This design comes from an exercise in tuning for small area, a short achievable clock period and few clock cycles on the open sky130 flow, not from production work. RTL that was checked went through simulation tests only; none was proved equivalent to the original. Not every run is shown, and edits may drop behaviour that the tests do not exercise. No functional check of the RTL was part of runs 3, 4 and 12.

File: flow/run.sh
#!/bin/bash
set -euo pipefail
cat >> config.mk <<'EOC'
export SETUP_SLACK_MARGIN = 12.0
EOC
bash standard.sh > standard.log 2>&1
File: constraint.sdc
create_clock -name core_clock -period 16.0 [get_ports {Clock_50}]
set_input_delay 3.2000 -clock core_clock [delete_from_list [all_inputs] [get_ports {Clock_50}]]
set_output_delay 3.2000 -clock core_clock [all_outputs]
set_load 0.01 [all_outputs]
File: design.v
typedef enum logic [2:0] {
	S_IDLE,
	S_ENABLE_UART_RX,
	S_WAIT_UART_RX,
	S_M1,
	S_M2
} top_state_type;
typedef enum logic [1:0] {
	S_RXC_IDLE,
	S_RXC_SYNC,
	S_RXC_ASSEMBLE_DATA,
	S_RXC_STOP_BIT
} RX_Controller_state_type;
typedef enum logic [2:0] {
	S_US_IDLE,
	S_US_STRIP_FILE_HEADER_1,
	S_US_STRIP_FILE_HEADER_2,
	S_US_START_FIRST_BYTE_RECEIVE,
	S_US_WRITE_FIRST_BYTE,
	S_US_START_SECOND_BYTE_RECEIVE,
	S_US_WRITE_SECOND_BYTE
} UART_SRAM_state_type;
typedef enum logic [3:0] {
	S_VS_WAIT_NEW_PIXEL_ROW,
	S_VS_NEW_PIXEL_ROW_DELAY_1,
	S_VS_NEW_PIXEL_ROW_DELAY_2,
	S_VS_NEW_PIXEL_ROW_DELAY_3,
	S_VS_NEW_PIXEL_ROW_DELAY_4,
	S_VS_NEW_PIXEL_ROW_DELAY_5,
	S_VS_FETCH_PIXEL_DATA_0,
	S_VS_FETCH_PIXEL_DATA_1,
	S_VS_FETCH_PIXEL_DATA_2,
	S_VS_FETCH_PIXEL_DATA_3
} VGA_SRAM_state_type;
typedef enum logic [5:0] {
	STATE_IDLE,
	STATE_00,
	STATE_01,
	STATE_02,
	STATE_03,
	STATE_04,
	STATE_05,
	STATE_06,
	STATE_07,
	STATE_08,
	STATE_09,
	STATE_10,
	STATE_11,
	STATE_12,
	STATE_13,
	STATE_14,
	STATE_15,
	STATE_16,
	STATE_17,
	STATE_18,
	STATE_19,
	STATE_20,
	STATE_21,
	STATE_22
} M1_STATE_type;
typedef enum logic [5:0] {
	STATE_2_IDLE,
	S_INIT_00,
	S_INIT_01,
	S_INIT_02,
	S_FETCH_S,
	S_COMPUTE_T,
	S_COMMON_1,
	S_COMMON_2,
	S_COMPUTE_S,
	S_WRITE_S,
	S_PRE_IDLE,
	STATE_PRE_IDLE
} M2_STATE_type;
`timescale 1ns/100ps
`default_nettype none
module fundamental_milestone (
		input logic Clock_50,
		input logic Resetn,
		input logic m1_enable,
		input logic [15:0] SRAM_read_data,
		output logic [15:0] SRAM_write_data,
		output logic SRAM_we_n,
		output logic [17:0] SRAM_address,
		output logic m1_disable
		);
logic        running;
logic [3:0]  ph;         
logic [1:0]  warm;       
logic [6:0]  col;        
logic        wr_en;
assign wr_en = (warm == 2'd3);
logic [16:0] up;
logic [16:0] ya;       
logic [17:0] wp;
logic [17:0] inc;
logic [7:0]  us0, us1, us2, us3, us4, us5, us6;    
logic [7:0]  vs0, vs1, vs2, vs3, vs4, vs5, vs6;    
logic [15:0] ybuf;
logic        u_en, u_ld, v_en, v_ld;    
logic [9:0]  fv;                
logic [7:0]  px_y;
logic [9:0]  px_u, px_v;        
logic [10:0] r_a, r_b, g_a, g_b, b_a, b_b;
logic        r_c, g_c, b_c;
logic [8:0]  p1, p2, p3;        
logic [7:0]  hold;
wire ya_0 = up[1] ^ 1'b1;
wire ya_1 = up[1] & 1'b1;
wire ya_2 = up[2] ^ 1'b1;
wire ya_3 = up[2] & 1'b1;
wire ya_4 = up[3] ^ 1'b1;
wire ya_5 = up[3] & 1'b1;
wire ya_6 = up[4] ^ 1'b1;
wire ya_7 = up[4] & 1'b1;
wire ya_8 = up[5] ^ 1'b1;
wire ya_9 = up[5] & 1'b1;
wire ya_10 = up[6] ^ 1'b1;
wire ya_11 = up[6] & 1'b1;
wire ya_12 = up[7] ^ 1'b1;
wire ya_13 = up[7] & 1'b1;
wire ya_14 = up[8] ^ 1'b1;
wire ya_15 = up[8] & 1'b1;
wire ya_16 = up[11] ^ 1'b1;
wire ya_17 = up[11] & 1'b1;
wire ya_18 = up[13] ^ 1'b1;
wire ya_19 = up[13] & 1'b1;
wire ya_20 = up[14] ^ 1'b1;
wire ya_21 = up[14] & 1'b1;
wire ya_22 = up[16] ^ 1'b1;
wire ya_23 = up[16] & 1'b1;
wire ya_24 = ya_3 | (ya_2 & ya_1);
wire ya_25 = ya_2 & ya_0;
wire ya_26 = ya_7 | (ya_6 & ya_5);
wire ya_27 = ya_6 & ya_4;
wire ya_28 = ya_11 | (ya_10 & ya_9);
wire ya_29 = ya_10 & ya_8;
wire ya_30 = ya_15 | (ya_14 & ya_13);
wire ya_31 = ya_14 & ya_12;
wire ya_32 = up[10] & up[9];
wire ya_33 = up[12] & ya_17;
wire ya_34 = up[12] & ya_16;
wire ya_35 = ya_21 | (ya_20 & ya_19);
wire ya_36 = ya_20 & ya_18;
wire ya_37 = ya_22 & up[15];
wire ya_38 = ya_9 | (ya_8 & ya_26);
wire ya_39 = ya_8 & ya_27;
wire ya_40 = ya_28 | (ya_29 & ya_26);
wire ya_41 = ya_29 & ya_27;
wire ya_42 = up[9] & ya_30;
wire ya_43 = up[9] & ya_31;
wire ya_44 = ya_32 & ya_30;
wire ya_45 = ya_32 & ya_31;
wire ya_46 = ya_19 | (ya_18 & ya_33);
wire ya_47 = ya_18 & ya_34;
wire ya_48 = ya_35 | (ya_36 & ya_33);
wire ya_49 = ya_36 & ya_34;
wire ya_50 = ya_5 | (ya_4 & ya_24);
wire ya_51 = ya_26 | (ya_27 & ya_24);
wire ya_52 = ya_38 | (ya_39 & ya_24);
wire ya_53 = ya_40 | (ya_41 & ya_24);
wire ya_54 = ya_17 | (ya_16 & ya_44);
wire ya_55 = ya_16 & ya_45;
wire ya_56 = ya_33 | (ya_34 & ya_44);
wire ya_57 = ya_34 & ya_45;
wire ya_58 = ya_46 | (ya_47 & ya_44);
wire ya_59 = ya_47 & ya_45;
wire ya_60 = ya_48 | (ya_49 & ya_44);
wire ya_61 = ya_49 & ya_45;
wire ya_62 = ya_13 | (ya_12 & ya_53);
wire ya_63 = ya_30 | (ya_31 & ya_53);
wire ya_64 = ya_42 | (ya_43 & ya_53);
wire ya_65 = ya_44 | (ya_45 & ya_53);
wire ya_66 = ya_54 | (ya_55 & ya_53);
wire ya_67 = ya_56 | (ya_57 & ya_53);
wire ya_68 = ya_58 | (ya_59 & ya_53);
wire ya_69 = ya_60 | (ya_61 & ya_53);
wire ya_70 = up[15] & ya_69;
wire ya_71 = ya_23 | (ya_37 & ya_69);
wire ya_72 = ya_2 ^ ya_1;
wire ya_73 = ya_4 ^ ya_24;
wire ya_74 = ya_6 ^ ya_50;
wire ya_75 = ya_8 ^ ya_51;
wire ya_76 = ya_10 ^ ya_52;
wire ya_77 = ya_12 ^ ya_53;
wire ya_78 = ya_14 ^ ya_62;
wire ya_79 = up[9] ^ ya_63;
wire ya_80 = up[10] ^ ya_64;
wire ya_81 = ya_16 ^ ya_65;
wire ya_82 = up[12] ^ ya_66;
wire ya_83 = ya_18 ^ ya_67;
wire ya_84 = ya_20 ^ ya_68;
wire ya_85 = up[15] ^ ya_69;
wire ya_86 = ya_22 ^ ya_70;
assign ya = {ya_86, ya_85, ya_84, ya_83, ya_82, ya_81, ya_80, ya_79, ya_78, ya_77, ya_76, ya_75, ya_74, ya_73, ya_72, ya_0, up[0]};
logic [17:0] icy;
always_comb begin
	icy[0] = 1'b1;
	for (int i = 1; i < 18; i++) icy[i] = icy[i-1] & SRAM_address[i-1];
	inc = SRAM_address ^ icy;
end
logic        f_isv, f_pre;
logic        c01, c02, c12, c32, c43, c42, c54, c53, c52;    
logic [3:0]  nph;
logic        n_isv, n_pre, n_first, n_78, n_last;
logic [7:0]  t0, t1, t2, t3, t4, t5;
logic [7:0]  s0, s1, s2, s3, s4, s5;
always_comb begin
	nph = ph + 4'd1;
	n_isv = (nph == 4'd1) || (nph == 4'd7);
	n_pre = (nph == 4'd7) || (nph == 4'd9);
	if (n_pre) begin
		n_first = (col == 7'd79);
		n_78    = 1'b0;
		n_last  = (col == 7'd78);
	end else begin
		n_first = (col == 7'd0);
		n_78    = (col == 7'd78);
		n_last  = (col == 7'd79);
	end
	if (f_isv) begin s0 = vs0; s1 = vs1; s2 = vs2; s3 = vs3; s4 = vs4; s5 = vs5; end
	else       begin s0 = us0; s1 = us1; s2 = us2; s3 = us3; s4 = us4; s5 = us5; end
	t0 = c02 ? s2 : c01 ? s1 : s0;
	t1 = c12 ? s2 : s1;
	t2 = s2;
	t3 = c32 ? s2 : s3;
	t4 = c42 ? s2 : c43 ? s3 : s4;
	t5 = c52 ? s2 : c53 ? s3 : c54 ? s4 : s5;
end
always_ff @(posedge Clock_50) begin
	f_isv <= n_isv;
	f_pre <= n_pre;
	c02 <= n_pre & n_first;
	c12 <= n_pre & n_first;
	c01 <= ~n_pre & n_first;
	c43 <= n_pre & n_last;
	c53 <= n_pre & n_last;
	c54 <= ~n_pre & n_78;
	c32 <= ~n_pre & n_last;
	c42 <= ~n_pre & n_last;
	c52 <= ~n_pre & n_last;
end
logic [8:0] p1_d, p2_d, p3_d;
wire fp_0 = t0[0] ^ t5[0];
wire fp_1 = t0[0] & t5[0];
wire fp_2 = t0[1] ^ t5[1];
wire fp_3 = t0[1] & t5[1];
wire fp_4 = t0[2] ^ t5[2];
wire fp_5 = t0[2] & t5[2];
wire fp_6 = t0[3] ^ t5[3];
wire fp_7 = t0[3] & t5[3];
wire fp_8 = t0[4] ^ t5[4];
wire fp_9 = t0[4] & t5[4];
wire fp_10 = t0[5] ^ t5[5];
wire fp_11 = t0[5] & t5[5];
wire fp_12 = t0[6] ^ t5[6];
wire fp_13 = t0[6] & t5[6];
wire fp_14 = t0[7] ^ t5[7];
wire fp_15 = t0[7] & t5[7];
wire fp_16 = fp_5 | (fp_4 & fp_3);
wire fp_17 = fp_4 & fp_2;
wire fp_18 = fp_9 | (fp_8 & fp_7);
wire fp_19 = fp_8 & fp_6;
wire fp_20 = fp_13 | (fp_12 & fp_11);
wire fp_21 = fp_12 & fp_10;
wire fp_22 = fp_3 | (fp_2 & fp_1);
wire fp_23 = fp_16 | (fp_17 & fp_1);
wire fp_24 = fp_11 | (fp_10 & fp_18);
wire fp_25 = fp_10 & fp_19;
wire fp_26 = fp_20 | (fp_21 & fp_18);
wire fp_27 = fp_21 & fp_19;
wire fp_28 = fp_7 | (fp_6 & fp_23);
wire fp_29 = fp_18 | (fp_19 & fp_23);
wire fp_30 = fp_24 | (fp_25 & fp_23);
wire fp_31 = fp_26 | (fp_27 & fp_23);
wire fp_32 = fp_15 | (fp_14 & fp_31);
wire fp_33 = fp_2 ^ fp_1;
wire fp_34 = fp_4 ^ fp_22;
wire fp_35 = fp_6 ^ fp_23;
wire fp_36 = fp_8 ^ fp_28;
wire fp_37 = fp_10 ^ fp_29;
wire fp_38 = fp_12 ^ fp_30;
wire fp_39 = fp_14 ^ fp_31;
wire fp_40 = 1'b0 ^ fp_32;
assign p1_d = {fp_40, fp_39, fp_38, fp_37, fp_36, fp_35, fp_34, fp_33, fp_0};
wire fp_41 = t1[0] ^ t4[0];
wire fp_42 = t1[0] & t4[0];
wire fp_43 = t1[1] ^ t4[1];
wire fp_44 = t1[1] & t4[1];
wire fp_45 = t1[2] ^ t4[2];
wire fp_46 = t1[2] & t4[2];
wire fp_47 = t1[3] ^ t4[3];
wire fp_48 = t1[3] & t4[3];
wire fp_49 = t1[4] ^ t4[4];
wire fp_50 = t1[4] & t4[4];
wire fp_51 = t1[5] ^ t4[5];
wire fp_52 = t1[5] & t4[5];
wire fp_53 = t1[6] ^ t4[6];
wire fp_54 = t1[6] & t4[6];
wire fp_55 = t1[7] ^ t4[7];
wire fp_56 = t1[7] & t4[7];
wire fp_57 = fp_46 | (fp_45 & fp_44);
wire fp_58 = fp_45 & fp_43;
wire fp_59 = fp_50 | (fp_49 & fp_48);
wire fp_60 = fp_49 & fp_47;
wire fp_61 = fp_54 | (fp_53 & fp_52);
wire fp_62 = fp_53 & fp_51;
wire fp_63 = fp_44 | (fp_43 & fp_42);
wire fp_64 = fp_57 | (fp_58 & fp_42);
wire fp_65 = fp_52 | (fp_51 & fp_59);
wire fp_66 = fp_51 & fp_60;
wire fp_67 = fp_61 | (fp_62 & fp_59);
wire fp_68 = fp_62 & fp_60;
wire fp_69 = fp_48 | (fp_47 & fp_64);
wire fp_70 = fp_59 | (fp_60 & fp_64);
wire fp_71 = fp_65 | (fp_66 & fp_64);
wire fp_72 = fp_67 | (fp_68 & fp_64);
wire fp_73 = fp_56 | (fp_55 & fp_72);
wire fp_74 = fp_43 ^ fp_42;
wire fp_75 = fp_45 ^ fp_63;
wire fp_76 = fp_47 ^ fp_64;
wire fp_77 = fp_49 ^ fp_69;
wire fp_78 = fp_51 ^ fp_70;
wire fp_79 = fp_53 ^ fp_71;
wire fp_80 = fp_55 ^ fp_72;
wire fp_81 = 1'b0 ^ fp_73;
assign p2_d = {fp_81, fp_80, fp_79, fp_78, fp_77, fp_76, fp_75, fp_74, fp_41};
wire fp_82 = t2[0] ^ t3[0];
wire fp_83 = t2[0] & t3[0];
wire fp_84 = t2[1] ^ t3[1];
wire fp_85 = t2[1] & t3[1];
wire fp_86 = t2[2] ^ t3[2];
wire fp_87 = t2[2] & t3[2];
wire fp_88 = t2[3] ^ t3[3];
wire fp_89 = t2[3] & t3[3];
wire fp_90 = t2[4] ^ t3[4];
wire fp_91 = t2[4] & t3[4];
wire fp_92 = t2[5] ^ t3[5];
wire fp_93 = t2[5] & t3[5];
wire fp_94 = t2[6] ^ t3[6];
wire fp_95 = t2[6] & t3[6];
wire fp_96 = t2[7] ^ t3[7];
wire fp_97 = t2[7] & t3[7];
wire fp_98 = fp_87 | (fp_86 & fp_85);
wire fp_99 = fp_86 & fp_84;
wire fp_100 = fp_91 | (fp_90 & fp_89);
wire fp_101 = fp_90 & fp_88;
wire fp_102 = fp_95 | (fp_94 & fp_93);
wire fp_103 = fp_94 & fp_92;
wire fp_104 = fp_85 | (fp_84 & fp_83);
wire fp_105 = fp_98 | (fp_99 & fp_83);
wire fp_106 = fp_93 | (fp_92 & fp_100);
wire fp_107 = fp_92 & fp_101;
wire fp_108 = fp_102 | (fp_103 & fp_100);
wire fp_109 = fp_103 & fp_101;
wire fp_110 = fp_89 | (fp_88 & fp_105);
wire fp_111 = fp_100 | (fp_101 & fp_105);
wire fp_112 = fp_106 | (fp_107 & fp_105);
wire fp_113 = fp_108 | (fp_109 & fp_105);
wire fp_114 = fp_97 | (fp_96 & fp_113);
wire fp_115 = fp_84 ^ fp_83;
wire fp_116 = fp_86 ^ fp_104;
wire fp_117 = fp_88 ^ fp_105;
wire fp_118 = fp_90 ^ fp_110;
wire fp_119 = fp_92 ^ fp_111;
wire fp_120 = fp_94 ^ fp_112;
wire fp_121 = fp_96 ^ fp_113;
wire fp_122 = 1'b0 ^ fp_114;
assign p3_d = {fp_122, fp_121, fp_120, fp_119, fp_118, fp_117, fp_116, fp_115, fp_82};
logic [9:0] fout;
wire fi_0, fi_1;
m1_ha u_fi_0 (.a(p1[7]), .b(p1[5]), .s(fi_0), .co(fi_1));
wire fi_2, fi_3;
m1_ha u_fi_2 (.a(p1[8]), .b(p1[6]), .s(fi_2), .co(fi_3));
wire fi_4, fi_5;
m1_ha u_fi_4 (.a(p1[5]), .b(p1[3]), .s(fi_4), .co(fi_5));
wire fi_6, fi_7;
m1_fa u_fi_6 (.a(p1[6]), .b(p1[4]), .c(p1[2]), .s(fi_6), .co(fi_7));
wire fi_8, fi_9;
m1_fa u_fi_8 (.a(~p2[4]), .b(p2[2]), .c(~p2[0]), .s(fi_8), .co(fi_9));
wire fi_10, fi_11;
m1_fa u_fi_10 (.a(fi_0), .b(p1[3]), .c(~p2[5]), .s(fi_10), .co(fi_11));
wire fi_12, fi_13;
m1_fa u_fi_12 (.a(p2[3]), .b(~p2[1]), .c(~p3[7]), .s(fi_12), .co(fi_13));
wire fi_14, fi_15;
m1_ha u_fi_14 (.a(p3[2]), .b(p3[0]), .s(fi_14), .co(fi_15));
wire fi_16, fi_17;
m1_fa u_fi_16 (.a(fi_1), .b(fi_2), .c(p1[4]), .s(fi_16), .co(fi_17));
wire fi_18, fi_19;
m1_fa u_fi_18 (.a(~p2[6]), .b(p2[4]), .c(~p2[2]), .s(fi_18), .co(fi_19));
wire fi_20, fi_21;
m1_fa u_fi_20 (.a(~p3[8]), .b(p3[3]), .c(p3[1]), .s(fi_20), .co(fi_21));
wire fi_22, fi_23;
m1_fa u_fi_22 (.a(fi_3), .b(p1[7]), .c(p1[5]), .s(fi_22), .co(fi_23));
wire fi_24, fi_25;
m1_fa u_fi_24 (.a(~p2[7]), .b(p2[5]), .c(~p2[3]), .s(fi_24), .co(fi_25));
wire fi_26 = ~(p3[4] ^ p3[2]);
wire fi_27 = p3[4] | p3[2];
wire fi_28, fi_29;
m1_fa u_fi_28 (.a(p1[8]), .b(p1[6]), .c(~p2[8]), .s(fi_28), .co(fi_29));
wire fi_30, fi_31;
m1_fa u_fi_30 (.a(p2[6]), .b(~p2[4]), .c(p3[5]), .s(fi_30), .co(fi_31));
wire fi_32 = ~p3[3];
wire fi_33, fi_34;
m1_fa u_fi_33 (.a(p1[7]), .b(p2[7]), .c(~p2[5]), .s(fi_33), .co(fi_34));
wire fi_35, fi_36;
m1_ha u_fi_35 (.a(p1[8]), .b(p2[8]), .s(fi_35), .co(fi_36));
wire fi_37, fi_38;
m1_ha u_fi_37 (.a(p1[2]), .b(p1[0]), .s(fi_37), .co(fi_38));
wire fi_39, fi_40;
m1_ha u_fi_39 (.a(p1[3]), .b(p1[1]), .s(fi_39), .co(fi_40));
wire fi_41, fi_42;
m1_fa u_fi_41 (.a(p1[4]), .b(p1[2]), .c(p1[0]), .s(fi_41), .co(fi_42));
wire fi_43, fi_44;
m1_ha u_fi_43 (.a(~p2[2]), .b(p2[0]), .s(fi_43), .co(fi_44));
wire fi_45, fi_46;
m1_fa u_fi_45 (.a(fi_4), .b(p1[1]), .c(~p2[3]), .s(fi_45), .co(fi_46));
wire fi_47, fi_48;
m1_fa u_fi_47 (.a(p2[1]), .b(~p3[5]), .c(p3[0]), .s(fi_47), .co(fi_48));
wire fi_49, fi_50;
m1_fa u_fi_49 (.a(fi_5), .b(fi_6), .c(fi_8), .s(fi_49), .co(fi_50));
wire fi_51 = ~(~p3[6] ^ p3[1]);
wire fi_52 = ~p3[6] | p3[1];
wire fi_53, fi_54;
m1_fa u_fi_53 (.a(fi_7), .b(fi_9), .c(fi_10), .s(fi_53), .co(fi_54));
wire fi_55 = ~(fi_12 ^ fi_14);
wire fi_56 = fi_12 | fi_14;
wire fi_57, fi_58;
m1_fa u_fi_57 (.a(fi_11), .b(fi_13), .c(fi_15), .s(fi_57), .co(fi_58));
wire fi_59, fi_60;
m1_fa u_fi_59 (.a(fi_16), .b(fi_18), .c(fi_20), .s(fi_59), .co(fi_60));
wire fi_61, fi_62;
m1_fa u_fi_61 (.a(fi_17), .b(fi_19), .c(fi_21), .s(fi_61), .co(fi_62));
wire fi_63, fi_64;
m1_fa u_fi_63 (.a(fi_22), .b(fi_24), .c(fi_26), .s(fi_63), .co(fi_64));
wire fi_65, fi_66;
m1_fa u_fi_65 (.a(fi_23), .b(fi_25), .c(fi_27), .s(fi_65), .co(fi_66));
wire fi_67, fi_68;
m1_fa u_fi_67 (.a(fi_28), .b(fi_30), .c(fi_32), .s(fi_67), .co(fi_68));
wire fi_69, fi_70;
m1_fa u_fi_69 (.a(fi_29), .b(fi_31), .c(p3[3]), .s(fi_69), .co(fi_70));
wire fi_71, fi_72;
m1_fa u_fi_71 (.a(fi_33), .b(p3[6]), .c(p3[4]), .s(fi_71), .co(fi_72));
wire fi_73, fi_74;
m1_fa u_fi_73 (.a(fi_34), .b(fi_35), .c(~p2[6]), .s(fi_73), .co(fi_74));
wire fi_75 = ~(p3[7] ^ p3[5]);
wire fi_76 = p3[7] | p3[5];
wire fi_77, fi_78;
m1_fa u_fi_77 (.a(fi_36), .b(~p2[7]), .c(p3[8]), .s(fi_77), .co(fi_78));
wire fi_79 = ~p3[6];
wire fi_80, fi_81;
m1_ha u_fi_80 (.a(~p2[8]), .b(p3[7]), .s(fi_80), .co(fi_81));
wire fi_82, fi_83;
m1_ha u_fi_82 (.a(fi_37), .b(~p2[0]), .s(fi_82), .co(fi_83));
wire fi_84, fi_85;
m1_fa u_fi_84 (.a(fi_38), .b(fi_39), .c(~p2[1]), .s(fi_84), .co(fi_85));
wire fi_86, fi_87;
m1_fa u_fi_86 (.a(fi_40), .b(fi_41), .c(fi_43), .s(fi_86), .co(fi_87));
wire fi_88, fi_89;
m1_fa u_fi_88 (.a(fi_42), .b(fi_44), .c(fi_45), .s(fi_88), .co(fi_89));
wire fi_90, fi_91;
m1_fa u_fi_90 (.a(fi_46), .b(fi_48), .c(fi_49), .s(fi_90), .co(fi_91));
wire fi_92, fi_93;
m1_fa u_fi_92 (.a(fi_50), .b(fi_52), .c(fi_53), .s(fi_92), .co(fi_93));
wire fi_94, fi_95;
m1_fa u_fi_94 (.a(fi_54), .b(fi_56), .c(fi_57), .s(fi_94), .co(fi_95));
wire fi_96, fi_97;
m1_fa u_fi_96 (.a(fi_58), .b(fi_60), .c(fi_61), .s(fi_96), .co(fi_97));
wire fi_98, fi_99;
m1_fa u_fi_98 (.a(fi_62), .b(fi_64), .c(fi_65), .s(fi_98), .co(fi_99));
wire fi_100, fi_101;
m1_fa u_fi_100 (.a(fi_66), .b(fi_68), .c(fi_69), .s(fi_100), .co(fi_101));
wire fi_102, fi_103;
m1_fa u_fi_102 (.a(fi_70), .b(fi_72), .c(fi_73), .s(fi_102), .co(fi_103));
wire fi_104, fi_105;
m1_fa u_fi_104 (.a(fi_74), .b(fi_76), .c(fi_77), .s(fi_104), .co(fi_105));
wire fi_106, fi_107;
m1_fa u_fi_106 (.a(fi_78), .b(p3[6]), .c(fi_80), .s(fi_106), .co(fi_107));
wire fi_108, fi_109;
m1_ha u_fi_108 (.a(p1[0]), .b(~p3[0]), .s(fi_108), .co(fi_109));
wire fi_110, fi_111;
m1_ha u_fi_110 (.a(p1[1]), .b(~p3[1]), .s(fi_110), .co(fi_111));
wire fi_112 = ~(fi_82 ^ ~p3[2]);
wire fi_113 = fi_82 | ~p3[2];
wire fi_114, fi_115;
m1_fa u_fi_114 (.a(fi_83), .b(fi_84), .c(~p3[3]), .s(fi_114), .co(fi_115));
wire fi_116, fi_117;
m1_fa u_fi_116 (.a(fi_85), .b(fi_86), .c(~p3[4]), .s(fi_116), .co(fi_117));
wire fi_118, fi_119;
m1_fa u_fi_118 (.a(fi_87), .b(fi_88), .c(fi_47), .s(fi_118), .co(fi_119));
wire fi_120, fi_121;
m1_fa u_fi_120 (.a(fi_89), .b(fi_90), .c(fi_51), .s(fi_120), .co(fi_121));
wire fi_122, fi_123;
m1_fa u_fi_122 (.a(fi_91), .b(fi_92), .c(fi_55), .s(fi_122), .co(fi_123));
wire fi_124, fi_125;
m1_fa u_fi_124 (.a(fi_93), .b(fi_94), .c(fi_59), .s(fi_124), .co(fi_125));
wire fi_126, fi_127;
m1_fa u_fi_126 (.a(fi_95), .b(fi_96), .c(fi_63), .s(fi_126), .co(fi_127));
wire fi_128, fi_129;
m1_fa u_fi_128 (.a(fi_97), .b(fi_98), .c(fi_67), .s(fi_128), .co(fi_129));
wire fi_130, fi_131;
m1_fa u_fi_130 (.a(fi_99), .b(fi_100), .c(fi_71), .s(fi_130), .co(fi_131));
wire fi_132, fi_133;
m1_fa u_fi_132 (.a(fi_101), .b(fi_102), .c(fi_75), .s(fi_132), .co(fi_133));
wire fi_134, fi_135;
m1_fa u_fi_134 (.a(fi_103), .b(fi_104), .c(fi_79), .s(fi_134), .co(fi_135));
wire fi_136 = ~(fi_105 ^ fi_106);
wire fi_137 = fi_105 | fi_106;
wire fi_138, fi_139;
m1_fa u_fi_138 (.a(fi_107), .b(fi_81), .c(p3[8]), .s(fi_138), .co(fi_139));
wire fi_140 = fi_108 & 1'b1;
wire fi_141 = fi_108 | 1'b1;
wire fi_142 = fi_109 & fi_110;
wire fi_143 = fi_109 | fi_110;
wire fi_144 = fi_111 & fi_112;
wire fi_145 = fi_111 | fi_112;
wire fi_146 = fi_113 & fi_114;
wire fi_147 = fi_113 | fi_114;
wire fi_148 = fi_115 & fi_116;
wire fi_149 = fi_115 | fi_116;
wire fi_150 = fi_117 & fi_118;
wire fi_151 = fi_117 | fi_118;
wire fi_152 = fi_119 & fi_120;
wire fi_153 = fi_119 | fi_120;
wire fi_154 = fi_121 & fi_122;
wire fi_155 = fi_121 | fi_122;
wire fi_156 = fi_142 | (fi_143 & fi_140);
wire fi_157 = fi_143 & fi_141;
wire fi_158 = fi_146 | (fi_147 & fi_144);
wire fi_159 = fi_147 & fi_145;
wire fi_160 = fi_158 | (fi_159 & fi_156);
wire fi_161 = fi_159 & fi_157;
wire fi_162 = fi_150 | (fi_151 & fi_148);
wire fi_163 = fi_151 & fi_149;
wire fi_164 = fi_154 | (fi_155 & fi_152);
wire fi_165 = fi_155 & fi_153;
wire fi_166 = fi_164 | (fi_165 & fi_162);
wire fi_167 = fi_165 & fi_163;
wire fi_168 = fi_166 | (fi_167 & fi_160);
wire fi_169 = fi_167 & fi_161;
wire fi_170 = fi_123 ^ fi_124;
wire fi_171 = fi_123 & fi_124;
wire fi_172 = fi_123 | fi_124;
wire fi_173 = fi_125 ^ fi_126;
wire fi_174 = fi_125 & fi_126;
wire fi_175 = fi_125 | fi_126;
wire fi_176 = fi_127 ^ fi_128;
wire fi_177 = fi_127 & fi_128;
wire fi_178 = fi_127 | fi_128;
wire fi_179 = fi_129 ^ fi_130;
wire fi_180 = fi_129 & fi_130;
wire fi_181 = fi_129 | fi_130;
wire fi_182 = fi_131 ^ fi_132;
wire fi_183 = fi_131 & fi_132;
wire fi_184 = fi_131 | fi_132;
wire fi_185 = fi_133 ^ fi_134;
wire fi_186 = fi_133 & fi_134;
wire fi_187 = fi_133 | fi_134;
wire fi_188 = fi_135 ^ fi_136;
wire fi_189 = fi_135 & fi_136;
wire fi_190 = fi_135 | fi_136;
wire fi_191 = fi_137 ^ fi_138;
wire fi_192 = fi_137 & fi_138;
wire fi_193 = fi_137 | fi_138;
wire fi_194 = fi_139 ^ 1'b1;
wire fi_195 = fi_139 & 1'b1;
wire fi_196 = fi_139 | 1'b1;
wire fi_197 = fi_174 | (fi_175 & fi_171);
wire fi_198 = fi_175 & fi_172;
wire fi_199 = fi_180 | (fi_181 & fi_177);
wire fi_200 = fi_181 & fi_178;
wire fi_201 = fi_186 | (fi_187 & fi_183);
wire fi_202 = fi_187 & fi_184;
wire fi_203 = fi_192 | (fi_193 & fi_189);
wire fi_204 = fi_193 & fi_190;
wire fi_205 = 1'b1 & fi_195;
wire fi_206 = 1'b1 & fi_196;
wire fi_207 = fi_177 | (fi_178 & fi_197);
wire fi_208 = fi_178 & fi_198;
wire fi_209 = fi_199 | (fi_200 & fi_197);
wire fi_210 = fi_200 & fi_198;
wire fi_211 = fi_189 | (fi_190 & fi_201);
wire fi_212 = fi_190 & fi_202;
wire fi_213 = fi_203 | (fi_204 & fi_201);
wire fi_214 = fi_204 & fi_202;
wire fi_215 = fi_183 | (fi_184 & fi_209);
wire fi_216 = fi_184 & fi_210;
wire fi_217 = fi_201 | (fi_202 & fi_209);
wire fi_218 = fi_202 & fi_210;
wire fi_219 = fi_211 | (fi_212 & fi_209);
wire fi_220 = fi_212 & fi_210;
wire fi_221 = fi_213 | (fi_214 & fi_209);
wire fi_222 = fi_214 & fi_210;
wire fi_223 = fi_195 | (fi_196 & fi_221);
wire fi_224 = fi_196 & fi_222;
wire fi_225 = fi_205 | (fi_206 & fi_221);
wire fi_226 = fi_206 & fi_222;
wire fi_227 = fi_170 ^ fi_168;
wire fi_228 = fi_171 | (fi_172 & fi_168);
wire fi_229 = fi_173 ^ fi_228;
wire fi_230 = fi_197 | (fi_198 & fi_168);
wire fi_231 = fi_176 ^ fi_230;
wire fi_232 = fi_207 | (fi_208 & fi_168);
wire fi_233 = fi_179 ^ fi_232;
wire fi_234 = fi_209 | (fi_210 & fi_168);
wire fi_235 = fi_182 ^ fi_234;
wire fi_236 = fi_215 | (fi_216 & fi_168);
wire fi_237 = fi_185 ^ fi_236;
wire fi_238 = fi_217 | (fi_218 & fi_168);
wire fi_239 = fi_188 ^ fi_238;
wire fi_240 = fi_219 | (fi_220 & fi_168);
wire fi_241 = fi_191 ^ fi_240;
wire fi_242 = fi_221 | (fi_222 & fi_168);
wire fi_243 = fi_194 ^ fi_242;
wire fi_244 = fi_223 | (fi_224 & fi_168);
wire fi_245 = 1'b1 ^ fi_244;
assign fout = {fi_245, fi_243, fi_241, fi_239, fi_237, fi_235, fi_233, fi_231, fi_229, fi_227};
logic [10:0] r_a_d, r_b_d, g_a_d, g_b_d, b_a_d, b_b_d;
logic        r_c_d, g_c_d, b_c_d;
wire cr_0, cr_1;
m1_fa u_cr_0 (.a(px_y[4]), .b(px_y[2]), .c(px_y[0]), .s(cr_0), .co(cr_1));
wire cr_2, cr_3;
m1_fa u_cr_2 (.a(px_y[5]), .b(px_y[3]), .c(px_y[1]), .s(cr_2), .co(cr_3));
wire cr_4, cr_5;
m1_fa u_cr_4 (.a(px_y[6]), .b(px_y[4]), .c(px_y[2]), .s(cr_4), .co(cr_5));
wire cr_6, cr_7;
m1_fa u_cr_6 (.a(px_y[7]), .b(px_y[5]), .c(px_y[3]), .s(cr_6), .co(cr_7));
wire cr_8, cr_9;
m1_ha u_cr_8 (.a(px_y[0]), .b(~px_v[9]), .s(cr_8), .co(cr_9));
wire cr_10, cr_11;
m1_fa u_cr_10 (.a(px_y[6]), .b(px_y[4]), .c(px_y[1]), .s(cr_10), .co(cr_11));
wire cr_12, cr_13;
m1_ha u_cr_12 (.a(~px_v[6]), .b(px_v[4]), .s(cr_12), .co(cr_13));
wire cr_14, cr_15;
m1_fa u_cr_14 (.a(px_y[7]), .b(px_y[5]), .c(px_y[2]), .s(cr_14), .co(cr_15));
wire cr_16, cr_17;
m1_ha u_cr_16 (.a(~px_v[7]), .b(px_v[5]), .s(cr_16), .co(cr_17));
wire cr_18, cr_19;
m1_fa u_cr_18 (.a(px_y[6]), .b(px_y[3]), .c(~px_v[8]), .s(cr_18), .co(cr_19));
wire cr_20, cr_21;
m1_fa u_cr_20 (.a(px_y[7]), .b(px_y[4]), .c(px_v[9]), .s(cr_20), .co(cr_21));
wire cr_22, cr_23;
m1_ha u_cr_22 (.a(~px_y[4]), .b(~px_v[6]), .s(cr_22), .co(cr_23));
wire cr_24, cr_25;
m1_fa u_cr_24 (.a(~px_y[5]), .b(~px_v[7]), .c(px_v[5]), .s(cr_24), .co(cr_25));
wire cr_26, cr_27;
m1_ha u_cr_26 (.a(px_v[3]), .b(px_v[0]), .s(cr_26), .co(cr_27));
wire cr_28, cr_29;
m1_fa u_cr_28 (.a(~px_y[6]), .b(~px_v[8]), .c(px_v[6]), .s(cr_28), .co(cr_29));
wire cr_30, cr_31;
m1_ha u_cr_30 (.a(px_v[4]), .b(px_v[1]), .s(cr_30), .co(cr_31));
wire cr_32, cr_33;
m1_fa u_cr_32 (.a(~px_y[7]), .b(px_y[0]), .c(px_v[9]), .s(cr_32), .co(cr_33));
wire cr_34, cr_35;
m1_fa u_cr_34 (.a(px_v[7]), .b(px_v[5]), .c(px_v[2]), .s(cr_34), .co(cr_35));
wire cr_36, cr_37;
m1_fa u_cr_36 (.a(px_y[1]), .b(px_v[8]), .c(px_v[6]), .s(cr_36), .co(cr_37));
wire cr_38, cr_39;
m1_fa u_cr_38 (.a(px_y[2]), .b(px_y[0]), .c(~px_v[9]), .s(cr_38), .co(cr_39));
wire cr_40, cr_41;
m1_ha u_cr_40 (.a(px_v[7]), .b(px_v[4]), .s(cr_40), .co(cr_41));
wire cr_42, cr_43;
m1_fa u_cr_42 (.a(px_y[3]), .b(px_y[1]), .c(px_v[8]), .s(cr_42), .co(cr_43));
wire cr_44 = ~(px_v[5] ^ ~px_v[1]);
wire cr_45 = px_v[5] | ~px_v[1];
wire cr_46, cr_47;
m1_fa u_cr_46 (.a(cr_0), .b(~px_v[9]), .c(px_v[6]), .s(cr_46), .co(cr_47));
wire cr_48 = ~(~px_v[2] ^ px_v[0]);
wire cr_49 = ~px_v[2] | px_v[0];
wire cr_50, cr_51;
m1_fa u_cr_50 (.a(cr_1), .b(cr_2), .c(px_v[7]), .s(cr_50), .co(cr_51));
wire cr_52 = ~(~px_v[3] ^ px_v[1]);
wire cr_53 = ~px_v[3] | px_v[1];
wire cr_54, cr_55;
m1_fa u_cr_54 (.a(cr_3), .b(cr_4), .c(px_v[8]), .s(cr_54), .co(cr_55));
wire cr_56, cr_57;
m1_fa u_cr_56 (.a(~px_v[4]), .b(px_v[2]), .c(~px_v[0]), .s(cr_56), .co(cr_57));
wire cr_58, cr_59;
m1_fa u_cr_58 (.a(cr_5), .b(cr_6), .c(cr_8), .s(cr_58), .co(cr_59));
wire cr_60, cr_61;
m1_fa u_cr_60 (.a(~px_v[5]), .b(px_v[3]), .c(~px_v[1]), .s(cr_60), .co(cr_61));
wire cr_62, cr_63;
m1_fa u_cr_62 (.a(cr_7), .b(cr_9), .c(cr_10), .s(cr_62), .co(cr_63));
wire cr_64, cr_65;
m1_fa u_cr_64 (.a(cr_12), .b(~px_v[2]), .c(px_v[0]), .s(cr_64), .co(cr_65));
wire cr_66, cr_67;
m1_fa u_cr_66 (.a(cr_11), .b(cr_13), .c(cr_14), .s(cr_66), .co(cr_67));
wire cr_68, cr_69;
m1_fa u_cr_68 (.a(cr_16), .b(~px_v[3]), .c(px_v[1]), .s(cr_68), .co(cr_69));
wire cr_70, cr_71;
m1_fa u_cr_70 (.a(cr_15), .b(cr_17), .c(cr_18), .s(cr_70), .co(cr_71));
wire cr_72, cr_73;
m1_fa u_cr_72 (.a(px_v[6]), .b(~px_v[4]), .c(px_v[2]), .s(cr_72), .co(cr_73));
wire cr_74, cr_75;
m1_fa u_cr_74 (.a(cr_19), .b(cr_20), .c(px_v[7]), .s(cr_74), .co(cr_75));
wire cr_76 = ~(~px_v[5] ^ px_v[3]);
wire cr_77 = ~px_v[5] | px_v[3];
wire cr_78, cr_79;
m1_fa u_cr_78 (.a(cr_21), .b(px_y[5]), .c(px_v[8]), .s(cr_78), .co(cr_79));
wire cr_80, cr_81;
m1_ha u_cr_80 (.a(~px_v[6]), .b(px_v[4]), .s(cr_80), .co(cr_81));
wire cr_82, cr_83;
m1_fa u_cr_82 (.a(px_y[6]), .b(~px_v[9]), .c(~px_v[7]), .s(cr_82), .co(cr_83));
wire cr_84 = ~px_v[5];
wire cr_85, cr_86;
m1_fa u_cr_85 (.a(px_y[7]), .b(~px_v[8]), .c(px_v[6]), .s(cr_85), .co(cr_86));
wire cr_87, cr_88;
m1_ha u_cr_87 (.a(~px_y[0]), .b(~px_v[2]), .s(cr_87), .co(cr_88));
wire cr_89, cr_90;
m1_ha u_cr_89 (.a(~px_y[1]), .b(~px_v[3]), .s(cr_89), .co(cr_90));
wire cr_91, cr_92;
m1_fa u_cr_91 (.a(~px_y[2]), .b(~px_v[4]), .c(px_v[2]), .s(cr_91), .co(cr_92));
wire cr_93, cr_94;
m1_fa u_cr_93 (.a(~px_y[3]), .b(~px_v[5]), .c(px_v[3]), .s(cr_93), .co(cr_94));
wire cr_95, cr_96;
m1_fa u_cr_95 (.a(cr_22), .b(px_v[4]), .c(px_v[2]), .s(cr_95), .co(cr_96));
wire cr_97, cr_98;
m1_fa u_cr_97 (.a(cr_23), .b(cr_24), .c(cr_26), .s(cr_97), .co(cr_98));
wire cr_99, cr_100;
m1_fa u_cr_99 (.a(cr_25), .b(cr_27), .c(cr_28), .s(cr_99), .co(cr_100));
wire cr_101, cr_102;
m1_fa u_cr_101 (.a(cr_29), .b(cr_31), .c(cr_32), .s(cr_101), .co(cr_102));
wire cr_103, cr_104;
m1_fa u_cr_103 (.a(cr_33), .b(cr_35), .c(cr_36), .s(cr_103), .co(cr_104));
wire cr_105, cr_106;
m1_fa u_cr_105 (.a(cr_37), .b(cr_38), .c(cr_40), .s(cr_105), .co(cr_106));
wire cr_107, cr_108;
m1_fa u_cr_107 (.a(cr_39), .b(cr_41), .c(cr_42), .s(cr_107), .co(cr_108));
wire cr_109, cr_110;
m1_fa u_cr_109 (.a(cr_43), .b(cr_45), .c(cr_46), .s(cr_109), .co(cr_110));
wire cr_111, cr_112;
m1_fa u_cr_111 (.a(cr_47), .b(cr_49), .c(cr_50), .s(cr_111), .co(cr_112));
wire cr_113, cr_114;
m1_fa u_cr_113 (.a(cr_51), .b(cr_53), .c(cr_54), .s(cr_113), .co(cr_114));
wire cr_115, cr_116;
m1_fa u_cr_115 (.a(cr_55), .b(cr_57), .c(cr_58), .s(cr_115), .co(cr_116));
wire cr_117, cr_118;
m1_fa u_cr_117 (.a(cr_59), .b(cr_61), .c(cr_62), .s(cr_117), .co(cr_118));
wire cr_119, cr_120;
m1_fa u_cr_119 (.a(cr_63), .b(cr_65), .c(cr_66), .s(cr_119), .co(cr_120));
wire cr_121, cr_122;
m1_fa u_cr_121 (.a(cr_67), .b(cr_69), .c(cr_70), .s(cr_121), .co(cr_122));
wire cr_123, cr_124;
m1_fa u_cr_123 (.a(cr_71), .b(cr_73), .c(cr_74), .s(cr_123), .co(cr_124));
wire cr_125, cr_126;
m1_fa u_cr_125 (.a(cr_75), .b(cr_77), .c(cr_78), .s(cr_125), .co(cr_126));
wire cr_127, cr_128;
m1_fa u_cr_127 (.a(cr_79), .b(cr_81), .c(cr_82), .s(cr_127), .co(cr_128));
wire cr_129, cr_130;
m1_fa u_cr_129 (.a(cr_83), .b(px_v[5]), .c(cr_85), .s(cr_129), .co(cr_130));
wire cr_131, cr_132;
m1_fa u_cr_131 (.a(cr_86), .b(px_v[9]), .c(px_v[7]), .s(cr_131), .co(cr_132));
wire cr_133, cr_134;
m1_ha u_cr_133 (.a(cr_87), .b(px_v[0]), .s(cr_133), .co(cr_134));
wire cr_135, cr_136;
m1_fa u_cr_135 (.a(cr_88), .b(cr_89), .c(px_v[1]), .s(cr_135), .co(cr_136));
wire cr_137, cr_138;
m1_fa u_cr_137 (.a(cr_90), .b(cr_91), .c(px_v[0]), .s(cr_137), .co(cr_138));
wire cr_139, cr_140;
m1_fa u_cr_139 (.a(cr_92), .b(cr_93), .c(px_v[1]), .s(cr_139), .co(cr_140));
wire cr_141 = ~(cr_94 ^ cr_95);
wire cr_142 = cr_94 | cr_95;
wire cr_143 = ~(cr_96 ^ cr_97);
wire cr_144 = cr_96 | cr_97;
wire cr_145, cr_146;
m1_fa u_cr_145 (.a(cr_98), .b(cr_99), .c(cr_30), .s(cr_145), .co(cr_146));
wire cr_147, cr_148;
m1_fa u_cr_147 (.a(cr_100), .b(cr_101), .c(cr_34), .s(cr_147), .co(cr_148));
wire cr_149, cr_150;
m1_fa u_cr_149 (.a(cr_102), .b(cr_103), .c(px_v[3]), .s(cr_149), .co(cr_150));
wire cr_151, cr_152;
m1_fa u_cr_151 (.a(cr_104), .b(cr_105), .c(~px_v[0]), .s(cr_151), .co(cr_152));
wire cr_153, cr_154;
m1_fa u_cr_153 (.a(cr_106), .b(cr_107), .c(cr_44), .s(cr_153), .co(cr_154));
wire cr_155, cr_156;
m1_fa u_cr_155 (.a(cr_108), .b(cr_109), .c(cr_48), .s(cr_155), .co(cr_156));
wire cr_157, cr_158;
m1_fa u_cr_157 (.a(cr_110), .b(cr_111), .c(cr_52), .s(cr_157), .co(cr_158));
wire cr_159, cr_160;
m1_fa u_cr_159 (.a(cr_112), .b(cr_113), .c(cr_56), .s(cr_159), .co(cr_160));
wire cr_161, cr_162;
m1_fa u_cr_161 (.a(cr_114), .b(cr_115), .c(cr_60), .s(cr_161), .co(cr_162));
wire cr_163, cr_164;
m1_fa u_cr_163 (.a(cr_116), .b(cr_117), .c(cr_64), .s(cr_163), .co(cr_164));
wire cr_165, cr_166;
m1_fa u_cr_165 (.a(cr_118), .b(cr_119), .c(cr_68), .s(cr_165), .co(cr_166));
wire cr_167, cr_168;
m1_fa u_cr_167 (.a(cr_120), .b(cr_121), .c(cr_72), .s(cr_167), .co(cr_168));
wire cr_169, cr_170;
m1_fa u_cr_169 (.a(cr_122), .b(cr_123), .c(cr_76), .s(cr_169), .co(cr_170));
wire cr_171, cr_172;
m1_fa u_cr_171 (.a(cr_124), .b(cr_125), .c(cr_80), .s(cr_171), .co(cr_172));
wire cr_173, cr_174;
m1_fa u_cr_173 (.a(cr_126), .b(cr_127), .c(cr_84), .s(cr_173), .co(cr_174));
wire cr_175 = ~(cr_128 ^ cr_129);
wire cr_176 = cr_128 | cr_129;
wire cr_177 = ~(cr_130 ^ cr_131);
wire cr_178 = cr_130 | cr_131;
wire cr_179, cr_180;
m1_ha u_cr_179 (.a(cr_132), .b(px_v[8]), .s(cr_179), .co(cr_180));
wire cr_181 = ~px_v[0] & 1'b1;
wire cr_182 = ~px_v[0] | 1'b1;
wire cr_183 = cr_133 & 1'b1;
wire cr_184 = cr_133 | 1'b1;
wire cr_185 = cr_134 & cr_135;
wire cr_186 = cr_134 | cr_135;
wire cr_187 = cr_136 & cr_137;
wire cr_188 = cr_136 | cr_137;
wire cr_189 = cr_138 & cr_139;
wire cr_190 = cr_138 | cr_139;
wire cr_191 = cr_140 & cr_141;
wire cr_192 = cr_140 | cr_141;
wire cr_193 = cr_142 & cr_143;
wire cr_194 = cr_142 | cr_143;
wire cr_195 = cr_144 & cr_145;
wire cr_196 = cr_144 | cr_145;
wire cr_197 = cr_146 & cr_147;
wire cr_198 = cr_146 | cr_147;
wire cr_199 = cr_148 & cr_149;
wire cr_200 = cr_148 | cr_149;
wire cr_201 = cr_150 & cr_151;
wire cr_202 = cr_150 | cr_151;
wire cr_203 = cr_152 & cr_153;
wire cr_204 = cr_152 | cr_153;
wire cr_205 = cr_154 & cr_155;
wire cr_206 = cr_154 | cr_155;
wire cr_207 = cr_156 & cr_157;
wire cr_208 = cr_156 | cr_157;
wire cr_209 = cr_158 & cr_159;
wire cr_210 = cr_158 | cr_159;
wire cr_211 = ~px_v[1] & cr_181;
wire cr_212 = ~px_v[1] & cr_182;
wire cr_213 = cr_185 | (cr_186 & cr_183);
wire cr_214 = cr_186 & cr_184;
wire cr_215 = cr_213 | (cr_214 & cr_211);
wire cr_216 = cr_214 & cr_212;
wire cr_217 = cr_189 | (cr_190 & cr_187);
wire cr_218 = cr_190 & cr_188;
wire cr_219 = cr_193 | (cr_194 & cr_191);
wire cr_220 = cr_194 & cr_192;
wire cr_221 = cr_219 | (cr_220 & cr_217);
wire cr_222 = cr_220 & cr_218;
wire cr_223 = cr_221 | (cr_222 & cr_215);
wire cr_224 = cr_222 & cr_216;
wire cr_225 = cr_197 | (cr_198 & cr_195);
wire cr_226 = cr_198 & cr_196;
wire cr_227 = cr_201 | (cr_202 & cr_199);
wire cr_228 = cr_202 & cr_200;
wire cr_229 = cr_227 | (cr_228 & cr_225);
wire cr_230 = cr_228 & cr_226;
wire cr_231 = cr_205 | (cr_206 & cr_203);
wire cr_232 = cr_206 & cr_204;
wire cr_233 = cr_209 | (cr_210 & cr_207);
wire cr_234 = cr_210 & cr_208;
wire cr_235 = cr_233 | (cr_234 & cr_231);
wire cr_236 = cr_234 & cr_232;
wire cr_237 = cr_235 | (cr_236 & cr_229);
wire cr_238 = cr_236 & cr_230;
wire cr_239 = cr_237 | (cr_238 & cr_223);
wire cr_240 = cr_238 & cr_224;
assign r_a_d = {cr_180, cr_178, cr_176, cr_174, cr_172, cr_170, cr_168, cr_166, cr_164, cr_162, cr_160};
assign r_b_d = {~px_v[9], cr_179, cr_177, cr_175, cr_173, cr_171, cr_169, cr_167, cr_165, cr_163, cr_161};
assign r_c_d = cr_239;
wire cg_0, cg_1;
m1_ha u_cg_0 (.a(px_y[5]), .b(px_y[3]), .s(cg_0), .co(cg_1));
wire cg_2, cg_3;
m1_ha u_cg_2 (.a(px_y[7]), .b(px_y[5]), .s(cg_2), .co(cg_3));
wire cg_4, cg_5;
m1_ha u_cg_4 (.a(px_y[6]), .b(px_y[4]), .s(cg_4), .co(cg_5));
wire cg_6, cg_7;
m1_ha u_cg_6 (.a(px_y[7]), .b(px_y[5]), .s(cg_6), .co(cg_7));
wire cg_8, cg_9;
m1_ha u_cg_8 (.a(~px_y[7]), .b(px_y[0]), .s(cg_8), .co(cg_9));
wire cg_10, cg_11;
m1_ha u_cg_10 (.a(px_y[2]), .b(px_y[0]), .s(cg_10), .co(cg_11));
wire cg_12, cg_13;
m1_fa u_cg_12 (.a(px_y[3]), .b(px_y[1]), .c(~px_u[9]), .s(cg_12), .co(cg_13));
wire cg_14, cg_15;
m1_ha u_cg_14 (.a(~px_u[7]), .b(~px_u[2]), .s(cg_14), .co(cg_15));
wire cg_16, cg_17;
m1_fa u_cg_16 (.a(px_y[4]), .b(px_y[2]), .c(px_y[0]), .s(cg_16), .co(cg_17));
wire cg_18, cg_19;
m1_fa u_cg_18 (.a(~px_u[8]), .b(~px_u[3]), .c(px_u[0]), .s(cg_18), .co(cg_19));
wire cg_20, cg_21;
m1_ha u_cg_20 (.a(~px_v[8]), .b(~px_v[1]), .s(cg_20), .co(cg_21));
wire cg_22, cg_23;
m1_fa u_cg_22 (.a(cg_0), .b(px_y[1]), .c(px_u[9]), .s(cg_22), .co(cg_23));
wire cg_24, cg_25;
m1_fa u_cg_24 (.a(~px_u[4]), .b(px_u[1]), .c(px_v[9]), .s(cg_24), .co(cg_25));
wire cg_26 = ~(~px_v[2] ^ px_v[0]);
wire cg_27 = ~px_v[2] | px_v[0];
wire cg_28, cg_29;
m1_fa u_cg_28 (.a(cg_1), .b(px_y[6]), .c(px_y[4]), .s(cg_28), .co(cg_29));
wire cg_30, cg_31;
m1_fa u_cg_30 (.a(px_y[2]), .b(~px_u[5]), .c(px_u[2]), .s(cg_30), .co(cg_31));
wire cg_32, cg_33;
m1_fa u_cg_32 (.a(~px_u[0]), .b(~px_v[3]), .c(px_v[1]), .s(cg_32), .co(cg_33));
wire cg_34, cg_35;
m1_fa u_cg_34 (.a(cg_2), .b(px_y[3]), .c(px_y[0]), .s(cg_34), .co(cg_35));
wire cg_36, cg_37;
m1_fa u_cg_36 (.a(~px_u[6]), .b(px_u[3]), .c(~px_u[1]), .s(cg_36), .co(cg_37));
wire cg_38, cg_39;
m1_fa u_cg_38 (.a(~px_v[4]), .b(px_v[2]), .c(~px_v[0]), .s(cg_38), .co(cg_39));
wire cg_40, cg_41;
m1_fa u_cg_40 (.a(cg_3), .b(cg_4), .c(px_y[1]), .s(cg_40), .co(cg_41));
wire cg_42, cg_43;
m1_fa u_cg_42 (.a(~px_u[7]), .b(px_u[4]), .c(~px_u[2]), .s(cg_42), .co(cg_43));
wire cg_44, cg_45;
m1_fa u_cg_44 (.a(~px_v[5]), .b(px_v[3]), .c(~px_v[1]), .s(cg_44), .co(cg_45));
wire cg_46, cg_47;
m1_fa u_cg_46 (.a(cg_5), .b(cg_6), .c(px_y[2]), .s(cg_46), .co(cg_47));
wire cg_48, cg_49;
m1_fa u_cg_48 (.a(~px_u[8]), .b(px_u[5]), .c(~px_u[3]), .s(cg_48), .co(cg_49));
wire cg_50, cg_51;
m1_fa u_cg_50 (.a(~px_v[6]), .b(px_v[4]), .c(~px_v[2]), .s(cg_50), .co(cg_51));
wire cg_52, cg_53;
m1_fa u_cg_52 (.a(cg_7), .b(px_y[6]), .c(px_y[3]), .s(cg_52), .co(cg_53));
wire cg_54, cg_55;
m1_fa u_cg_54 (.a(px_u[9]), .b(px_u[6]), .c(~px_u[4]), .s(cg_54), .co(cg_55));
wire cg_56, cg_57;
m1_fa u_cg_56 (.a(~px_v[7]), .b(px_v[5]), .c(~px_v[3]), .s(cg_56), .co(cg_57));
wire cg_58, cg_59;
m1_fa u_cg_58 (.a(px_y[7]), .b(px_y[4]), .c(px_u[7]), .s(cg_58), .co(cg_59));
wire cg_60, cg_61;
m1_fa u_cg_60 (.a(~px_u[5]), .b(~px_v[8]), .c(px_v[6]), .s(cg_60), .co(cg_61));
wire cg_62, cg_63;
m1_fa u_cg_62 (.a(px_y[5]), .b(px_u[8]), .c(~px_u[6]), .s(cg_62), .co(cg_63));
wire cg_64, cg_65;
m1_ha u_cg_64 (.a(px_v[9]), .b(px_v[7]), .s(cg_64), .co(cg_65));
wire cg_66, cg_67;
m1_ha u_cg_66 (.a(px_y[6]), .b(~px_u[9]), .s(cg_66), .co(cg_67));
wire cg_68, cg_69;
m1_ha u_cg_68 (.a(~px_y[3]), .b(px_u[2]), .s(cg_68), .co(cg_69));
wire cg_70, cg_71;
m1_fa u_cg_70 (.a(~px_y[4]), .b(px_u[3]), .c(~px_u[1]), .s(cg_70), .co(cg_71));
wire cg_72, cg_73;
m1_fa u_cg_72 (.a(~px_y[5]), .b(px_u[4]), .c(~px_u[2]), .s(cg_72), .co(cg_73));
wire cg_74, cg_75;
m1_fa u_cg_74 (.a(~px_y[6]), .b(px_u[5]), .c(~px_u[3]), .s(cg_74), .co(cg_75));
wire cg_76, cg_77;
m1_ha u_cg_76 (.a(~px_v[8]), .b(~px_v[3]), .s(cg_76), .co(cg_77));
wire cg_78, cg_79;
m1_fa u_cg_78 (.a(cg_8), .b(px_u[6]), .c(~px_u[4]), .s(cg_78), .co(cg_79));
wire cg_80 = ~(px_v[9] ^ ~px_v[4]);
wire cg_81 = px_v[9] | ~px_v[4];
wire cg_82, cg_83;
m1_fa u_cg_82 (.a(cg_9), .b(px_y[1]), .c(px_u[7]), .s(cg_82), .co(cg_83));
wire cg_84, cg_85;
m1_fa u_cg_84 (.a(~px_u[5]), .b(~px_u[0]), .c(~px_v[5]), .s(cg_84), .co(cg_85));
wire cg_86, cg_87;
m1_fa u_cg_86 (.a(cg_10), .b(px_u[8]), .c(~px_u[6]), .s(cg_86), .co(cg_87));
wire cg_88 = ~(~px_u[1] ^ ~px_v[6]);
wire cg_89 = ~px_u[1] | ~px_v[6];
wire cg_90, cg_91;
m1_fa u_cg_90 (.a(cg_11), .b(cg_12), .c(cg_14), .s(cg_90), .co(cg_91));
wire cg_92 = ~(~px_v[7] ^ ~px_v[0]);
wire cg_93 = ~px_v[7] | ~px_v[0];
wire cg_94, cg_95;
m1_fa u_cg_94 (.a(cg_13), .b(cg_15), .c(cg_16), .s(cg_94), .co(cg_95));
wire cg_96 = ~(cg_18 ^ cg_20);
wire cg_97 = cg_18 | cg_20;
wire cg_98, cg_99;
m1_fa u_cg_98 (.a(cg_17), .b(cg_19), .c(cg_21), .s(cg_98), .co(cg_99));
wire cg_100, cg_101;
m1_fa u_cg_100 (.a(cg_22), .b(cg_24), .c(cg_26), .s(cg_100), .co(cg_101));
wire cg_102, cg_103;
m1_fa u_cg_102 (.a(cg_23), .b(cg_25), .c(cg_27), .s(cg_102), .co(cg_103));
wire cg_104, cg_105;
m1_fa u_cg_104 (.a(cg_28), .b(cg_30), .c(cg_32), .s(cg_104), .co(cg_105));
wire cg_106, cg_107;
m1_fa u_cg_106 (.a(cg_29), .b(cg_31), .c(cg_33), .s(cg_106), .co(cg_107));
wire cg_108, cg_109;
m1_fa u_cg_108 (.a(cg_34), .b(cg_36), .c(cg_38), .s(cg_108), .co(cg_109));
wire cg_110, cg_111;
m1_fa u_cg_110 (.a(cg_35), .b(cg_37), .c(cg_39), .s(cg_110), .co(cg_111));
wire cg_112, cg_113;
m1_fa u_cg_112 (.a(cg_40), .b(cg_42), .c(cg_44), .s(cg_112), .co(cg_113));
wire cg_114, cg_115;
m1_fa u_cg_114 (.a(cg_41), .b(cg_43), .c(cg_45), .s(cg_114), .co(cg_115));
wire cg_116, cg_117;
m1_fa u_cg_116 (.a(cg_46), .b(cg_48), .c(cg_50), .s(cg_116), .co(cg_117));
wire cg_118, cg_119;
m1_fa u_cg_118 (.a(cg_47), .b(cg_49), .c(cg_51), .s(cg_118), .co(cg_119));
wire cg_120, cg_121;
m1_fa u_cg_120 (.a(cg_52), .b(cg_54), .c(cg_56), .s(cg_120), .co(cg_121));
wire cg_122, cg_123;
m1_fa u_cg_122 (.a(cg_53), .b(cg_55), .c(cg_57), .s(cg_122), .co(cg_123));
wire cg_124, cg_125;
m1_fa u_cg_124 (.a(cg_58), .b(cg_60), .c(~px_v[4]), .s(cg_124), .co(cg_125));
wire cg_126, cg_127;
m1_fa u_cg_126 (.a(cg_59), .b(cg_61), .c(cg_62), .s(cg_126), .co(cg_127));
wire cg_128 = ~(cg_64 ^ ~px_v[5]);
wire cg_129 = cg_64 | ~px_v[5];
wire cg_130, cg_131;
m1_fa u_cg_130 (.a(cg_63), .b(cg_65), .c(cg_66), .s(cg_130), .co(cg_131));
wire cg_132, cg_133;
m1_fa u_cg_132 (.a(~px_u[7]), .b(px_v[8]), .c(~px_v[6]), .s(cg_132), .co(cg_133));
wire cg_134, cg_135;
m1_fa u_cg_134 (.a(cg_67), .b(px_y[7]), .c(~px_u[8]), .s(cg_134), .co(cg_135));
wire cg_136 = ~(~px_v[9] ^ ~px_v[7]);
wire cg_137 = ~px_v[9] | ~px_v[7];
wire cg_138, cg_139;
m1_ha u_cg_138 (.a(cg_68), .b(~px_u[0]), .s(cg_138), .co(cg_139));
wire cg_140, cg_141;
m1_fa u_cg_140 (.a(cg_69), .b(cg_70), .c(~px_v[6]), .s(cg_140), .co(cg_141));
wire cg_142, cg_143;
m1_fa u_cg_142 (.a(cg_71), .b(cg_72), .c(~px_v[7]), .s(cg_142), .co(cg_143));
wire cg_144, cg_145;
m1_fa u_cg_144 (.a(cg_73), .b(cg_74), .c(cg_76), .s(cg_144), .co(cg_145));
wire cg_146, cg_147;
m1_fa u_cg_146 (.a(cg_75), .b(cg_77), .c(cg_78), .s(cg_146), .co(cg_147));
wire cg_148, cg_149;
m1_fa u_cg_148 (.a(cg_79), .b(cg_81), .c(cg_82), .s(cg_148), .co(cg_149));
wire cg_150, cg_151;
m1_fa u_cg_150 (.a(cg_83), .b(cg_85), .c(cg_86), .s(cg_150), .co(cg_151));
wire cg_152, cg_153;
m1_fa u_cg_152 (.a(cg_87), .b(cg_89), .c(cg_90), .s(cg_152), .co(cg_153));
wire cg_154, cg_155;
m1_fa u_cg_154 (.a(cg_91), .b(cg_93), .c(cg_94), .s(cg_154), .co(cg_155));
wire cg_156, cg_157;
m1_fa u_cg_156 (.a(cg_95), .b(cg_97), .c(cg_98), .s(cg_156), .co(cg_157));
wire cg_158, cg_159;
m1_fa u_cg_158 (.a(cg_99), .b(cg_101), .c(cg_102), .s(cg_158), .co(cg_159));
wire cg_160, cg_161;
m1_fa u_cg_160 (.a(cg_103), .b(cg_105), .c(cg_106), .s(cg_160), .co(cg_161));
wire cg_162, cg_163;
m1_fa u_cg_162 (.a(cg_107), .b(cg_109), .c(cg_110), .s(cg_162), .co(cg_163));
wire cg_164, cg_165;
m1_fa u_cg_164 (.a(cg_111), .b(cg_113), .c(cg_114), .s(cg_164), .co(cg_165));
wire cg_166, cg_167;
m1_fa u_cg_166 (.a(cg_115), .b(cg_117), .c(cg_118), .s(cg_166), .co(cg_167));
wire cg_168, cg_169;
m1_fa u_cg_168 (.a(cg_119), .b(cg_121), .c(cg_122), .s(cg_168), .co(cg_169));
wire cg_170, cg_171;
m1_fa u_cg_170 (.a(cg_123), .b(cg_125), .c(cg_126), .s(cg_170), .co(cg_171));
wire cg_172, cg_173;
m1_fa u_cg_172 (.a(cg_127), .b(cg_129), .c(cg_130), .s(cg_172), .co(cg_173));
wire cg_174, cg_175;
m1_fa u_cg_174 (.a(cg_131), .b(cg_133), .c(cg_134), .s(cg_174), .co(cg_175));
wire cg_176, cg_177;
m1_fa u_cg_176 (.a(cg_135), .b(cg_137), .c(px_u[9]), .s(cg_176), .co(cg_177));
wire cg_178, cg_179;
m1_ha u_cg_178 (.a(~px_y[0]), .b(~px_v[2]), .s(cg_178), .co(cg_179));
wire cg_180, cg_181;
m1_fa u_cg_180 (.a(~px_y[1]), .b(px_u[0]), .c(~px_v[3]), .s(cg_180), .co(cg_181));
wire cg_182, cg_183;
m1_fa u_cg_182 (.a(~px_y[2]), .b(px_u[1]), .c(~px_v[4]), .s(cg_182), .co(cg_183));
wire cg_184, cg_185;
m1_fa u_cg_184 (.a(cg_138), .b(~px_v[5]), .c(~px_v[0]), .s(cg_184), .co(cg_185));
wire cg_186, cg_187;
m1_fa u_cg_186 (.a(cg_139), .b(cg_140), .c(~px_v[1]), .s(cg_186), .co(cg_187));
wire cg_188, cg_189;
m1_fa u_cg_188 (.a(cg_141), .b(cg_142), .c(~px_v[2]), .s(cg_188), .co(cg_189));
wire cg_190 = ~(cg_143 ^ cg_144);
wire cg_191 = cg_143 | cg_144;
wire cg_192, cg_193;
m1_fa u_cg_192 (.a(cg_145), .b(cg_146), .c(cg_80), .s(cg_192), .co(cg_193));
wire cg_194, cg_195;
m1_fa u_cg_194 (.a(cg_147), .b(cg_148), .c(cg_84), .s(cg_194), .co(cg_195));
wire cg_196, cg_197;
m1_fa u_cg_196 (.a(cg_149), .b(cg_150), .c(cg_88), .s(cg_196), .co(cg_197));
wire cg_198, cg_199;
m1_fa u_cg_198 (.a(cg_151), .b(cg_152), .c(cg_92), .s(cg_198), .co(cg_199));
wire cg_200, cg_201;
m1_fa u_cg_200 (.a(cg_153), .b(cg_154), .c(cg_96), .s(cg_200), .co(cg_201));
wire cg_202, cg_203;
m1_fa u_cg_202 (.a(cg_155), .b(cg_156), .c(cg_100), .s(cg_202), .co(cg_203));
wire cg_204, cg_205;
m1_fa u_cg_204 (.a(cg_157), .b(cg_158), .c(cg_104), .s(cg_204), .co(cg_205));
wire cg_206, cg_207;
m1_fa u_cg_206 (.a(cg_159), .b(cg_160), .c(cg_108), .s(cg_206), .co(cg_207));
wire cg_208, cg_209;
m1_fa u_cg_208 (.a(cg_161), .b(cg_162), .c(cg_112), .s(cg_208), .co(cg_209));
wire cg_210, cg_211;
m1_fa u_cg_210 (.a(cg_163), .b(cg_164), .c(cg_116), .s(cg_210), .co(cg_211));
wire cg_212, cg_213;
m1_fa u_cg_212 (.a(cg_165), .b(cg_166), .c(cg_120), .s(cg_212), .co(cg_213));
wire cg_214, cg_215;
m1_fa u_cg_214 (.a(cg_167), .b(cg_168), .c(cg_124), .s(cg_214), .co(cg_215));
wire cg_216, cg_217;
m1_fa u_cg_216 (.a(cg_169), .b(cg_170), .c(cg_128), .s(cg_216), .co(cg_217));
wire cg_218, cg_219;
m1_fa u_cg_218 (.a(cg_171), .b(cg_172), .c(cg_132), .s(cg_218), .co(cg_219));
wire cg_220, cg_221;
m1_fa u_cg_220 (.a(cg_173), .b(cg_174), .c(cg_136), .s(cg_220), .co(cg_221));
wire cg_222, cg_223;
m1_fa u_cg_222 (.a(cg_175), .b(cg_176), .c(~px_v[8]), .s(cg_222), .co(cg_223));
wire cg_224, cg_225;
m1_ha u_cg_224 (.a(cg_177), .b(px_v[9]), .s(cg_224), .co(cg_225));
wire cg_226 = ~px_v[0] & 1'b1;
wire cg_227 = ~px_v[0] | 1'b1;
wire cg_228 = cg_178 & 1'b1;
wire cg_229 = cg_178 | 1'b1;
wire cg_230 = cg_179 & cg_180;
wire cg_231 = cg_179 | cg_180;
wire cg_232 = cg_181 & cg_182;
wire cg_233 = cg_181 | cg_182;
wire cg_234 = cg_183 & cg_184;
wire cg_235 = cg_183 | cg_184;
wire cg_236 = cg_185 & cg_186;
wire cg_237 = cg_185 | cg_186;
wire cg_238 = cg_187 & cg_188;
wire cg_239 = cg_187 | cg_188;
wire cg_240 = cg_189 & cg_190;
wire cg_241 = cg_189 | cg_190;
wire cg_242 = cg_191 & cg_192;
wire cg_243 = cg_191 | cg_192;
wire cg_244 = cg_193 & cg_194;
wire cg_245 = cg_193 | cg_194;
wire cg_246 = cg_195 & cg_196;
wire cg_247 = cg_195 | cg_196;
wire cg_248 = cg_197 & cg_198;
wire cg_249 = cg_197 | cg_198;
wire cg_250 = cg_199 & cg_200;
wire cg_251 = cg_199 | cg_200;
wire cg_252 = cg_201 & cg_202;
wire cg_253 = cg_201 | cg_202;
wire cg_254 = cg_203 & cg_204;
wire cg_255 = cg_203 | cg_204;
wire cg_256 = ~px_v[1] & cg_226;
wire cg_257 = ~px_v[1] & cg_227;
wire cg_258 = cg_230 | (cg_231 & cg_228);
wire cg_259 = cg_231 & cg_229;
wire cg_260 = cg_258 | (cg_259 & cg_256);
wire cg_261 = cg_259 & cg_257;
wire cg_262 = cg_234 | (cg_235 & cg_232);
wire cg_263 = cg_235 & cg_233;
wire cg_264 = cg_238 | (cg_239 & cg_236);
wire cg_265 = cg_239 & cg_237;
wire cg_266 = cg_264 | (cg_265 & cg_262);
wire cg_267 = cg_265 & cg_263;
wire cg_268 = cg_266 | (cg_267 & cg_260);
wire cg_269 = cg_267 & cg_261;
wire cg_270 = cg_242 | (cg_243 & cg_240);
wire cg_271 = cg_243 & cg_241;
wire cg_272 = cg_246 | (cg_247 & cg_244);
wire cg_273 = cg_247 & cg_245;
wire cg_274 = cg_272 | (cg_273 & cg_270);
wire cg_275 = cg_273 & cg_271;
wire cg_276 = cg_250 | (cg_251 & cg_248);
wire cg_277 = cg_251 & cg_249;
wire cg_278 = cg_254 | (cg_255 & cg_252);
wire cg_279 = cg_255 & cg_253;
wire cg_280 = cg_278 | (cg_279 & cg_276);
wire cg_281 = cg_279 & cg_277;
wire cg_282 = cg_280 | (cg_281 & cg_274);
wire cg_283 = cg_281 & cg_275;
wire cg_284 = cg_282 | (cg_283 & cg_268);
wire cg_285 = cg_283 & cg_269;
assign g_a_d = {cg_225, cg_223, cg_221, cg_219, cg_217, cg_215, cg_213, cg_211, cg_209, cg_207, cg_205};
assign g_b_d = {1'b1, cg_224, cg_222, cg_220, cg_218, cg_216, cg_214, cg_212, cg_210, cg_208, cg_206};
assign g_c_d = cg_284;
wire cb_0, cb_1;
m1_ha u_cb_0 (.a(px_y[5]), .b(px_y[3]), .s(cb_0), .co(cb_1));
wire cb_2, cb_3;
m1_ha u_cb_2 (.a(px_y[6]), .b(px_y[4]), .s(cb_2), .co(cb_3));
wire cb_4, cb_5;
m1_fa u_cb_4 (.a(px_y[7]), .b(px_y[5]), .c(px_y[3]), .s(cb_4), .co(cb_5));
wire cb_6, cb_7;
m1_ha u_cb_6 (.a(~px_y[4]), .b(~px_u[6]), .s(cb_6), .co(cb_7));
wire cb_8, cb_9;
m1_fa u_cb_8 (.a(~px_y[5]), .b(~px_u[7]), .c(~px_u[5]), .s(cb_8), .co(cb_9));
wire cb_10, cb_11;
m1_ha u_cb_10 (.a(px_u[2]), .b(px_u[0]), .s(cb_10), .co(cb_11));
wire cb_12, cb_13;
m1_fa u_cb_12 (.a(~px_y[6]), .b(~px_u[8]), .c(~px_u[6]), .s(cb_12), .co(cb_13));
wire cb_14, cb_15;
m1_ha u_cb_14 (.a(px_u[3]), .b(px_u[1]), .s(cb_14), .co(cb_15));
wire cb_16, cb_17;
m1_fa u_cb_16 (.a(~px_y[7]), .b(px_y[0]), .c(px_u[9]), .s(cb_16), .co(cb_17));
wire cb_18, cb_19;
m1_fa u_cb_18 (.a(~px_u[7]), .b(px_u[4]), .c(px_u[2]), .s(cb_18), .co(cb_19));
wire cb_20, cb_21;
m1_fa u_cb_20 (.a(px_y[1]), .b(~px_u[8]), .c(px_u[5]), .s(cb_20), .co(cb_21));
wire cb_22 = ~(px_u[3] ^ px_u[0]);
wire cb_23 = px_u[3] | px_u[0];
wire cb_24, cb_25;
m1_fa u_cb_24 (.a(px_y[2]), .b(px_y[0]), .c(px_u[9]), .s(cb_24), .co(cb_25));
wire cb_26, cb_27;
m1_fa u_cb_26 (.a(px_u[6]), .b(px_u[4]), .c(px_u[1]), .s(cb_26), .co(cb_27));
wire cb_28, cb_29;
m1_fa u_cb_28 (.a(px_y[3]), .b(px_y[1]), .c(px_u[7]), .s(cb_28), .co(cb_29));
wire cb_30, cb_31;
m1_ha u_cb_30 (.a(px_u[5]), .b(px_u[2]), .s(cb_30), .co(cb_31));
wire cb_32, cb_33;
m1_fa u_cb_32 (.a(px_y[4]), .b(px_y[2]), .c(px_y[0]), .s(cb_32), .co(cb_33));
wire cb_34, cb_35;
m1_fa u_cb_34 (.a(px_u[8]), .b(px_u[6]), .c(px_u[3]), .s(cb_34), .co(cb_35));
wire cb_36, cb_37;
m1_fa u_cb_36 (.a(cb_0), .b(px_y[1]), .c(~px_u[9]), .s(cb_36), .co(cb_37));
wire cb_38 = ~(px_u[7] ^ px_u[4]);
wire cb_39 = px_u[7] | px_u[4];
wire cb_40, cb_41;
m1_fa u_cb_40 (.a(cb_1), .b(cb_2), .c(px_y[2]), .s(cb_40), .co(cb_41));
wire cb_42 = ~(px_u[8] ^ px_u[5]);
wire cb_43 = px_u[8] | px_u[5];
wire cb_44, cb_45;
m1_fa u_cb_44 (.a(cb_3), .b(cb_4), .c(px_y[0]), .s(cb_44), .co(cb_45));
wire cb_46 = ~(~px_u[9] ^ px_u[6]);
wire cb_47 = ~px_u[9] | px_u[6];
wire cb_48, cb_49;
m1_fa u_cb_48 (.a(cb_5), .b(px_y[6]), .c(px_y[4]), .s(cb_48), .co(cb_49));
wire cb_50, cb_51;
m1_fa u_cb_50 (.a(px_y[1]), .b(px_u[7]), .c(px_u[0]), .s(cb_50), .co(cb_51));
wire cb_52, cb_53;
m1_fa u_cb_52 (.a(px_y[7]), .b(px_y[5]), .c(px_y[2]), .s(cb_52), .co(cb_53));
wire cb_54, cb_55;
m1_ha u_cb_54 (.a(px_u[8]), .b(px_u[1]), .s(cb_54), .co(cb_55));
wire cb_56, cb_57;
m1_fa u_cb_56 (.a(px_y[6]), .b(px_y[3]), .c(~px_u[9]), .s(cb_56), .co(cb_57));
wire cb_58, cb_59;
m1_ha u_cb_58 (.a(~px_y[1]), .b(~px_u[3]), .s(cb_58), .co(cb_59));
wire cb_60, cb_61;
m1_ha u_cb_60 (.a(~px_y[2]), .b(~px_u[4]), .s(cb_60), .co(cb_61));
wire cb_62, cb_63;
m1_fa u_cb_62 (.a(~px_y[3]), .b(~px_u[5]), .c(~px_u[3]), .s(cb_62), .co(cb_63));
wire cb_64, cb_65;
m1_fa u_cb_64 (.a(cb_6), .b(~px_u[4]), .c(px_u[1]), .s(cb_64), .co(cb_65));
wire cb_66, cb_67;
m1_fa u_cb_66 (.a(cb_7), .b(cb_8), .c(cb_10), .s(cb_66), .co(cb_67));
wire cb_68, cb_69;
m1_fa u_cb_68 (.a(cb_9), .b(cb_11), .c(cb_12), .s(cb_68), .co(cb_69));
wire cb_70, cb_71;
m1_fa u_cb_70 (.a(cb_13), .b(cb_15), .c(cb_16), .s(cb_70), .co(cb_71));
wire cb_72, cb_73;
m1_fa u_cb_72 (.a(cb_17), .b(cb_19), .c(cb_20), .s(cb_72), .co(cb_73));
wire cb_74, cb_75;
m1_fa u_cb_74 (.a(cb_21), .b(cb_23), .c(cb_24), .s(cb_74), .co(cb_75));
wire cb_76, cb_77;
m1_fa u_cb_76 (.a(cb_25), .b(cb_27), .c(cb_28), .s(cb_76), .co(cb_77));
wire cb_78, cb_79;
m1_fa u_cb_78 (.a(cb_29), .b(cb_31), .c(cb_32), .s(cb_78), .co(cb_79));
wire cb_80, cb_81;
m1_fa u_cb_80 (.a(cb_33), .b(cb_35), .c(cb_36), .s(cb_80), .co(cb_81));
wire cb_82, cb_83;
m1_fa u_cb_82 (.a(cb_37), .b(cb_39), .c(cb_40), .s(cb_82), .co(cb_83));
wire cb_84, cb_85;
m1_fa u_cb_84 (.a(cb_41), .b(cb_43), .c(cb_44), .s(cb_84), .co(cb_85));
wire cb_86, cb_87;
m1_fa u_cb_86 (.a(cb_45), .b(cb_47), .c(cb_48), .s(cb_86), .co(cb_87));
wire cb_88, cb_89;
m1_fa u_cb_88 (.a(cb_49), .b(cb_51), .c(cb_52), .s(cb_88), .co(cb_89));
wire cb_90, cb_91;
m1_fa u_cb_90 (.a(cb_53), .b(cb_55), .c(cb_56), .s(cb_90), .co(cb_91));
wire cb_92, cb_93;
m1_fa u_cb_92 (.a(cb_57), .b(px_y[7]), .c(px_y[4]), .s(cb_92), .co(cb_93));
wire cb_94, cb_95;
m1_ha u_cb_94 (.a(px_y[5]), .b(px_u[4]), .s(cb_94), .co(cb_95));
wire cb_96, cb_97;
m1_ha u_cb_96 (.a(px_y[6]), .b(px_u[5]), .s(cb_96), .co(cb_97));
wire cb_98, cb_99;
m1_ha u_cb_98 (.a(px_y[7]), .b(px_u[6]), .s(cb_98), .co(cb_99));
wire cb_100, cb_101;
m1_ha u_cb_100 (.a(~px_y[0]), .b(~px_u[2]), .s(cb_100), .co(cb_101));
wire cb_102 = ~(cb_58 ^ ~px_u[1]);
wire cb_103 = cb_58 | ~px_u[1];
wire cb_104, cb_105;
m1_fa u_cb_104 (.a(cb_59), .b(cb_60), .c(~px_u[2]), .s(cb_104), .co(cb_105));
wire cb_106, cb_107;
m1_fa u_cb_106 (.a(cb_61), .b(cb_62), .c(px_u[0]), .s(cb_106), .co(cb_107));
wire cb_108 = ~(cb_63 ^ cb_64);
wire cb_109 = cb_63 | cb_64;
wire cb_110 = ~(cb_65 ^ cb_66);
wire cb_111 = cb_65 | cb_66;
wire cb_112, cb_113;
m1_fa u_cb_112 (.a(cb_67), .b(cb_68), .c(cb_14), .s(cb_112), .co(cb_113));
wire cb_114, cb_115;
m1_fa u_cb_114 (.a(cb_69), .b(cb_70), .c(cb_18), .s(cb_114), .co(cb_115));
wire cb_116, cb_117;
m1_fa u_cb_116 (.a(cb_71), .b(cb_72), .c(cb_22), .s(cb_116), .co(cb_117));
wire cb_118, cb_119;
m1_fa u_cb_118 (.a(cb_73), .b(cb_74), .c(cb_26), .s(cb_118), .co(cb_119));
wire cb_120, cb_121;
m1_fa u_cb_120 (.a(cb_75), .b(cb_76), .c(cb_30), .s(cb_120), .co(cb_121));
wire cb_122, cb_123;
m1_fa u_cb_122 (.a(cb_77), .b(cb_78), .c(cb_34), .s(cb_122), .co(cb_123));
wire cb_124, cb_125;
m1_fa u_cb_124 (.a(cb_79), .b(cb_80), .c(cb_38), .s(cb_124), .co(cb_125));
wire cb_126, cb_127;
m1_fa u_cb_126 (.a(cb_81), .b(cb_82), .c(cb_42), .s(cb_126), .co(cb_127));
wire cb_128, cb_129;
m1_fa u_cb_128 (.a(cb_83), .b(cb_84), .c(cb_46), .s(cb_128), .co(cb_129));
wire cb_130, cb_131;
m1_fa u_cb_130 (.a(cb_85), .b(cb_86), .c(cb_50), .s(cb_130), .co(cb_131));
wire cb_132, cb_133;
m1_fa u_cb_132 (.a(cb_87), .b(cb_88), .c(cb_54), .s(cb_132), .co(cb_133));
wire cb_134, cb_135;
m1_fa u_cb_134 (.a(cb_89), .b(cb_90), .c(px_u[2]), .s(cb_134), .co(cb_135));
wire cb_136, cb_137;
m1_fa u_cb_136 (.a(cb_91), .b(cb_92), .c(px_u[3]), .s(cb_136), .co(cb_137));
wire cb_138 = ~(cb_93 ^ cb_94);
wire cb_139 = cb_93 | cb_94;
wire cb_140 = ~(cb_95 ^ cb_96);
wire cb_141 = cb_95 | cb_96;
wire cb_142 = ~(cb_97 ^ cb_98);
wire cb_143 = cb_97 | cb_98;
wire cb_144, cb_145;
m1_ha u_cb_144 (.a(cb_99), .b(px_u[7]), .s(cb_144), .co(cb_145));
wire cb_146 = ~px_u[8];
wire cb_147 = ~px_u[0] & 1'b1;
wire cb_148 = ~px_u[0] | 1'b1;
wire cb_149 = cb_100 & ~px_u[0];
wire cb_150 = cb_100 | ~px_u[0];
wire cb_151 = cb_101 & cb_102;
wire cb_152 = cb_101 | cb_102;
wire cb_153 = cb_103 & cb_104;
wire cb_154 = cb_103 | cb_104;
wire cb_155 = cb_105 & cb_106;
wire cb_156 = cb_105 | cb_106;
wire cb_157 = cb_107 & cb_108;
wire cb_158 = cb_107 | cb_108;
wire cb_159 = cb_109 & cb_110;
wire cb_160 = cb_109 | cb_110;
wire cb_161 = cb_111 & cb_112;
wire cb_162 = cb_111 | cb_112;
wire cb_163 = cb_113 & cb_114;
wire cb_164 = cb_113 | cb_114;
wire cb_165 = cb_115 & cb_116;
wire cb_166 = cb_115 | cb_116;
wire cb_167 = cb_117 & cb_118;
wire cb_168 = cb_117 | cb_118;
wire cb_169 = cb_119 & cb_120;
wire cb_170 = cb_119 | cb_120;
wire cb_171 = cb_121 & cb_122;
wire cb_172 = cb_121 | cb_122;
wire cb_173 = cb_123 & cb_124;
wire cb_174 = cb_123 | cb_124;
wire cb_175 = cb_125 & cb_126;
wire cb_176 = cb_125 | cb_126;
wire cb_177 = ~px_u[1] & cb_147;
wire cb_178 = ~px_u[1] & cb_148;
wire cb_179 = cb_151 | (cb_152 & cb_149);
wire cb_180 = cb_152 & cb_150;
wire cb_181 = cb_179 | (cb_180 & cb_177);
wire cb_182 = cb_180 & cb_178;
wire cb_183 = cb_155 | (cb_156 & cb_153);
wire cb_184 = cb_156 & cb_154;
wire cb_185 = cb_159 | (cb_160 & cb_157);
wire cb_186 = cb_160 & cb_158;
wire cb_187 = cb_185 | (cb_186 & cb_183);
wire cb_188 = cb_186 & cb_184;
wire cb_189 = cb_187 | (cb_188 & cb_181);
wire cb_190 = cb_188 & cb_182;
wire cb_191 = cb_163 | (cb_164 & cb_161);
wire cb_192 = cb_164 & cb_162;
wire cb_193 = cb_167 | (cb_168 & cb_165);
wire cb_194 = cb_168 & cb_166;
wire cb_195 = cb_193 | (cb_194 & cb_191);
wire cb_196 = cb_194 & cb_192;
wire cb_197 = cb_171 | (cb_172 & cb_169);
wire cb_198 = cb_172 & cb_170;
wire cb_199 = cb_175 | (cb_176 & cb_173);
wire cb_200 = cb_176 & cb_174;
wire cb_201 = cb_199 | (cb_200 & cb_197);
wire cb_202 = cb_200 & cb_198;
wire cb_203 = cb_201 | (cb_202 & cb_195);
wire cb_204 = cb_202 & cb_196;
wire cb_205 = cb_203 | (cb_204 & cb_189);
wire cb_206 = cb_204 & cb_190;
assign b_a_d = {px_u[8], cb_145, cb_143, cb_141, cb_139, cb_137, cb_135, cb_133, cb_131, cb_129, cb_127};
assign b_b_d = {~px_u[9], cb_146, cb_144, cb_142, cb_140, cb_138, cb_136, cb_134, cb_132, cb_130, cb_128};
assign b_c_d = cb_205;
logic [10:0] r_s, g_s, b_s;
wire dr_0 = r_a[0] ^ r_b[0];
wire dr_1 = r_a[0] & r_b[0];
wire dr_2 = r_a[1] ^ r_b[1];
wire dr_3 = r_a[1] & r_b[1];
wire dr_4 = r_a[2] ^ r_b[2];
wire dr_5 = r_a[2] & r_b[2];
wire dr_6 = r_a[3] ^ r_b[3];
wire dr_7 = r_a[3] & r_b[3];
wire dr_8 = r_a[4] ^ r_b[4];
wire dr_9 = r_a[4] & r_b[4];
wire dr_10 = r_a[5] ^ r_b[5];
wire dr_11 = r_a[5] & r_b[5];
wire dr_12 = r_a[6] ^ r_b[6];
wire dr_13 = r_a[6] & r_b[6];
wire dr_14 = r_a[7] ^ r_b[7];
wire dr_15 = r_a[7] & r_b[7];
wire dr_16 = r_a[8] ^ r_b[8];
wire dr_17 = r_a[8] & r_b[8];
wire dr_18 = r_a[9] ^ r_b[9];
wire dr_19 = r_a[9] & r_b[9];
wire dr_20 = r_a[10] ^ r_b[10];
wire dr_21 = r_a[10] & r_b[10];
wire dr_22 = dr_1 | (dr_0 & r_c);
wire dr_23 = dr_5 | (dr_4 & dr_3);
wire dr_24 = dr_4 & dr_2;
wire dr_25 = dr_9 | (dr_8 & dr_7);
wire dr_26 = dr_8 & dr_6;
wire dr_27 = dr_13 | (dr_12 & dr_11);
wire dr_28 = dr_12 & dr_10;
wire dr_29 = dr_17 | (dr_16 & dr_15);
wire dr_30 = dr_16 & dr_14;
wire dr_31 = dr_21 | (dr_20 & dr_19);
wire dr_32 = dr_20 & dr_18;
wire dr_33 = dr_3 | (dr_2 & dr_22);
wire dr_34 = dr_23 | (dr_24 & dr_22);
wire dr_35 = dr_11 | (dr_10 & dr_25);
wire dr_36 = dr_10 & dr_26;
wire dr_37 = dr_27 | (dr_28 & dr_25);
wire dr_38 = dr_28 & dr_26;
wire dr_39 = dr_19 | (dr_18 & dr_29);
wire dr_40 = dr_18 & dr_30;
wire dr_41 = dr_31 | (dr_32 & dr_29);
wire dr_42 = dr_32 & dr_30;
wire dr_43 = dr_7 | (dr_6 & dr_34);
wire dr_44 = dr_25 | (dr_26 & dr_34);
wire dr_45 = dr_35 | (dr_36 & dr_34);
wire dr_46 = dr_37 | (dr_38 & dr_34);
wire dr_47 = dr_15 | (dr_14 & dr_46);
wire dr_48 = dr_29 | (dr_30 & dr_46);
wire dr_49 = dr_39 | (dr_40 & dr_46);
wire dr_50 = dr_41 | (dr_42 & dr_46);
wire dr_51 = dr_0 ^ r_c;
wire dr_52 = dr_2 ^ dr_22;
wire dr_53 = dr_4 ^ dr_33;
wire dr_54 = dr_6 ^ dr_34;
wire dr_55 = dr_8 ^ dr_43;
wire dr_56 = dr_10 ^ dr_44;
wire dr_57 = dr_12 ^ dr_45;
wire dr_58 = dr_14 ^ dr_46;
wire dr_59 = dr_16 ^ dr_47;
wire dr_60 = dr_18 ^ dr_48;
wire dr_61 = dr_20 ^ dr_49;
assign r_s = {dr_61, dr_60, dr_59, dr_58, dr_57, dr_56, dr_55, dr_54, dr_53, dr_52, dr_51};
wire dg_0 = g_a[0] ^ g_b[0];
wire dg_1 = g_a[0] & g_b[0];
wire dg_2 = g_a[1] ^ g_b[1];
wire dg_3 = g_a[1] & g_b[1];
wire dg_4 = g_a[2] ^ g_b[2];
wire dg_5 = g_a[2] & g_b[2];
wire dg_6 = g_a[3] ^ g_b[3];
wire dg_7 = g_a[3] & g_b[3];
wire dg_8 = g_a[4] ^ g_b[4];
wire dg_9 = g_a[4] & g_b[4];
wire dg_10 = g_a[5] ^ g_b[5];
wire dg_11 = g_a[5] & g_b[5];
wire dg_12 = g_a[6] ^ g_b[6];
wire dg_13 = g_a[6] & g_b[6];
wire dg_14 = g_a[7] ^ g_b[7];
wire dg_15 = g_a[7] & g_b[7];
wire dg_16 = g_a[8] ^ g_b[8];
wire dg_17 = g_a[8] & g_b[8];
wire dg_18 = g_a[9] ^ g_b[9];
wire dg_19 = g_a[9] & g_b[9];
wire dg_20 = g_a[10] ^ 1'b1;
wire dg_21 = g_a[10] & 1'b1;
wire dg_22 = dg_1 | (dg_0 & g_c);
wire dg_23 = dg_5 | (dg_4 & dg_3);
wire dg_24 = dg_4 & dg_2;
wire dg_25 = dg_9 | (dg_8 & dg_7);
wire dg_26 = dg_8 & dg_6;
wire dg_27 = dg_13 | (dg_12 & dg_11);
wire dg_28 = dg_12 & dg_10;
wire dg_29 = dg_17 | (dg_16 & dg_15);
wire dg_30 = dg_16 & dg_14;
wire dg_31 = dg_21 | (dg_20 & dg_19);
wire dg_32 = dg_20 & dg_18;
wire dg_33 = dg_3 | (dg_2 & dg_22);
wire dg_34 = dg_23 | (dg_24 & dg_22);
wire dg_35 = dg_11 | (dg_10 & dg_25);
wire dg_36 = dg_10 & dg_26;
wire dg_37 = dg_27 | (dg_28 & dg_25);
wire dg_38 = dg_28 & dg_26;
wire dg_39 = dg_19 | (dg_18 & dg_29);
wire dg_40 = dg_18 & dg_30;
wire dg_41 = dg_31 | (dg_32 & dg_29);
wire dg_42 = dg_32 & dg_30;
wire dg_43 = dg_7 | (dg_6 & dg_34);
wire dg_44 = dg_25 | (dg_26 & dg_34);
wire dg_45 = dg_35 | (dg_36 & dg_34);
wire dg_46 = dg_37 | (dg_38 & dg_34);
wire dg_47 = dg_15 | (dg_14 & dg_46);
wire dg_48 = dg_29 | (dg_30 & dg_46);
wire dg_49 = dg_39 | (dg_40 & dg_46);
wire dg_50 = dg_41 | (dg_42 & dg_46);
wire dg_51 = dg_0 ^ g_c;
wire dg_52 = dg_2 ^ dg_22;
wire dg_53 = dg_4 ^ dg_33;
wire dg_54 = dg_6 ^ dg_34;
wire dg_55 = dg_8 ^ dg_43;
wire dg_56 = dg_10 ^ dg_44;
wire dg_57 = dg_12 ^ dg_45;
wire dg_58 = dg_14 ^ dg_46;
wire dg_59 = dg_16 ^ dg_47;
wire dg_60 = dg_18 ^ dg_48;
wire dg_61 = dg_20 ^ dg_49;
assign g_s = {dg_61, dg_60, dg_59, dg_58, dg_57, dg_56, dg_55, dg_54, dg_53, dg_52, dg_51};
wire db_0 = b_a[0] ^ b_b[0];
wire db_1 = b_a[0] & b_b[0];
wire db_2 = b_a[1] ^ b_b[1];
wire db_3 = b_a[1] & b_b[1];
wire db_4 = b_a[2] ^ b_b[2];
wire db_5 = b_a[2] & b_b[2];
wire db_6 = b_a[3] ^ b_b[3];
wire db_7 = b_a[3] & b_b[3];
wire db_8 = b_a[4] ^ b_b[4];
wire db_9 = b_a[4] & b_b[4];
wire db_10 = b_a[5] ^ b_b[5];
wire db_11 = b_a[5] & b_b[5];
wire db_12 = b_a[6] ^ b_b[6];
wire db_13 = b_a[6] & b_b[6];
wire db_14 = b_a[7] ^ b_b[7];
wire db_15 = b_a[7] & b_b[7];
wire db_16 = b_a[8] ^ b_b[8];
wire db_17 = b_a[8] & b_b[8];
wire db_18 = b_a[9] ^ b_b[9];
wire db_19 = b_a[9] & b_b[9];
wire db_20 = b_a[10] ^ b_b[10];
wire db_21 = b_a[10] & b_b[10];
wire db_22 = db_1 | (db_0 & b_c);
wire db_23 = db_5 | (db_4 & db_3);
wire db_24 = db_4 & db_2;
wire db_25 = db_9 | (db_8 & db_7);
wire db_26 = db_8 & db_6;
wire db_27 = db_13 | (db_12 & db_11);
wire db_28 = db_12 & db_10;
wire db_29 = db_17 | (db_16 & db_15);
wire db_30 = db_16 & db_14;
wire db_31 = db_21 | (db_20 & db_19);
wire db_32 = db_20 & db_18;
wire db_33 = db_3 | (db_2 & db_22);
wire db_34 = db_23 | (db_24 & db_22);
wire db_35 = db_11 | (db_10 & db_25);
wire db_36 = db_10 & db_26;
wire db_37 = db_27 | (db_28 & db_25);
wire db_38 = db_28 & db_26;
wire db_39 = db_19 | (db_18 & db_29);
wire db_40 = db_18 & db_30;
wire db_41 = db_31 | (db_32 & db_29);
wire db_42 = db_32 & db_30;
wire db_43 = db_7 | (db_6 & db_34);
wire db_44 = db_25 | (db_26 & db_34);
wire db_45 = db_35 | (db_36 & db_34);
wire db_46 = db_37 | (db_38 & db_34);
wire db_47 = db_15 | (db_14 & db_46);
wire db_48 = db_29 | (db_30 & db_46);
wire db_49 = db_39 | (db_40 & db_46);
wire db_50 = db_41 | (db_42 & db_46);
wire db_51 = db_0 ^ b_c;
wire db_52 = db_2 ^ db_22;
wire db_53 = db_4 ^ db_33;
wire db_54 = db_6 ^ db_34;
wire db_55 = db_8 ^ db_43;
wire db_56 = db_10 ^ db_44;
wire db_57 = db_12 ^ db_45;
wire db_58 = db_14 ^ db_46;
wire db_59 = db_16 ^ db_47;
wire db_60 = db_18 ^ db_48;
wire db_61 = db_20 ^ db_49;
assign b_s = {db_61, db_60, db_59, db_58, db_57, db_56, db_55, db_54, db_53, db_52, db_51};
logic [7:0] q_r, q_g, q_b;
assign q_r = r_s[10] ? 8'd0 : (r_s[9] | r_s[8]) ? 8'd255 : r_s[7:0];
assign q_g = g_s[10] ? 8'd0 : (g_s[9] | g_s[8]) ? 8'd255 : g_s[7:0];
assign q_b = b_s[10] ? 8'd0 : (b_s[9] | b_s[8]) ? 8'd255 : b_s[7:0];
always_ff @(posedge Clock_50) begin
	if (!running) begin
		ph <= 4'd6;
		warm <= 2'd0;
		col <= 7'd77;
	end else begin
		ph <= (ph == 4'd9) ? 4'd0 : ph + 4'd1;
		if (ph == 4'd9) begin
			if (!wr_en) warm <= warm + 2'd1;
			col <= (col == 7'd79) ? 7'd0 : col + 7'd1;
		end
	end
end
always_ff @(posedge Clock_50 or negedge Resetn) begin
	if (!Resetn) begin
		running <= 1'b0;
		SRAM_we_n <= 1'b1;
		m1_disable <= 1'b0;
	end else begin
		m1_disable <= 1'b0;
		if (!running) begin
			SRAM_we_n <= 1'b1;
			if (m1_enable) running <= 1'b1;
		end else begin
			case (ph)
				4'd1, 4'd2, 4'd3, 4'd6, 4'd7, 4'd8: SRAM_we_n <= ~wr_en;
				default: SRAM_we_n <= 1'b1;
			endcase
			if (ph == 4'd8 && wr_en && SRAM_address == 18'h3FFFE) begin
				m1_disable <= 1'b1;
				running <= 1'b0;
			end
		end
	end
end
always_ff @(posedge Clock_50) begin
	if (!running) begin
		up <= 17'd38400;
		wp <= 18'd146944;
		SRAM_address <= 18'd57600;
	end else begin
		case (ph)
			4'd9: SRAM_address <= {1'b0, up};
			4'd0, 4'd4: SRAM_address <= {ya, (ph == 4'd0)};    
			4'd5: SRAM_address <= {1'b0, up[16:8] + 9'h4B, up[7:0]};    
			4'd1, 4'd6: SRAM_address <= wp;
			default: SRAM_address <= inc;
		endcase
		if (ph == 4'd0) up <= inc[16:0];
		if ((ph == 4'd4 || ph == 4'd9) && wr_en) wp <= inc;
	end
	if (ph == 4'd3 || ph == 4'd7) ybuf <= SRAM_read_data;
	u_en <= (ph == 4'd1) || (ph == 4'd3);
	u_ld <= (ph == 4'd1);
	v_en <= (ph == 4'd0) || (ph == 4'd7);
	v_ld <= (ph == 4'd7);
	if (u_en) begin
		us0 <= us1; us1 <= us2; us2 <= us3; us3 <= us4; us4 <= us5;
		us5 <= u_ld ? SRAM_read_data[15:8] : us6;
		us6 <= SRAM_read_data[7:0];
	end
	if (v_en) begin
		vs0 <= vs1; vs1 <= vs2; vs2 <= vs3; vs3 <= vs4; vs4 <= vs5;
		vs5 <= v_ld ? SRAM_read_data[15:8] : vs6;
		vs6 <= SRAM_read_data[7:0];
	end
	p1 <= p1_d; p2 <= p2_d; p3 <= p3_d;
	if (ph == 4'd2 || ph == 4'd8) fv <= fout;
	case (ph)
		4'd9, 4'd4: begin px_y <= ybuf[15:8]; px_u <= {2'b00, us2}; px_v <= {2'b00, vs1}; end
		4'd0, 4'd5: begin px_y <= ybuf[7:0];  px_u <= fout;          px_v <= fv; end
		default:    begin px_y <= ybuf[7:0];                          px_v <= fv; end
	endcase
	r_a <= r_a_d; r_b <= r_b_d; r_c <= r_c_d;
	g_a <= g_a_d; g_b <= g_b_d; g_c <= g_c_d;
	b_a <= b_a_d; b_b <= b_b_d; b_c <= b_c_d;
	case (ph)
		4'd1, 4'd6: begin SRAM_write_data <= {q_r, q_g}; hold <= q_b; end
		4'd2, 4'd7: SRAM_write_data <= {hold, q_r};
		default:    SRAM_write_data <= {q_g, q_b};    
	endcase
end
endmodule
module m1_fa (input logic a, input logic b, input logic c, output logic s, output logic co);
assign s = a ^ b ^ c;
assign co = (a & b) | (a & c) | (b & c);
endmodule
module m1_ha (input logic a, input logic b, output logic s, output logic co);
assign s = a ^ b;
assign co = a & b;
endmodule
File: standard.sh
#!/bin/bash
# synth_recipe.tcl (not shown) runs the flow's synth.tcl, then flattens the netlist and writes it again
# the make line also repeats each setting of config.mk as NAME=value (left out here)
make -C /OpenROAD-flow-scripts/flow DESIGN_CONFIG=/design/flow/config.mk WORK_HOME=/design/flow/orfs CLKGATE_MAP_FILE= SYNTH_SCRIPT=/design/flow/synth_recipe.tcl "${@:-finish}"
File: config.mk
export PLATFORM = sky130hd
export DESIGN_NAME = fundamental_milestone
export DESIGN_NICKNAME = fundamental_milestone
export VERILOG_FILES = /design/flow/design.v
export SDC_FILE = /design/flow/constraint.sdc
export NUM_CORES = 4
export LEC_CHECK = 0
export CAP_MARGIN = 20
export CORE_MARGIN = 2
export CORE_UTILIZATION = 40
export CTS_CLUSTER_DIAMETER = 70
export CTS_CLUSTER_SIZE = 36
export PLACE_DENSITY = 0.6
export SLEW_MARGIN = 20
export SYNTH_HIERARCHICAL = 1
export SYNTH_MINIMUM_KEEP_SIZE = 0
export SETUP_SLACK_MARGIN = 12.0
==> results by group, run 1 <==
Synthesis
  • Synth top cells by count: fa_1, inv_1, dfxtp_1, ha_1, edfxtp_1
  • Seq/Total Area, Yosys: 38.02%
  • Mean Syn Cell Area: 11.99 µm²
  • Post-synth EDFFs: 156
  • Most common cell in the netlist: fa_1
  • Area contributors post-synth: fa_1, edfxtp_1, dfxtp_1
  • Gate Count Post-Synth: 1945
  • Synth Register Bits: 364
  • Asr flop ratio synth: 0.8242%
  • Library cells used by synthesis: 79
  • Top FF cell, synth: dfxtp_1
  • Yosys warnings: 7
  • Syn nets: 2420
  • Mapped cell area: 23320 µm²
  • Area leader, netlist: fa_1
  • Top cell type's share of synthesized area: 24.21%

Drt
  • Total Routed Length: 57020 µm
  • Routed via count: 14779
  • DRT iter0 DRCs: 974
  • # DRC: 0
  • TritonRoute pass-1 iters: 5
  • Routed len/inst: 20.13 µm
  • Detail Route Antenna Nets: 0
  • DR vias/cell: 5.217

Layout
  • Fin nets: 2519
  • Final Non-Filler Cells: 2833
  • Inserted Diodes: 0
  • Fill cell count: 5238
  • P&R area growth vs syn: 14.51%
  • Final instance area: 26700 µm²
  • Share of layout cells above drive strength 1: 17.26%

Die
  • I/O Pins: 55
  • Die Footprint: 60240 µm²
  • Row cnt: 88
  • Core area: 57700 µm²
  • Height of the die: 245.4 µm
  • Die X: 245.4 µm
  • Starting Density: 40.42%

STA
  • Fin. Hold Viols: 0
  • Crit share post-route: 27.69%
  • Clock skew: 0.02002 ns
  • Post-route minimum period: 4.431 ns
  • RSZ-0062 raised after global routing: true
  • Worst slew pin tran: 1.057 ns
  • # setup viols final: 0
  • Setup_tns: 0 ns
  • Fin. max-slew vios: 0
  • FMAX: 225.7 MHz
  • Relative slew margins: 29.29%

Setup path
  • CP max stage cell: dfstp_2
  • Critical path class: register to primary output
  • Arrival time worst endpoint: 1.23 ns
  • Sequence of cells on the critical path: buf_6
  • Worst-path fanout max: 1
  • Worst setup EP type: primary output
  • Top delay family on crit path: flip-flops
  • WP buf/inv: 1
  • CP Launch Type: register
  • Largest incremental delay on the critical path: 0.53 ns
  • Data required, critical path: 12.80 ns

Global routing
  • GRT Resource Usage Total: 19.27%
  • Grt ovf: 0
  • Vias in the first global route: 15766
  • Largest net degree at the start of global routing: 57
  • First-pass GRT wire length: 89650 µm
  • Antenna violations before repair: 0

Placed design
  • Placer Congestion: 0.8476
  • Placed cell areas: 24840 µm²
  • Dpl hpwl: 42480 µm
  • Port bufs: 54
  • Placed Cells: 2725

Clocking
  • CTS tree: built
  • CTS sink cnt: 364
  • Buffers from clock root to sink, at most: 3
  • H-tree Lvls: 1
  • CTS root buf: clkbuf_16
  • CTS buffer count: 30
  • Worst-path clk slew: 0.09 ns
  • Hold buffer count at CTS: 0
  • Worst skew pair latency: 0.61 ns

Run status
  • Status: timing/DRC/antenna clean

Hold path
  • Min-Delay Path Class: register to register

Run
  • # Max-Cap Violations: 0
Testbench counts for the RTL of run 1, summed over its fixed seeds: cycles 1,536,200.
## run 1: metal layers
metal | track usage (%) | up-vias | wire (µm)
li1 | - | 6893 | -
met1 | 24.63 | 7501 | 24510
met2 | 33.98 | 304 | 28610
met3 | 2.925 | 81 | 2410
met4 | 5.169 | 0 | 1486
met5 | 0 | - | 0
## run 1: repair_timing
| item | 4_1_cts | 5_1_grt |
|---|---|---|
| pin swaps | 19 | 32 |
| setup endpoints to repair | 61 | 56 |
| gates resized for setup | 228 | 63 |
| buffers inserted | 38 | 14 |
## run 1: stage by stage
stage / utilization (%) / setup WS [ns] / hold slack [ns]
2_1_floorplan: - / 11.74 / 0.4180
3_3_place_gp: 43.05 / 11.60 / 0.4293
3_5_place_dp: 43.05 / 11.55 / 0.4316
4_1_cts: 45.72 / 11.54 / 0.4540
5_1_grt: 46.28 / 11.50 / 0.4611
6_report: 46.28 / 11.57 / 0.4542
## run 1: sequential cells by signal, indices dropped and copies added, names as in the netlist, 9 cells and up
signal,cells
SRAM_address,18
SRAM_write_data,16
b_a,11
b_b,11
fv,10
g_a,11
g_b,10
p1,9
p2,9
p3,9
px_u,10
px_v,10
r_a,11
r_b,11
up,17
wp,18
ybuf,16
## run 1: layout make-up
class,instances,area (µm²),share of cell area (%)
Timing Repair Buffer,121,1036,3.880
Multi-Input combinational cell,1300,13750,51.50
Clock inverter,22,336.6,1.260
Tap cell,765,957.2,3.585
Clock buffer,34,797.0,2.985
Sequential cell,364,8949,33.51
Inverter,227,874.6,3.275
## run 1: Yosys stat by module, one instance, submodules excluded
module	flip-flops and latches	copies in the design
fundamental_milestone	364	1
m1_fa	0	260
m1_ha	0	53
## run 1: kinds of logic after synthesis
group                      after synthesis  synth area share, %
buffers and inverters                  281                4.539
DFF                                    364                38.02
muxes                                  102                5.398
adders and majority gates              461                33.77
and+or+nand+nor                        365                7.254
xor gates and xnor gates                52                1.953
AOI/OAI and AO/OA                      320                9.073
## run 1: layout by cell type (no fill, tap or decap), types with 19 or more instances in the layout
cell	count
inv_1	213
a21oi_1	78
edfxtp_1	156
dfxtp_2	31
nand2_1	147
dfxtp_1	162
buf_4	63
nor2b_1	26
fa_1	263
xor2_1	26
nor2_1	72
xnor2_1	21
nor3_1	21
buf_6	24
o21ai_0	76
ha_1	154
fa_2	19
mux2i_1	36
mux2_2	49
clkbuf_16	31
## run 1: worst paths after layout
| kind | depth (start not counted) | slack (ns) | end | startpoint |
|---|---|---|---|---|
| setup / recovery | 1 | 11.57 | SRAM_we_n | SRAM_we_n |
| hold / removal | 0 | 0.45 | vs1[0] | vs2[0] |
| setup reg to reg | 14 | 11.61 | px_u[5] | p1[5] |
| hold reg to reg | 0 | 0.45 | vs1[0] | vs2[0] |
| max in group asynchronous | 1 | 12.98 | SRAM_we_n | Resetn |
| min in group asynchronous | 1 | 2.79 | running | Resetn |
### Nets reached from selected ports, run 1

(2 px per µm)
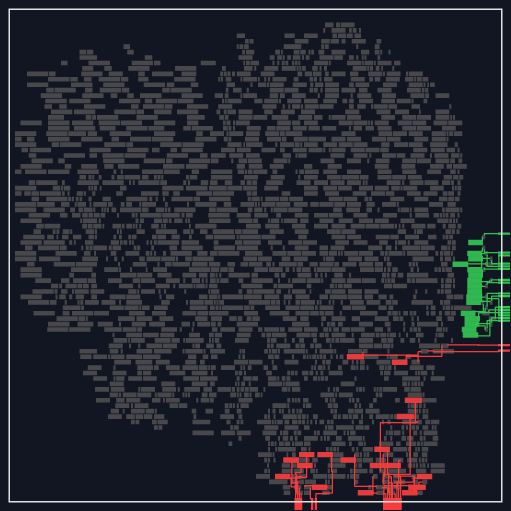
[green] SRAM_write_data | bits: 16 | direction: output | edge: right | end cells: 16 | buffers: 16 | wire: 236 µm
[red] SRAM_address | bits: 18 | direction: output | edge: 16 bottom, 2 right | end cells: 18 | buffers: 18 | wire: 626 µm

### Clock wires, drivers and flops, run 1

(2 px per µm)
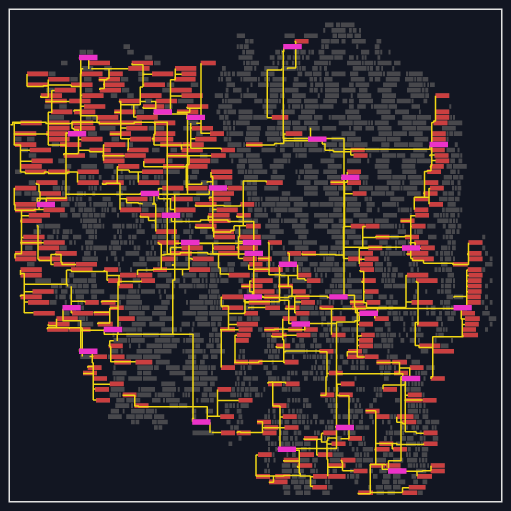
[yellow] clock wires | length: 4610 µm
[red] flip-flops | count: 364
[magenta] clock-net drivers | count: 30
flops lie: spread over the die
routed clock nets: 31

### Close-up of the layout, run 1

Window x 98 to 148, y 147 to 197 µm. Cells in gray, sequential cells in the stronger gray; small squares are vias.
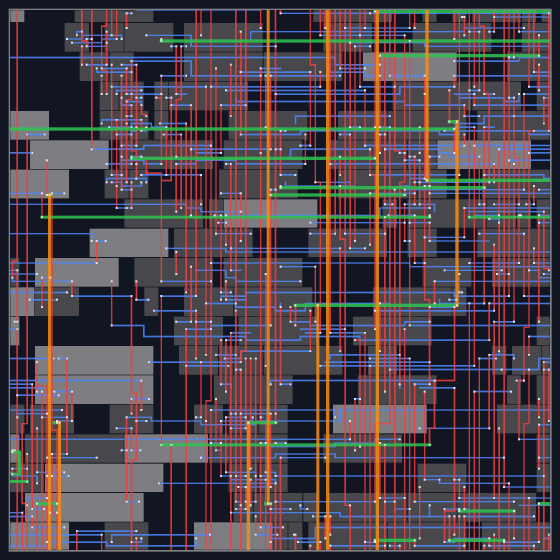
[blue] M1
[orange] M4
[green] M3
[red] M2
most frequent: fa_1 (38), inv_1 (13), ha_1 (11)
cells with their middle in the window: 106
netlist names of flops here include: px_v (5), px_y (4), px_u (3)
sequential cells in the window: 13

### Sizing map, run 1

(3 px per µm)
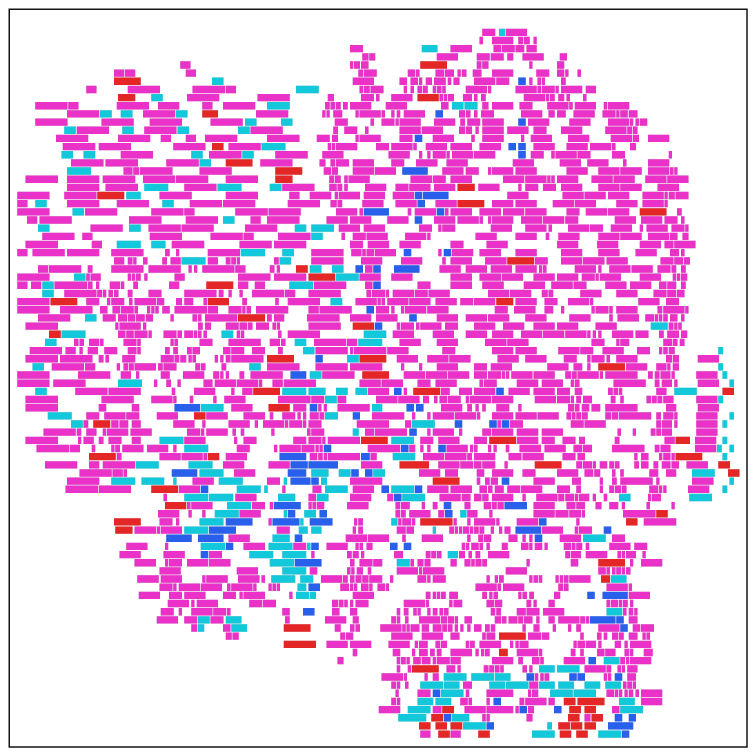

## Run 2: what changed since run 1
==> flow/run.sh (replaced) <==
#!/bin/bash
set -euo pipefail
cat >> config.mk <<'EOC'
export SETUP_SLACK_MARGIN = 11.6
EOC
bash standard.sh > standard.log 2>&1
--- a/config.mk
+++ b/config.mk
@@ -15,3 +15,3 @@
 export SYNTH_HIERARCHICAL = 1
 export SYNTH_MINIMUM_KEEP_SIZE = 0
-export SETUP_SLACK_MARGIN = 12.0
+export SETUP_SLACK_MARGIN = 11.6
### Sizing map, run 2

(3 px per µm)
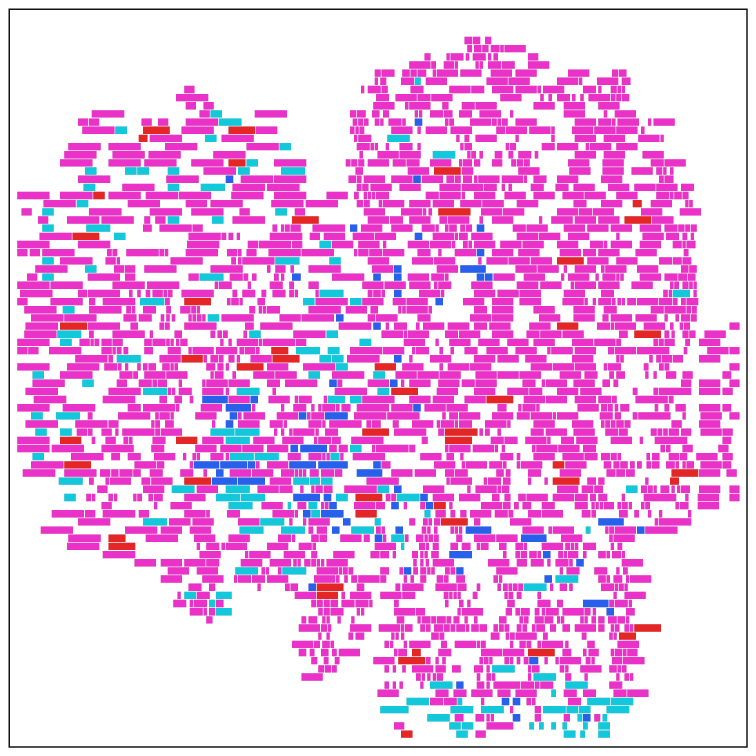
[magenta] x1 and smaller | cells: 1787
[cyan] x2 | cells: 138
[red] x6 and larger | cells: 48
[blue] x3 and x4 | cells: 73

### Close-up of the layout, run 2

Window x 98 to 148, y 147 to 197 µm. Cells in gray, sequential cells in the stronger gray; small squares are vias.
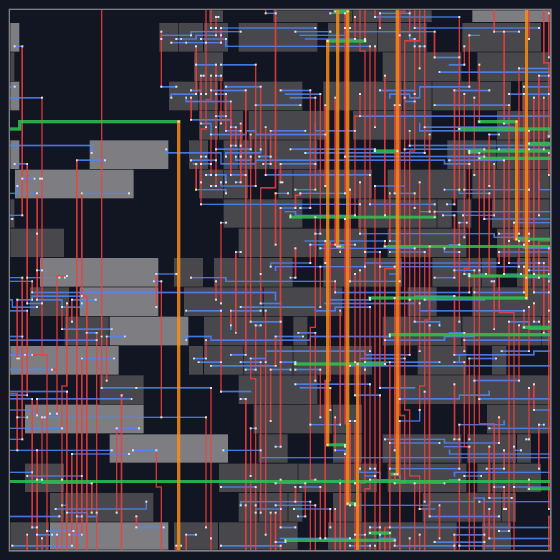
[orange] M4
[green] M3
[blue] M1
[red] M2
most frequent: fa_1 (38), inv_1 (14), ha_1 (11)
netlist names of flops here include: px_v (3)
sequential cells in the window: 9
cells with their middle in the window: 109

==> results by group, run 2 <==
Synthesis
  • Most common cell in the netlist: fa_1
  • Mapped cell area: 23320 µm²
  • Mean Syn Cell Area: 11.99 µm²
  • Seq/Total Area, Yosys: 38.02%
  • Top FF cell, synth: dfxtp_1
  • Area leader, netlist: fa_1
  • Top cell type's share of synthesized area: 24.21%
  • Yosys warnings: 7
  • Asr flop ratio synth: 0.8242%
  • Synth top cells by count: fa_1, inv_1, dfxtp_1, ha_1, edfxtp_1
  • Synth Register Bits: 364
  • Syn nets: 2420
  • Post-synth EDFFs: 156
  • Gate Count Post-Synth: 1945
  • Area contributors post-synth: fa_1, edfxtp_1, dfxtp_1
  • Library cells used by synthesis: 79

Setup path
  • CP max stage cell: fa_2
  • Data required, critical path: 16.34 ns
  • Top delay family on crit path: adder cells
  • CP Launch Type: register
  • Largest incremental delay on the critical path: 0.58 ns
  • Worst-path fanout max: 4
  • Reg2reg end: px_u[7]
  • WP buf/inv: 2
  • Flop2flop setup slack: 11.52 ns
  • Critical path class: register to register
  • Critical path's most frequent cell: fa_2
  • Sequence of cells on the critical path: ha_4 -> fa_2 -> fa_2 -> fa_2 -> fa_1 -> inv_2 -> ha_4 -> nor3_1 -> a32o_1 -> a31o_2 -> o41ai_4 -> buf_4 -> o21bai_2 -> xor2_1 -> mux2_2
  • Reg2reg path depth: 15
  • Worst setup EP type: register
  • FF-to-FF Start: p1[8]
  • Arrival time worst endpoint: 4.81 ns

Hold path
  • Min-Delay Endpoint: us2[5]
  • Min-Delay Path Class: register to register
  • Hold Crit Start: us3[5]
  • Hold Path Cell Cnt: 0

Drt
  • Routed len/inst: 19.92 µm
  • DR vias/cell: 5.237
  • Detail Route Antenna Nets: 0
  • # DRC: 0
  • Routed via count: 14722
  • Total Routed Length: 56000 µm
  • TritonRoute pass-1 iters: 5
  • DRT iter0 DRCs: 1008

Layout
  • Final instance area: 26220 µm²
  • Fill cell count: 5290
  • Register Area: 8930 µm²
  • Share of layout cells above drive strength 1: 12.66%
  • Area occupied by multi-input gates: 13570 µm²
  • Inserted Diodes: 0
  • P&R area growth vs syn: 12.43%
  • Commonest non-fill, non-tap cell in the layout: fa_1
  • Commonest cells after routing, fill and taps aside: fa_1, inv_1, dfxtp_1
  • Largest registers: SRAM_address x18, wp x18, up x17
  • Fin nets: 2501

Die
  • Core area: 57700 µm²
  • Die X: 245.4 µm
  • Height of the die: 245.4 µm
  • Die Footprint: 60240 µm²
  • Starting Density: 40.42%
  • I/O Pins: 55
  • Row cnt: 88

Clocking
  • Buffers from clock root to sink, at most: 3
  • H-tree Lvls: 1
  • CTS tree: built
  • CTS sink cnt: 364
  • Worst-path clk slew: 0.10 ns
  • Worst skew pair latency: 0.59 ns
  • CTS buffer count: 27
  • CTS root buf: clkbuf_16

Global routing
  • Vias in the first global route: 15815
  • First-pass GRT wire length: 88350 µm
  • GRT Resource Usage Total: 18.88%
  • Grt ovf: 0
  • Largest net degree at the start of global routing: 57
  • Antenna violations before repair: 1

Run status
  • Status: timing/DRC/antenna clean

STA
  • Relative slew margins: 27.44%
  • Post-route minimum period: 4.475 ns
  • # setup viols final: 0
  • Setup_tns: 0 ns
  • Crit share post-route: 27.97%
  • FMAX: 223.4 MHz
  • Fin. max-slew vios: 0
  • Fin. Hold Viols: 0
  • Clock skew: 0.01821 ns
  • RSZ-0062 raised after global routing: true
  • Worst slew pin tran: 1.087 ns

Placed design
  • Placed cell areas: 24780 µm²
  • Placer Congestion: 0.8588
  • Port bufs: 54
  • Dpl hpwl: 42070 µm

Run
  • # Max-Cap Violations: 0
## run 2: cell counts after synthesis
Identical to the previous run, type by type.
## run 2: worst max path at each step
| stage | slack, ns | cells past startpoint | start | end |
|---|---|---|---|---|
| finish | 11.52 | 15 | p1[8] | px_u[7] |
| global route | 11.43 | 15 | p1[8] | px_u[7] |
| CTS | 11.37 | 1 | SRAM_address[0] | SRAM_address[0] |
| detailed placement | 11.31 | 13 | px_y[7] | g_c |
| global placement | 11.39 | 13 | px_y[7] | g_c |
| floorplan | 11.63 | 14 | p1[7] | px_u[7] |
## run 2: per-module statistics from Yosys, one instance, submodules excluded
module / cells inside / area [µm²] / times used
fundamental_milestone: 1632 / 17450 / 1
m1_fa: 1 / 20.02 / 260
m1_ha: 1 / 12.51 / 53
## run 2: what timing repair did
action | CTS | global route
buffers inserted | 14 | 20
pin swaps | 15 | 15
setup endpoints to repair | 46 | 32
hold buffers | 0 | 0
resized for setup | 131 | 37
## run 2: per-layer routing
metal  wire [µm]  up-vias  track usage [%]
li1            -     6847                -
met1       24280     7455            24.41
met2       27690      330            33.08
met3        2401       90            2.674
met4        1629        0            5.169
met5           0        -                0
## run 2: cell families after synthesis
family	count (synthesis)	synth area share, %
adder cells (fa/ha/maj)	461	33.77
AND/OR/NAND/NOR	365	7.254
flip-flops	364	38.02
AO/OA/AOI/OAI	320	9.073
buffers and inverters	281	4.539
multiplexers	102	5.398
XOR/XNOR	52	1.953
## run 2: final cells by class
class / instances / area share (%)
Sequential cell: 364 / 34.06
Clock inverter: 22 / 1.341
Tap cell: 765 / 3.651
Inverter: 227 / 3.250
Timing Repair Buffer: 106 / 3.365
Multi-Input combinational cell: 1300 / 51.76
Clock buffer: 27 / 2.577
## run 2: per-stage QoR
stage	setup WS [ns]	hold WS, ns	util (%)	instances
6_report	11.52	0.4500	45.44	2811
5_1_grt	11.43	0.4710	45.44	2811
4_1_cts	11.37	0.4531	45.14	2791
3_5_place_dp	11.31	0.4316	42.94	2728
3_3_place_gp	11.39	0.4271	42.93	2728
2_1_floorplan	11.63	0.4180	-	1945
### Clock wires, drivers and flops, run 2

(2 px per µm)
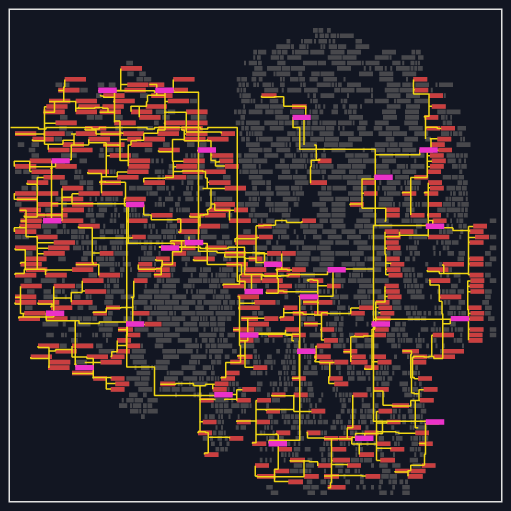

## Run 3: what changed since run 2
--- a/design.v
+++ b/design.v
@@ -342,278 +342,273 @@
 wire fp_96 = t2[7] ^ t3[7];
 wire fp_97 = t2[7] & t3[7];
-wire fp_98 = fp_87 | (fp_86 & fp_85);
-wire fp_99 = fp_86 & fp_84;
-wire fp_100 = fp_91 | (fp_90 & fp_89);
-wire fp_101 = fp_90 & fp_88;
-wire fp_102 = fp_95 | (fp_94 & fp_93);
-wire fp_103 = fp_94 & fp_92;
-wire fp_104 = fp_85 | (fp_84 & fp_83);
-wire fp_105 = fp_98 | (fp_99 & fp_83);
-wire fp_106 = fp_93 | (fp_92 & fp_100);
-wire fp_107 = fp_92 & fp_101;
-wire fp_108 = fp_102 | (fp_103 & fp_100);
-wire fp_109 = fp_103 & fp_101;
-wire fp_110 = fp_89 | (fp_88 & fp_105);
-wire fp_111 = fp_100 | (fp_101 & fp_105);
-wire fp_112 = fp_106 | (fp_107 & fp_105);
-wire fp_113 = fp_108 | (fp_109 & fp_105);
-wire fp_114 = fp_97 | (fp_96 & fp_113);
-wire fp_115 = fp_84 ^ fp_83;
-wire fp_116 = fp_86 ^ fp_104;
-wire fp_117 = fp_88 ^ fp_105;
-wire fp_118 = fp_90 ^ fp_110;
-wire fp_119 = fp_92 ^ fp_111;
-wire fp_120 = fp_94 ^ fp_112;
-wire fp_121 = fp_96 ^ fp_113;
-wire fp_122 = 1'b0 ^ fp_114;
-assign p3_d = {fp_122, fp_121, fp_120, fp_119, fp_118, fp_117, fp_116, fp_115, fp_82};
+wire fp_98 = fp_83 | (fp_82 & 1'b1);
+wire fp_99 = fp_87 | (fp_86 & fp_85);
+wire fp_100 = fp_86 & fp_84;
+wire fp_101 = fp_91 | (fp_90 & fp_89);
+wire fp_102 = fp_90 & fp_88;
+wire fp_103 = fp_95 | (fp_94 & fp_93);
+wire fp_104 = fp_94 & fp_92;
+wire fp_105 = fp_85 | (fp_84 & fp_98);
+wire fp_106 = fp_99 | (fp_100 & fp_98);
+wire fp_107 = fp_93 | (fp_92 & fp_101);
+wire fp_108 = fp_92 & fp_102;
+wire fp_109 = fp_103 | (fp_104 & fp_101);
+wire fp_110 = fp_104 & fp_102;
+wire fp_111 = fp_89 | (fp_88 & fp_106);
+wire fp_112 = fp_101 | (fp_102 & fp_106);
+wire fp_113 = fp_107 | (fp_108 & fp_106);
+wire fp_114 = fp_109 | (fp_110 & fp_106);
+wire fp_115 = fp_97 | (fp_96 & fp_114);
+wire fp_116 = fp_82 ^ 1'b1;
+wire fp_117 = fp_84 ^ fp_98;
+wire fp_118 = fp_86 ^ fp_105;
+wire fp_119 = fp_88 ^ fp_106;
+wire fp_120 = fp_90 ^ fp_111;
+wire fp_121 = fp_92 ^ fp_112;
+wire fp_122 = fp_94 ^ fp_113;
+wire fp_123 = fp_96 ^ fp_114;
+wire fp_124 = 1'b0 ^ fp_115;
+assign p3_d = {fp_124, fp_123, fp_122, fp_121, fp_120, fp_119, fp_118, fp_117, fp_116};
 logic [9:0] fout;
 wire fi_0, fi_1;
-m1_ha u_fi_0 (.a(p1[7]), .b(p1[5]), .s(fi_0), .co(fi_1));
+m1_fa u_fi_0 (.a(p1[5]), .b(p1[3]), .c(p1[1]), .s(fi_0), .co(fi_1));
 wire fi_2, fi_3;
-m1_ha u_fi_2 (.a(p1[8]), .b(p1[6]), .s(fi_2), .co(fi_3));
+m1_fa u_fi_2 (.a(p1[6]), .b(p1[4]), .c(p1[2]), .s(fi_2), .co(fi_3));
 wire fi_4, fi_5;
-m1_ha u_fi_4 (.a(p1[5]), .b(p1[3]), .s(fi_4), .co(fi_5));
+m1_ha u_fi_4 (.a(~p2[4]), .b(p2[2]), .s(fi_4), .co(fi_5));
 wire fi_6, fi_7;
-m1_fa u_fi_6 (.a(p1[6]), .b(p1[4]), .c(p1[2]), .s(fi_6), .co(fi_7));
+m1_fa u_fi_6 (.a(p1[7]), .b(p1[5]), .c(p1[3]), .s(fi_6), .co(fi_7));
 wire fi_8, fi_9;
-m1_fa u_fi_8 (.a(~p2[4]), .b(p2[2]), .c(~p2[0]), .s(fi_8), .co(fi_9));
+m1_fa u_fi_8 (.a(~p2[5]), .b(p2[3]), .c(~p2[1]), .s(fi_8), .co(fi_9));
 wire fi_10, fi_11;
-m1_fa u_fi_10 (.a(fi_0), .b(p1[3]), .c(~p2[5]), .s(fi_10), .co(fi_11));
+m1_ha u_fi_10 (.a(~p3[7]), .b(p3[2]), .s(fi_10), .co(fi_11));
 wire fi_12, fi_13;
-m1_fa u_fi_12 (.a(p2[3]), .b(~p2[1]), .c(~p3[7]), .s(fi_12), .co(fi_13));
+m1_fa u_fi_12 (.a(p1[8]), .b(p1[6]), .c(p1[4]), .s(fi_12), .co(fi_13));
 wire fi_14, fi_15;
-m1_ha u_fi_14 (.a(p3[2]), .b(p3[0]), .s(fi_14), .co(fi_15));
+m1_fa u_fi_14 (.a(~p2[6]), .b(p2[4]), .c(~p2[2]), .s(fi_14), .co(fi_15));
 wire fi_16, fi_17;
-m1_fa u_fi_16 (.a(fi_1), .b(fi_2), .c(p1[4]), .s(fi_16), .co(fi_17));
+m1_fa u_fi_16 (.a(~p3[8]), .b(p3[3]), .c(p3[1]), .s(fi_16), .co(fi_17));
 wire fi_18, fi_19;
-m1_fa u_fi_18 (.a(~p2[6]), .b(p2[4]), .c(~p2[2]), .s(fi_18), .co(fi_19));
+m1_fa u_fi_18 (.a(p1[7]), .b(p1[5]), .c(~p2[7]), .s(fi_18), .co(fi_19));
 wire fi_20, fi_21;
-m1_fa u_fi_20 (.a(~p3[8]), .b(p3[3]), .c(p3[1]), .s(fi_20), .co(fi_21));
-wire fi_22, fi_23;
-m1_fa u_fi_22 (.a(fi_3), .b(p1[7]), .c(p1[5]), .s(fi_22), .co(fi_23));
-wire fi_24, fi_25;
-m1_fa u_fi_24 (.a(~p2[7]), .b(p2[5]), .c(~p2[3]), .s(fi_24), .co(fi_25));
-wire fi_26 = ~(p3[4] ^ p3[2]);
-wire fi_27 = p3[4] | p3[2];
+m1_fa u_fi_20 (.a(p2[5]), .b(~p2[3]), .c(p3[4]), .s(fi_20), .co(fi_21));
+wire fi_22 = ~p3[2];
+wire fi_23, fi_24;
+m1_fa u_fi_23 (.a(p1[8]), .b(p1[6]), .c(~p2[8]), .s(fi_23), .co(fi_24));
+wire fi_25, fi_26;
+m1_fa u_fi_25 (.a(p2[6]), .b(~p2[4]), .c(p3[5]), .s(fi_25), .co(fi_26));
+wire fi_27 = ~p3[3];
 wire fi_28, fi_29;
-m1_fa u_fi_28 (.a(p1[8]), .b(p1[6]), .c(~p2[8]), .s(fi_28), .co(fi_29));
+m1_fa u_fi_28 (.a(p1[7]), .b(p2[7]), .c(~p2[5]), .s(fi_28), .co(fi_29));
 wire fi_30, fi_31;
-m1_fa u_fi_30 (.a(p2[6]), .b(~p2[4]), .c(p3[5]), .s(fi_30), .co(fi_31));
-wire fi_32 = ~p3[3];
-wire fi_33, fi_34;
-m1_fa u_fi_33 (.a(p1[7]), .b(p2[7]), .c(~p2[5]), .s(fi_33), .co(fi_34));
-wire fi_35, fi_36;
-m1_ha u_fi_35 (.a(p1[8]), .b(p2[8]), .s(fi_35), .co(fi_36));
-wire fi_37, fi_38;
-m1_ha u_fi_37 (.a(p1[2]), .b(p1[0]), .s(fi_37), .co(fi_38));
-wire fi_39, fi_40;
-m1_ha u_fi_39 (.a(p1[3]), .b(p1[1]), .s(fi_39), .co(fi_40));
-wire fi_41, fi_42;
-m1_fa u_fi_41 (.a(p1[4]), .b(p1[2]), .c(p1[0]), .s(fi_41), .co(fi_42));
-wire fi_43, fi_44;
-m1_ha u_fi_43 (.a(~p2[2]), .b(p2[0]), .s(fi_43), .co(fi_44));
-wire fi_45, fi_46;
-m1_fa u_fi_45 (.a(fi_4), .b(p1[1]), .c(~p2[3]), .s(fi_45), .co(fi_46));
-wire fi_47, fi_48;
-m1_fa u_fi_47 (.a(p2[1]), .b(~p3[5]), .c(p3[0]), .s(fi_47), .co(fi_48));
-wire fi_49, fi_50;
-m1_fa u_fi_49 (.a(fi_5), .b(fi_6), .c(fi_8), .s(fi_49), .co(fi_50));
-wire fi_51 = ~(~p3[6] ^ p3[1]);
-wire fi_52 = ~p3[6] | p3[1];
-wire fi_53, fi_54;
-m1_fa u_fi_53 (.a(fi_7), .b(fi_9), .c(fi_10), .s(fi_53), .co(fi_54));
-wire fi_55 = ~(fi_12 ^ fi_14);
-wire fi_56 = fi_12 | fi_14;
-wire fi_57, fi_58;
-m1_fa u_fi_57 (.a(fi_11), .b(fi_13), .c(fi_15), .s(fi_57), .co(fi_58));
-wire fi_59, fi_60;
-m1_fa u_fi_59 (.a(fi_16), .b(fi_18), .c(fi_20), .s(fi_59), .co(fi_60));
-wire fi_61, fi_62;
-m1_fa u_fi_61 (.a(fi_17), .b(fi_19), .c(fi_21), .s(fi_61), .co(fi_62));
-wire fi_63, fi_64;
-m1_fa u_fi_63 (.a(fi_22), .b(fi_24), .c(fi_26), .s(fi_63), .co(fi_64));
-wire fi_65, fi_66;
-m1_fa u_fi_65 (.a(fi_23), .b(fi_25), .c(fi_27), .s(fi_65), .co(fi_66));
-wire fi_67, fi_68;
-m1_fa u_fi_67 (.a(fi_28), .b(fi_30), .c(fi_32), .s(fi_67), .co(fi_68));
-wire fi_69, fi_70;
-m1_fa u_fi_69 (.a(fi_29), .b(fi_31), .c(p3[3]), .s(fi_69), .co(fi_70));
-wire fi_71, fi_72;
-m1_fa u_fi_71 (.a(fi_33), .b(p3[6]), .c(p3[4]), .s(fi_71), .co(fi_72));
-wire fi_73, fi_74;
-m1_fa u_fi_73 (.a(fi_34), .b(fi_35), .c(~p2[6]), .s(fi_73), .co(fi_74));
-wire fi_75 = ~(p3[7] ^ p3[5]);
-wire fi_76 = p3[7] | p3[5];
+m1_ha u_fi_30 (.a(p1[8]), .b(p2[8]), .s(fi_30), .co(fi_31));
+wire fi_32, fi_33;
+m1_ha u_fi_32 (.a(p1[2]), .b(p1[0]), .s(fi_32), .co(fi_33));
+wire fi_34, fi_35;
+m1_ha u_fi_34 (.a(p1[3]), .b(p1[1]), .s(fi_34), .co(fi_35));
+wire fi_36, fi_37;
+m1_fa u_fi_36 (.a(p1[4]), .b(p1[2]), .c(p1[0]), .s(fi_36), .co(fi_37));
+wire fi_38, fi_39;
+m1_ha u_fi_38 (.a(~p2[2]), .b(p2[0]), .s(fi_38), .co(fi_39));
+wire fi_40, fi_41;
+m1_fa u_fi_40 (.a(fi_0), .b(~p2[3]), .c(p2[1]), .s(fi_40), .co(fi_41));
+wire fi_42 = ~(~p3[5] ^ p3[0]);
+wire fi_43 = ~p3[5] | p3[0];
+wire fi_44, fi_45;
+m1_fa u_fi_44 (.a(fi_1), .b(fi_2), .c(fi_4), .s(fi_44), .co(fi_45));
+wire fi_46, fi_47;
+m1_fa u_fi_46 (.a(~p2[0]), .b(~p3[6]), .c(p3[1]), .s(fi_46), .co(fi_47));
+wire fi_48, fi_49;
+m1_fa u_fi_48 (.a(fi_3), .b(fi_5), .c(fi_6), .s(fi_48), .co(fi_49));
+wire fi_50, fi_51;
+m1_fa u_fi_50 (.a(fi_8), .b(fi_10), .c(p3[0]), .s(fi_50), .co(fi_51));
+wire fi_52, fi_53;
+m1_fa u_fi_52 (.a(fi_7), .b(fi_9), .c(fi_11), .s(fi_52), .co(fi_53));
+wire fi_54, fi_55;
+m1_fa u_fi_54 (.a(fi_12), .b(fi_14), .c(fi_16), .s(fi_54), .co(fi_55));
+wire fi_56, fi_57;
+m1_fa u_fi_56 (.a(fi_13), .b(fi_15), .c(fi_17), .s(fi_56), .co(fi_57));
+wire fi_58, fi_59;
+m1_fa u_fi_58 (.a(fi_18), .b(fi_20), .c(fi_22), .s(fi_58), .co(fi_59));
+wire fi_60, fi_61;
+m1_fa u_fi_60 (.a(fi_19), .b(fi_21), .c(p3[2]), .s(fi_60), .co(fi_61));
+wire fi_62, fi_63;
+m1_fa u_fi_62 (.a(fi_23), .b(fi_25), .c(fi_27), .s(fi_62), .co(fi_63));
+wire fi_64, fi_65;
+m1_fa u_fi_64 (.a(fi_24), .b(fi_26), .c(p3[3]), .s(fi_64), .co(fi_65));
+wire fi_66, fi_67;
+m1_fa u_fi_66 (.a(fi_28), .b(p3[6]), .c(p3[4]), .s(fi_66), .co(fi_67));
+wire fi_68, fi_69;
+m1_fa u_fi_68 (.a(fi_29), .b(fi_30), .c(~p2[6]), .s(fi_68), .co(fi_69));
+wire fi_70 = ~(p3[7] ^ p3[5]);
+wire fi_71 = p3[7] | p3[5];
+wire fi_72, fi_73;
+m1_fa u_fi_72 (.a(fi_31), .b(~p2[7]), .c(p3[8]), .s(fi_72), .co(fi_73));
+wire fi_74 = ~p3[6];
+wire fi_75, fi_76;
+m1_ha u_fi_75 (.a(~p2[8]), .b(p3[7]), .s(fi_75), .co(fi_76));
 wire fi_77, fi_78;
-m1_fa u_fi_77 (.a(fi_36), .b(~p2[7]), .c(p3[8]), .s(fi_77), .co(fi_78));
-wire fi_79 = ~p3[6];
-wire fi_80, fi_81;
-m1_ha u_fi_80 (.a(~p2[8]), .b(p3[7]), .s(fi_80), .co(fi_81));
-wire fi_82, fi_83;
-m1_ha u_fi_82 (.a(fi_37), .b(~p2[0]), .s(fi_82), .co(fi_83));
-wire fi_84, fi_85;
-m1_fa u_fi_84 (.a(fi_38), .b(fi_39), .c(~p2[1]), .s(fi_84), .co(fi_85));
-wire fi_86, fi_87;
-m1_fa u_fi_86 (.a(fi_40), .b(fi_41), .c(fi_43), .s(fi_86), .co(fi_87));
-wire fi_88, fi_89;
-m1_fa u_fi_88 (.a(fi_42), .b(fi_44), .c(fi_45), .s(fi_88), .co(fi_89));
-wire fi_90, fi_91;
-m1_fa u_fi_90 (.a(fi_46), .b(fi_48), .c(fi_49), .s(fi_90), .co(fi_91));
-wire fi_92, fi_93;
-m1_fa u_fi_92 (.a(fi_50), .b(fi_52), .c(fi_53), .s(fi_92), .co(fi_93));
-wire fi_94, fi_95;
-m1_fa u_fi_94 (.a(fi_54), .b(fi_56), .c(fi_57), .s(fi_94), .co(fi_95));
-wire fi_96, fi_97;
-m1_fa u_fi_96 (.a(fi_58), .b(fi_60), .c(fi_61), .s(fi_96), .co(fi_97));
-wire fi_98, fi_99;
-m1_fa u_fi_98 (.a(fi_62), .b(fi_64), .c(fi_65), .s(fi_98), .co(fi_99));
-wire fi_100, fi_101;
-m1_fa u_fi_100 (.a(fi_66), .b(fi_68), .c(fi_69), .s(fi_100), .co(fi_101));
-wire fi_102, fi_103;
-m1_fa u_fi_102 (.a(fi_70), .b(fi_72), .c(fi_73), .s(fi_102), .co(fi_103));
-wire fi_104, fi_105;
-m1_fa u_fi_104 (.a(fi_74), .b(fi_76), .c(fi_77), .s(fi_104), .co(fi_105));
-wire fi_106, fi_107;
-m1_fa u_fi_106 (.a(fi_78), .b(p3[6]), .c(fi_80), .s(fi_106), .co(fi_107));
-wire fi_108, fi_109;
-m1_ha u_fi_108 (.a(p1[0]), .b(~p3[0]), .s(fi_108), .co(fi_109));
-wire fi_110, fi_111;
-m1_ha u_fi_110 (.a(p1[1]), .b(~p3[1]), .s(fi_110), .co(fi_111));
-wire fi_112 = ~(fi_82 ^ ~p3[2]);
-wire fi_113 = fi_82 | ~p3[2];
-wire fi_114, fi_115;
-m1_fa u_fi_114 (.a(fi_83), .b(fi_84), .c(~p3[3]), .s(fi_114), .co(fi_115));
-wire fi_116, fi_117;
-m1_fa u_fi_116 (.a(fi_85), .b(fi_86), .c(~p3[4]), .s(fi_116), .co(fi_117));
-wire fi_118, fi_119;
-m1_fa u_fi_118 (.a(fi_87), .b(fi_88), .c(fi_47), .s(fi_118), .co(fi_119));
-wire fi_120, fi_121;
-m1_fa u_fi_120 (.a(fi_89), .b(fi_90), .c(fi_51), .s(fi_120), .co(fi_121));
-wire fi_122, fi_123;
-m1_fa u_fi_122 (.a(fi_91), .b(fi_92), .c(fi_55), .s(fi_122), .co(fi_123));
-wire fi_124, fi_125;
-m1_fa u_fi_124 (.a(fi_93), .b(fi_94), .c(fi_59), .s(fi_124), .co(fi_125));
-wire fi_126, fi_127;
-m1_fa u_fi_126 (.a(fi_95), .b(fi_96), .c(fi_63), .s(fi_126), .co(fi_127));
-wire fi_128, fi_129;
-m1_fa u_fi_128 (.a(fi_97), .b(fi_98), .c(fi_67), .s(fi_128), .co(fi_129));
-wire fi_130, fi_131;
-m1_fa u_fi_130 (.a(fi_99), .b(fi_100), .c(fi_71), .s(fi_130), .co(fi_131));
-wire fi_132, fi_133;
-m1_fa u_fi_132 (.a(fi_101), .b(fi_102), .c(fi_75), .s(fi_132), .co(fi_133));
-wire fi_134, fi_135;
-m1_fa u_fi_134 (.a(fi_103), .b(fi_104), .c(fi_79), .s(fi_134), .co(fi_135));
-wire fi_136 = ~(fi_105 ^ fi_106);
-wire fi_137 = fi_105 | fi_106;
-wire fi_138, fi_139;
-m1_fa u_fi_138 (.a(fi_107), .b(fi_81), .c(p3[8]), .s(fi_138), .co(fi_139));
-wire fi_140 = fi_108 & 1'b1;
-wire fi_141 = fi_108 | 1'b1;
-wire fi_142 = fi_109 & fi_110;
-wire fi_143 = fi_109 | fi_110;
-wire fi_144 = fi_111 & fi_112;
-wire fi_145 = fi_111 | fi_112;
-wire fi_146 = fi_113 & fi_114;
-wire fi_147 = fi_113 | fi_114;
-wire fi_148 = fi_115 & fi_116;
-wire fi_149 = fi_115 | fi_116;
-wire fi_150 = fi_117 & fi_118;
-wire fi_151 = fi_117 | fi_118;
-wire fi_152 = fi_119 & fi_120;
-wire fi_153 = fi_119 | fi_120;
-wire fi_154 = fi_121 & fi_122;
-wire fi_155 = fi_121 | fi_122;
-wire fi_156 = fi_142 | (fi_143 & fi_140);
-wire fi_157 = fi_143 & fi_141;
-wire fi_158 = fi_146 | (fi_147 & fi_144);
-wire fi_159 = fi_147 & fi_145;
-wire fi_160 = fi_158 | (fi_159 & fi_156);
-wire fi_161 = fi_159 & fi_157;
-wire fi_162 = fi_150 | (fi_151 & fi_148);
-wire fi_163 = fi_151 & fi_149;
-wire fi_164 = fi_154 | (fi_155 & fi_152);
-wire fi_165 = fi_155 & fi_153;
-wire fi_166 = fi_164 | (fi_165 & fi_162);
-wire fi_167 = fi_165 & fi_163;
-wire fi_168 = fi_166 | (fi_167 & fi_160);
-wire fi_169 = fi_167 & fi_161;
-wire fi_170 = fi_123 ^ fi_124;
-wire fi_171 = fi_123 & fi_124;
-wire fi_172 = fi_123 | fi_124;
-wire fi_173 = fi_125 ^ fi_126;
-wire fi_174 = fi_125 & fi_126;
-wire fi_175 = fi_125 | fi_126;
-wire fi_176 = fi_127 ^ fi_128;
-wire fi_177 = fi_127 & fi_128;
-wire fi_178 = fi_127 | fi_128;
-wire fi_179 = fi_129 ^ fi_130;
-wire fi_180 = fi_129 & fi_130;
-wire fi_181 = fi_129 | fi_130;
-wire fi_182 = fi_131 ^ fi_132;
-wire fi_183 = fi_131 & fi_132;
-wire fi_184 = fi_131 | fi_132;
-wire fi_185 = fi_133 ^ fi_134;
-wire fi_186 = fi_133 & fi_134;
-wire fi_187 = fi_133 | fi_134;
-wire fi_188 = fi_135 ^ fi_136;
-wire fi_189 = fi_135 & fi_136;
-wire fi_190 = fi_135 | fi_136;
-wire fi_191 = fi_137 ^ fi_138;
-wire fi_192 = fi_137 & fi_138;
-wire fi_193 = fi_137 | fi_138;
-wire fi_194 = fi_139 ^ 1'b1;
-wire fi_195 = fi_139 & 1'b1;
-wire fi_196 = fi_139 | 1'b1;
-wire fi_197 = fi_174 | (fi_175 & fi_171);
-wire fi_198 = fi_175 & fi_172;
-wire fi_199 = fi_180 | (fi_181 & fi_177);
-wire fi_200 = fi_181 & fi_178;
-wire fi_201 = fi_186 | (fi_187 & fi_183);
-wire fi_202 = fi_187 & fi_184;
-wire fi_203 = fi_192 | (fi_193 & fi_189);
-wire fi_204 = fi_193 & fi_190;
-wire fi_205 = 1'b1 & fi_195;
-wire fi_206 = 1'b1 & fi_196;
-wire fi_207 = fi_177 | (fi_178 & fi_197);
-wire fi_208 = fi_178 & fi_198;
-wire fi_209 = fi_199 | (fi_200 & fi_197);
-wire fi_210 = fi_200 & fi_198;
-wire fi_211 = fi_189 | (fi_190 & fi_201);
-wire fi_212 = fi_190 & fi_202;
-wire fi_213 = fi_203 | (fi_204 & fi_201);
-wire fi_214 = fi_204 & fi_202;
-wire fi_215 = fi_183 | (fi_184 & fi_209);
-wire fi_216 = fi_184 & fi_210;
-wire fi_217 = fi_201 | (fi_202 & fi_209);
-wire fi_218 = fi_202 & fi_210;
-wire fi_219 = fi_211 | (fi_212 & fi_209);
-wire fi_220 = fi_212 & fi_210;
-wire fi_221 = fi_213 | (fi_214 & fi_209);
-wire fi_222 = fi_214 & fi_210;
-wire fi_223 = fi_195 | (fi_196 & fi_221);
-wire fi_224 = fi_196 & fi_222;
-wire fi_225 = fi_205 | (fi_206 & fi_221);
-wire fi_226 = fi_206 & fi_222;
-wire fi_227 = fi_170 ^ fi_168;
-wire fi_228 = fi_171 | (fi_172 & fi_168);
-wire fi_229 = fi_173 ^ fi_228;
-wire fi_230 = fi_197 | (fi_198 & fi_168);
-wire fi_231 = fi_176 ^ fi_230;
-wire fi_232 = fi_207 | (fi_208 & fi_168);
-wire fi_233 = fi_179 ^ fi_232;
-wire fi_234 = fi_209 | (fi_210 & fi_168);
-wire fi_235 = fi_182 ^ fi_234;
-wire fi_236 = fi_215 | (fi_216 & fi_168);
-wire fi_237 = fi_185 ^ fi_236;
-wire fi_238 = fi_217 | (fi_218 & fi_168);
-wire fi_239 = fi_188 ^ fi_238;
-wire fi_240 = fi_219 | (fi_220 & fi_168);
-wire fi_241 = fi_191 ^ fi_240;
-wire fi_242 = fi_221 | (fi_222 & fi_168);
-wire fi_243 = fi_194 ^ fi_242;
-wire fi_244 = fi_223 | (fi_224 & fi_168);
-wire fi_245 = 1'b1 ^ fi_244;
-assign fout = {fi_245, fi_243, fi_241, fi_239, fi_237, fi_235, fi_233, fi_231, fi_229, fi_227};
+m1_ha u_fi_77 (.a(fi_32), .b(~p2[0]), .s(fi_77), .co(fi_78));
+wire fi_79, fi_80;
+m1_fa u_fi_79 (.a(fi_33), .b(fi_34), .c(~p2[1]), .s(fi_79), .co(fi_80));
+wire fi_81, fi_82;
+m1_fa u_fi_81 (.a(fi_35), .b(fi_36), .c(fi_38), .s(fi_81), .co(fi_82));
+wire fi_83, fi_84;
+m1_fa u_fi_83 (.a(fi_37), .b(fi_39), .c(fi_40), .s(fi_83), .co(fi_84));
+wire fi_85, fi_86;
+m1_fa u_fi_85 (.a(fi_41), .b(fi_43), .c(fi_44), .s(fi_85), .co(fi_86));
+wire fi_87, fi_88;
+m1_fa u_fi_87 (.a(fi_45), .b(fi_47), .c(fi_48), .s(fi_87), .co(fi_88));
+wire fi_89, fi_90;
+m1_fa u_fi_89 (.a(fi_49), .b(fi_51), .c(fi_52), .s(fi_89), .co(fi_90));
+wire fi_91, fi_92;
+m1_fa u_fi_91 (.a(fi_53), .b(fi_55), .c(fi_56), .s(fi_91), .co(fi_92));
+wire fi_93, fi_94;
+m1_fa u_fi_93 (.a(fi_57), .b(fi_59), .c(fi_60), .s(fi_93), .co(fi_94));
+wire fi_95, fi_96;
+m1_fa u_fi_95 (.a(fi_61), .b(fi_63), .c(fi_64), .s(fi_95), .co(fi_96));
+wire fi_97, fi_98;
+m1_fa u_fi_97 (.a(fi_65), .b(fi_67), .c(fi_68), .s(fi_97), .co(fi_98));
+wire fi_99, fi_100;
+m1_fa u_fi_99 (.a(fi_69), .b(fi_71), .c(fi_72), .s(fi_99), .co(fi_100));
+wire fi_101, fi_102;
+m1_fa u_fi_101 (.a(fi_73), .b(p3[6]), .c(fi_75), .s(fi_101), .co(fi_102));
+wire fi_103, fi_104;
+m1_ha u_fi_103 (.a(p1[1]), .b(~p3[1]), .s(fi_103), .co(fi_104));
+wire fi_105 = ~(fi_77 ^ ~p3[2]);
+wire fi_106 = fi_77 | ~p3[2];
+wire fi_107, fi_108;
+m1_fa u_fi_107 (.a(fi_78), .b(fi_79), .c(~p3[3]), .s(fi_107), .co(fi_108));
+wire fi_109, fi_110;
+m1_fa u_fi_109 (.a(fi_80), .b(fi_81), .c(~p3[4]), .s(fi_109), .co(fi_110));
+wire fi_111, fi_112;
+m1_fa u_fi_111 (.a(fi_82), .b(fi_83), .c(fi_42), .s(fi_111), .co(fi_112));
+wire fi_113, fi_114;
+m1_fa u_fi_113 (.a(fi_84), .b(fi_85), .c(fi_46), .s(fi_113), .co(fi_114));
+wire fi_115, fi_116;
+m1_fa u_fi_115 (.a(fi_86), .b(fi_87), .c(fi_50), .s(fi_115), .co(fi_116));
+wire fi_117, fi_118;
+m1_fa u_fi_117 (.a(fi_88), .b(fi_89), .c(fi_54), .s(fi_117), .co(fi_118));
+wire fi_119, fi_120;
+m1_fa u_fi_119 (.a(fi_90), .b(fi_91), .c(fi_58), .s(fi_119), .co(fi_120));
+wire fi_121, fi_122;
+m1_fa u_fi_121 (.a(fi_92), .b(fi_93), .c(fi_62), .s(fi_121), .co(fi_122));
+wire fi_123, fi_124;
+m1_fa u_fi_123 (.a(fi_94), .b(fi_95), .c(fi_66), .s(fi_123), .co(fi_124));
+wire fi_125, fi_126;
+m1_fa u_fi_125 (.a(fi_96), .b(fi_97), .c(fi_70), .s(fi_125), .co(fi_126));
+wire fi_127, fi_128;
+m1_fa u_fi_127 (.a(fi_98), .b(fi_99), .c(fi_74), .s(fi_127), .co(fi_128));
+wire fi_129 = ~(fi_100 ^ fi_101);
+wire fi_130 = fi_100 | fi_101;
+wire fi_131, fi_132;
+m1_fa u_fi_131 (.a(fi_102), .b(fi_76), .c(p3[8]), .s(fi_131), .co(fi_132));
+wire fi_133 = p1[0] & ~p3[0];
+wire fi_134 = p1[0] | ~p3[0];
+wire fi_135 = fi_103 & 1'b1;
+wire fi_136 = fi_103 | 1'b1;
+wire fi_137 = fi_104 & fi_105;
+wire fi_138 = fi_104 | fi_105;
+wire fi_139 = fi_106 & fi_107;
+wire fi_140 = fi_106 | fi_107;
+wire fi_141 = fi_108 & fi_109;
+wire fi_142 = fi_108 | fi_109;
+wire fi_143 = fi_110 & fi_111;
+wire fi_144 = fi_110 | fi_111;
+wire fi_145 = fi_112 & fi_113;
+wire fi_146 = fi_112 | fi_113;
+wire fi_147 = fi_114 & fi_115;
+wire fi_148 = fi_114 | fi_115;
+wire fi_149 = fi_135 | (fi_136 & fi_133);
+wire fi_150 = fi_136 & fi_134;
+wire fi_151 = fi_139 | (fi_140 & fi_137);
+wire fi_152 = fi_140 & fi_138;
+wire fi_153 = fi_151 | (fi_152 & fi_149);
+wire fi_154 = fi_152 & fi_150;
+wire fi_155 = fi_143 | (fi_144 & fi_141);
+wire fi_156 = fi_144 & fi_142;
+wire fi_157 = fi_147 | (fi_148 & fi_145);
+wire fi_158 = fi_148 & fi_146;
+wire fi_159 = fi_157 | (fi_158 & fi_155);
+wire fi_160 = fi_158 & fi_156;
+wire fi_161 = fi_159 | (fi_160 & fi_153);
+wire fi_162 = fi_160 & fi_154;
+wire fi_163 = fi_116 ^ fi_117;
+wire fi_164 = fi_116 & fi_117;
+wire fi_165 = fi_116 | fi_117;
+wire fi_166 = fi_118 ^ fi_119;
+wire fi_167 = fi_118 & fi_119;
+wire fi_168 = fi_118 | fi_119;
+wire fi_169 = fi_120 ^ fi_121;
+wire fi_170 = fi_120 & fi_121;
+wire fi_171 = fi_120 | fi_121;
+wire fi_172 = fi_122 ^ fi_123;
+wire fi_173 = fi_122 & fi_123;
+wire fi_174 = fi_122 | fi_123;
+wire fi_175 = fi_124 ^ fi_125;
+wire fi_176 = fi_124 & fi_125;
+wire fi_177 = fi_124 | fi_125;
+wire fi_178 = fi_126 ^ fi_127;
+wire fi_179 = fi_126 & fi_127;
+wire fi_180 = fi_126 | fi_127;
+wire fi_181 = fi_128 ^ fi_129;
+wire fi_182 = fi_128 & fi_129;
+wire fi_183 = fi_128 | fi_129;
+wire fi_184 = fi_130 ^ fi_131;
+wire fi_185 = fi_130 & fi_131;
+wire fi_186 = fi_130 | fi_131;
+wire fi_187 = fi_132 ^ 1'b1;
+wire fi_188 = fi_132 & 1'b1;
+wire fi_189 = fi_132 | 1'b1;
+wire fi_190 = fi_167 | (fi_168 & fi_164);
+wire fi_191 = fi_168 & fi_165;
+wire fi_192 = fi_173 | (fi_174 & fi_170);
+wire fi_193 = fi_174 & fi_171;
+wire fi_194 = fi_179 | (fi_180 & fi_176);
+wire fi_195 = fi_180 & fi_177;
+wire fi_196 = fi_185 | (fi_186 & fi_182);
+wire fi_197 = fi_186 & fi_183;
+wire fi_198 = 1'b1 & fi_188;
+wire fi_199 = 1'b1 & fi_189;
+wire fi_200 = fi_170 | (fi_171 & fi_190);
+wire fi_201 = fi_171 & fi_191;
+wire fi_202 = fi_192 | (fi_193 & fi_190);
+wire fi_203 = fi_193 & fi_191;
+wire fi_204 = fi_182 | (fi_183 & fi_194);
+wire fi_205 = fi_183 & fi_195;
+wire fi_206 = fi_196 | (fi_197 & fi_194);
+wire fi_207 = fi_197 & fi_195;
+wire fi_208 = fi_176 | (fi_177 & fi_202);
+wire fi_209 = fi_177 & fi_203;
+wire fi_210 = fi_194 | (fi_195 & fi_202);
+wire fi_211 = fi_195 & fi_203;
+wire fi_212 = fi_204 | (fi_205 & fi_202);
+wire fi_213 = fi_205 & fi_203;
+wire fi_214 = fi_206 | (fi_207 & fi_202);
+wire fi_215 = fi_207 & fi_203;
+wire fi_216 = fi_188 | (fi_189 & fi_214);
+wire fi_217 = fi_189 & fi_215;
+wire fi_218 = fi_198 | (fi_199 & fi_214);
+wire fi_219 = fi_199 & fi_215;
+wire fi_220 = fi_163 ^ fi_161;
+wire fi_221 = fi_164 | (fi_165 & fi_161);
+wire fi_222 = fi_166 ^ fi_221;
+wire fi_223 = fi_190 | (fi_191 & fi_161);
+wire fi_224 = fi_169 ^ fi_223;
+wire fi_225 = fi_200 | (fi_201 & fi_161);
+wire fi_226 = fi_172 ^ fi_225;
+wire fi_227 = fi_202 | (fi_203 & fi_161);
+wire fi_228 = fi_175 ^ fi_227;
+wire fi_229 = fi_208 | (fi_209 & fi_161);
+wire fi_230 = fi_178 ^ fi_229;
+wire fi_231 = fi_210 | (fi_211 & fi_161);
+wire fi_232 = fi_181 ^ fi_231;
+wire fi_233 = fi_212 | (fi_213 & fi_161);
+wire fi_234 = fi_184 ^ fi_233;
+wire fi_235 = fi_214 | (fi_215 & fi_161);
+wire fi_236 = fi_187 ^ fi_235;
+wire fi_237 = fi_216 | (fi_217 & fi_161);
+wire fi_238 = 1'b1 ^ fi_237;
+assign fout = {fi_238, fi_236, fi_234, fi_232, fi_230, fi_228, fi_226, fi_224, fi_222, fi_220};
 logic [10:0] r_a_d, r_b_d, g_a_d, g_b_d, b_a_d, b_b_d;
 logic        r_c_d, g_c_d, b_c_d;
==> flow/run.sh (replaced) <==
#!/bin/bash
set -euo pipefail
cat >> config.mk <<'EOC'
export SETUP_SLACK_MARGIN = 11.8
EOC
bash standard.sh > standard.log 2>&1
--- a/config.mk
+++ b/config.mk
@@ -15,3 +15,3 @@
 export SYNTH_HIERARCHICAL = 1
 export SYNTH_MINIMUM_KEEP_SIZE = 0
-export SETUP_SLACK_MARGIN = 11.6
+export SETUP_SLACK_MARGIN = 11.8
### Clock wires, drivers and flops, run 3

(2 px per µm)
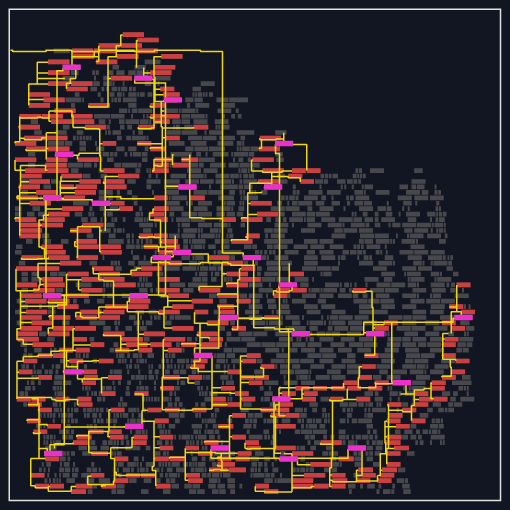
[yellow] clock wires | length: 4570 µm
[red] flip-flops | count: 364
[magenta] clock-net drivers | count: 28
flops lie: spread over the die
routed clock nets: 29

==> results by group, run 3 <==
Run status
  • Status: timing/DRC/antenna clean

Layout
  • Commonest non-fill, non-tap cell in the layout: fa_1
  • Share of layout cells above drive strength 1: 16.18%
  • Fin nets: 2470
  • P&R area growth vs syn: 13.07%
  • Largest registers: SRAM_address x18, wp x18, up x17
  • Inserted Diodes: 0
  • Final instance area: 26240 µm²
  • Final Non-Filler Cells: 2786
  • Commonest cells after routing, fill and taps aside: fa_1, inv_1, ha_1

Setup path
  • Data required, critical path: 12.80 ns
  • Critical path depth in cells: 1
  • Largest incremental delay on the critical path: 0.53 ns
  • CP max stage cell: dfstp_2
  • Critical path class: register to primary output
  • Sequence of cells on the critical path: buf_6
  • WP buf/inv: 1
  • Reg2reg path depth: 12
  • Arrival time worst endpoint: 1.20 ns
  • Worst-path fanout max: 1
  • Worst setup EP type: primary output
  • Top delay family on crit path: flip-flops
  • CP Launch Type: register

Placed design
  • Placed cell areas: 24640 µm²
  • Placer Congestion: 0.8763
  • Post-place setup slack: 11.57 ns
  • Placed Cells: 2692
  • Port bufs: 54
  • Dpl hpwl: 40270 µm

Clocking
  • Worst-path clk slew: 0.10 ns
  • Buffers from clock root to sink, at most: 3
  • H-tree Lvls: 1
  • Worst skew pair latency: 0.59 ns
  • CTS root buf: clkbuf_16
  • CTS tree: built
  • CTS buffer count: 28
  • CTS sink cnt: 364

Die
  • Height of the die: 244.9 µm
  • Die X: 244.9 µm
  • I/O Pins: 55
  • Starting Density: 40.38%
  • Die Footprint: 59960 µm²
  • Row cnt: 88
  • Core area: 57480 µm²

STA
  • Fin. Hold Viols: 0
  • Clock skew: 0.03632 ns
  • Fin. max-slew vios: 0
  • Slack of the critical path: 11.60 ns
  • FMAX: 227.5 MHz
  • Post-route minimum period: 4.395 ns
  • Worst slew pin tran: 1.093 ns
  • Setup_tns: 0 ns
  • Crit share post-route: 27.47%
  • RSZ-0062 raised after global routing: true
  • Relative slew margins: 27.06%
  • # setup viols final: 0

Global routing
  • First-pass GRT wire length: 84560 µm
  • Met2 usage: 31.42%
  • M1 GR Usage: 23.52%
  • GR met3 Demand/Resource: 2.460%
  • Largest net degree at the start of global routing: 57
  • Antenna violations before repair: 2
  • Grt ovf: 0
  • Vias in the first global route: 15443
  • GRT busiest layer: met2
  • GRT Resource Usage Total: 18.01%

Synthesis
  • Mapped cell area: 23210 µm²
  • Seq/Total Area, Yosys: 38.20%
  • Synth Register Bits: 364
  • Most common cell in the netlist: fa_1
  • Top cell type's share of synthesized area: 24.41%
  • Gate Count Post-Synth: 1908
  • Library cells used by synthesis: 85
  • Asr flop ratio synth: 0.8242%
  • Post-synth EDFFs: 156
  • Yosys warnings: 7
  • Area leader, netlist: fa_1
  • Syn nets: 2379
  • Synth top cells by count: fa_1, inv_1, dfxtp_1, ha_1, edfxtp_1
  • Mean Syn Cell Area: 12.16 µm²
  • Top FF cell, synth: dfxtp_1
  • Area contributors post-synth: fa_1, edfxtp_1, dfxtp_1

Drt
  • Total Routed Length: 53170 µm
  • Routed len/inst: 19.09 µm
  • TritonRoute pass-1 iters: 7
  • DRT iter0 DRCs: 859
  • Detail Route Antenna Nets: 0
  • DR vias/cell: 5.170
  • # DRC: 0
  • Routed via count: 14405

Hold path
  • Min-Delay Path Class: register to register
  • Hold Path Cell Cnt: 0

Run
  • # Max-Cap Violations: 0
### Sizing map, run 3

(3 px per µm)
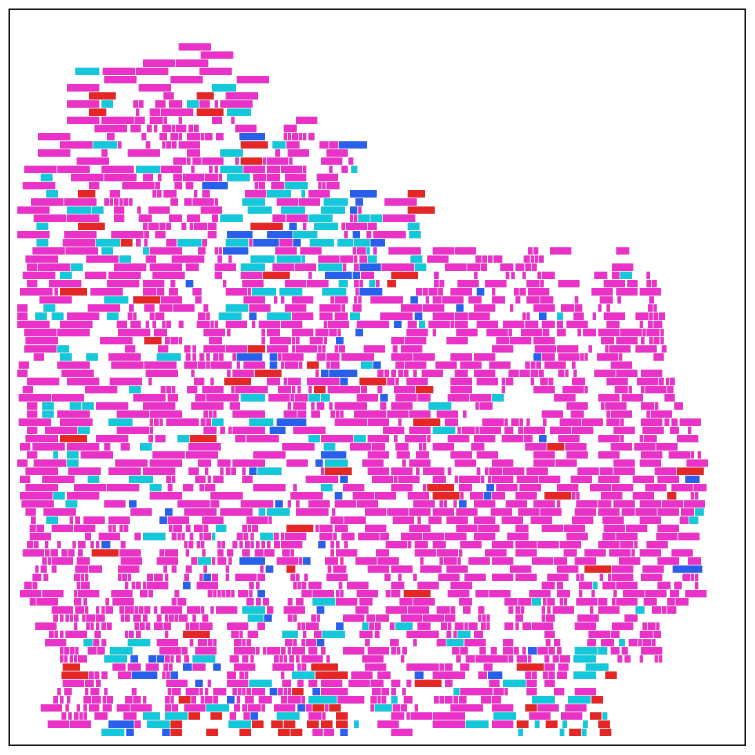
[red] x6 and larger | cells: 75
[blue] x3 and x4 | cells: 86
[cyan] x2 | cells: 166
[magenta] x1 and smaller | cells: 1694

run 3: cell types whose count changed in the layout (fill, tap and decap cells not counted), moves of 5 or more:
cell             previous run  this run
nor2_1                     77        70
dfxtp_2                    22        39
or2_2                       2         7
inv_12                      3         8
buf_4                      52        58
buf_6                       1        31
inv_1                     224       208
clkdlybuf4s15_1            12         0
nand3_1                    17        24
clkdlybuf4s15_2             8         0
inv_16                      7         1
dfxtp_1                   173       155
mux2_2                     50        45
run 3: stage by stage:
stage | utilization (%) | hold WS [ns]
2_1_floorplan | - | 0.4180
3_3_place_gp | 42.87 | 0.4258
3_5_place_dp | 42.87 | 0.4253
4_1_cts | 45.14 | 0.4491
5_1_grt | 45.65 | 0.4559
6_report | 45.65 | 0.4488
run 3: routing by layer:
metal	vias to the layer above	part of all wire [%]
li1	6730	-
met1	7285	43
met2	305	50
met3	83	4.5
met4	2	2.7
met5	-	0.024
run 3: final cells by class:
cell class / count / area [µm²]
fill: 5264 / 31240
clock inverter: 20 / 289.0
inverter: 213 / 803.3
sequential: 364 / 8955
multi-input combinational: 1277 / 13490
clock buffer: 32 / 737.0
timing repair buffer: 115 / 1005
tap: 765 / 957.2
run 3: repair_timing:
item                                   CTS  global route
buffers inserted                        27            15
setup endpoints to repair               45            51
pin swaps                               15            27
resized for setup                      218            57
endpoints found under the hold margin    0             0
hold buffers                             0             0
run 3: worst paths after layout:
check	startpoint	endpoint	slack (ns)
worst min-delay path	us5[7]	us4[7]	0.45
max in group asynchronous	Resetn	SRAM_we_n	12.98
worst max register to register	p1[7]	px_u[7]	11.89
min in group asynchronous	Resetn	m1_disable	2.80
worst min register to register	us5[7]	us4[7]	0.45
worst max-delay path	SRAM_we_n	SRAM_we_n	11.60
run 3: kinds of logic (layout without fill, tap and decap cells):
group           count (synthesis)  after routing  share of synthesized area (%)
flops                         364            364                          38.20
xor+xnor                       54             54                          2.103
compound gates                311            311                          9.026
mux                            98             98                          5.284
fa+ha+maj                     459            459                          33.84
buf+inv                       267            380                          4.437
simple gates                  355            355                          7.112
run 3: Yosys stat by module (local to each module, per instance):
module,cells inside,copies in the design,cell area (µm²)
m1_fa,1,261,20.02
fundamental_milestone,1597,1,17360
m1_ha,1,50,12.51
## Run 4: what changed since run 3
--- a/config.mk
+++ b/config.mk
@@ -11,4 +11,5 @@
 export CTS_CLUSTER_DIAMETER = 70
 export CTS_CLUSTER_SIZE = 36
+export GPL_TIMING_DRIVEN = 1
 export PLACE_DENSITY = 0.6
 export SLEW_MARGIN = 20
### Cell placement, run 4

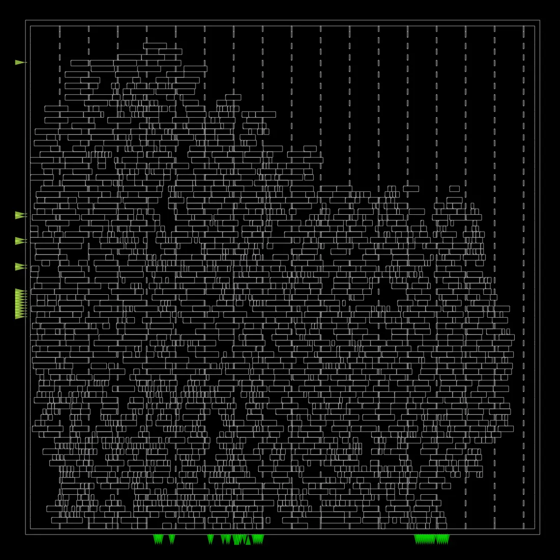
core area: 57480 µm²
sequential cells: 364
num tapcells: 765
Seq/total area: 34.13%
fill cell count: 5264

==> results by group, run 4 <==
Run status
  • Status: timing/DRC/antenna clean

Global routing
  • Grt ovf: 0
  • Met2 usage: 31.42%
  • Antenna violations before repair: 2
  • GRT busiest layer: met2
  • GR met3 Demand/Resource: 2.460%
  • GRT Resource Usage Total: 18.01%
  • First-pass GRT wire length: 84560 µm
  • Vias in the first global route: 15443
  • M1 GR Usage: 23.52%
  • Largest net degree at the start of global routing: 57

Clocking
  • Buffers from clock root to sink, at most: 3
  • CTS buffer count: 28
  • H-tree Lvls: 1
  • Worst-path clk slew: 0.10 ns
  • Worst skew pair latency: 0.59 ns
  • CTS tree: built
  • CTS root buf: clkbuf_16
  • CTS sink cnt: 364
  • Hold buffer count at CTS: 0

Hold path
  • Min-Delay Path Class: register to register

Die
  • Die Footprint: 59960 µm²
  • Height of the die: 244.9 µm
  • Die X: 244.9 µm
  • Starting Density: 40.38%
  • I/O Pins: 55
  • Row cnt: 88

Layout
  • Largest registers: SRAM_address x18, wp x18, up x17
  • Final instance area: 26240 µm²
  • Commonest non-fill, non-tap cell in the layout: fa_1
  • Inserted Diodes: 0
  • Share of layout cells above drive strength 1: 16.18%
  • Final Non-Filler Cells: 2786
  • Commonest cells after routing, fill and taps aside: fa_1, inv_1, ha_1
  • Fin nets: 2470
  • P&R area growth vs syn: 13.07%
  • Fin util: 45.65%

STA
  • Relative slew margins: 27.06%
  • # setup viols final: 0
  • Fin. max-slew vios: 0
  • Worst slew pin tran: 1.093 ns
  • RSZ-0062 raised after global routing: true
  • FMAX: 227.5 MHz
  • Setup_tns: 0 ns
  • Fin. Hold Viols: 0
  • Post-route minimum period: 4.395 ns
  • Crit share post-route: 27.47%
  • Clock skew: 0.03632 ns

Synthesis
  • Synth Register Bits: 364
  • Mapped cell area: 23210 µm²
  • Most common cell in the netlist: fa_1
  • Top cell type's share of synthesized area: 24.41%
  • Largest family of logic cells by synthesized area: adder cells
  • Area leader, netlist: fa_1
  • Library cells used by synthesis: 85
  • Synth top cells by count: fa_1, inv_1, dfxtp_1, ha_1, edfxtp_1
  • Seq/Total Area, Yosys: 38.20%
  • Mean Syn Cell Area: 12.16 µm²
  • Gate Count Post-Synth: 1908
  • Yosys warnings: 7
  • Mux share of post-synthesis cell area: 5.284%
  • Top FF cell, synth: dfxtp_1
  • Syn nets: 2379
  • Post-synthesis simple-gate area fraction: 7.112%
  • Synth Area in Compound Gates: 9.026%
  • XOR/XNOR share of the synthesized area: 2.103%
  • Post-synth EDFFs: 156
  • Post-Synth Adder-Cell Area: 33.84%
  • Asr flop ratio synth: 0.8242%
  • Area contributors post-synth: fa_1, edfxtp_1, dfxtp_1

Placed design
  • Placed Cells: 2692
  • Dpl hpwl: 40270 µm
  • Placer Congestion: 0.8763
  • Port bufs: 54
  • Placed cell areas: 24640 µm²

Setup path
  • WP buf/inv: 1
  • Worst setup EP type: primary output
  • Arrival time worst endpoint: 1.20 ns
  • Largest incremental delay on the critical path: 0.53 ns
  • Sequence of cells on the critical path: buf_6
  • Worst-path fanout max: 1
  • CP Launch Type: register
  • CP max stage cell: dfstp_2
  • Top delay family on crit path: flip-flops
  • Data required, critical path: 12.80 ns
  • Critical path class: register to primary output

Drt
  • Routed len/inst: 19.09 µm
  • Total Routed Length: 53170 µm
  • Routed via count: 14405
  • TritonRoute pass-1 iters: 7
  • DRT iter0 DRCs: 859
  • # DRC: 0
  • DR vias/cell: 5.170
  • Detail Route Antenna Nets: 0

Run
  • # Max-Cap Violations: 0
### Nets reached from selected ports, run 4

(2 px per µm)
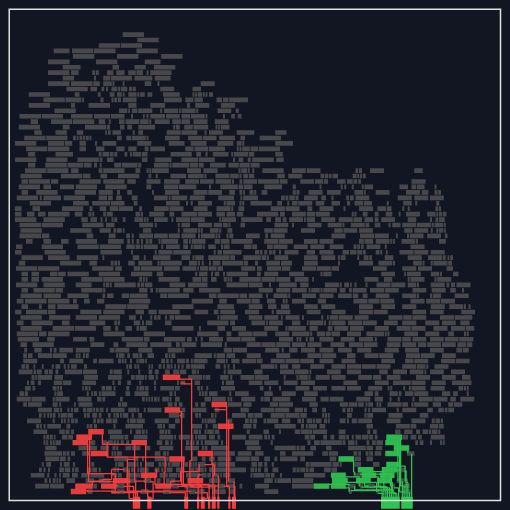
[green] SRAM_write_data | bits: 16 | direction: output | edge: bottom | end cells: 16 | buffers: 16 | wire: 374 µm
[red] SRAM_address | bits: 18 | direction: output | edge: bottom | end cells: 18 | buffers: 18 | wire: 820 µm

-- run 4: cell counts in the layout (fill, tap and decap cells not counted) --
No cell type changed its count.
-- run 4: metrics by stage --
| stage | hold WS [ns] | setup slack, ns |
|---|---|---|
| floorplan | 0.4180 | 11.81 |
| global placement | 0.4258 | 11.56 |
| detailed placement | 0.4253 | 11.57 |
| CTS | 0.4491 | 11.58 |
| global route | 0.4559 | 11.57 |
| finish | 0.4488 | 11.60 |
-- run 4: final timing paths --
kind	start	end	slack [ns]	depth (start not counted)
max	SRAM_we_n	SRAM_we_n	11.60	1
min	us5[7]	us4[7]	0.45	0
max reg2reg	p1[7]	px_u[7]	11.89	12
min reg2reg	us5[7]	us4[7]	0.45	0
max in group asynchronous	Resetn	SRAM_we_n	12.98	1
min in group asynchronous	Resetn	m1_disable	2.80	1
-- run 4: cell type report --
type                            count  area [µm²]  share of cell area [%]
Multi-Input combinational cell   1277       13490                   51.42
Timing Repair Buffer              115        1005                   3.829
Clock buffer                       32       737.0                   2.809
Clock inverter                     20       289.0                   1.102
Tap cell                          765       957.2                   3.648
Inverter                          213       803.3                   3.061
Sequential cell                   364        8955                   34.13
-- run 4: per-module statistics from Yosys, one instance, submodules excluded --
module	cell area, µm²	copies in the design	cells inside	flops+latches
m1_ha	12.51	50	1	0
fundamental_milestone	17360	1	1597	364
m1_fa	20.02	261	1	0
-- run 4: routing by layer --
layer  vias up  wire length [µm]  share of wire, %
li1       6730                 -                 -
met1      7285             22890                43
met2       305             26490                50
met3        83              2370               4.5
met4         2              1411               2.7
met5         -                13             0.024
-- run 4: kinds of logic after synthesis --
family,count (synthesis)
fa+ha+maj,459
flops,364
compound gates,311
xor+xnor,54
buf+inv,267
mux,98
simple gates,355
-- run 4: timing repair --
| item | CTS | global route |
|---|---|---|
| endpoints found under the setup margin | 45 | 51 |
| hold endpoints to repair | 0 | 0 |
| gates resized for setup | 218 | 57 |
| setup buffers | 27 | 15 |
| pin swaps | 15 | 27 |
| gates cloned | 0 | 0 |
### Close-up of the layout, run 4

Window x 97 to 147, y 146 to 196 µm. Cells in gray, sequential cells in the stronger gray; small squares are vias.
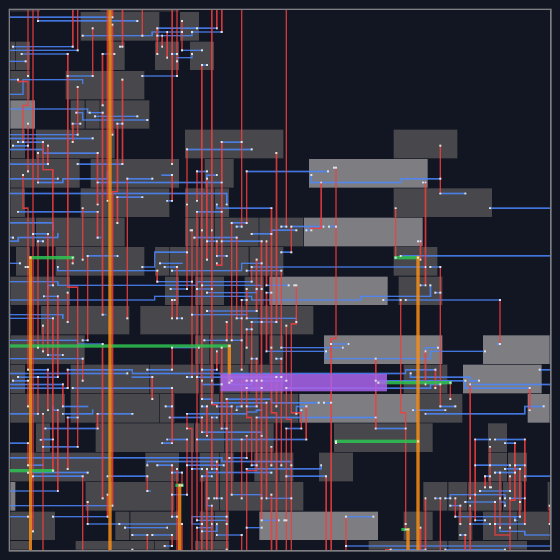

## Run 5: what changed since run 4
--- a/design.v
+++ b/design.v
@@ -91,4 +91,6 @@
 logic        wr_en;
 assign wr_en = (warm == 2'd3);
+logic        we;         
+assign SRAM_we_n = ~we;
 logic [16:0] up;
 logic [16:0] ya;       
@@ -1566,15 +1568,15 @@
 	if (!Resetn) begin
 		running <= 1'b0;
-		SRAM_we_n <= 1'b1;
+		we <= 1'b0;
 		m1_disable <= 1'b0;
 	end else begin
 		m1_disable <= 1'b0;
 		if (!running) begin
-			SRAM_we_n <= 1'b1;
+			we <= 1'b0;
 			if (m1_enable) running <= 1'b1;
 		end else begin
 			case (ph)
-				4'd1, 4'd2, 4'd3, 4'd6, 4'd7, 4'd8: SRAM_we_n <= ~wr_en;
-				default: SRAM_we_n <= 1'b1;
+				4'd1, 4'd2, 4'd3, 4'd6, 4'd7, 4'd8: we <= wr_en;
+				default: we <= 1'b0;
 			endcase
 			if (ph == 4'd8 && wr_en && SRAM_address == 18'h3FFFE) begin
==> flow/run.sh (replaced) <==
#!/bin/bash
set -euo pipefail
cat >> config.mk <<'EOC'
export SETUP_SLACK_MARGIN = 11.95
EOC
bash standard.sh > standard.log 2>&1
--- a/config.mk
+++ b/config.mk
@@ -11,8 +11,7 @@
 export CTS_CLUSTER_DIAMETER = 70
 export CTS_CLUSTER_SIZE = 36
-export GPL_TIMING_DRIVEN = 1
 export PLACE_DENSITY = 0.6
 export SLEW_MARGIN = 20
 export SYNTH_HIERARCHICAL = 1
 export SYNTH_MINIMUM_KEEP_SIZE = 0
-export SETUP_SLACK_MARGIN = 11.8
+export SETUP_SLACK_MARGIN = 11.95
### Close-up of the layout, run 5

Window x 97 to 147, y 146 to 196 µm. Cells in gray, sequential cells in the stronger gray; small squares are vias.
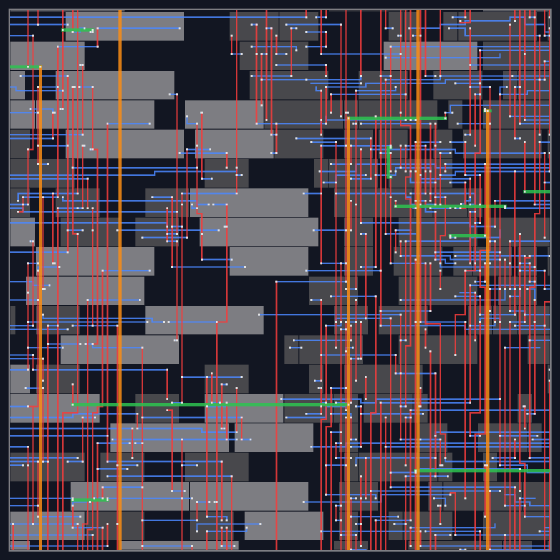
[blue] M1
[red] M2
[green] M3
[orange] M4
most frequent: inv_1 (17), edfxtp_1 (16)
netlist names of flops here include: px_v (6), fv (5), px_u (4)
sequential cells in the window: 23
cells with their middle in the window: 114

==> results by group, run 5 <==
Synthesis
  • Asr flop ratio synth: 0.8242%
  • Area leader, netlist: fa_1
  • Top FF cell, synth: dfxtp_1
  • Mapped cell area: 23170 µm²
  • Post-synth EDFFs: 156
  • Syn nets: 2391
  • Area contributors post-synth: fa_1, edfxtp_1, dfxtp_1
  • Mean Syn Cell Area: 12.07 µm²
  • Gate Count Post-Synth: 1920
  • Most common cell in the netlist: fa_1
  • Yosys warnings: 7
  • Synth top cells by count: fa_1, inv_1, dfxtp_1, ha_1, edfxtp_1
  • Top cell type's share of synthesized area: 24.45%
  • Seq/Total Area, Yosys: 38.25%
  • Library cells used by synthesis: 78
  • Synth Register Bits: 364

Setup path
  • Worst setup EP type: primary output
  • Critical path class: register to primary output
  • CP Launch Type: register
  • CP max stage cell: dfrtp_1
  • Sequence of cells on the critical path: inv_1 -> buf_2
  • Data required, critical path: 12.80 ns
  • Arrival time worst endpoint: 1.13 ns
  • Largest incremental delay on the critical path: 0.37 ns
  • Worst-path fanout max: 1

Die
  • Core area: 57480 µm²
  • Height of the die: 244.7 µm
  • Die X: 244.7 µm
  • Die Footprint: 59870 µm²
  • I/O Pins: 55
  • Starting Density: 40.31%
  • Row cnt: 88

Hold path
  • Min-Delay Path Class: register to register

Layout
  • Area occupied by multi-input gates: 13580 µm²
  • Share of layout cells above drive strength 1: 18.86%
  • Final instance area: 26730 µm²
  • P&R area growth vs syn: 15.35%
  • Fill cell count: 5208
  • Inserted Diodes: 0
  • Register Area: 8946 µm²
  • Commonest non-fill, non-tap cell in the layout: fa_1
  • Largest registers: SRAM_address x18, wp x18, up x17
  • Commonest cells after routing, fill and taps aside: fa_1, inv_1, dfxtp_1
  • Fin util: 46.50%
  • Fin nets: 2521

Global routing
  • Antenna violations before repair: 1
  • GRT Resource Usage Total: 18.79%
  • First-pass GRT wire length: 87490 µm
  • Vias in the first global route: 15455
  • Grt ovf: 0
  • Largest net degree at the start of global routing: 57

Placed design
  • Port bufs: 54
  • Placed cell areas: 24640 µm²
  • Dpl hpwl: 41450 µm
  • Placer Congestion: 0.9155

STA
  • Crit share post-route: 27.07%
  • Clock skew: 0.02914 ns
  • RSZ-0062 raised after global routing: true
  • Setup_tns: 0 ns
  • # setup viols final: 0
  • Fin. max-slew vios: 0
  • Worst slew pin tran: 1.039 ns
  • Post-route minimum period: 4.331 ns
  • Relative slew margins: 30.50%
  • Min Hold Slack: 0.4475 ns
  • FMAX: 230.9 MHz
  • Fin. Hold Viols: 0

Run
  • # Max-Cap Violations: 0

Clocking
  • CTS root buf: clkbuf_16
  • CTS sink cnt: 364
  • CTS tree: built
  • Buffers from clock root to sink, at most: 3
  • Worst skew pair latency: 0.61 ns
  • Hold buffer count at CTS: 0
  • CTS buffer count: 29
  • Worst-path clk slew: 0.10 ns
  • H-tree Lvls: 1

Drt
  • # DRC: 0
  • TritonRoute pass-1 iters: 5
  • Total Routed Length: 55690 µm
  • DR vias/cell: 5.207
  • Routed len/inst: 19.62 µm
  • Detail Route Antenna Nets: 0
  • DRT iter0 DRCs: 836
  • Routed via count: 14777

Run status
  • Status: timing/DRC/antenna clean
Testbench counts for the RTL of run 5, summed over its fixed seeds: cycles 1,536,200.
### Clock wires, drivers and flops, run 5

(2 px per µm)
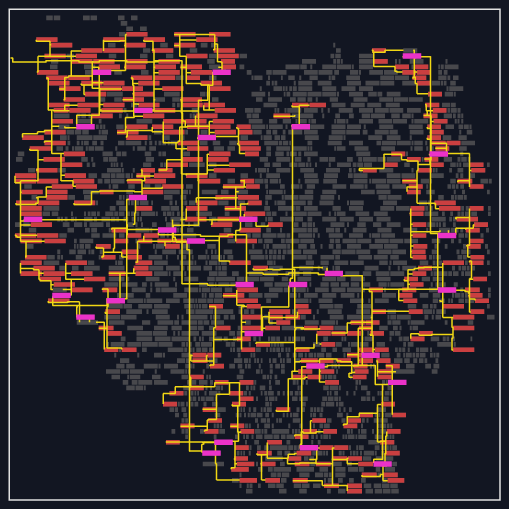
[yellow] clock wires | length: 4520 µm
[red] flip-flops | count: 364
[magenta] clock-net drivers | count: 29
flops lie: spread over the die

## run 5: changes by cell type after synthesis, moves of 7 or more
cell and change:
nor2_1 +10, a211oi_1 -10, a221o_1 -14, nand2_1 -11, clkbuf_1 +7, nand3_1 -10
a21oi_1 +33, or3_1 +7
## run 5: worst max-delay path: cells and delay by family, from the launching register on
| kind | cells | cell delay, ns |
|---|---|---|
| flops | 1 | 0.37 |
| buf+inv | 2 | 0.16 |
## run 5: layout make-up
| type | count | share of cell area [%] |
|---|---|---|
| inverter | 217 | 3.090 |
| clock buffer | 29 | 2.715 |
| sequential | 364 | 33.47 |
| timing repair buffer | 153 | 4.738 |
| multi-input combinational | 1285 | 50.82 |
| tap | 765 | 3.581 |
| clock inverter | 25 | 1.582 |
## run 5: Yosys stat by module (local to each module, per instance)
module                 times used  flip-flops and latches  cells inside  area [µm²]
fundamental_milestone           1                     364          1609       17320
m1_ha                          50                       0             1       12.51
m1_fa                         261                       0             1       20.02
## run 5: logic make-up after synthesis
| group | count (synthesis) | synth area share, % |
|---|---|---|
| buf+inv | 271 | 4.477 |
| compound gates | 328 | 9.045 |
| mux | 100 | 5.400 |
| xor+xnor | 52 | 1.966 |
| simple gates | 343 | 6.842 |
| fa+ha+maj | 462 | 34.02 |
| flops | 364 | 38.25 |
## run 5: stage by stage
stage / cells / worst slack [ns]
3_3_place_gp: 2704 / 11.48
5_1_grt: 2838 / 11.60
6_report: 2838 / 11.67
2_1_floorplan: 1920 / 11.91
4_1_cts: 2798 / 11.62
3_5_place_dp: 2704 / 11.45
## run 5: path summary, 6_finish.rpt
path | from | end | slack (ns) | cells past startpoint
min in group asynchronous | Resetn | we | 2.77 | 1
min reg2reg | vs3[1] | vs2[1] | 0.45 | 0
max reg2reg | p1[4] | px_u[6] | 11.75 | 13
min | vs3[1] | vs2[1] | 0.45 | 0
max | we | SRAM_we_n | 11.67 | 2
max in group asynchronous | Resetn | m1_disable | 13.08 | 1
## run 5: repair_timing
| action | CTS | global route |
|---|---|---|
| buffers inserted | 40 | 40 |
| pin swaps | 26 | 44 |
| hold endpoints to repair | 0 | 0 |
| gates resized for setup | 240 | 58 |
| endpoints found under the setup margin | 52 | 65 |
## run 5: metal layers
layer | track usage, % | wire length (µm) | vias up
li1 | - | - | 6842
met1 | 24.47 | 23770 | 7533
met2 | 32.79 | 28050 | 306
met3 | 1.728 | 1757 | 96
met4 | 6.528 | 2112 | 0
met5 | 0 | 0 | -
### Nets reached from selected ports, run 5

(2 px per µm)
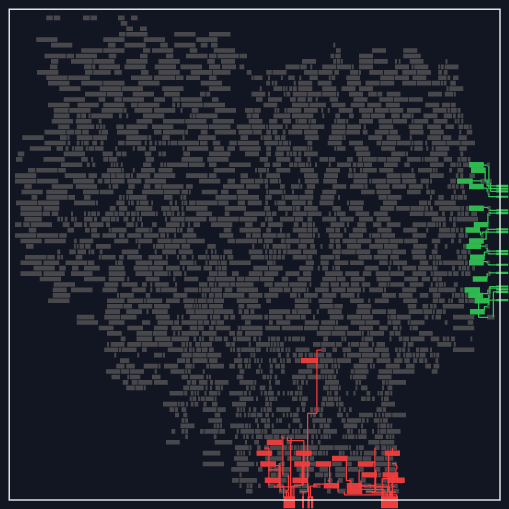

## Run 6: what changed since run 5
==> flow/run.sh (replaced) <==
#!/bin/bash
set -euo pipefail
cat >> config.mk <<'EOC'
export SETUP_SLACK_MARGIN = 11.8
EOC
bash standard.sh > standard.log 2>&1
--- a/config.mk
+++ b/config.mk
@@ -15,3 +15,3 @@
 export SYNTH_HIERARCHICAL = 1
 export SYNTH_MINIMUM_KEEP_SIZE = 0
-export SETUP_SLACK_MARGIN = 11.95
+export SETUP_SLACK_MARGIN = 11.8
### Nets reached from selected ports, run 6

(2 px per µm)
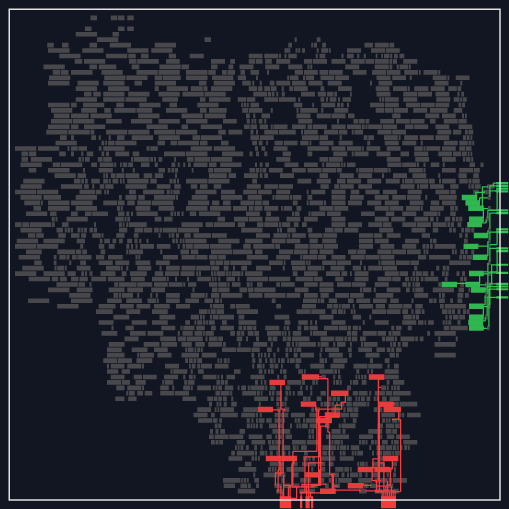
[green] SRAM_write_data | bits: 16 | direction: output | edge: right | end cells: 16 | buffers: 16 | wire: 291 µm
[red] SRAM_address | bits: 18 | direction: output | edge: bottom | end cells: 18 | buffers: 18 | wire: 869 µm

### Clock wires, drivers and flops, run 6

(2 px per µm)
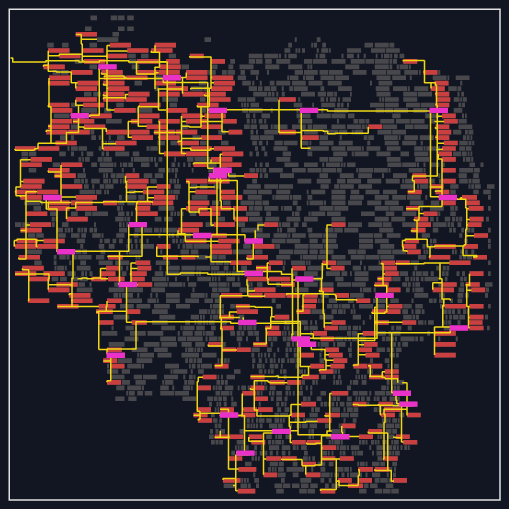
[red] flip-flops | count: 364
[magenta] clock-net drivers | count: 29
[yellow] clock wires | length: 4440 µm
routed clock nets: 30
flops lie: spread over the die

==> results by group, run 6 <==
Drt
  • Detail Route Antenna Nets: 0
  • # DRC: 0
  • DRT iter0 DRCs: 845
  • Total Routed Length: 56000 µm
  • Routed via count: 14510
  • DR vias/cell: 5.188
  • Routed len/inst: 20.02 µm
  • TritonRoute pass-1 iters: 5

Clocking
  • CTS tree: built
  • H-tree Lvls: 1
  • CTS root buf: clkbuf_16
  • Hold buffer count at CTS: 0
  • CTS buffer count: 29
  • Worst-path clk slew: 0.08 ns
  • CTS sink cnt: 364
  • Buffers from clock root to sink, at most: 3
  • Worst skew pair latency: 0.60 ns

Setup path
  • CP Launch Type: register
  • Critical path origin: we
  • Critical path class: register to primary output
  • Data required, critical path: 12.80 ns
  • Arrival time worst endpoint: 1.07 ns
  • Flop2flop setup slack: 11.74 ns
  • Reg2reg end: px_u[5]
  • Reg2reg path depth: 15
  • Worst-path fanout max: 1
  • Worst setup EP type: primary output
  • FF-to-FF Start: p2[5]

STA
  • Fin. Hold Viols: 0
  • Relative slew margins: 27.73%
  • Crit share post-route: 26.70%
  • Post-route minimum period: 4.272 ns
  • # setup viols final: 0
  • Worst slew pin tran: 1.083 ns
  • Fin. max-slew vios: 0
  • Clock skew: 0.04872 ns
  • RSZ-0062 raised after global routing: true
  • Slack of the critical path: 11.73 ns
  • Setup_tns: 0 ns
  • FMAX: 234.1 MHz

Synthesis
  • Area leader, netlist: fa_1
  • Syn nets: 2391
  • Synth top cells by count: fa_1, inv_1, dfxtp_1, ha_1, edfxtp_1
  • Mean Syn Cell Area: 12.07 µm²
  • Mux share of post-synthesis cell area: 5.400%
  • Area contributors post-synth: fa_1, edfxtp_1, dfxtp_1
  • Post-synthesis simple-gate area fraction: 6.842%
  • Top FF cell, synth: dfxtp_1
  • Library cells used by synthesis: 78
  • Synth Area in Compound Gates: 9.045%
  • Top cell type's share of synthesized area: 24.45%
  • Asr flop ratio synth: 0.8242%
  • Largest family of logic cells by synthesized area: adder cells
  • XOR/XNOR share of the synthesized area: 1.966%
  • Seq/Total Area, Yosys: 38.25%
  • Most common cell in the netlist: fa_1
  • Yosys warnings: 7
  • Synth Register Bits: 364
  • Gate Count Post-Synth: 1920
  • Post-Synth Adder-Cell Area: 34.02%
  • Post-synth EDFFs: 156
  • Mapped cell area: 23170 µm²

Layout
  • Inserted Diodes: 0
  • Fin nets: 2480
  • Area occupied by multi-input gates: 13440 µm²
  • Commonest cells after routing, fill and taps aside: fa_1, inv_1, dfxtp_1, ha_1, edfxtp_1
  • Commonest non-fill, non-tap cell in the layout: fa_1
  • Register Area: 8942 µm²
  • P&R area growth vs syn: 12.96%
  • Largest registers: SRAM_address x18, wp x18, up x17
  • Final instance area: 26170 µm²
  • Share of layout cells above drive strength 1: 15.94%
  • Fill cell count: 5213

Hold path
  • Hold Crit Start: fv[8]
  • Hold Path Cell Cnt: 1
  • Min-Delay Path Class: register to register
  • Min-Delay Endpoint: px_v[8]

Placed design
  • Placer Congestion: 0.9090
  • Placed cell areas: 24610 µm²
  • Dpl hpwl: 42040 µm
  • Port bufs: 54
  • Post-place setup slack: 11.39 ns

Run status
  • Status: timing/DRC/antenna clean

Die
  • Die Footprint: 59870 µm²
  • I/O Pins: 55
  • Starting Density: 40.31%
  • Core area: 57480 µm²
  • Row cnt: 88
  • Die X: 244.7 µm
  • Height of the die: 244.7 µm

Global routing
  • First-pass GRT wire length: 88710 µm
  • Antenna violations before repair: 0
  • Vias in the first global route: 15599
  • Largest net degree at the start of global routing: 57
  • Grt ovf: 0
  • GRT Resource Usage Total: 19.07%

Run
  • # Max-Cap Violations: 0
## run 6: cell count changes in the layout (fill, tap and decap cells not counted), sizes merged
cell      previous run  this run
clkbuf              29        32
bufinv               0         2
buf                135        94
clkinvlp             4         5
clkinv              13         7
## run 6: layer usage
metal	wire length, µm	global-route usage [%]	share of wire, %
met5	0	0	0
met3	1874	2.394	3.3
met2	28610	34.09	51
met1	24150	24.42	43
met4	1376	4.878	2.5
## run 6: cell families (layout without fill, tap and decap cells)
| logic type | count (synthesis) | count (layout) |
|---|---|---|
| fa+ha+maj | 462 | 462 |
| flops | 364 | 364 |
| simple gates | 343 | 343 |
| compound gates | 328 | 328 |
| buf+inv | 271 | 383 |
| mux | 100 | 100 |
| xor+xnor | 52 | 52 |
## run 6: critical path, stage by stage, from the launching register on
cell and delay [ns]:
dfrtp_1 0.36, inv_1 0.04, buf_2 0.12
## run 6: final cells by class
class	instances	area share, %
Multi-Input combinational cell	1285	51.35
Clock buffer	32	2.930
Sequential cell	364	34.17
Timing Repair Buffer	112	3.571
Clock inverter	22	1.162
Inverter	217	3.165
Tap cell	765	3.657
## run 6: repair_timing
| item | in CTS | in global routing |
|---|---|---|
| pin swaps | 11 | 21 |
| resized for setup | 223 | 43 |
| setup endpoints to repair | 47 | 55 |
| buffers inserted | 24 | 16 |
## run 6: how the worst max path moves through the flow
| stage | endpoint | slack, ns | cells past startpoint |
|---|---|---|---|
| CTS | SRAM_address[0] | 11.52 | 1 |
| detailed placement | b_c | 11.39 | 12 |
| global placement | b_c | 11.45 | 12 |
| finish | SRAM_we_n | 11.73 | 2 |
| floorplan | px_u[6] | 11.81 | 14 |
| global route | px_u[8] | 11.56 | 15 |
## run 6: through the flow
step | cells | hold slack [ns] | utilization, %
5_1_grt | 2797 | 0.4532 | 45.54
3_5_place_dp | 2703 | 0.4308 | 42.81
2_1_floorplan | 1920 | 0.4180 | -
4_1_cts | 2781 | 0.4462 | 45.09
6_report | 2797 | 0.4465 | 45.54
3_3_place_gp | 2703 | 0.4311 | 42.81
## run 6: modules after synthesis (local to each module, per instance)
module                 area [µm²]  flip-flops and latches  times used
m1_ha                       12.51                       0          50
fundamental_milestone       17320                     364           1
m1_fa                       20.02                       0         261
## Run 7: what changed since run 6
--- a/config.mk
+++ b/config.mk
@@ -9,4 +9,5 @@
 export CORE_MARGIN = 2
 export CORE_UTILIZATION = 40
+export CTS_BUF_LIST = sky130_fd_sc_hd__clkbuf_8 sky130_fd_sc_hd__clkbuf_16
 export CTS_CLUSTER_DIAMETER = 70
 export CTS_CLUSTER_SIZE = 36
### Sizing map, run 7

(3 px per µm)
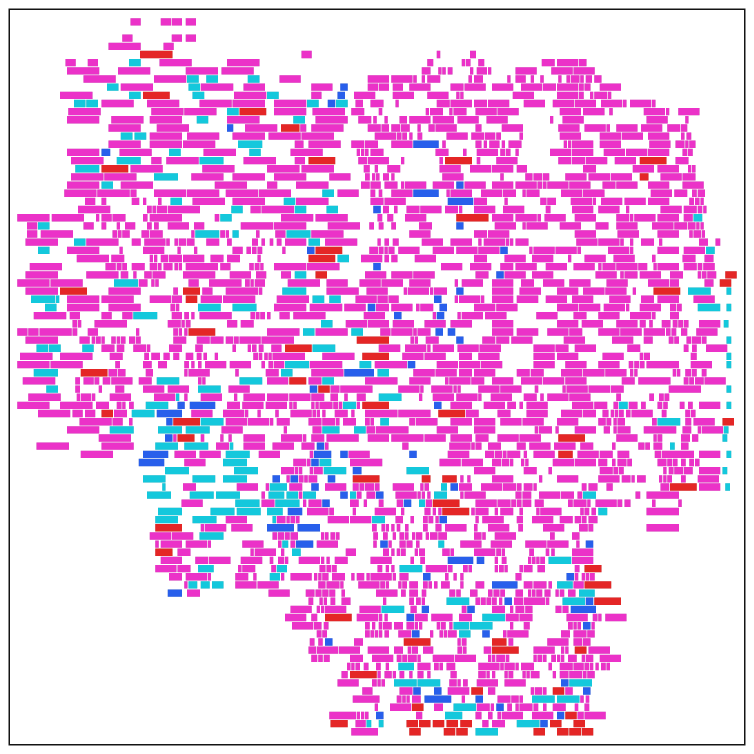
[red] x6 and larger | cells: 70
[cyan] x2 | cells: 171
[blue] x3 and x4 | cells: 83
[magenta] x1 and smaller | cells: 1708

### Close-up of the layout, run 7

Window x 97 to 147, y 146 to 196 µm. Cells in gray, sequential cells in the stronger gray; small squares are vias.
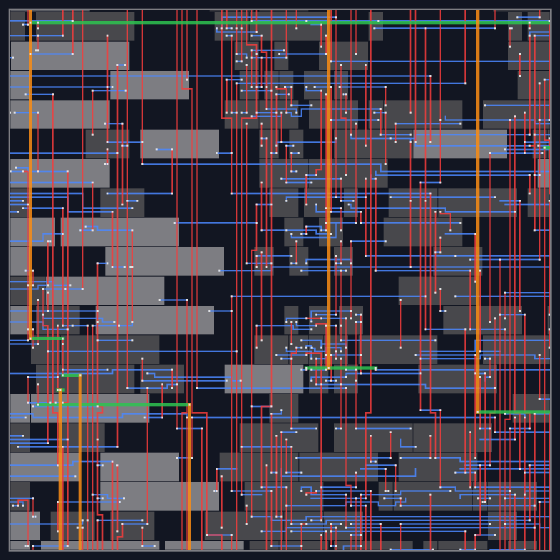
[blue] M1
[orange] M4
[green] M3
[red] M2
sequential cells in the window: 15
most frequent: fa_1 (22), inv_1 (11), edfxtp_1 (10)
netlist names of flops here include: px_u (4), px_v (4), fv (3)
cells with their middle in the window: 93

==> results by group, run 7 <==
Setup path
  • CP Launch Type: register
  • Reg2reg path depth: 15
  • Worst-path fanout max: 1
  • Critical path class: register to primary output
  • Worst setup EP type: primary output
  • Arrival time worst endpoint: 1.07 ns
  • Data required, critical path: 12.80 ns

Global routing
  • GRT Resource Usage Total: 19.07%
  • Grt ovf: 0
  • Vias in the first global route: 15599
  • Largest net degree at the start of global routing: 57
  • Antenna violations before repair: 0
  • First-pass GRT wire length: 88710 µm

Synthesis
  • Top cell type's share of synthesized area: 24.45%
  • Synth top cells by count: fa_1, inv_1, dfxtp_1, ha_1, edfxtp_1
  • Area contributors post-synth: fa_1, edfxtp_1, dfxtp_1
  • Library cells used by synthesis: 78
  • Asr flop ratio synth: 0.8242%
  • Synth Register Bits: 364
  • Mean Syn Cell Area: 12.07 µm²
  • Mapped cell area: 23170 µm²
  • Post-synth EDFFs: 156
  • Top FF cell, synth: dfxtp_1
  • Syn nets: 2391
  • Most common cell in the netlist: fa_1
  • Area leader, netlist: fa_1
  • Gate Count Post-Synth: 1920
  • Seq/Total Area, Yosys: 38.25%
  • Yosys warnings: 7

STA
  • # setup viols final: 0
  • Fin. max-slew vios: 0
  • Clock skew: 0.04872 ns
  • Setup_tns: 0 ns
  • Post-route minimum period: 4.272 ns
  • Crit share post-route: 26.70%
  • Relative slew margins: 27.73%
  • Fin. Hold Viols: 0
  • Worst slew pin tran: 1.083 ns
  • FMAX: 234.1 MHz
  • RSZ-0062 raised after global routing: true

Hold path
  • Min-Delay Path Class: register to register
  • Hold Path Cell Cnt: 1

Layout
  • Share of layout cells above drive strength 1: 15.94%
  • Fill cell count: 5213
  • P&R area growth vs syn: 12.96%
  • Fin nets: 2480
  • Largest registers: SRAM_address x18, wp x18, up x17
  • Final instance area: 26170 µm²
  • Commonest non-fill, non-tap cell in the layout: fa_1
  • Inserted Diodes: 0
  • Area occupied by multi-input gates: 13440 µm²
  • Commonest cells after routing, fill and taps aside: fa_1, inv_1, dfxtp_1, ha_1, edfxtp_1
  • Register Area: 8942 µm²

Drt
  • TritonRoute pass-1 iters: 5
  • Total Routed Length: 56000 µm
  • DR vias/cell: 5.188
  • DRT iter0 DRCs: 845
  • Routed via count: 14510
  • Routed len/inst: 20.02 µm
  • # DRC: 0
  • Detail Route Antenna Nets: 0

Clocking
  • H-tree Lvls: 1
  • Worst-path clk slew: 0.08 ns
  • CTS tree: built
  • Buffers from clock root to sink, at most: 3
  • CTS root buf: clkbuf_16
  • Worst skew pair latency: 0.60 ns
  • CTS buffer count: 29
  • Hold buffer count at CTS: 0
  • CTS sink cnt: 364

Placed design
  • Dpl hpwl: 42040 µm
  • Port bufs: 54
  • Placed cell areas: 24610 µm²
  • Placer Congestion: 0.9090

Run
  • # Max-Cap Violations: 0

Run status
  • Status: timing/DRC/antenna clean

Die
  • Core area: 57480 µm²
  • Height of the die: 244.7 µm
  • Die X: 244.7 µm
  • Row cnt: 88
  • I/O Pins: 55
  • Die Footprint: 59870 µm²
  • Starting Density: 40.31%
==> run 7: routing by layer <==
layer,vias to the layer above,wire (µm),global-route usage (%),share of wire [%]
met1,7400,24150,24.42,43
li1,6769,-,-,-
met3,88,1874,2.394,3.3
met4,0,1376,4.878,2.5
met5,-,0,0,0
met2,253,28610,34.09,51
==> run 7: cell families after synthesis <==
| logic type | count (synthesis) | share of synthesized area, % |
|---|---|---|
| buf+inv | 271 | 4.477 |
| compound gates | 328 | 9.045 |
| fa+ha+maj | 462 | 34.02 |
| mux | 100 | 5.400 |
| simple gates | 343 | 6.842 |
| xor+xnor | 52 | 1.966 |
| flops | 364 | 38.25 |
==> run 7: layout make-up <==
class                      count  area share, %
multi-input combinational   1285          51.35
sequential                   364          34.17
tap                          765          3.657
timing repair buffer         112          3.571
clock inverter                22          1.162
clock buffer                  32          2.930
inverter                     217          3.165
==> run 7: final timing paths <==
path / end / slack (ns) / from
worst max-delay path: SRAM_we_n / 11.73 / we
worst min-delay path: px_v[8] / 0.45 / fv[8]
worst max register to register: px_u[5] / 11.74 / p2[5]
worst min register to register: px_v[8] / 0.45 / fv[8]
max in group asynchronous: we / 13.04 / Resetn
min in group asynchronous: m1_disable / 2.81 / Resetn
==> run 7: what timing repair did <==
item | CTS | global route
gates resized for setup | 223 | 43
pin swaps | 11 | 21
endpoints found under the setup margin | 47 | 55
setup buffers | 24 | 16
==> run 7: Yosys stat by module (local to each module, per instance) <==
module,cells,cell area (µm²)
fundamental_milestone,1609,17320
m1_ha,1,12.51
m1_fa,1,20.02
==> run 7: through the flow <==
step,utilization [%],setup WS [ns],cells,hold WS [ns]
floorplan,-,11.81,1920,0.4180
global placement,42.81,11.45,2703,0.4311
detailed placement,42.81,11.39,2703,0.4308
CTS,45.09,11.52,2781,0.4462
global route,45.54,11.56,2797,0.4532
finish,45.54,11.73,2797,0.4465
==> run 7: worst max-delay path, stage by stage (launching register included) <==
cell,delay [ns]
dfrtp_1,0.36
inv_1,0.04
buf_2,0.12
### Cell placement, run 7

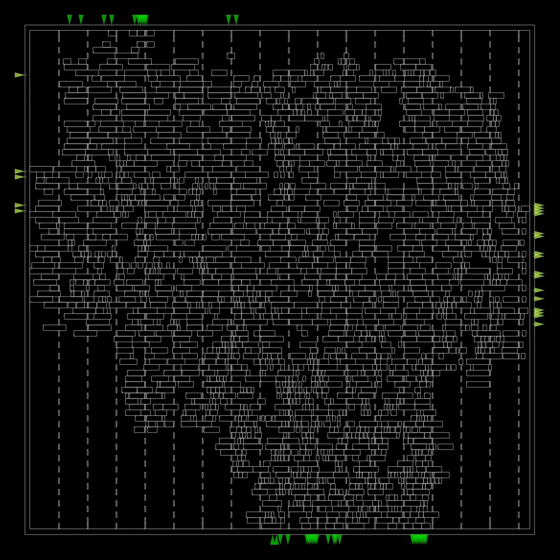

## Run 8: what changed since run 7
--- a/config.mk
+++ b/config.mk
@@ -9,8 +9,7 @@
 export CORE_MARGIN = 2
 export CORE_UTILIZATION = 40
-export CTS_BUF_LIST = sky130_fd_sc_hd__clkbuf_8 sky130_fd_sc_hd__clkbuf_16
 export CTS_CLUSTER_DIAMETER = 70
 export CTS_CLUSTER_SIZE = 36
-export PLACE_DENSITY = 0.6
+export PLACE_DENSITY = 0.5
 export SLEW_MARGIN = 20
 export SYNTH_HIERARCHICAL = 1
### Cell placement, run 8

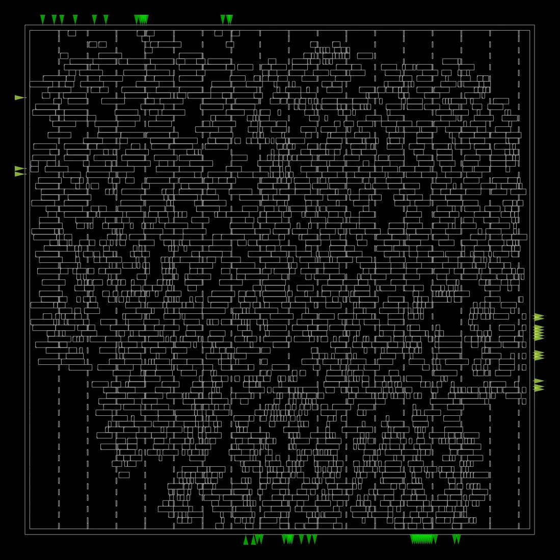
Final Non-Filler Cells: 2811
fin util: 45.73%
row cnt: 88

### Sizing map, run 8

(3 px per µm)
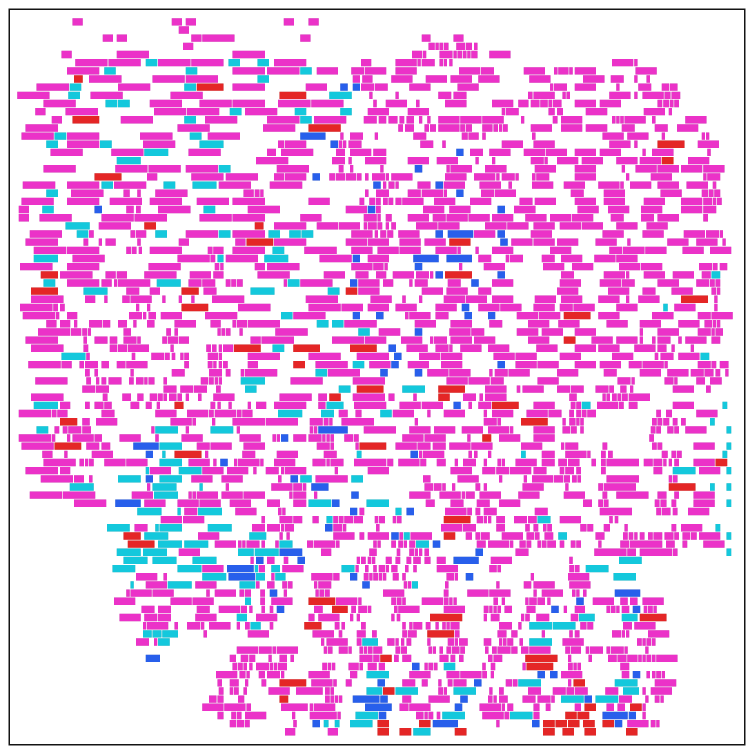
[red] x6 and larger | cells: 74
[cyan] x2 | cells: 173
[blue] x3 and x4 | cells: 91
[magenta] x1 and smaller | cells: 1708

==> results by group, run 8 <==
Run status
  • Status: timing/DRC/antenna clean

STA
  • FMAX: 231.7 MHz
  • Relative slew margins: 36.31%
  • RSZ-0062 raised after global routing: true
  • Worst slew pin tran: 0.9490 ns
  • Clock skew: 0.03014 ns
  • Post-route minimum period: 4.317 ns
  • # setup viols final: 0
  • Fin. Hold Viols: 0
  • Setup_tns: 0 ns
  • Slack of the critical path: 11.68 ns
  • Crit share post-route: 26.98%
  • Fin. max-slew vios: 0

Run
  • # Max-Cap Violations: 0

Setup path
  • Largest incremental delay on the critical path: 0.36 ns
  • Arrival time worst endpoint: 1.12 ns
  • Worst setup EP type: primary output
  • Data required, critical path: 12.80 ns
  • CP Launch Type: register
  • Sequence of cells on the critical path: inv_1 -> buf_2
  • Critical path depth in cells: 2
  • Worst-path fanout max: 1
  • Top delay family on crit path: flip-flops
  • CP max stage cell: dfrtp_1
  • WP buf/inv: 2
  • Critical path class: register to primary output
  • Reg2reg path depth: 14

Layout
  • Share of layout cells above drive strength 1: 16.52%
  • Commonest non-fill, non-tap cell in the layout: fa_1
  • Fin nets: 2494
  • Fill cell count: 5316
  • Final instance area: 26280 µm²
  • Commonest cells after routing, fill and taps aside: fa_1, inv_1, dfxtp_1
  • P&R area growth vs syn: 13.44%
  • Inserted Diodes: 0
  • Largest registers: SRAM_address x18, wp x18, up x17

Global routing
  • First-pass GRT wire length: 89920 µm
  • Largest net degree at the start of global routing: 57
  • GRT Resource Usage Total: 19.72%
  • Antenna violations before repair: 0
  • GR met3 Demand/Resource: 2.012%
  • Met2 usage: 35.34%
  • Grt ovf: 0
  • Vias in the first global route: 15031
  • M1 GR Usage: 25.87%
  • GRT busiest layer: met2

Placed design
  • Placed cell areas: 24640 µm²
  • Port bufs: 54
  • Dpl hpwl: 43920 µm
  • Placed Cells: 2708
  • Post-place setup slack: 11.40 ns
  • Placer Congestion: 0.8900

Drt
  • TritonRoute pass-1 iters: 5
  • Routed via count: 14431
  • # DRC: 0
  • Total Routed Length: 58580 µm
  • Routed len/inst: 20.84 µm
  • DRT iter0 DRCs: 825
  • Detail Route Antenna Nets: 0
  • DR vias/cell: 5.134

Synthesis
  • Mapped cell area: 23170 µm²
  • Area contributors post-synth: fa_1, edfxtp_1, dfxtp_1
  • Yosys warnings: 7
  • Most common cell in the netlist: fa_1
  • Mean Syn Cell Area: 12.07 µm²
  • Syn nets: 2391
  • Synth Register Bits: 364
  • Post-synth EDFFs: 156
  • Gate Count Post-Synth: 1920
  • Area leader, netlist: fa_1
  • Top cell type's share of synthesized area: 24.45%
  • Top FF cell, synth: dfxtp_1
  • Asr flop ratio synth: 0.8242%
  • Library cells used by synthesis: 78
  • Synth top cells by count: fa_1, inv_1, dfxtp_1, ha_1, edfxtp_1
  • Seq/Total Area, Yosys: 38.25%

Clocking
  • H-tree Lvls: 1
  • CTS sink cnt: 364
  • Worst-path clk slew: 0.08 ns
  • Hold buffer count at CTS: 0
  • CTS tree: built
  • CTS root buf: clkbuf_16
  • Worst skew pair latency: 0.60 ns
  • Buffers from clock root to sink, at most: 3
  • CTS buffer count: 29

Die
  • Height of the die: 244.7 µm
  • Die X: 244.7 µm
  • Core area: 57480 µm²
  • Starting Density: 40.31%
  • Die Footprint: 59870 µm²
  • I/O Pins: 55

Hold path
  • Min-Delay Path Class: register to register
  • Hold Path Cell Cnt: 0
-- run 8: what timing repair did --
item,CTS,global route
endpoints found under the hold margin,0,0
setup endpoints to repair,46,52
setup buffers,26,22
pin swaps,11,6
resized for setup,231,35
-- run 8: metrics by stage --
stage	utilization, %	hold WS [ns]
finish	45.73	0.4572
global route	45.73	0.4627
CTS	45.18	0.4550
detailed placement	42.88	0.4301
global placement	42.88	0.4295
floorplan	-	0.4180
-- run 8: logic make-up (layout without fill, tap and decap cells) --
| group | Yosys count | after routing | synth area share (%) |
|---|---|---|---|
| muxes | 100 | 100 | 5.400 |
| xor gates and xnor gates | 52 | 52 | 1.966 |
| and+or+nand+nor | 343 | 343 | 6.842 |
| DFF | 364 | 364 | 38.25 |
| AOI/OAI and AO/OA | 328 | 328 | 9.045 |
| adders and majority gates | 462 | 462 | 34.02 |
| buffers and inverters | 271 | 397 | 4.477 |
-- run 8: Yosys stat by module, one instance, submodules excluded --
module | copies in the design | flip-flops and latches
m1_fa | 261 | 0
fundamental_milestone | 1 | 364
m1_ha | 50 | 0
-- run 8: path summary, 6_finish.rpt --
kind	from	endpoint	slack, ns
worst max-delay path	we	SRAM_we_n	11.68
worst min-delay path	vs3[3]	vs2[3]	0.46
worst max register to register	p1[7]	px_u[8]	11.82
worst min register to register	vs3[3]	vs2[3]	0.46
max in group asynchronous	Resetn	m1_disable	13.08
min in group asynchronous	Resetn	running	2.78
-- run 8: layout make-up --
type,count,area [µm²],area share [%]
Clock inverter,24,325.3,1.238
Clock buffer,30,729.5,2.775
Sequential cell,364,8941,34.02
Multi-Input combinational cell,1285,13450,51.18
Inverter,217,825.8,3.142
Timing Repair Buffer,126,1054,4.008
Tap cell,765,957.2,3.642
-- run 8: layer usage --
| metal | wire (µm) | vias up |
|---|---|---|
| met5 | 0 | - |
| met4 | 1250 | 0 |
| met3 | 1778 | 56 |
| met2 | 30160 | 213 |
| met1 | 25380 | 7373 |
| li1 | - | 6789 |
-- run 8: worst register-to-register path, delay by kind of cell (launching register included) --
kind / cells / cell delay (ns)
adders and majority gates: 5 / 2.23
buffers and inverters: 1 / 0.06
and+or+nand+nor: 2 / 0.27
xor gates and xnor gates: 1 / 0.13
AOI/OAI and AO/OA: 5 / 0.84
DFF: 1 / 0.37
### Nets reached from selected ports, run 8

(2 px per µm)
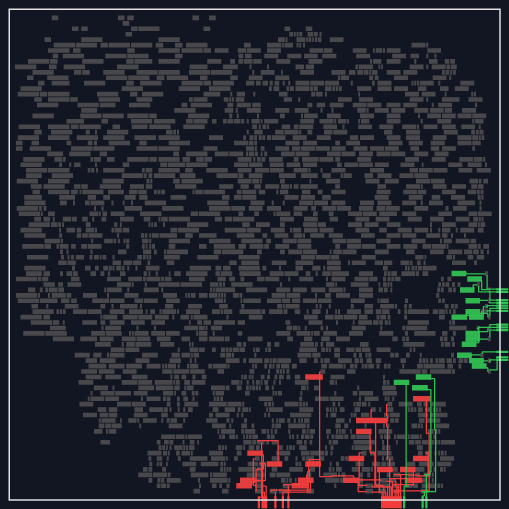

## Run 9: what changed since run 8
--- a/config.mk
+++ b/config.mk
@@ -8,8 +8,8 @@
 export CAP_MARGIN = 20
 export CORE_MARGIN = 2
-export CORE_UTILIZATION = 40
+export CORE_UTILIZATION = 50
 export CTS_CLUSTER_DIAMETER = 70
 export CTS_CLUSTER_SIZE = 36
-export PLACE_DENSITY = 0.5
+export PLACE_DENSITY = 0.65
 export SLEW_MARGIN = 20
 export SYNTH_HIERARCHICAL = 1
### Nets reached from selected ports, run 9

(2 px per µm)
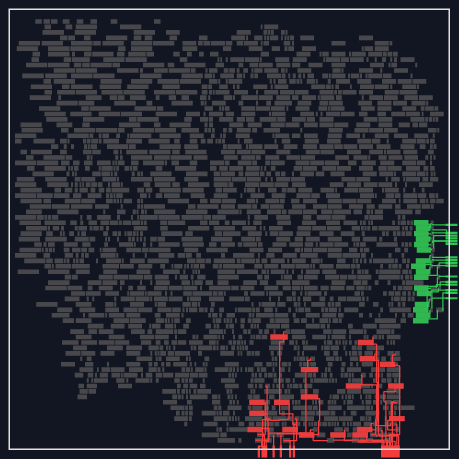
[red] SRAM_address | bits: 18 | direction: output | edge: bottom | end cells: 18 | buffers: 18 | wire: 770 µm
[green] SRAM_write_data | bits: 16 | direction: output | edge: right | end cells: 16 | buffers: 16 | wire: 205 µm

### Sizing map, run 9

(3 px per µm)
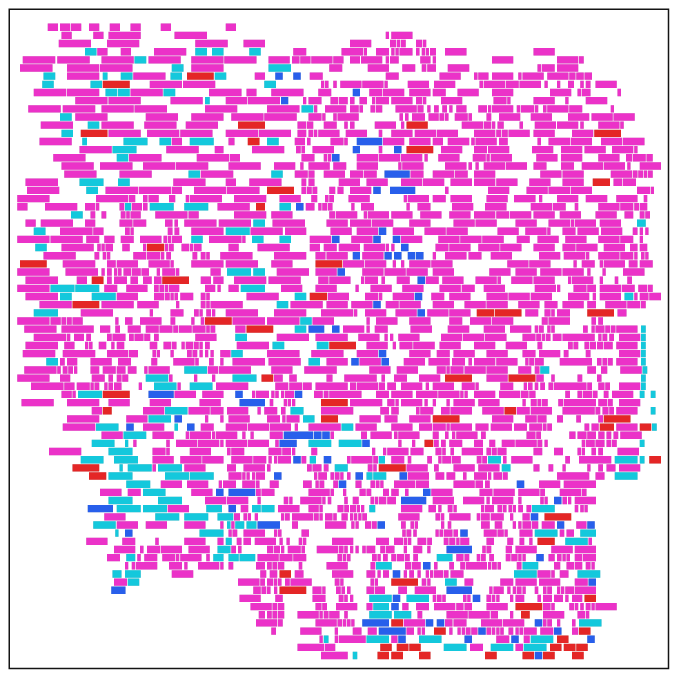
[cyan] x2 | cells: 170
[magenta] x1 and smaller | cells: 1714
[blue] x3 and x4 | cells: 87
[red] x6 and larger | cells: 66

==> results by group, run 9 <==
Setup path
  • Data required, critical path: 12.80 ns
  • Arrival time worst endpoint: 1.09 ns
  • Worst setup EP type: primary output
  • Critical path class: register to primary output
  • CP Launch Type: register

Layout
  • Register Area: 8937 µm²
  • Area occupied by multi-input gates: 13430 µm²
  • Share of layout cells above drive strength 1: 15.86%
  • Inserted Diodes: 0
  • Fin nets: 2488
  • Final Non-Filler Cells: 2637
  • P&R area growth vs syn: 11.75%

Clocking
  • CTS sink cnt: 364
  • CTS tree: built
  • H-tree Lvls: 1
  • CTS root buf: clkbuf_16
  • Worst skew pair latency: 0.58 ns
  • CTS buffer count: 27

Placed design
  • Placer Congestion: 0.8826
  • Placed Cells: 2538

Synthesis
  • Area leader, netlist: fa_1
  • Mean Syn Cell Area: 12.07 µm²
  • Synth Register Bits: 364
  • Top cell type's share of synthesized area: 24.45%
  • Library cells used by synthesis: 78
  • Post-synth EDFFs: 156
  • Asr flop ratio synth: 0.8242%
  • Mapped cell area: 23170 µm²
  • Synth top cells by count: fa_1, inv_1, dfxtp_1, ha_1, edfxtp_1
  • Gate Count Post-Synth: 1920
  • Seq/Total Area, Yosys: 38.25%
  • Yosys warnings: 7

Run status
  • Status: timing/DRC/antenna clean

STA
  • Post-route minimum period: 4.295 ns
  • Clock skew: 0.01527 ns
  • Setup_tns: 0 ns
  • Crit share post-route: 26.84%
  • Relative slew margins: 32.53%
  • Slack of the critical path: 11.71 ns
  • RSZ-0062 raised after global routing: true

Drt
  • Routed via count: 14596
  • TritonRoute pass-1 iters: 8
  • DRT iter0 DRCs: 1001
  • Met3 wire len: 2405 µm
  • Met2 wire length: 27320 µm
  • Routed len/inst: 20.63 µm
  • # DRC: 0
  • DR vias/cell: 5.535
  • Top sig layer: met4
  • Total Routed Length: 54400 µm

Global routing
  • Grt ovf: 0
  • First-pass GRT wire length: 85640 µm

Hold path
  • Min-Delay Path Class: register to register

Die
  • Die X: 219.3 µm
  • Starting Density: 50.84%
  • Height of the die: 219.3 µm
  • Die Footprint: 48080 µm²

Run
  • # Max-Cap Violations: 0
run 9: kinds of logic after synthesis:
kind of cell             after synthesis  share of synthesized area [%]
multiplexers                         100                          5.400
flip-flops                           364                          38.25
adder cells (fa/ha/maj)              462                          34.02
AND/OR/NAND/NOR                      343                          6.842
XOR/XNOR                              52                          1.966
buffers and inverters                271                          4.477
AO/OA/AOI/OAI                        328                          9.045
run 9: modules after synthesis (local to each module, per instance):
| module | times used | area [µm²] | cells | flip-flops and latches |
|---|---|---|---|---|
| fundamental_milestone | 1 | 17320 | 1609 | 364 |
| m1_ha | 50 | 12.51 | 1 | 0 |
| m1_fa | 261 | 20.02 | 1 | 0 |
run 9: critical path, stage by stage, from the launching register on:
cell     delay [ns]
dfrtp_1        0.37
inv_1          0.04
buf_2          0.12
run 9: worst paths after layout:
check	startpoint	endpoint	slack, ns	cells past startpoint
max in group asynchronous	Resetn	we	13.06	1
hold reg to reg	vs3[5]	vs2[5]	0.45	0
setup reg to reg	p2[1]	px_u[6]	11.74	14
setup / recovery	we	SRAM_we_n	11.71	2
min in group asynchronous	Resetn	m1_disable	2.80	1
hold / removal	vs3[5]	vs2[5]	0.45	0
run 9: metrics by stage:
step	hold slack (ns)	instance area, µm²
6_report	0.4523	25890
5_1_grt	0.4587	25890
4_1_cts	0.4518	25610
3_5_place_dp	0.4324	24400
3_3_place_gp	0.4281	24390
2_1_floorplan	0.4180	23180
run 9: final cells by class:
class                   count  area share [%]
multi-input cells        1285           51.87
flip-flops and latches    364           34.52
repair buffers            122           3.876
inverters                 217           3.189
well taps                 600           2.899
clock buffers              30           2.774
clock inverters            19          0.8698
run 9: what timing repair did:
item / in CTS / in global routing
setup endpoints to repair: 49 / 56
pin swaps: 21 / 15
gates resized for setup: 225 / 34
hold endpoints to repair: 0 / 0
buffers inserted: 29 / 21
run 9: layer usage:
metal	up-vias	GRT usage, %
met4	0	6.959
met2	354	40.97
li1	6773	-
met5	-	0
met3	93	2.966
met1	7376	30.07
### Close-up of the layout, run 9

Window x 85 to 135, y 128 to 178 µm. Cells in gray, sequential cells in the stronger gray; small squares are vias.
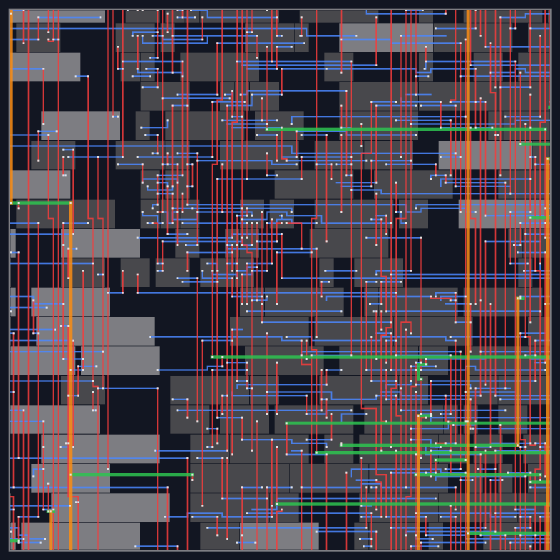

## Run 10: what changed since run 9
--- a/design.v
+++ b/design.v
@@ -1628,6 +1628,7 @@
 	g_a <= g_a_d; g_b <= g_b_d; g_c <= g_c_d;
 	b_a <= b_a_d; b_b <= b_b_d; b_c <= b_c_d;
+	hold <= q_b;
 	case (ph)
-		4'd1, 4'd6: begin SRAM_write_data <= {q_r, q_g}; hold <= q_b; end
+		4'd1, 4'd6: SRAM_write_data <= {q_r, q_g};
 		4'd2, 4'd7: SRAM_write_data <= {hold, q_r};
 		default:    SRAM_write_data <= {q_g, q_b};    
### Close-up of the layout, run 10

Window x 85 to 135, y 129 to 179 µm. Cells in gray, sequential cells in the stronger gray; small squares are vias.
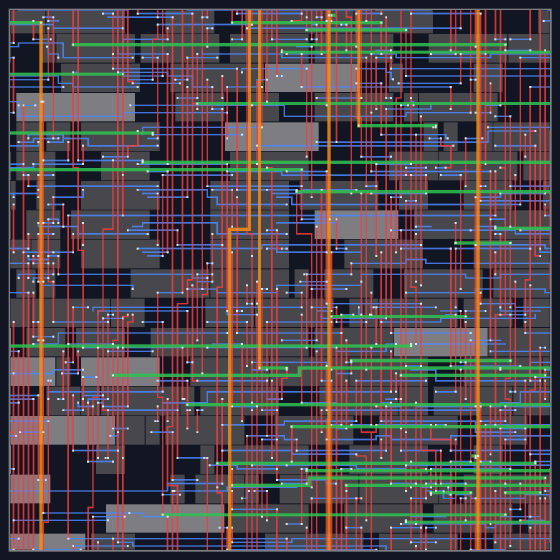
[green] M3
[red] M2
[blue] M1
[orange] M4
sequential cells in the window: 9
netlist names of flops here include: px_y (4), px_u (3)
cells with their middle in the window: 122
most frequent: fa_1 (58), inv_1 (18), ha_1 (13)

==> results by group, run 10 <==
Synthesis
  • Library cells used by synthesis: 84
  • Top FF cell, synth: dfxtp_1
  • Area leader, netlist: fa_1
  • Synth Register Bits: 364
  • Top cell type's share of synthesized area: 24.15%
  • Seq/Total Area, Yosys: 37.44%
  • Asr flop ratio synth: 0.8242%
  • Post-Synth Adder-Cell Area: 33.60%
  • Mean Syn Cell Area: 11.99 µm²
  • Gate Count Post-Synth: 1957
  • Mapped cell area: 23460 µm²
  • XOR/XNOR share of the synthesized area: 1.941%
  • Yosys warnings: 7
  • Area contributors post-synth: fa_1, edfxtp_1, dfxtp_1
  • Largest family of logic cells by synthesized area: adder cells
  • Mux share of post-synthesis cell area: 5.376%
  • Syn nets: 2428
  • Synth Area in Compound Gates: 9.274%
  • Most common cell in the netlist: fa_1
  • Synth top cells by count: fa_1, dfxtp_1, inv_1, ha_1, edfxtp_1
  • Post-synthesis simple-gate area fraction: 7.888%
  • Post-synth EDFFs: 148

Layout
  • Inserted Diodes: 0
  • Fin nets: 2520
  • Commonest non-fill, non-tap cell in the layout: fa_1
  • Area occupied by multi-input gates: 13790 µm²
  • Register Area: 8871 µm²
  • Commonest cells after routing, fill and taps aside: fa_1, inv_1, dfxtp_1
  • Fill cell count: 3894
  • Largest registers: SRAM_address x18, wp x18, up x17
  • P&R area growth vs syn: 11.78%
  • Share of layout cells above drive strength 1: 16.05%

STA
  • FMAX: 231.3 MHz
  • Post-route minimum period: 4.324 ns
  • # setup viols final: 0
  • Fin. Hold Viols: 0
  • Crit share post-route: 27.02%
  • Setup_tns: 0 ns
  • RSZ-0062 raised after global routing: true
  • Worst slew pin tran: 1.054 ns
  • Relative slew margins: 29.66%
  • Clock skew: 0.02003 ns
  • Fin. max-slew vios: 0

Drt
  • TritonRoute pass-1 iters: 6
  • Detail Route Antenna Nets: 0
  • DR vias/cell: 5.598
  • DRT iter0 DRCs: 1037
  • Routed len/inst: 21.36 µm
  • # DRC: 0
  • Routed via count: 14980
  • Total Routed Length: 57150 µm

Die
  • Row cnt: 79
  • Starting Density: 50.50%
  • Die Footprint: 48670 µm²
  • I/O Pins: 55
  • Die X: 220.6 µm
  • Core area: 46460 µm²
  • Height of the die: 220.6 µm

Setup path
  • Data required, critical path: 16.32 ns
  • Reg2reg end: px_u[5]
  • Arrival time worst endpoint: 4.64 ns
  • Critical path class: register to register
  • Worst setup EP type: register
  • Critical path origin: p1[7]
  • Reg2reg path depth: 13
  • CP Launch Type: register
  • Worst-path fanout max: 3
  • FF-to-FF Start: p1[7]
  • Worst setup path end: px_u[5]
  • Flop2flop setup slack: 11.68 ns

Clocking
  • CTS root buf: clkbuf_16
  • CTS buffer count: 27
  • Worst-path clk slew: 0.08 ns
  • Worst skew pair latency: 0.58 ns
  • CTS tree: built
  • CTS sink cnt: 364
  • H-tree Lvls: 1
  • Buffers from clock root to sink, at most: 3

Run status
  • Status: timing/DRC/antenna clean

Global routing
  • Antenna violations before repair: 1
  • Grt ovf: 0
  • Vias in the first global route: 15530
  • First-pass GRT wire length: 88940 µm
  • GRT Resource Usage Total: 24.14%
  • Largest net degree at the start of global routing: 57

Hold path
  • Min-Delay Path Class: register to register
  • Hold Path Cell Cnt: 2

Placed design
  • Dpl hpwl: 43090 µm
  • Placer Congestion: 0.9781
  • Port bufs: 54

Run
  • # Max-Cap Violations: 0
Testbench counts for the RTL of run 10, summed over its fixed seeds: cycles 1,536,200.
### Nets reached from selected ports, run 10

(2 px per µm)
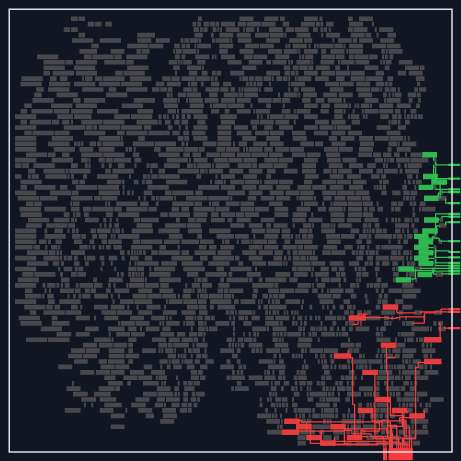
[green] SRAM_write_data | bits: 16 | direction: output | edge: right | end cells: 16 | buffers: 16 | wire: 207 µm
[red] SRAM_address | bits: 18 | direction: output | edge: 15 bottom, 3 right | end cells: 18 | buffers: 18 | wire: 809 µm

==> run 10: cell families after synthesis <==
| logic type | count (synthesis) |
|---|---|
| buffers and inverters | 269 |
| and+or+nand+nor | 385 |
| xor gates and xnor gates | 52 |
| AOI/OAI and AO/OA | 324 |
| muxes | 101 |
| DFF | 364 |
| adders and majority gates | 462 |
==> run 10: worst min-delay path by stage <==
stage                       start                   to  slack [ns]
final                     hold[4]  SRAM_write_data[12]        0.45
after floorplan           hold[2]  SRAM_write_data[10]        0.41
after global placement     vs3[7]               vs2[7]        0.42
after detailed placement  hold[7]  SRAM_write_data[15]        0.42
after CTS                 hold[2]  SRAM_write_data[10]        0.45
after global routing       vs2[2]               vs1[2]        0.47
==> run 10: per-layer routing <==
layer | up-vias | GRT usage [%] | wire length [µm]
li1 | 6928 | - | -
met1 | 7548 | 32.91 | 24430
met2 | 399 | 40.46 | 27740
met3 | 105 | 3.423 | 3047
met4 | 0 | 6.933 | 1934
met5 | - | 0 | 0
==> run 10: metrics by stage <==
step	hold slack, ns	instance area (µm²)	std cells	util, %	setup slack (ns)
floorplan	0.4088	23460	1957	-	11.79
global placement	0.4240	24660	2579	53.08	11.50
detailed placement	0.4245	24660	2579	53.08	11.44
CTS	0.4476	25870	2650	55.68	11.55
global route	0.4664	26230	2676	56.45	11.57
finish	0.4506	26230	2676	56.45	11.68
==> run 10: Yosys stat by module (local to each module, per instance) <==
module	cells inside	flops+latches
fundamental_milestone	1646	364
m1_ha	1	0
m1_fa	1	0
==> run 10: worst max-delay path, stage by stage (launching register included) <==
cell,delay [ns]
dfxtp_2,0.36
fa_1,0.55
fa_1,0.43
fa_1,0.46
fa_1,0.55
nor2_1,0.08
or4b_1,0.53
a211oi_2,0.22
buf_4,0.17
a21oi_4,0.05
nand3b_1,0.14
a21oi_2,0.09
xnor2_2,0.16
mux2_4,0.28
==> run 10: area by class of cell <==
type / instances / share of cell area, %
Clock buffer: 29 / 2.605
Clock inverter: 20 / 1.150
Inverter: 213 / 3.087
Multi-Input combinational cell: 1324 / 52.58
Sequential cell: 364 / 33.83
Tap cell: 607 / 2.896
Timing Repair Buffer: 119 / 3.855
==> run 10: what timing repair did <==
action / 4_1_cts / 5_1_grt
buffers inserted: 22 / 26
hold endpoints to repair: 0 / 0
endpoints found under the setup margin: 57 / 63
gates resized for setup: 215 / 47
hold buffers: 0 / 0
pin swaps: 18 / 20
### Sizing map, run 10

(3 px per µm)
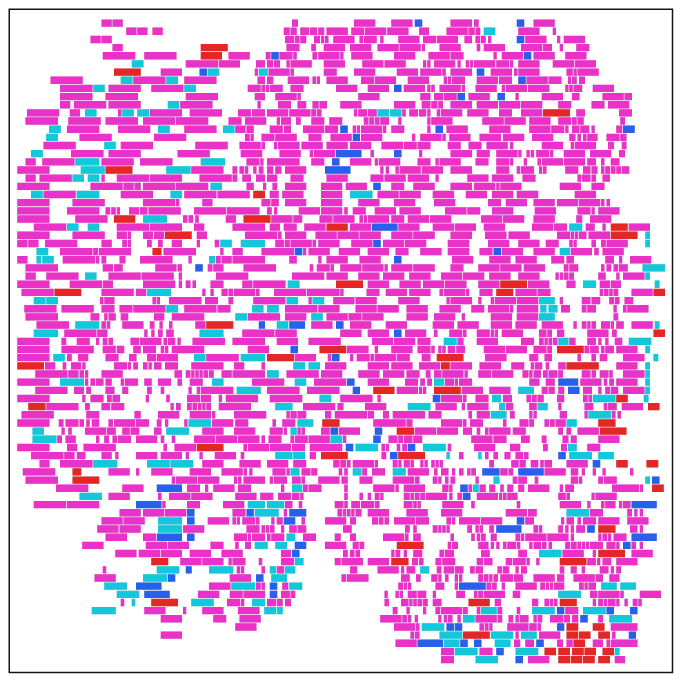

## Run 11: what changed since run 10
--- a/design.v
+++ b/design.v
@@ -1628,7 +1628,6 @@
 	g_a <= g_a_d; g_b <= g_b_d; g_c <= g_c_d;
 	b_a <= b_a_d; b_b <= b_b_d; b_c <= b_c_d;
-	hold <= q_b;
 	case (ph)
-		4'd1, 4'd6: SRAM_write_data <= {q_r, q_g};
+		4'd1, 4'd6: begin SRAM_write_data <= {q_r, q_g}; hold <= q_b; end
 		4'd2, 4'd7: SRAM_write_data <= {hold, q_r};
 		default:    SRAM_write_data <= {q_g, q_b};    
--- a/config.mk
+++ b/config.mk
@@ -8,8 +8,8 @@
 export CAP_MARGIN = 20
 export CORE_MARGIN = 2
-export CORE_UTILIZATION = 50
-export CTS_CLUSTER_DIAMETER = 70
-export CTS_CLUSTER_SIZE = 36
-export PLACE_DENSITY = 0.65
+export CORE_UTILIZATION = 40
+export CTS_CLUSTER_DIAMETER = 80
+export CTS_CLUSTER_SIZE = 40
+export PLACE_DENSITY = 0.6
 export SLEW_MARGIN = 20
 export SYNTH_HIERARCHICAL = 1
### Sizing map, run 11

(3 px per µm)
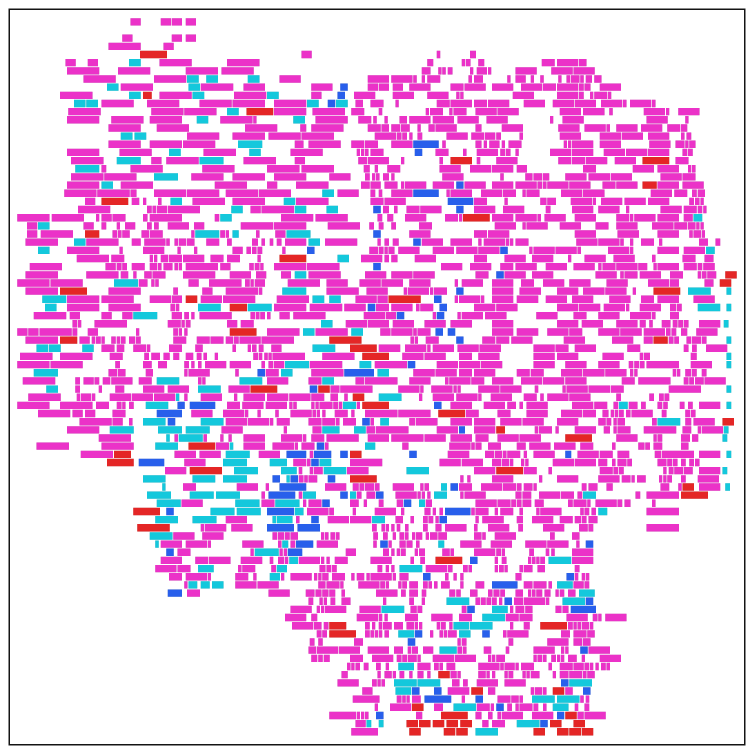
[magenta] x1 and smaller | cells: 1699
[cyan] x2 | cells: 177
[red] x6 and larger | cells: 66
[blue] x3 and x4 | cells: 89

==> results by group, run 11 <==
Run
  • # Max-Cap Violations: 0

STA
  • RSZ-0062 raised after global routing: true
  • FMAX: 232.5 MHz
  • # setup viols final: 0
  • Setup_tns: 0 ns
  • Slack of the critical path: 11.70 ns
  • Min Hold Slack: 0.4520 ns
  • Worst slew pin tran: 1.096 ns
  • Fin. max-slew vios: 0
  • Post-route minimum period: 4.300 ns
  • Fin. Hold Viols: 0
  • Relative slew margins: 26.64%
  • Crit share post-route: 26.88%

Synthesis
  • Mapped cell area: 23170 µm²
  • Post-synth EDFFs: 156
  • Syn nets: 2391
  • Gate Count Post-Synth: 1920
  • Synth top cells by count: fa_1, inv_1, dfxtp_1, ha_1, edfxtp_1
  • Seq/Total Area, Yosys: 38.25%
  • Top FF cell, synth: dfxtp_1
  • Mean Syn Cell Area: 12.07 µm²
  • Top cell type's share of synthesized area: 24.45%
  • Most common cell in the netlist: fa_1
  • Area contributors post-synth: fa_1, edfxtp_1, dfxtp_1
  • Library cells used by synthesis: 78
  • Yosys warnings: 7

Die
  • Starting Density: 40.31%
  • Core area: 57480 µm²
  • Die X: 244.7 µm
  • Row cnt: 88
  • I/O Pins: 55
  • Die Footprint: 59870 µm²
  • Height of the die: 244.7 µm

Placed design
  • Placed Cells: 2703
  • Port bufs: 54
  • Placed cell areas: 24610 µm²
  • Dpl hpwl: 42040 µm
  • Post-place setup slack: 11.39 ns
  • Placer Congestion: 0.9090

Drt
  • TritonRoute pass-1 iters: 5
  • # DRC: 0
  • Routed len/inst: 20.09 µm
  • DR vias/cell: 5.221
  • Met3 wire len: 2172 µm
  • Routed via count: 14599
  • Detail Route Antenna Nets: 0
  • Met1 WL: 23630 µm
  • DRT iter0 DRCs: 782
  • Top sig layer: met4

Layout
  • Fill cell count: 5189
  • Fin nets: 2484
  • Largest registers: SRAM_address x18, wp x18, up x17
  • Final Non-Filler Cells: 2796
  • Commonest cells after routing, fill and taps aside: fa_1, inv_1, dfxtp_1
  • Inserted Diodes: 0
  • P&R area growth vs syn: 12.93%
  • Final instance area: 26170 µm²
  • Share of layout cells above drive strength 1: 16.35%
  • Commonest non-fill, non-tap cell in the layout: fa_1

Clocking
  • Worst-path clk slew: 0.09 ns
  • CTS root buf: clkbuf_16
  • Buffers from clock root to sink, at most: 3
  • CTS buffer count: 25
  • H-tree Lvls: 1
  • Worst skew pair latency: 0.59 ns
  • Hold buffer count at CTS: 0

Global routing
  • Vias in the first global route: 15588
  • First-pass GRT wire length: 88770 µm
  • GRT Resource Usage Total: 19.08%
  • Grt ovf: 0
  • Largest net degree at the start of global routing: 57
  • Antenna violations before repair: 0

Setup path
  • Worst-path fanout max: 1
  • Reg2reg end: px_u[5]
  • Worst setup EP type: primary output
  • Critical path class: register to primary output
  • CP Launch Type: register
  • FF-to-FF Start: p1[5]
  • Flop2flop setup slack: 11.74 ns

Hold path
  • Hold Crit Start: fv[8]
  • Min-Delay Path Class: register to register
  • Min-Delay Endpoint: px_v[8]

Run status
  • Status: timing/DRC/antenna clean
Testbench counts for the RTL of run 11, summed over its fixed seeds: cycles 1,536,200.
### Close-up of the layout, run 11

Window x 97 to 147, y 146 to 196 µm. Cells in gray, sequential cells in the stronger gray; small squares are vias.
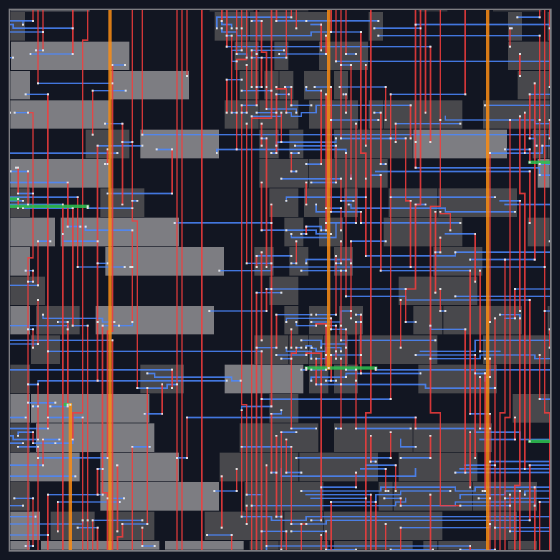
[green] M3
[red] M2
[orange] M4
[blue] M1
most frequent: fa_1 (22), inv_1 (11), edfxtp_1 (10)
cells with their middle in the window: 91
sequential cells in the window: 15
netlist names of flops here include: px_u (4), px_v (4), fv (3)

-- run 11: cell count changes after synthesis, moves of 7 or more --
cell      change
o211ai_1      -7
xnor2_1       -8
edfxtp_1      +8
a21oi_1      +32
o22ai_1       +7
clkbuf_1      +7
nand3_1      -11
xor2_1        +8
and3_1        -7
dfxtp_1       -8
nand2_1       -7
-- run 11: per-stage QoR --
step / utilization, %
global route: 45.52
global placement: 42.81
finish: 45.52
floorplan: -
CTS: 44.92
detailed placement: 42.81
-- run 11: what timing repair did --
item                       in CTS  in global routing
buffers inserted               28                 20
setup endpoints to repair      47                 55
gates resized for setup       225                 52
pin swaps                      16                 27
-- run 11: how the worst max path moves through the flow --
stage / cells past startpoint / end / from
floorplan: 14 / px_u[6] / p2[5]
global placement: 12 / b_c / px_y[6]
detailed placement: 12 / b_c / px_y[5]
CTS: 2 / SRAM_we_n / we
global route: 15 / px_u[8] / p2[1]
finish: 2 / SRAM_we_n / we
-- run 11: kinds of logic (layout without fill, tap and decap cells) --
logic type / count (synthesis) / in the layout / share of synthesized area, %
buffers and inverters: 271 / 382 / 4.477
AND/OR/NAND/NOR: 343 / 343 / 6.842
AO/OA/AOI/OAI: 328 / 328 / 9.045
XOR/XNOR: 52 / 52 / 1.966
multiplexers: 100 / 100 / 5.400
flip-flops: 364 / 364 / 38.25
adder cells (fa/ha/maj): 462 / 462 / 34.02
-- run 11: area by class of cell --
cell class,instances,area [µm²],area share [%]
Multi-Input combinational cell,1285,13500,51.61
Tap cell,765,957.2,3.658
Timing Repair Buffer,120,998.5,3.816
Inverter,217,825.8,3.156
Clock inverter,17,272.8,1.042
Clock buffer,28,666.9,2.549
Sequential cell,364,8940,34.17
-- run 11: metal layers --
| metal | vias up | track usage (%) |
|---|---|---|
| met2 | 328 | 33.68 |
| met3 | 96 | 2.340 |
| li1 | 6757 | - |
| met4 | 0 | 5.829 |
| met1 | 7418 | 24.47 |
| met5 | - | 0 |
-- run 11: critical path, stage by stage, from the launching register on --
cell and delay, ns:
dfrtp_1 0.37, inv_1 0.04, buf_2 0.12
-- run 11: modules after synthesis, one instance, submodules excluded --
module	cell area (µm²)	cells	flops+latches	copies in the design
fundamental_milestone	17320	1609	364	1
m1_ha	12.51	1	0	50
m1_fa	20.02	1	0	261
### Clock wires, drivers and flops, run 11

(2 px per µm)
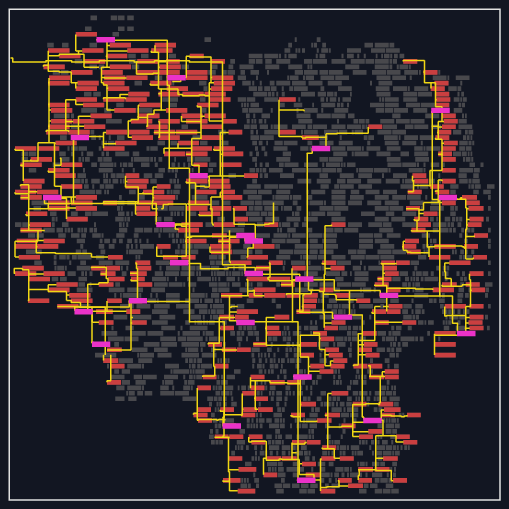

## Run 12: what changed since run 11
--- a/design.v
+++ b/design.v
@@ -99,8 +99,8 @@
 logic [7:0]  us0, us1, us2, us3, us4, us5, us6;    
 logic [7:0]  vs0, vs1, vs2, vs3, vs4, vs5, vs6;    
-logic [15:0] ybuf;
+logic [15:0] ybuf;       
 logic        u_en, u_ld, v_en, v_ld;    
 logic [9:0]  fv;                
-logic [7:0]  px_y;
+logic [7:0]  px_y;       
 logic [9:0]  px_u, px_v;        
 logic [10:0] r_a, r_b, g_a, g_b, b_a, b_b;
@@ -613,4 +613,5 @@
 wire fi_238 = 1'b1 ^ fi_237;
 assign fout = {fi_238, fi_236, fi_234, fi_232, fi_230, fi_228, fi_226, fi_224, fi_222, fi_220};
+assign px_y = ybuf[15:8];
 logic [10:0] r_a_d, r_b_d, g_a_d, g_b_d, b_a_d, b_b_d;
 logic        r_c_d, g_c_d, b_c_d;
@@ -1604,4 +1605,5 @@
 	end
 	if (ph == 4'd3 || ph == 4'd7) ybuf <= SRAM_read_data;
+	else if (ph == 4'd0 || ph == 4'd5) ybuf[15:8] <= ybuf[7:0];
 	u_en <= (ph == 4'd1) || (ph == 4'd3);
 	u_ld <= (ph == 4'd1);
@@ -1621,7 +1623,7 @@
 	if (ph == 4'd2 || ph == 4'd8) fv <= fout;
 	case (ph)
-		4'd9, 4'd4: begin px_y <= ybuf[15:8]; px_u <= {2'b00, us2}; px_v <= {2'b00, vs1}; end
-		4'd0, 4'd5: begin px_y <= ybuf[7:0];  px_u <= fout;          px_v <= fv; end
-		default:    begin px_y <= ybuf[7:0];                          px_v <= fv; end
+		4'd9, 4'd4: begin px_u <= {2'b00, us2}; px_v <= {2'b00, vs1}; end
+		4'd0, 4'd5: begin px_u <= fout;          px_v <= fv; end
+		default:    begin                        px_v <= fv; end
 	endcase
 	r_a <= r_a_d; r_b <= r_b_d; r_c <= r_c_d;
--- a/config.mk
+++ b/config.mk
@@ -9,6 +9,6 @@
 export CORE_MARGIN = 2
 export CORE_UTILIZATION = 40
-export CTS_CLUSTER_DIAMETER = 80
-export CTS_CLUSTER_SIZE = 40
+export CTS_CLUSTER_DIAMETER = 70
+export CTS_CLUSTER_SIZE = 36
 export PLACE_DENSITY = 0.6
 export SLEW_MARGIN = 20
### Clock wires, drivers and flops, run 12

(2 px per µm)
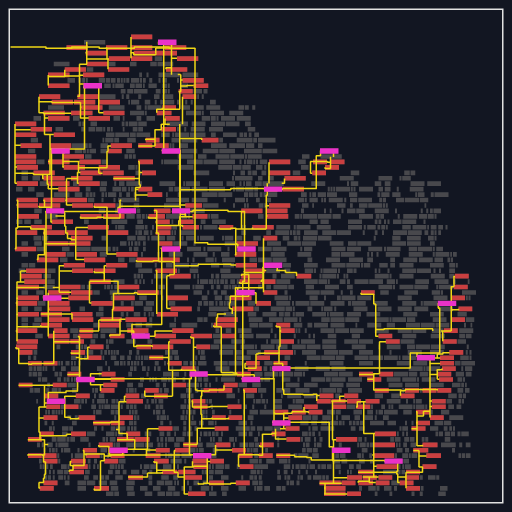
[yellow] clock wires | length: 4460 µm
[magenta] clock-net drivers | count: 27
[red] flip-flops | count: 356
routed clock nets: 28
flops lie: spread over the die

### Cell placement, run 12

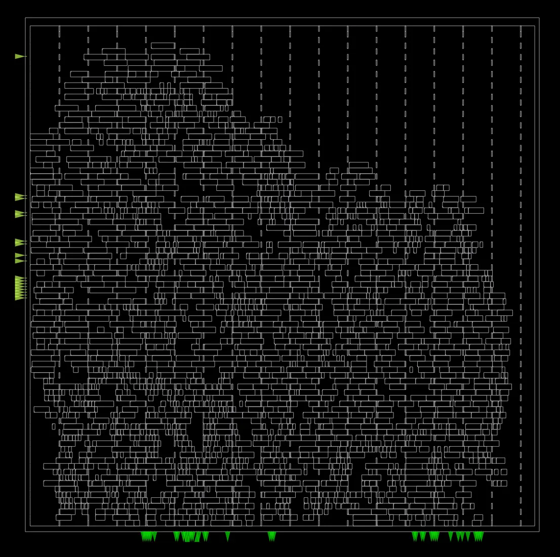
Final Non-Filler Cells: 2849
Seq/total area: 33.05%

==> results by group, run 12 <==
Global routing
  • First-pass GRT wire length: 86020 µm
  • Vias in the first global route: 15761
  • Grt ovf: 0
  • Antenna violations before repair: 1
  • GRT Resource Usage Total: 18.16%
  • Largest net degree at the start of global routing: 57

Die
  • Starting Density: 40.51%
  • I/O Pins: 55
  • Height of the die: 246.0 µm
  • Core area: 57810 µm²
  • Die Footprint: 60500 µm²
  • Row cnt: 88

Layout
  • Inserted Diodes: 0
  • Share of layout cells above drive strength 1: 16.03%
  • Largest registers: SRAM_address x18, wp x18, up x17
  • P&R area growth vs syn: 13.45%
  • Fin nets: 2534
  • Final instance area: 26570 µm²
  • Commonest cells after routing, fill and taps aside: fa_1, inv_1, ha_1

Placed design
  • Placed cell areas: 24850 µm²
  • Port bufs: 54
  • Placer Congestion: 0.8563
  • Placed Cells: 2757
  • Dpl hpwl: 40820 µm

Run status
  • Status: timing/DRC/antenna clean

STA
  • Fin. max-slew vios: 0
  • Fin. Hold Viols: 0
  • Post-route minimum period: 4.318 ns
  • Crit share post-route: 26.98%
  • Relative slew margins: 32.13%
  • Min Hold Slack: 0.4415 ns
  • Setup_tns: 0 ns
  • FMAX: 231.6 MHz
  • Clock skew: 0.03896 ns
  • RSZ-0062 raised after global routing: true
  • Worst slew pin tran: 1.013 ns

Synthesis
  • Synth Register Bits: 356
  • Most common cell in the netlist: fa_1
  • Synth top cells by count: fa_1, inv_1, dfxtp_1, ha_1, edfxtp_1
  • Library cells used by synthesis: 84
  • Mean Syn Cell Area: 11.86 µm²
  • Top FF cell, synth: dfxtp_1
  • Post-synth EDFFs: 156
  • Area leader, netlist: fa_1
  • Area contributors post-synth: fa_1, edfxtp_1, dfxtp_1
  • Top cell type's share of synthesized area: 24.19%
  • Asr flop ratio synth: 0.8427%
  • Seq/Total Area, Yosys: 37.16%
  • Yosys warnings: 7

Setup path
  • Critical path class: register to primary output
  • Largest incremental delay on the critical path: 0.37 ns
  • CP max stage cell: dfrtp_1
  • Top delay family on crit path: flip-flops
  • Sequence of cells on the critical path: inv_1 -> buf_2
  • WP buf/inv: 2
  • CP Launch Type: register
  • Data required, critical path: 12.80 ns
  • Flop2flop setup slack: 11.71 ns
  • Worst-path fanout max: 1
  • Worst setup EP type: primary output

Drt
  • DRT iter0 DRCs: 843
  • Routed len/inst: 19.00 µm
  • Detail Route Antenna Nets: 0
  • DR vias/cell: 5.227
  • Routed via count: 14893
  • # DRC: 0
  • TritonRoute pass-1 iters: 5
  • Total Routed Length: 54120 µm

Clocking
  • CTS root buf: clkbuf_16
  • CTS buffer count: 27
  • Worst skew pair latency: 0.61 ns
  • Buffers from clock root to sink, at most: 3
  • CTS sink cnt: 356
  • Worst-path clk slew: 0.12 ns

Hold path
  • Min-Delay Path Class: register to register

Run
  • # Max-Cap Violations: 0
==> run 12: modules after synthesis, one instance, submodules excluded <==
module | times used | flip-flops and latches
m1_ha | 50 | 0
fundamental_milestone | 1 | 356
m1_fa | 261 | 0
==> run 12: timing repair <==
| item | in CTS | in global routing |
|---|---|---|
| setup endpoints to repair | 46 | 54 |
| buffers inserted | 21 | 21 |
| cloned | 0 | 0 |
| pin swaps | 13 | 25 |
| hold buffers | 0 | 0 |
| resized for setup | 230 | 58 |
==> run 12: metal layers <==
| metal | GRT usage (%) | up-vias | wire (µm) |
|---|---|---|---|
| met5 | 0 | - | 0 |
| met4 | 4.920 | 0 | 1308 |
| met3 | 2.423 | 85 | 2332 |
| met2 | 31.15 | 325 | 26930 |
| met1 | 24.08 | 7492 | 23540 |
| li1 | - | 6991 | - |
==> run 12: final timing paths <==
check	from	end	cells past startpoint
max in group asynchronous	Resetn	m1_disable	1
min in group asynchronous	Resetn	we	1
hold reg to reg	us5[4]	us4[4]	0
hold / removal	us5[4]	us4[4]	0
setup reg to reg	p2[5]	px_u[6]	15
setup / recovery	we	SRAM_we_n	2
==> run 12: cell families after synthesis <==
family,synth area share [%]
adders and majority gates,33.49
and+or+nand+nor,7.768
DFF,37.16
AOI/OAI and AO/OA,9.841
buffers and inverters,4.766
muxes,5.140
xor gates and xnor gates,1.833
==> run 12: cell type report <==
cell class / count / area [µm²]
clock buffers: 29 / 714.4
clock inverters: 21 / 380.4
fillers: 5273 / 31240
inverters: 232 / 877.1
multi-input cells: 1328 / 13840
flip-flops and latches: 356 / 8781
well taps: 765 / 957.2
repair buffers: 118 / 1021
==> run 12: metrics by stage <==
| stage | utilization, % | setup slack [ns] |
|---|---|---|
| after CTS | 45.29 | 11.64 |
| after global placement | 42.99 | 11.57 |
| after floorplan | - | 11.87 |
| final | 45.96 | 11.68 |
| after global routing | 45.96 | 11.54 |
| after detailed placement | 42.99 | 11.49 |

==> static timing again, ports no longer ideal <==
The results above use ideal ports. As a check the final layouts listed here were re-extracted and re-timed, cells and wires unchanged.
Step 1 (the two cells are an assumption about what drives the block):
set clk [get_ports {Clock_50}]
set_driving_cell -lib_cell sky130_fd_sc_hd__clkbuf_16 $clk
set_driving_cell -lib_cell sky130_fd_sc_hd__buf_2 [delete_from_list [all_inputs] $clk]
Step 2, shift: input delay + t, output delay - t, t = (earliest + latest rising clock arrival at the registers) / 2. This alone moves slack from input paths to output paths.
Slacks: ideal / step 1 / step 2; pairs: ideal / step 1.
| run | shift t [ns] | setup WS [ns] | clock arrival spread, ns | worst register clock-pin slew, ns | cell pins on the clock port's net |
|---|---|---|---|---|---|
| run 1 | 0.652 | 11.569 / 11.514 / 11.609 | 0.022 / 0.022 | 0.10 / 0.10 | 1 |
| run 2 | 0.633 | 11.525 / 11.525 / 11.525 | 0.020 / 0.020 | 0.10 / 0.10 | 1 |
| run 3 | 0.633 | 11.605 / 11.547 / 11.776 | 0.036 / 0.037 | 0.11 / 0.11 | 1 |
| run 4 | 0.633 | 11.605 / 11.547 / 11.776 | 0.036 / 0.037 | 0.11 / 0.11 | 1 |
| run 5 | 0.661 | 11.669 / 11.604 / 11.751 | 0.029 / 0.029 | 0.10 / 0.10 | 1 |
| run 6 | 0.643 | 11.728 / 11.667 / 11.737 | 0.051 / 0.051 | 0.09 / 0.09 | 1 |
| run 7 | 0.643 | 11.728 / 11.667 / 11.737 | 0.051 / 0.051 | 0.09 / 0.09 | 1 |
| run 8 | 0.647 | 11.683 / 11.623 / 11.815 | 0.033 / 0.033 | 0.09 / 0.09 | 1 |
| run 9 | 0.623 | 11.705 / 11.650 / 11.743 | 0.017 / 0.017 | 0.09 / 0.09 | 1 |
| run 10 | 0.621 | 11.676 / 11.660 / 11.676 | 0.020 / 0.020 | 0.10 / 0.10 | 1 |
| run 11 | 0.637 | 11.700 / 11.640 / 11.745 | 0.029 / 0.029 | 0.11 / 0.11 | 1 |
| run 12 | 0.645 | 11.683 / 11.627 / 11.709 | 0.039 / 0.039 | 0.12 / 0.12 | 1 |
After both steps setup and hold are still met in every run listed.
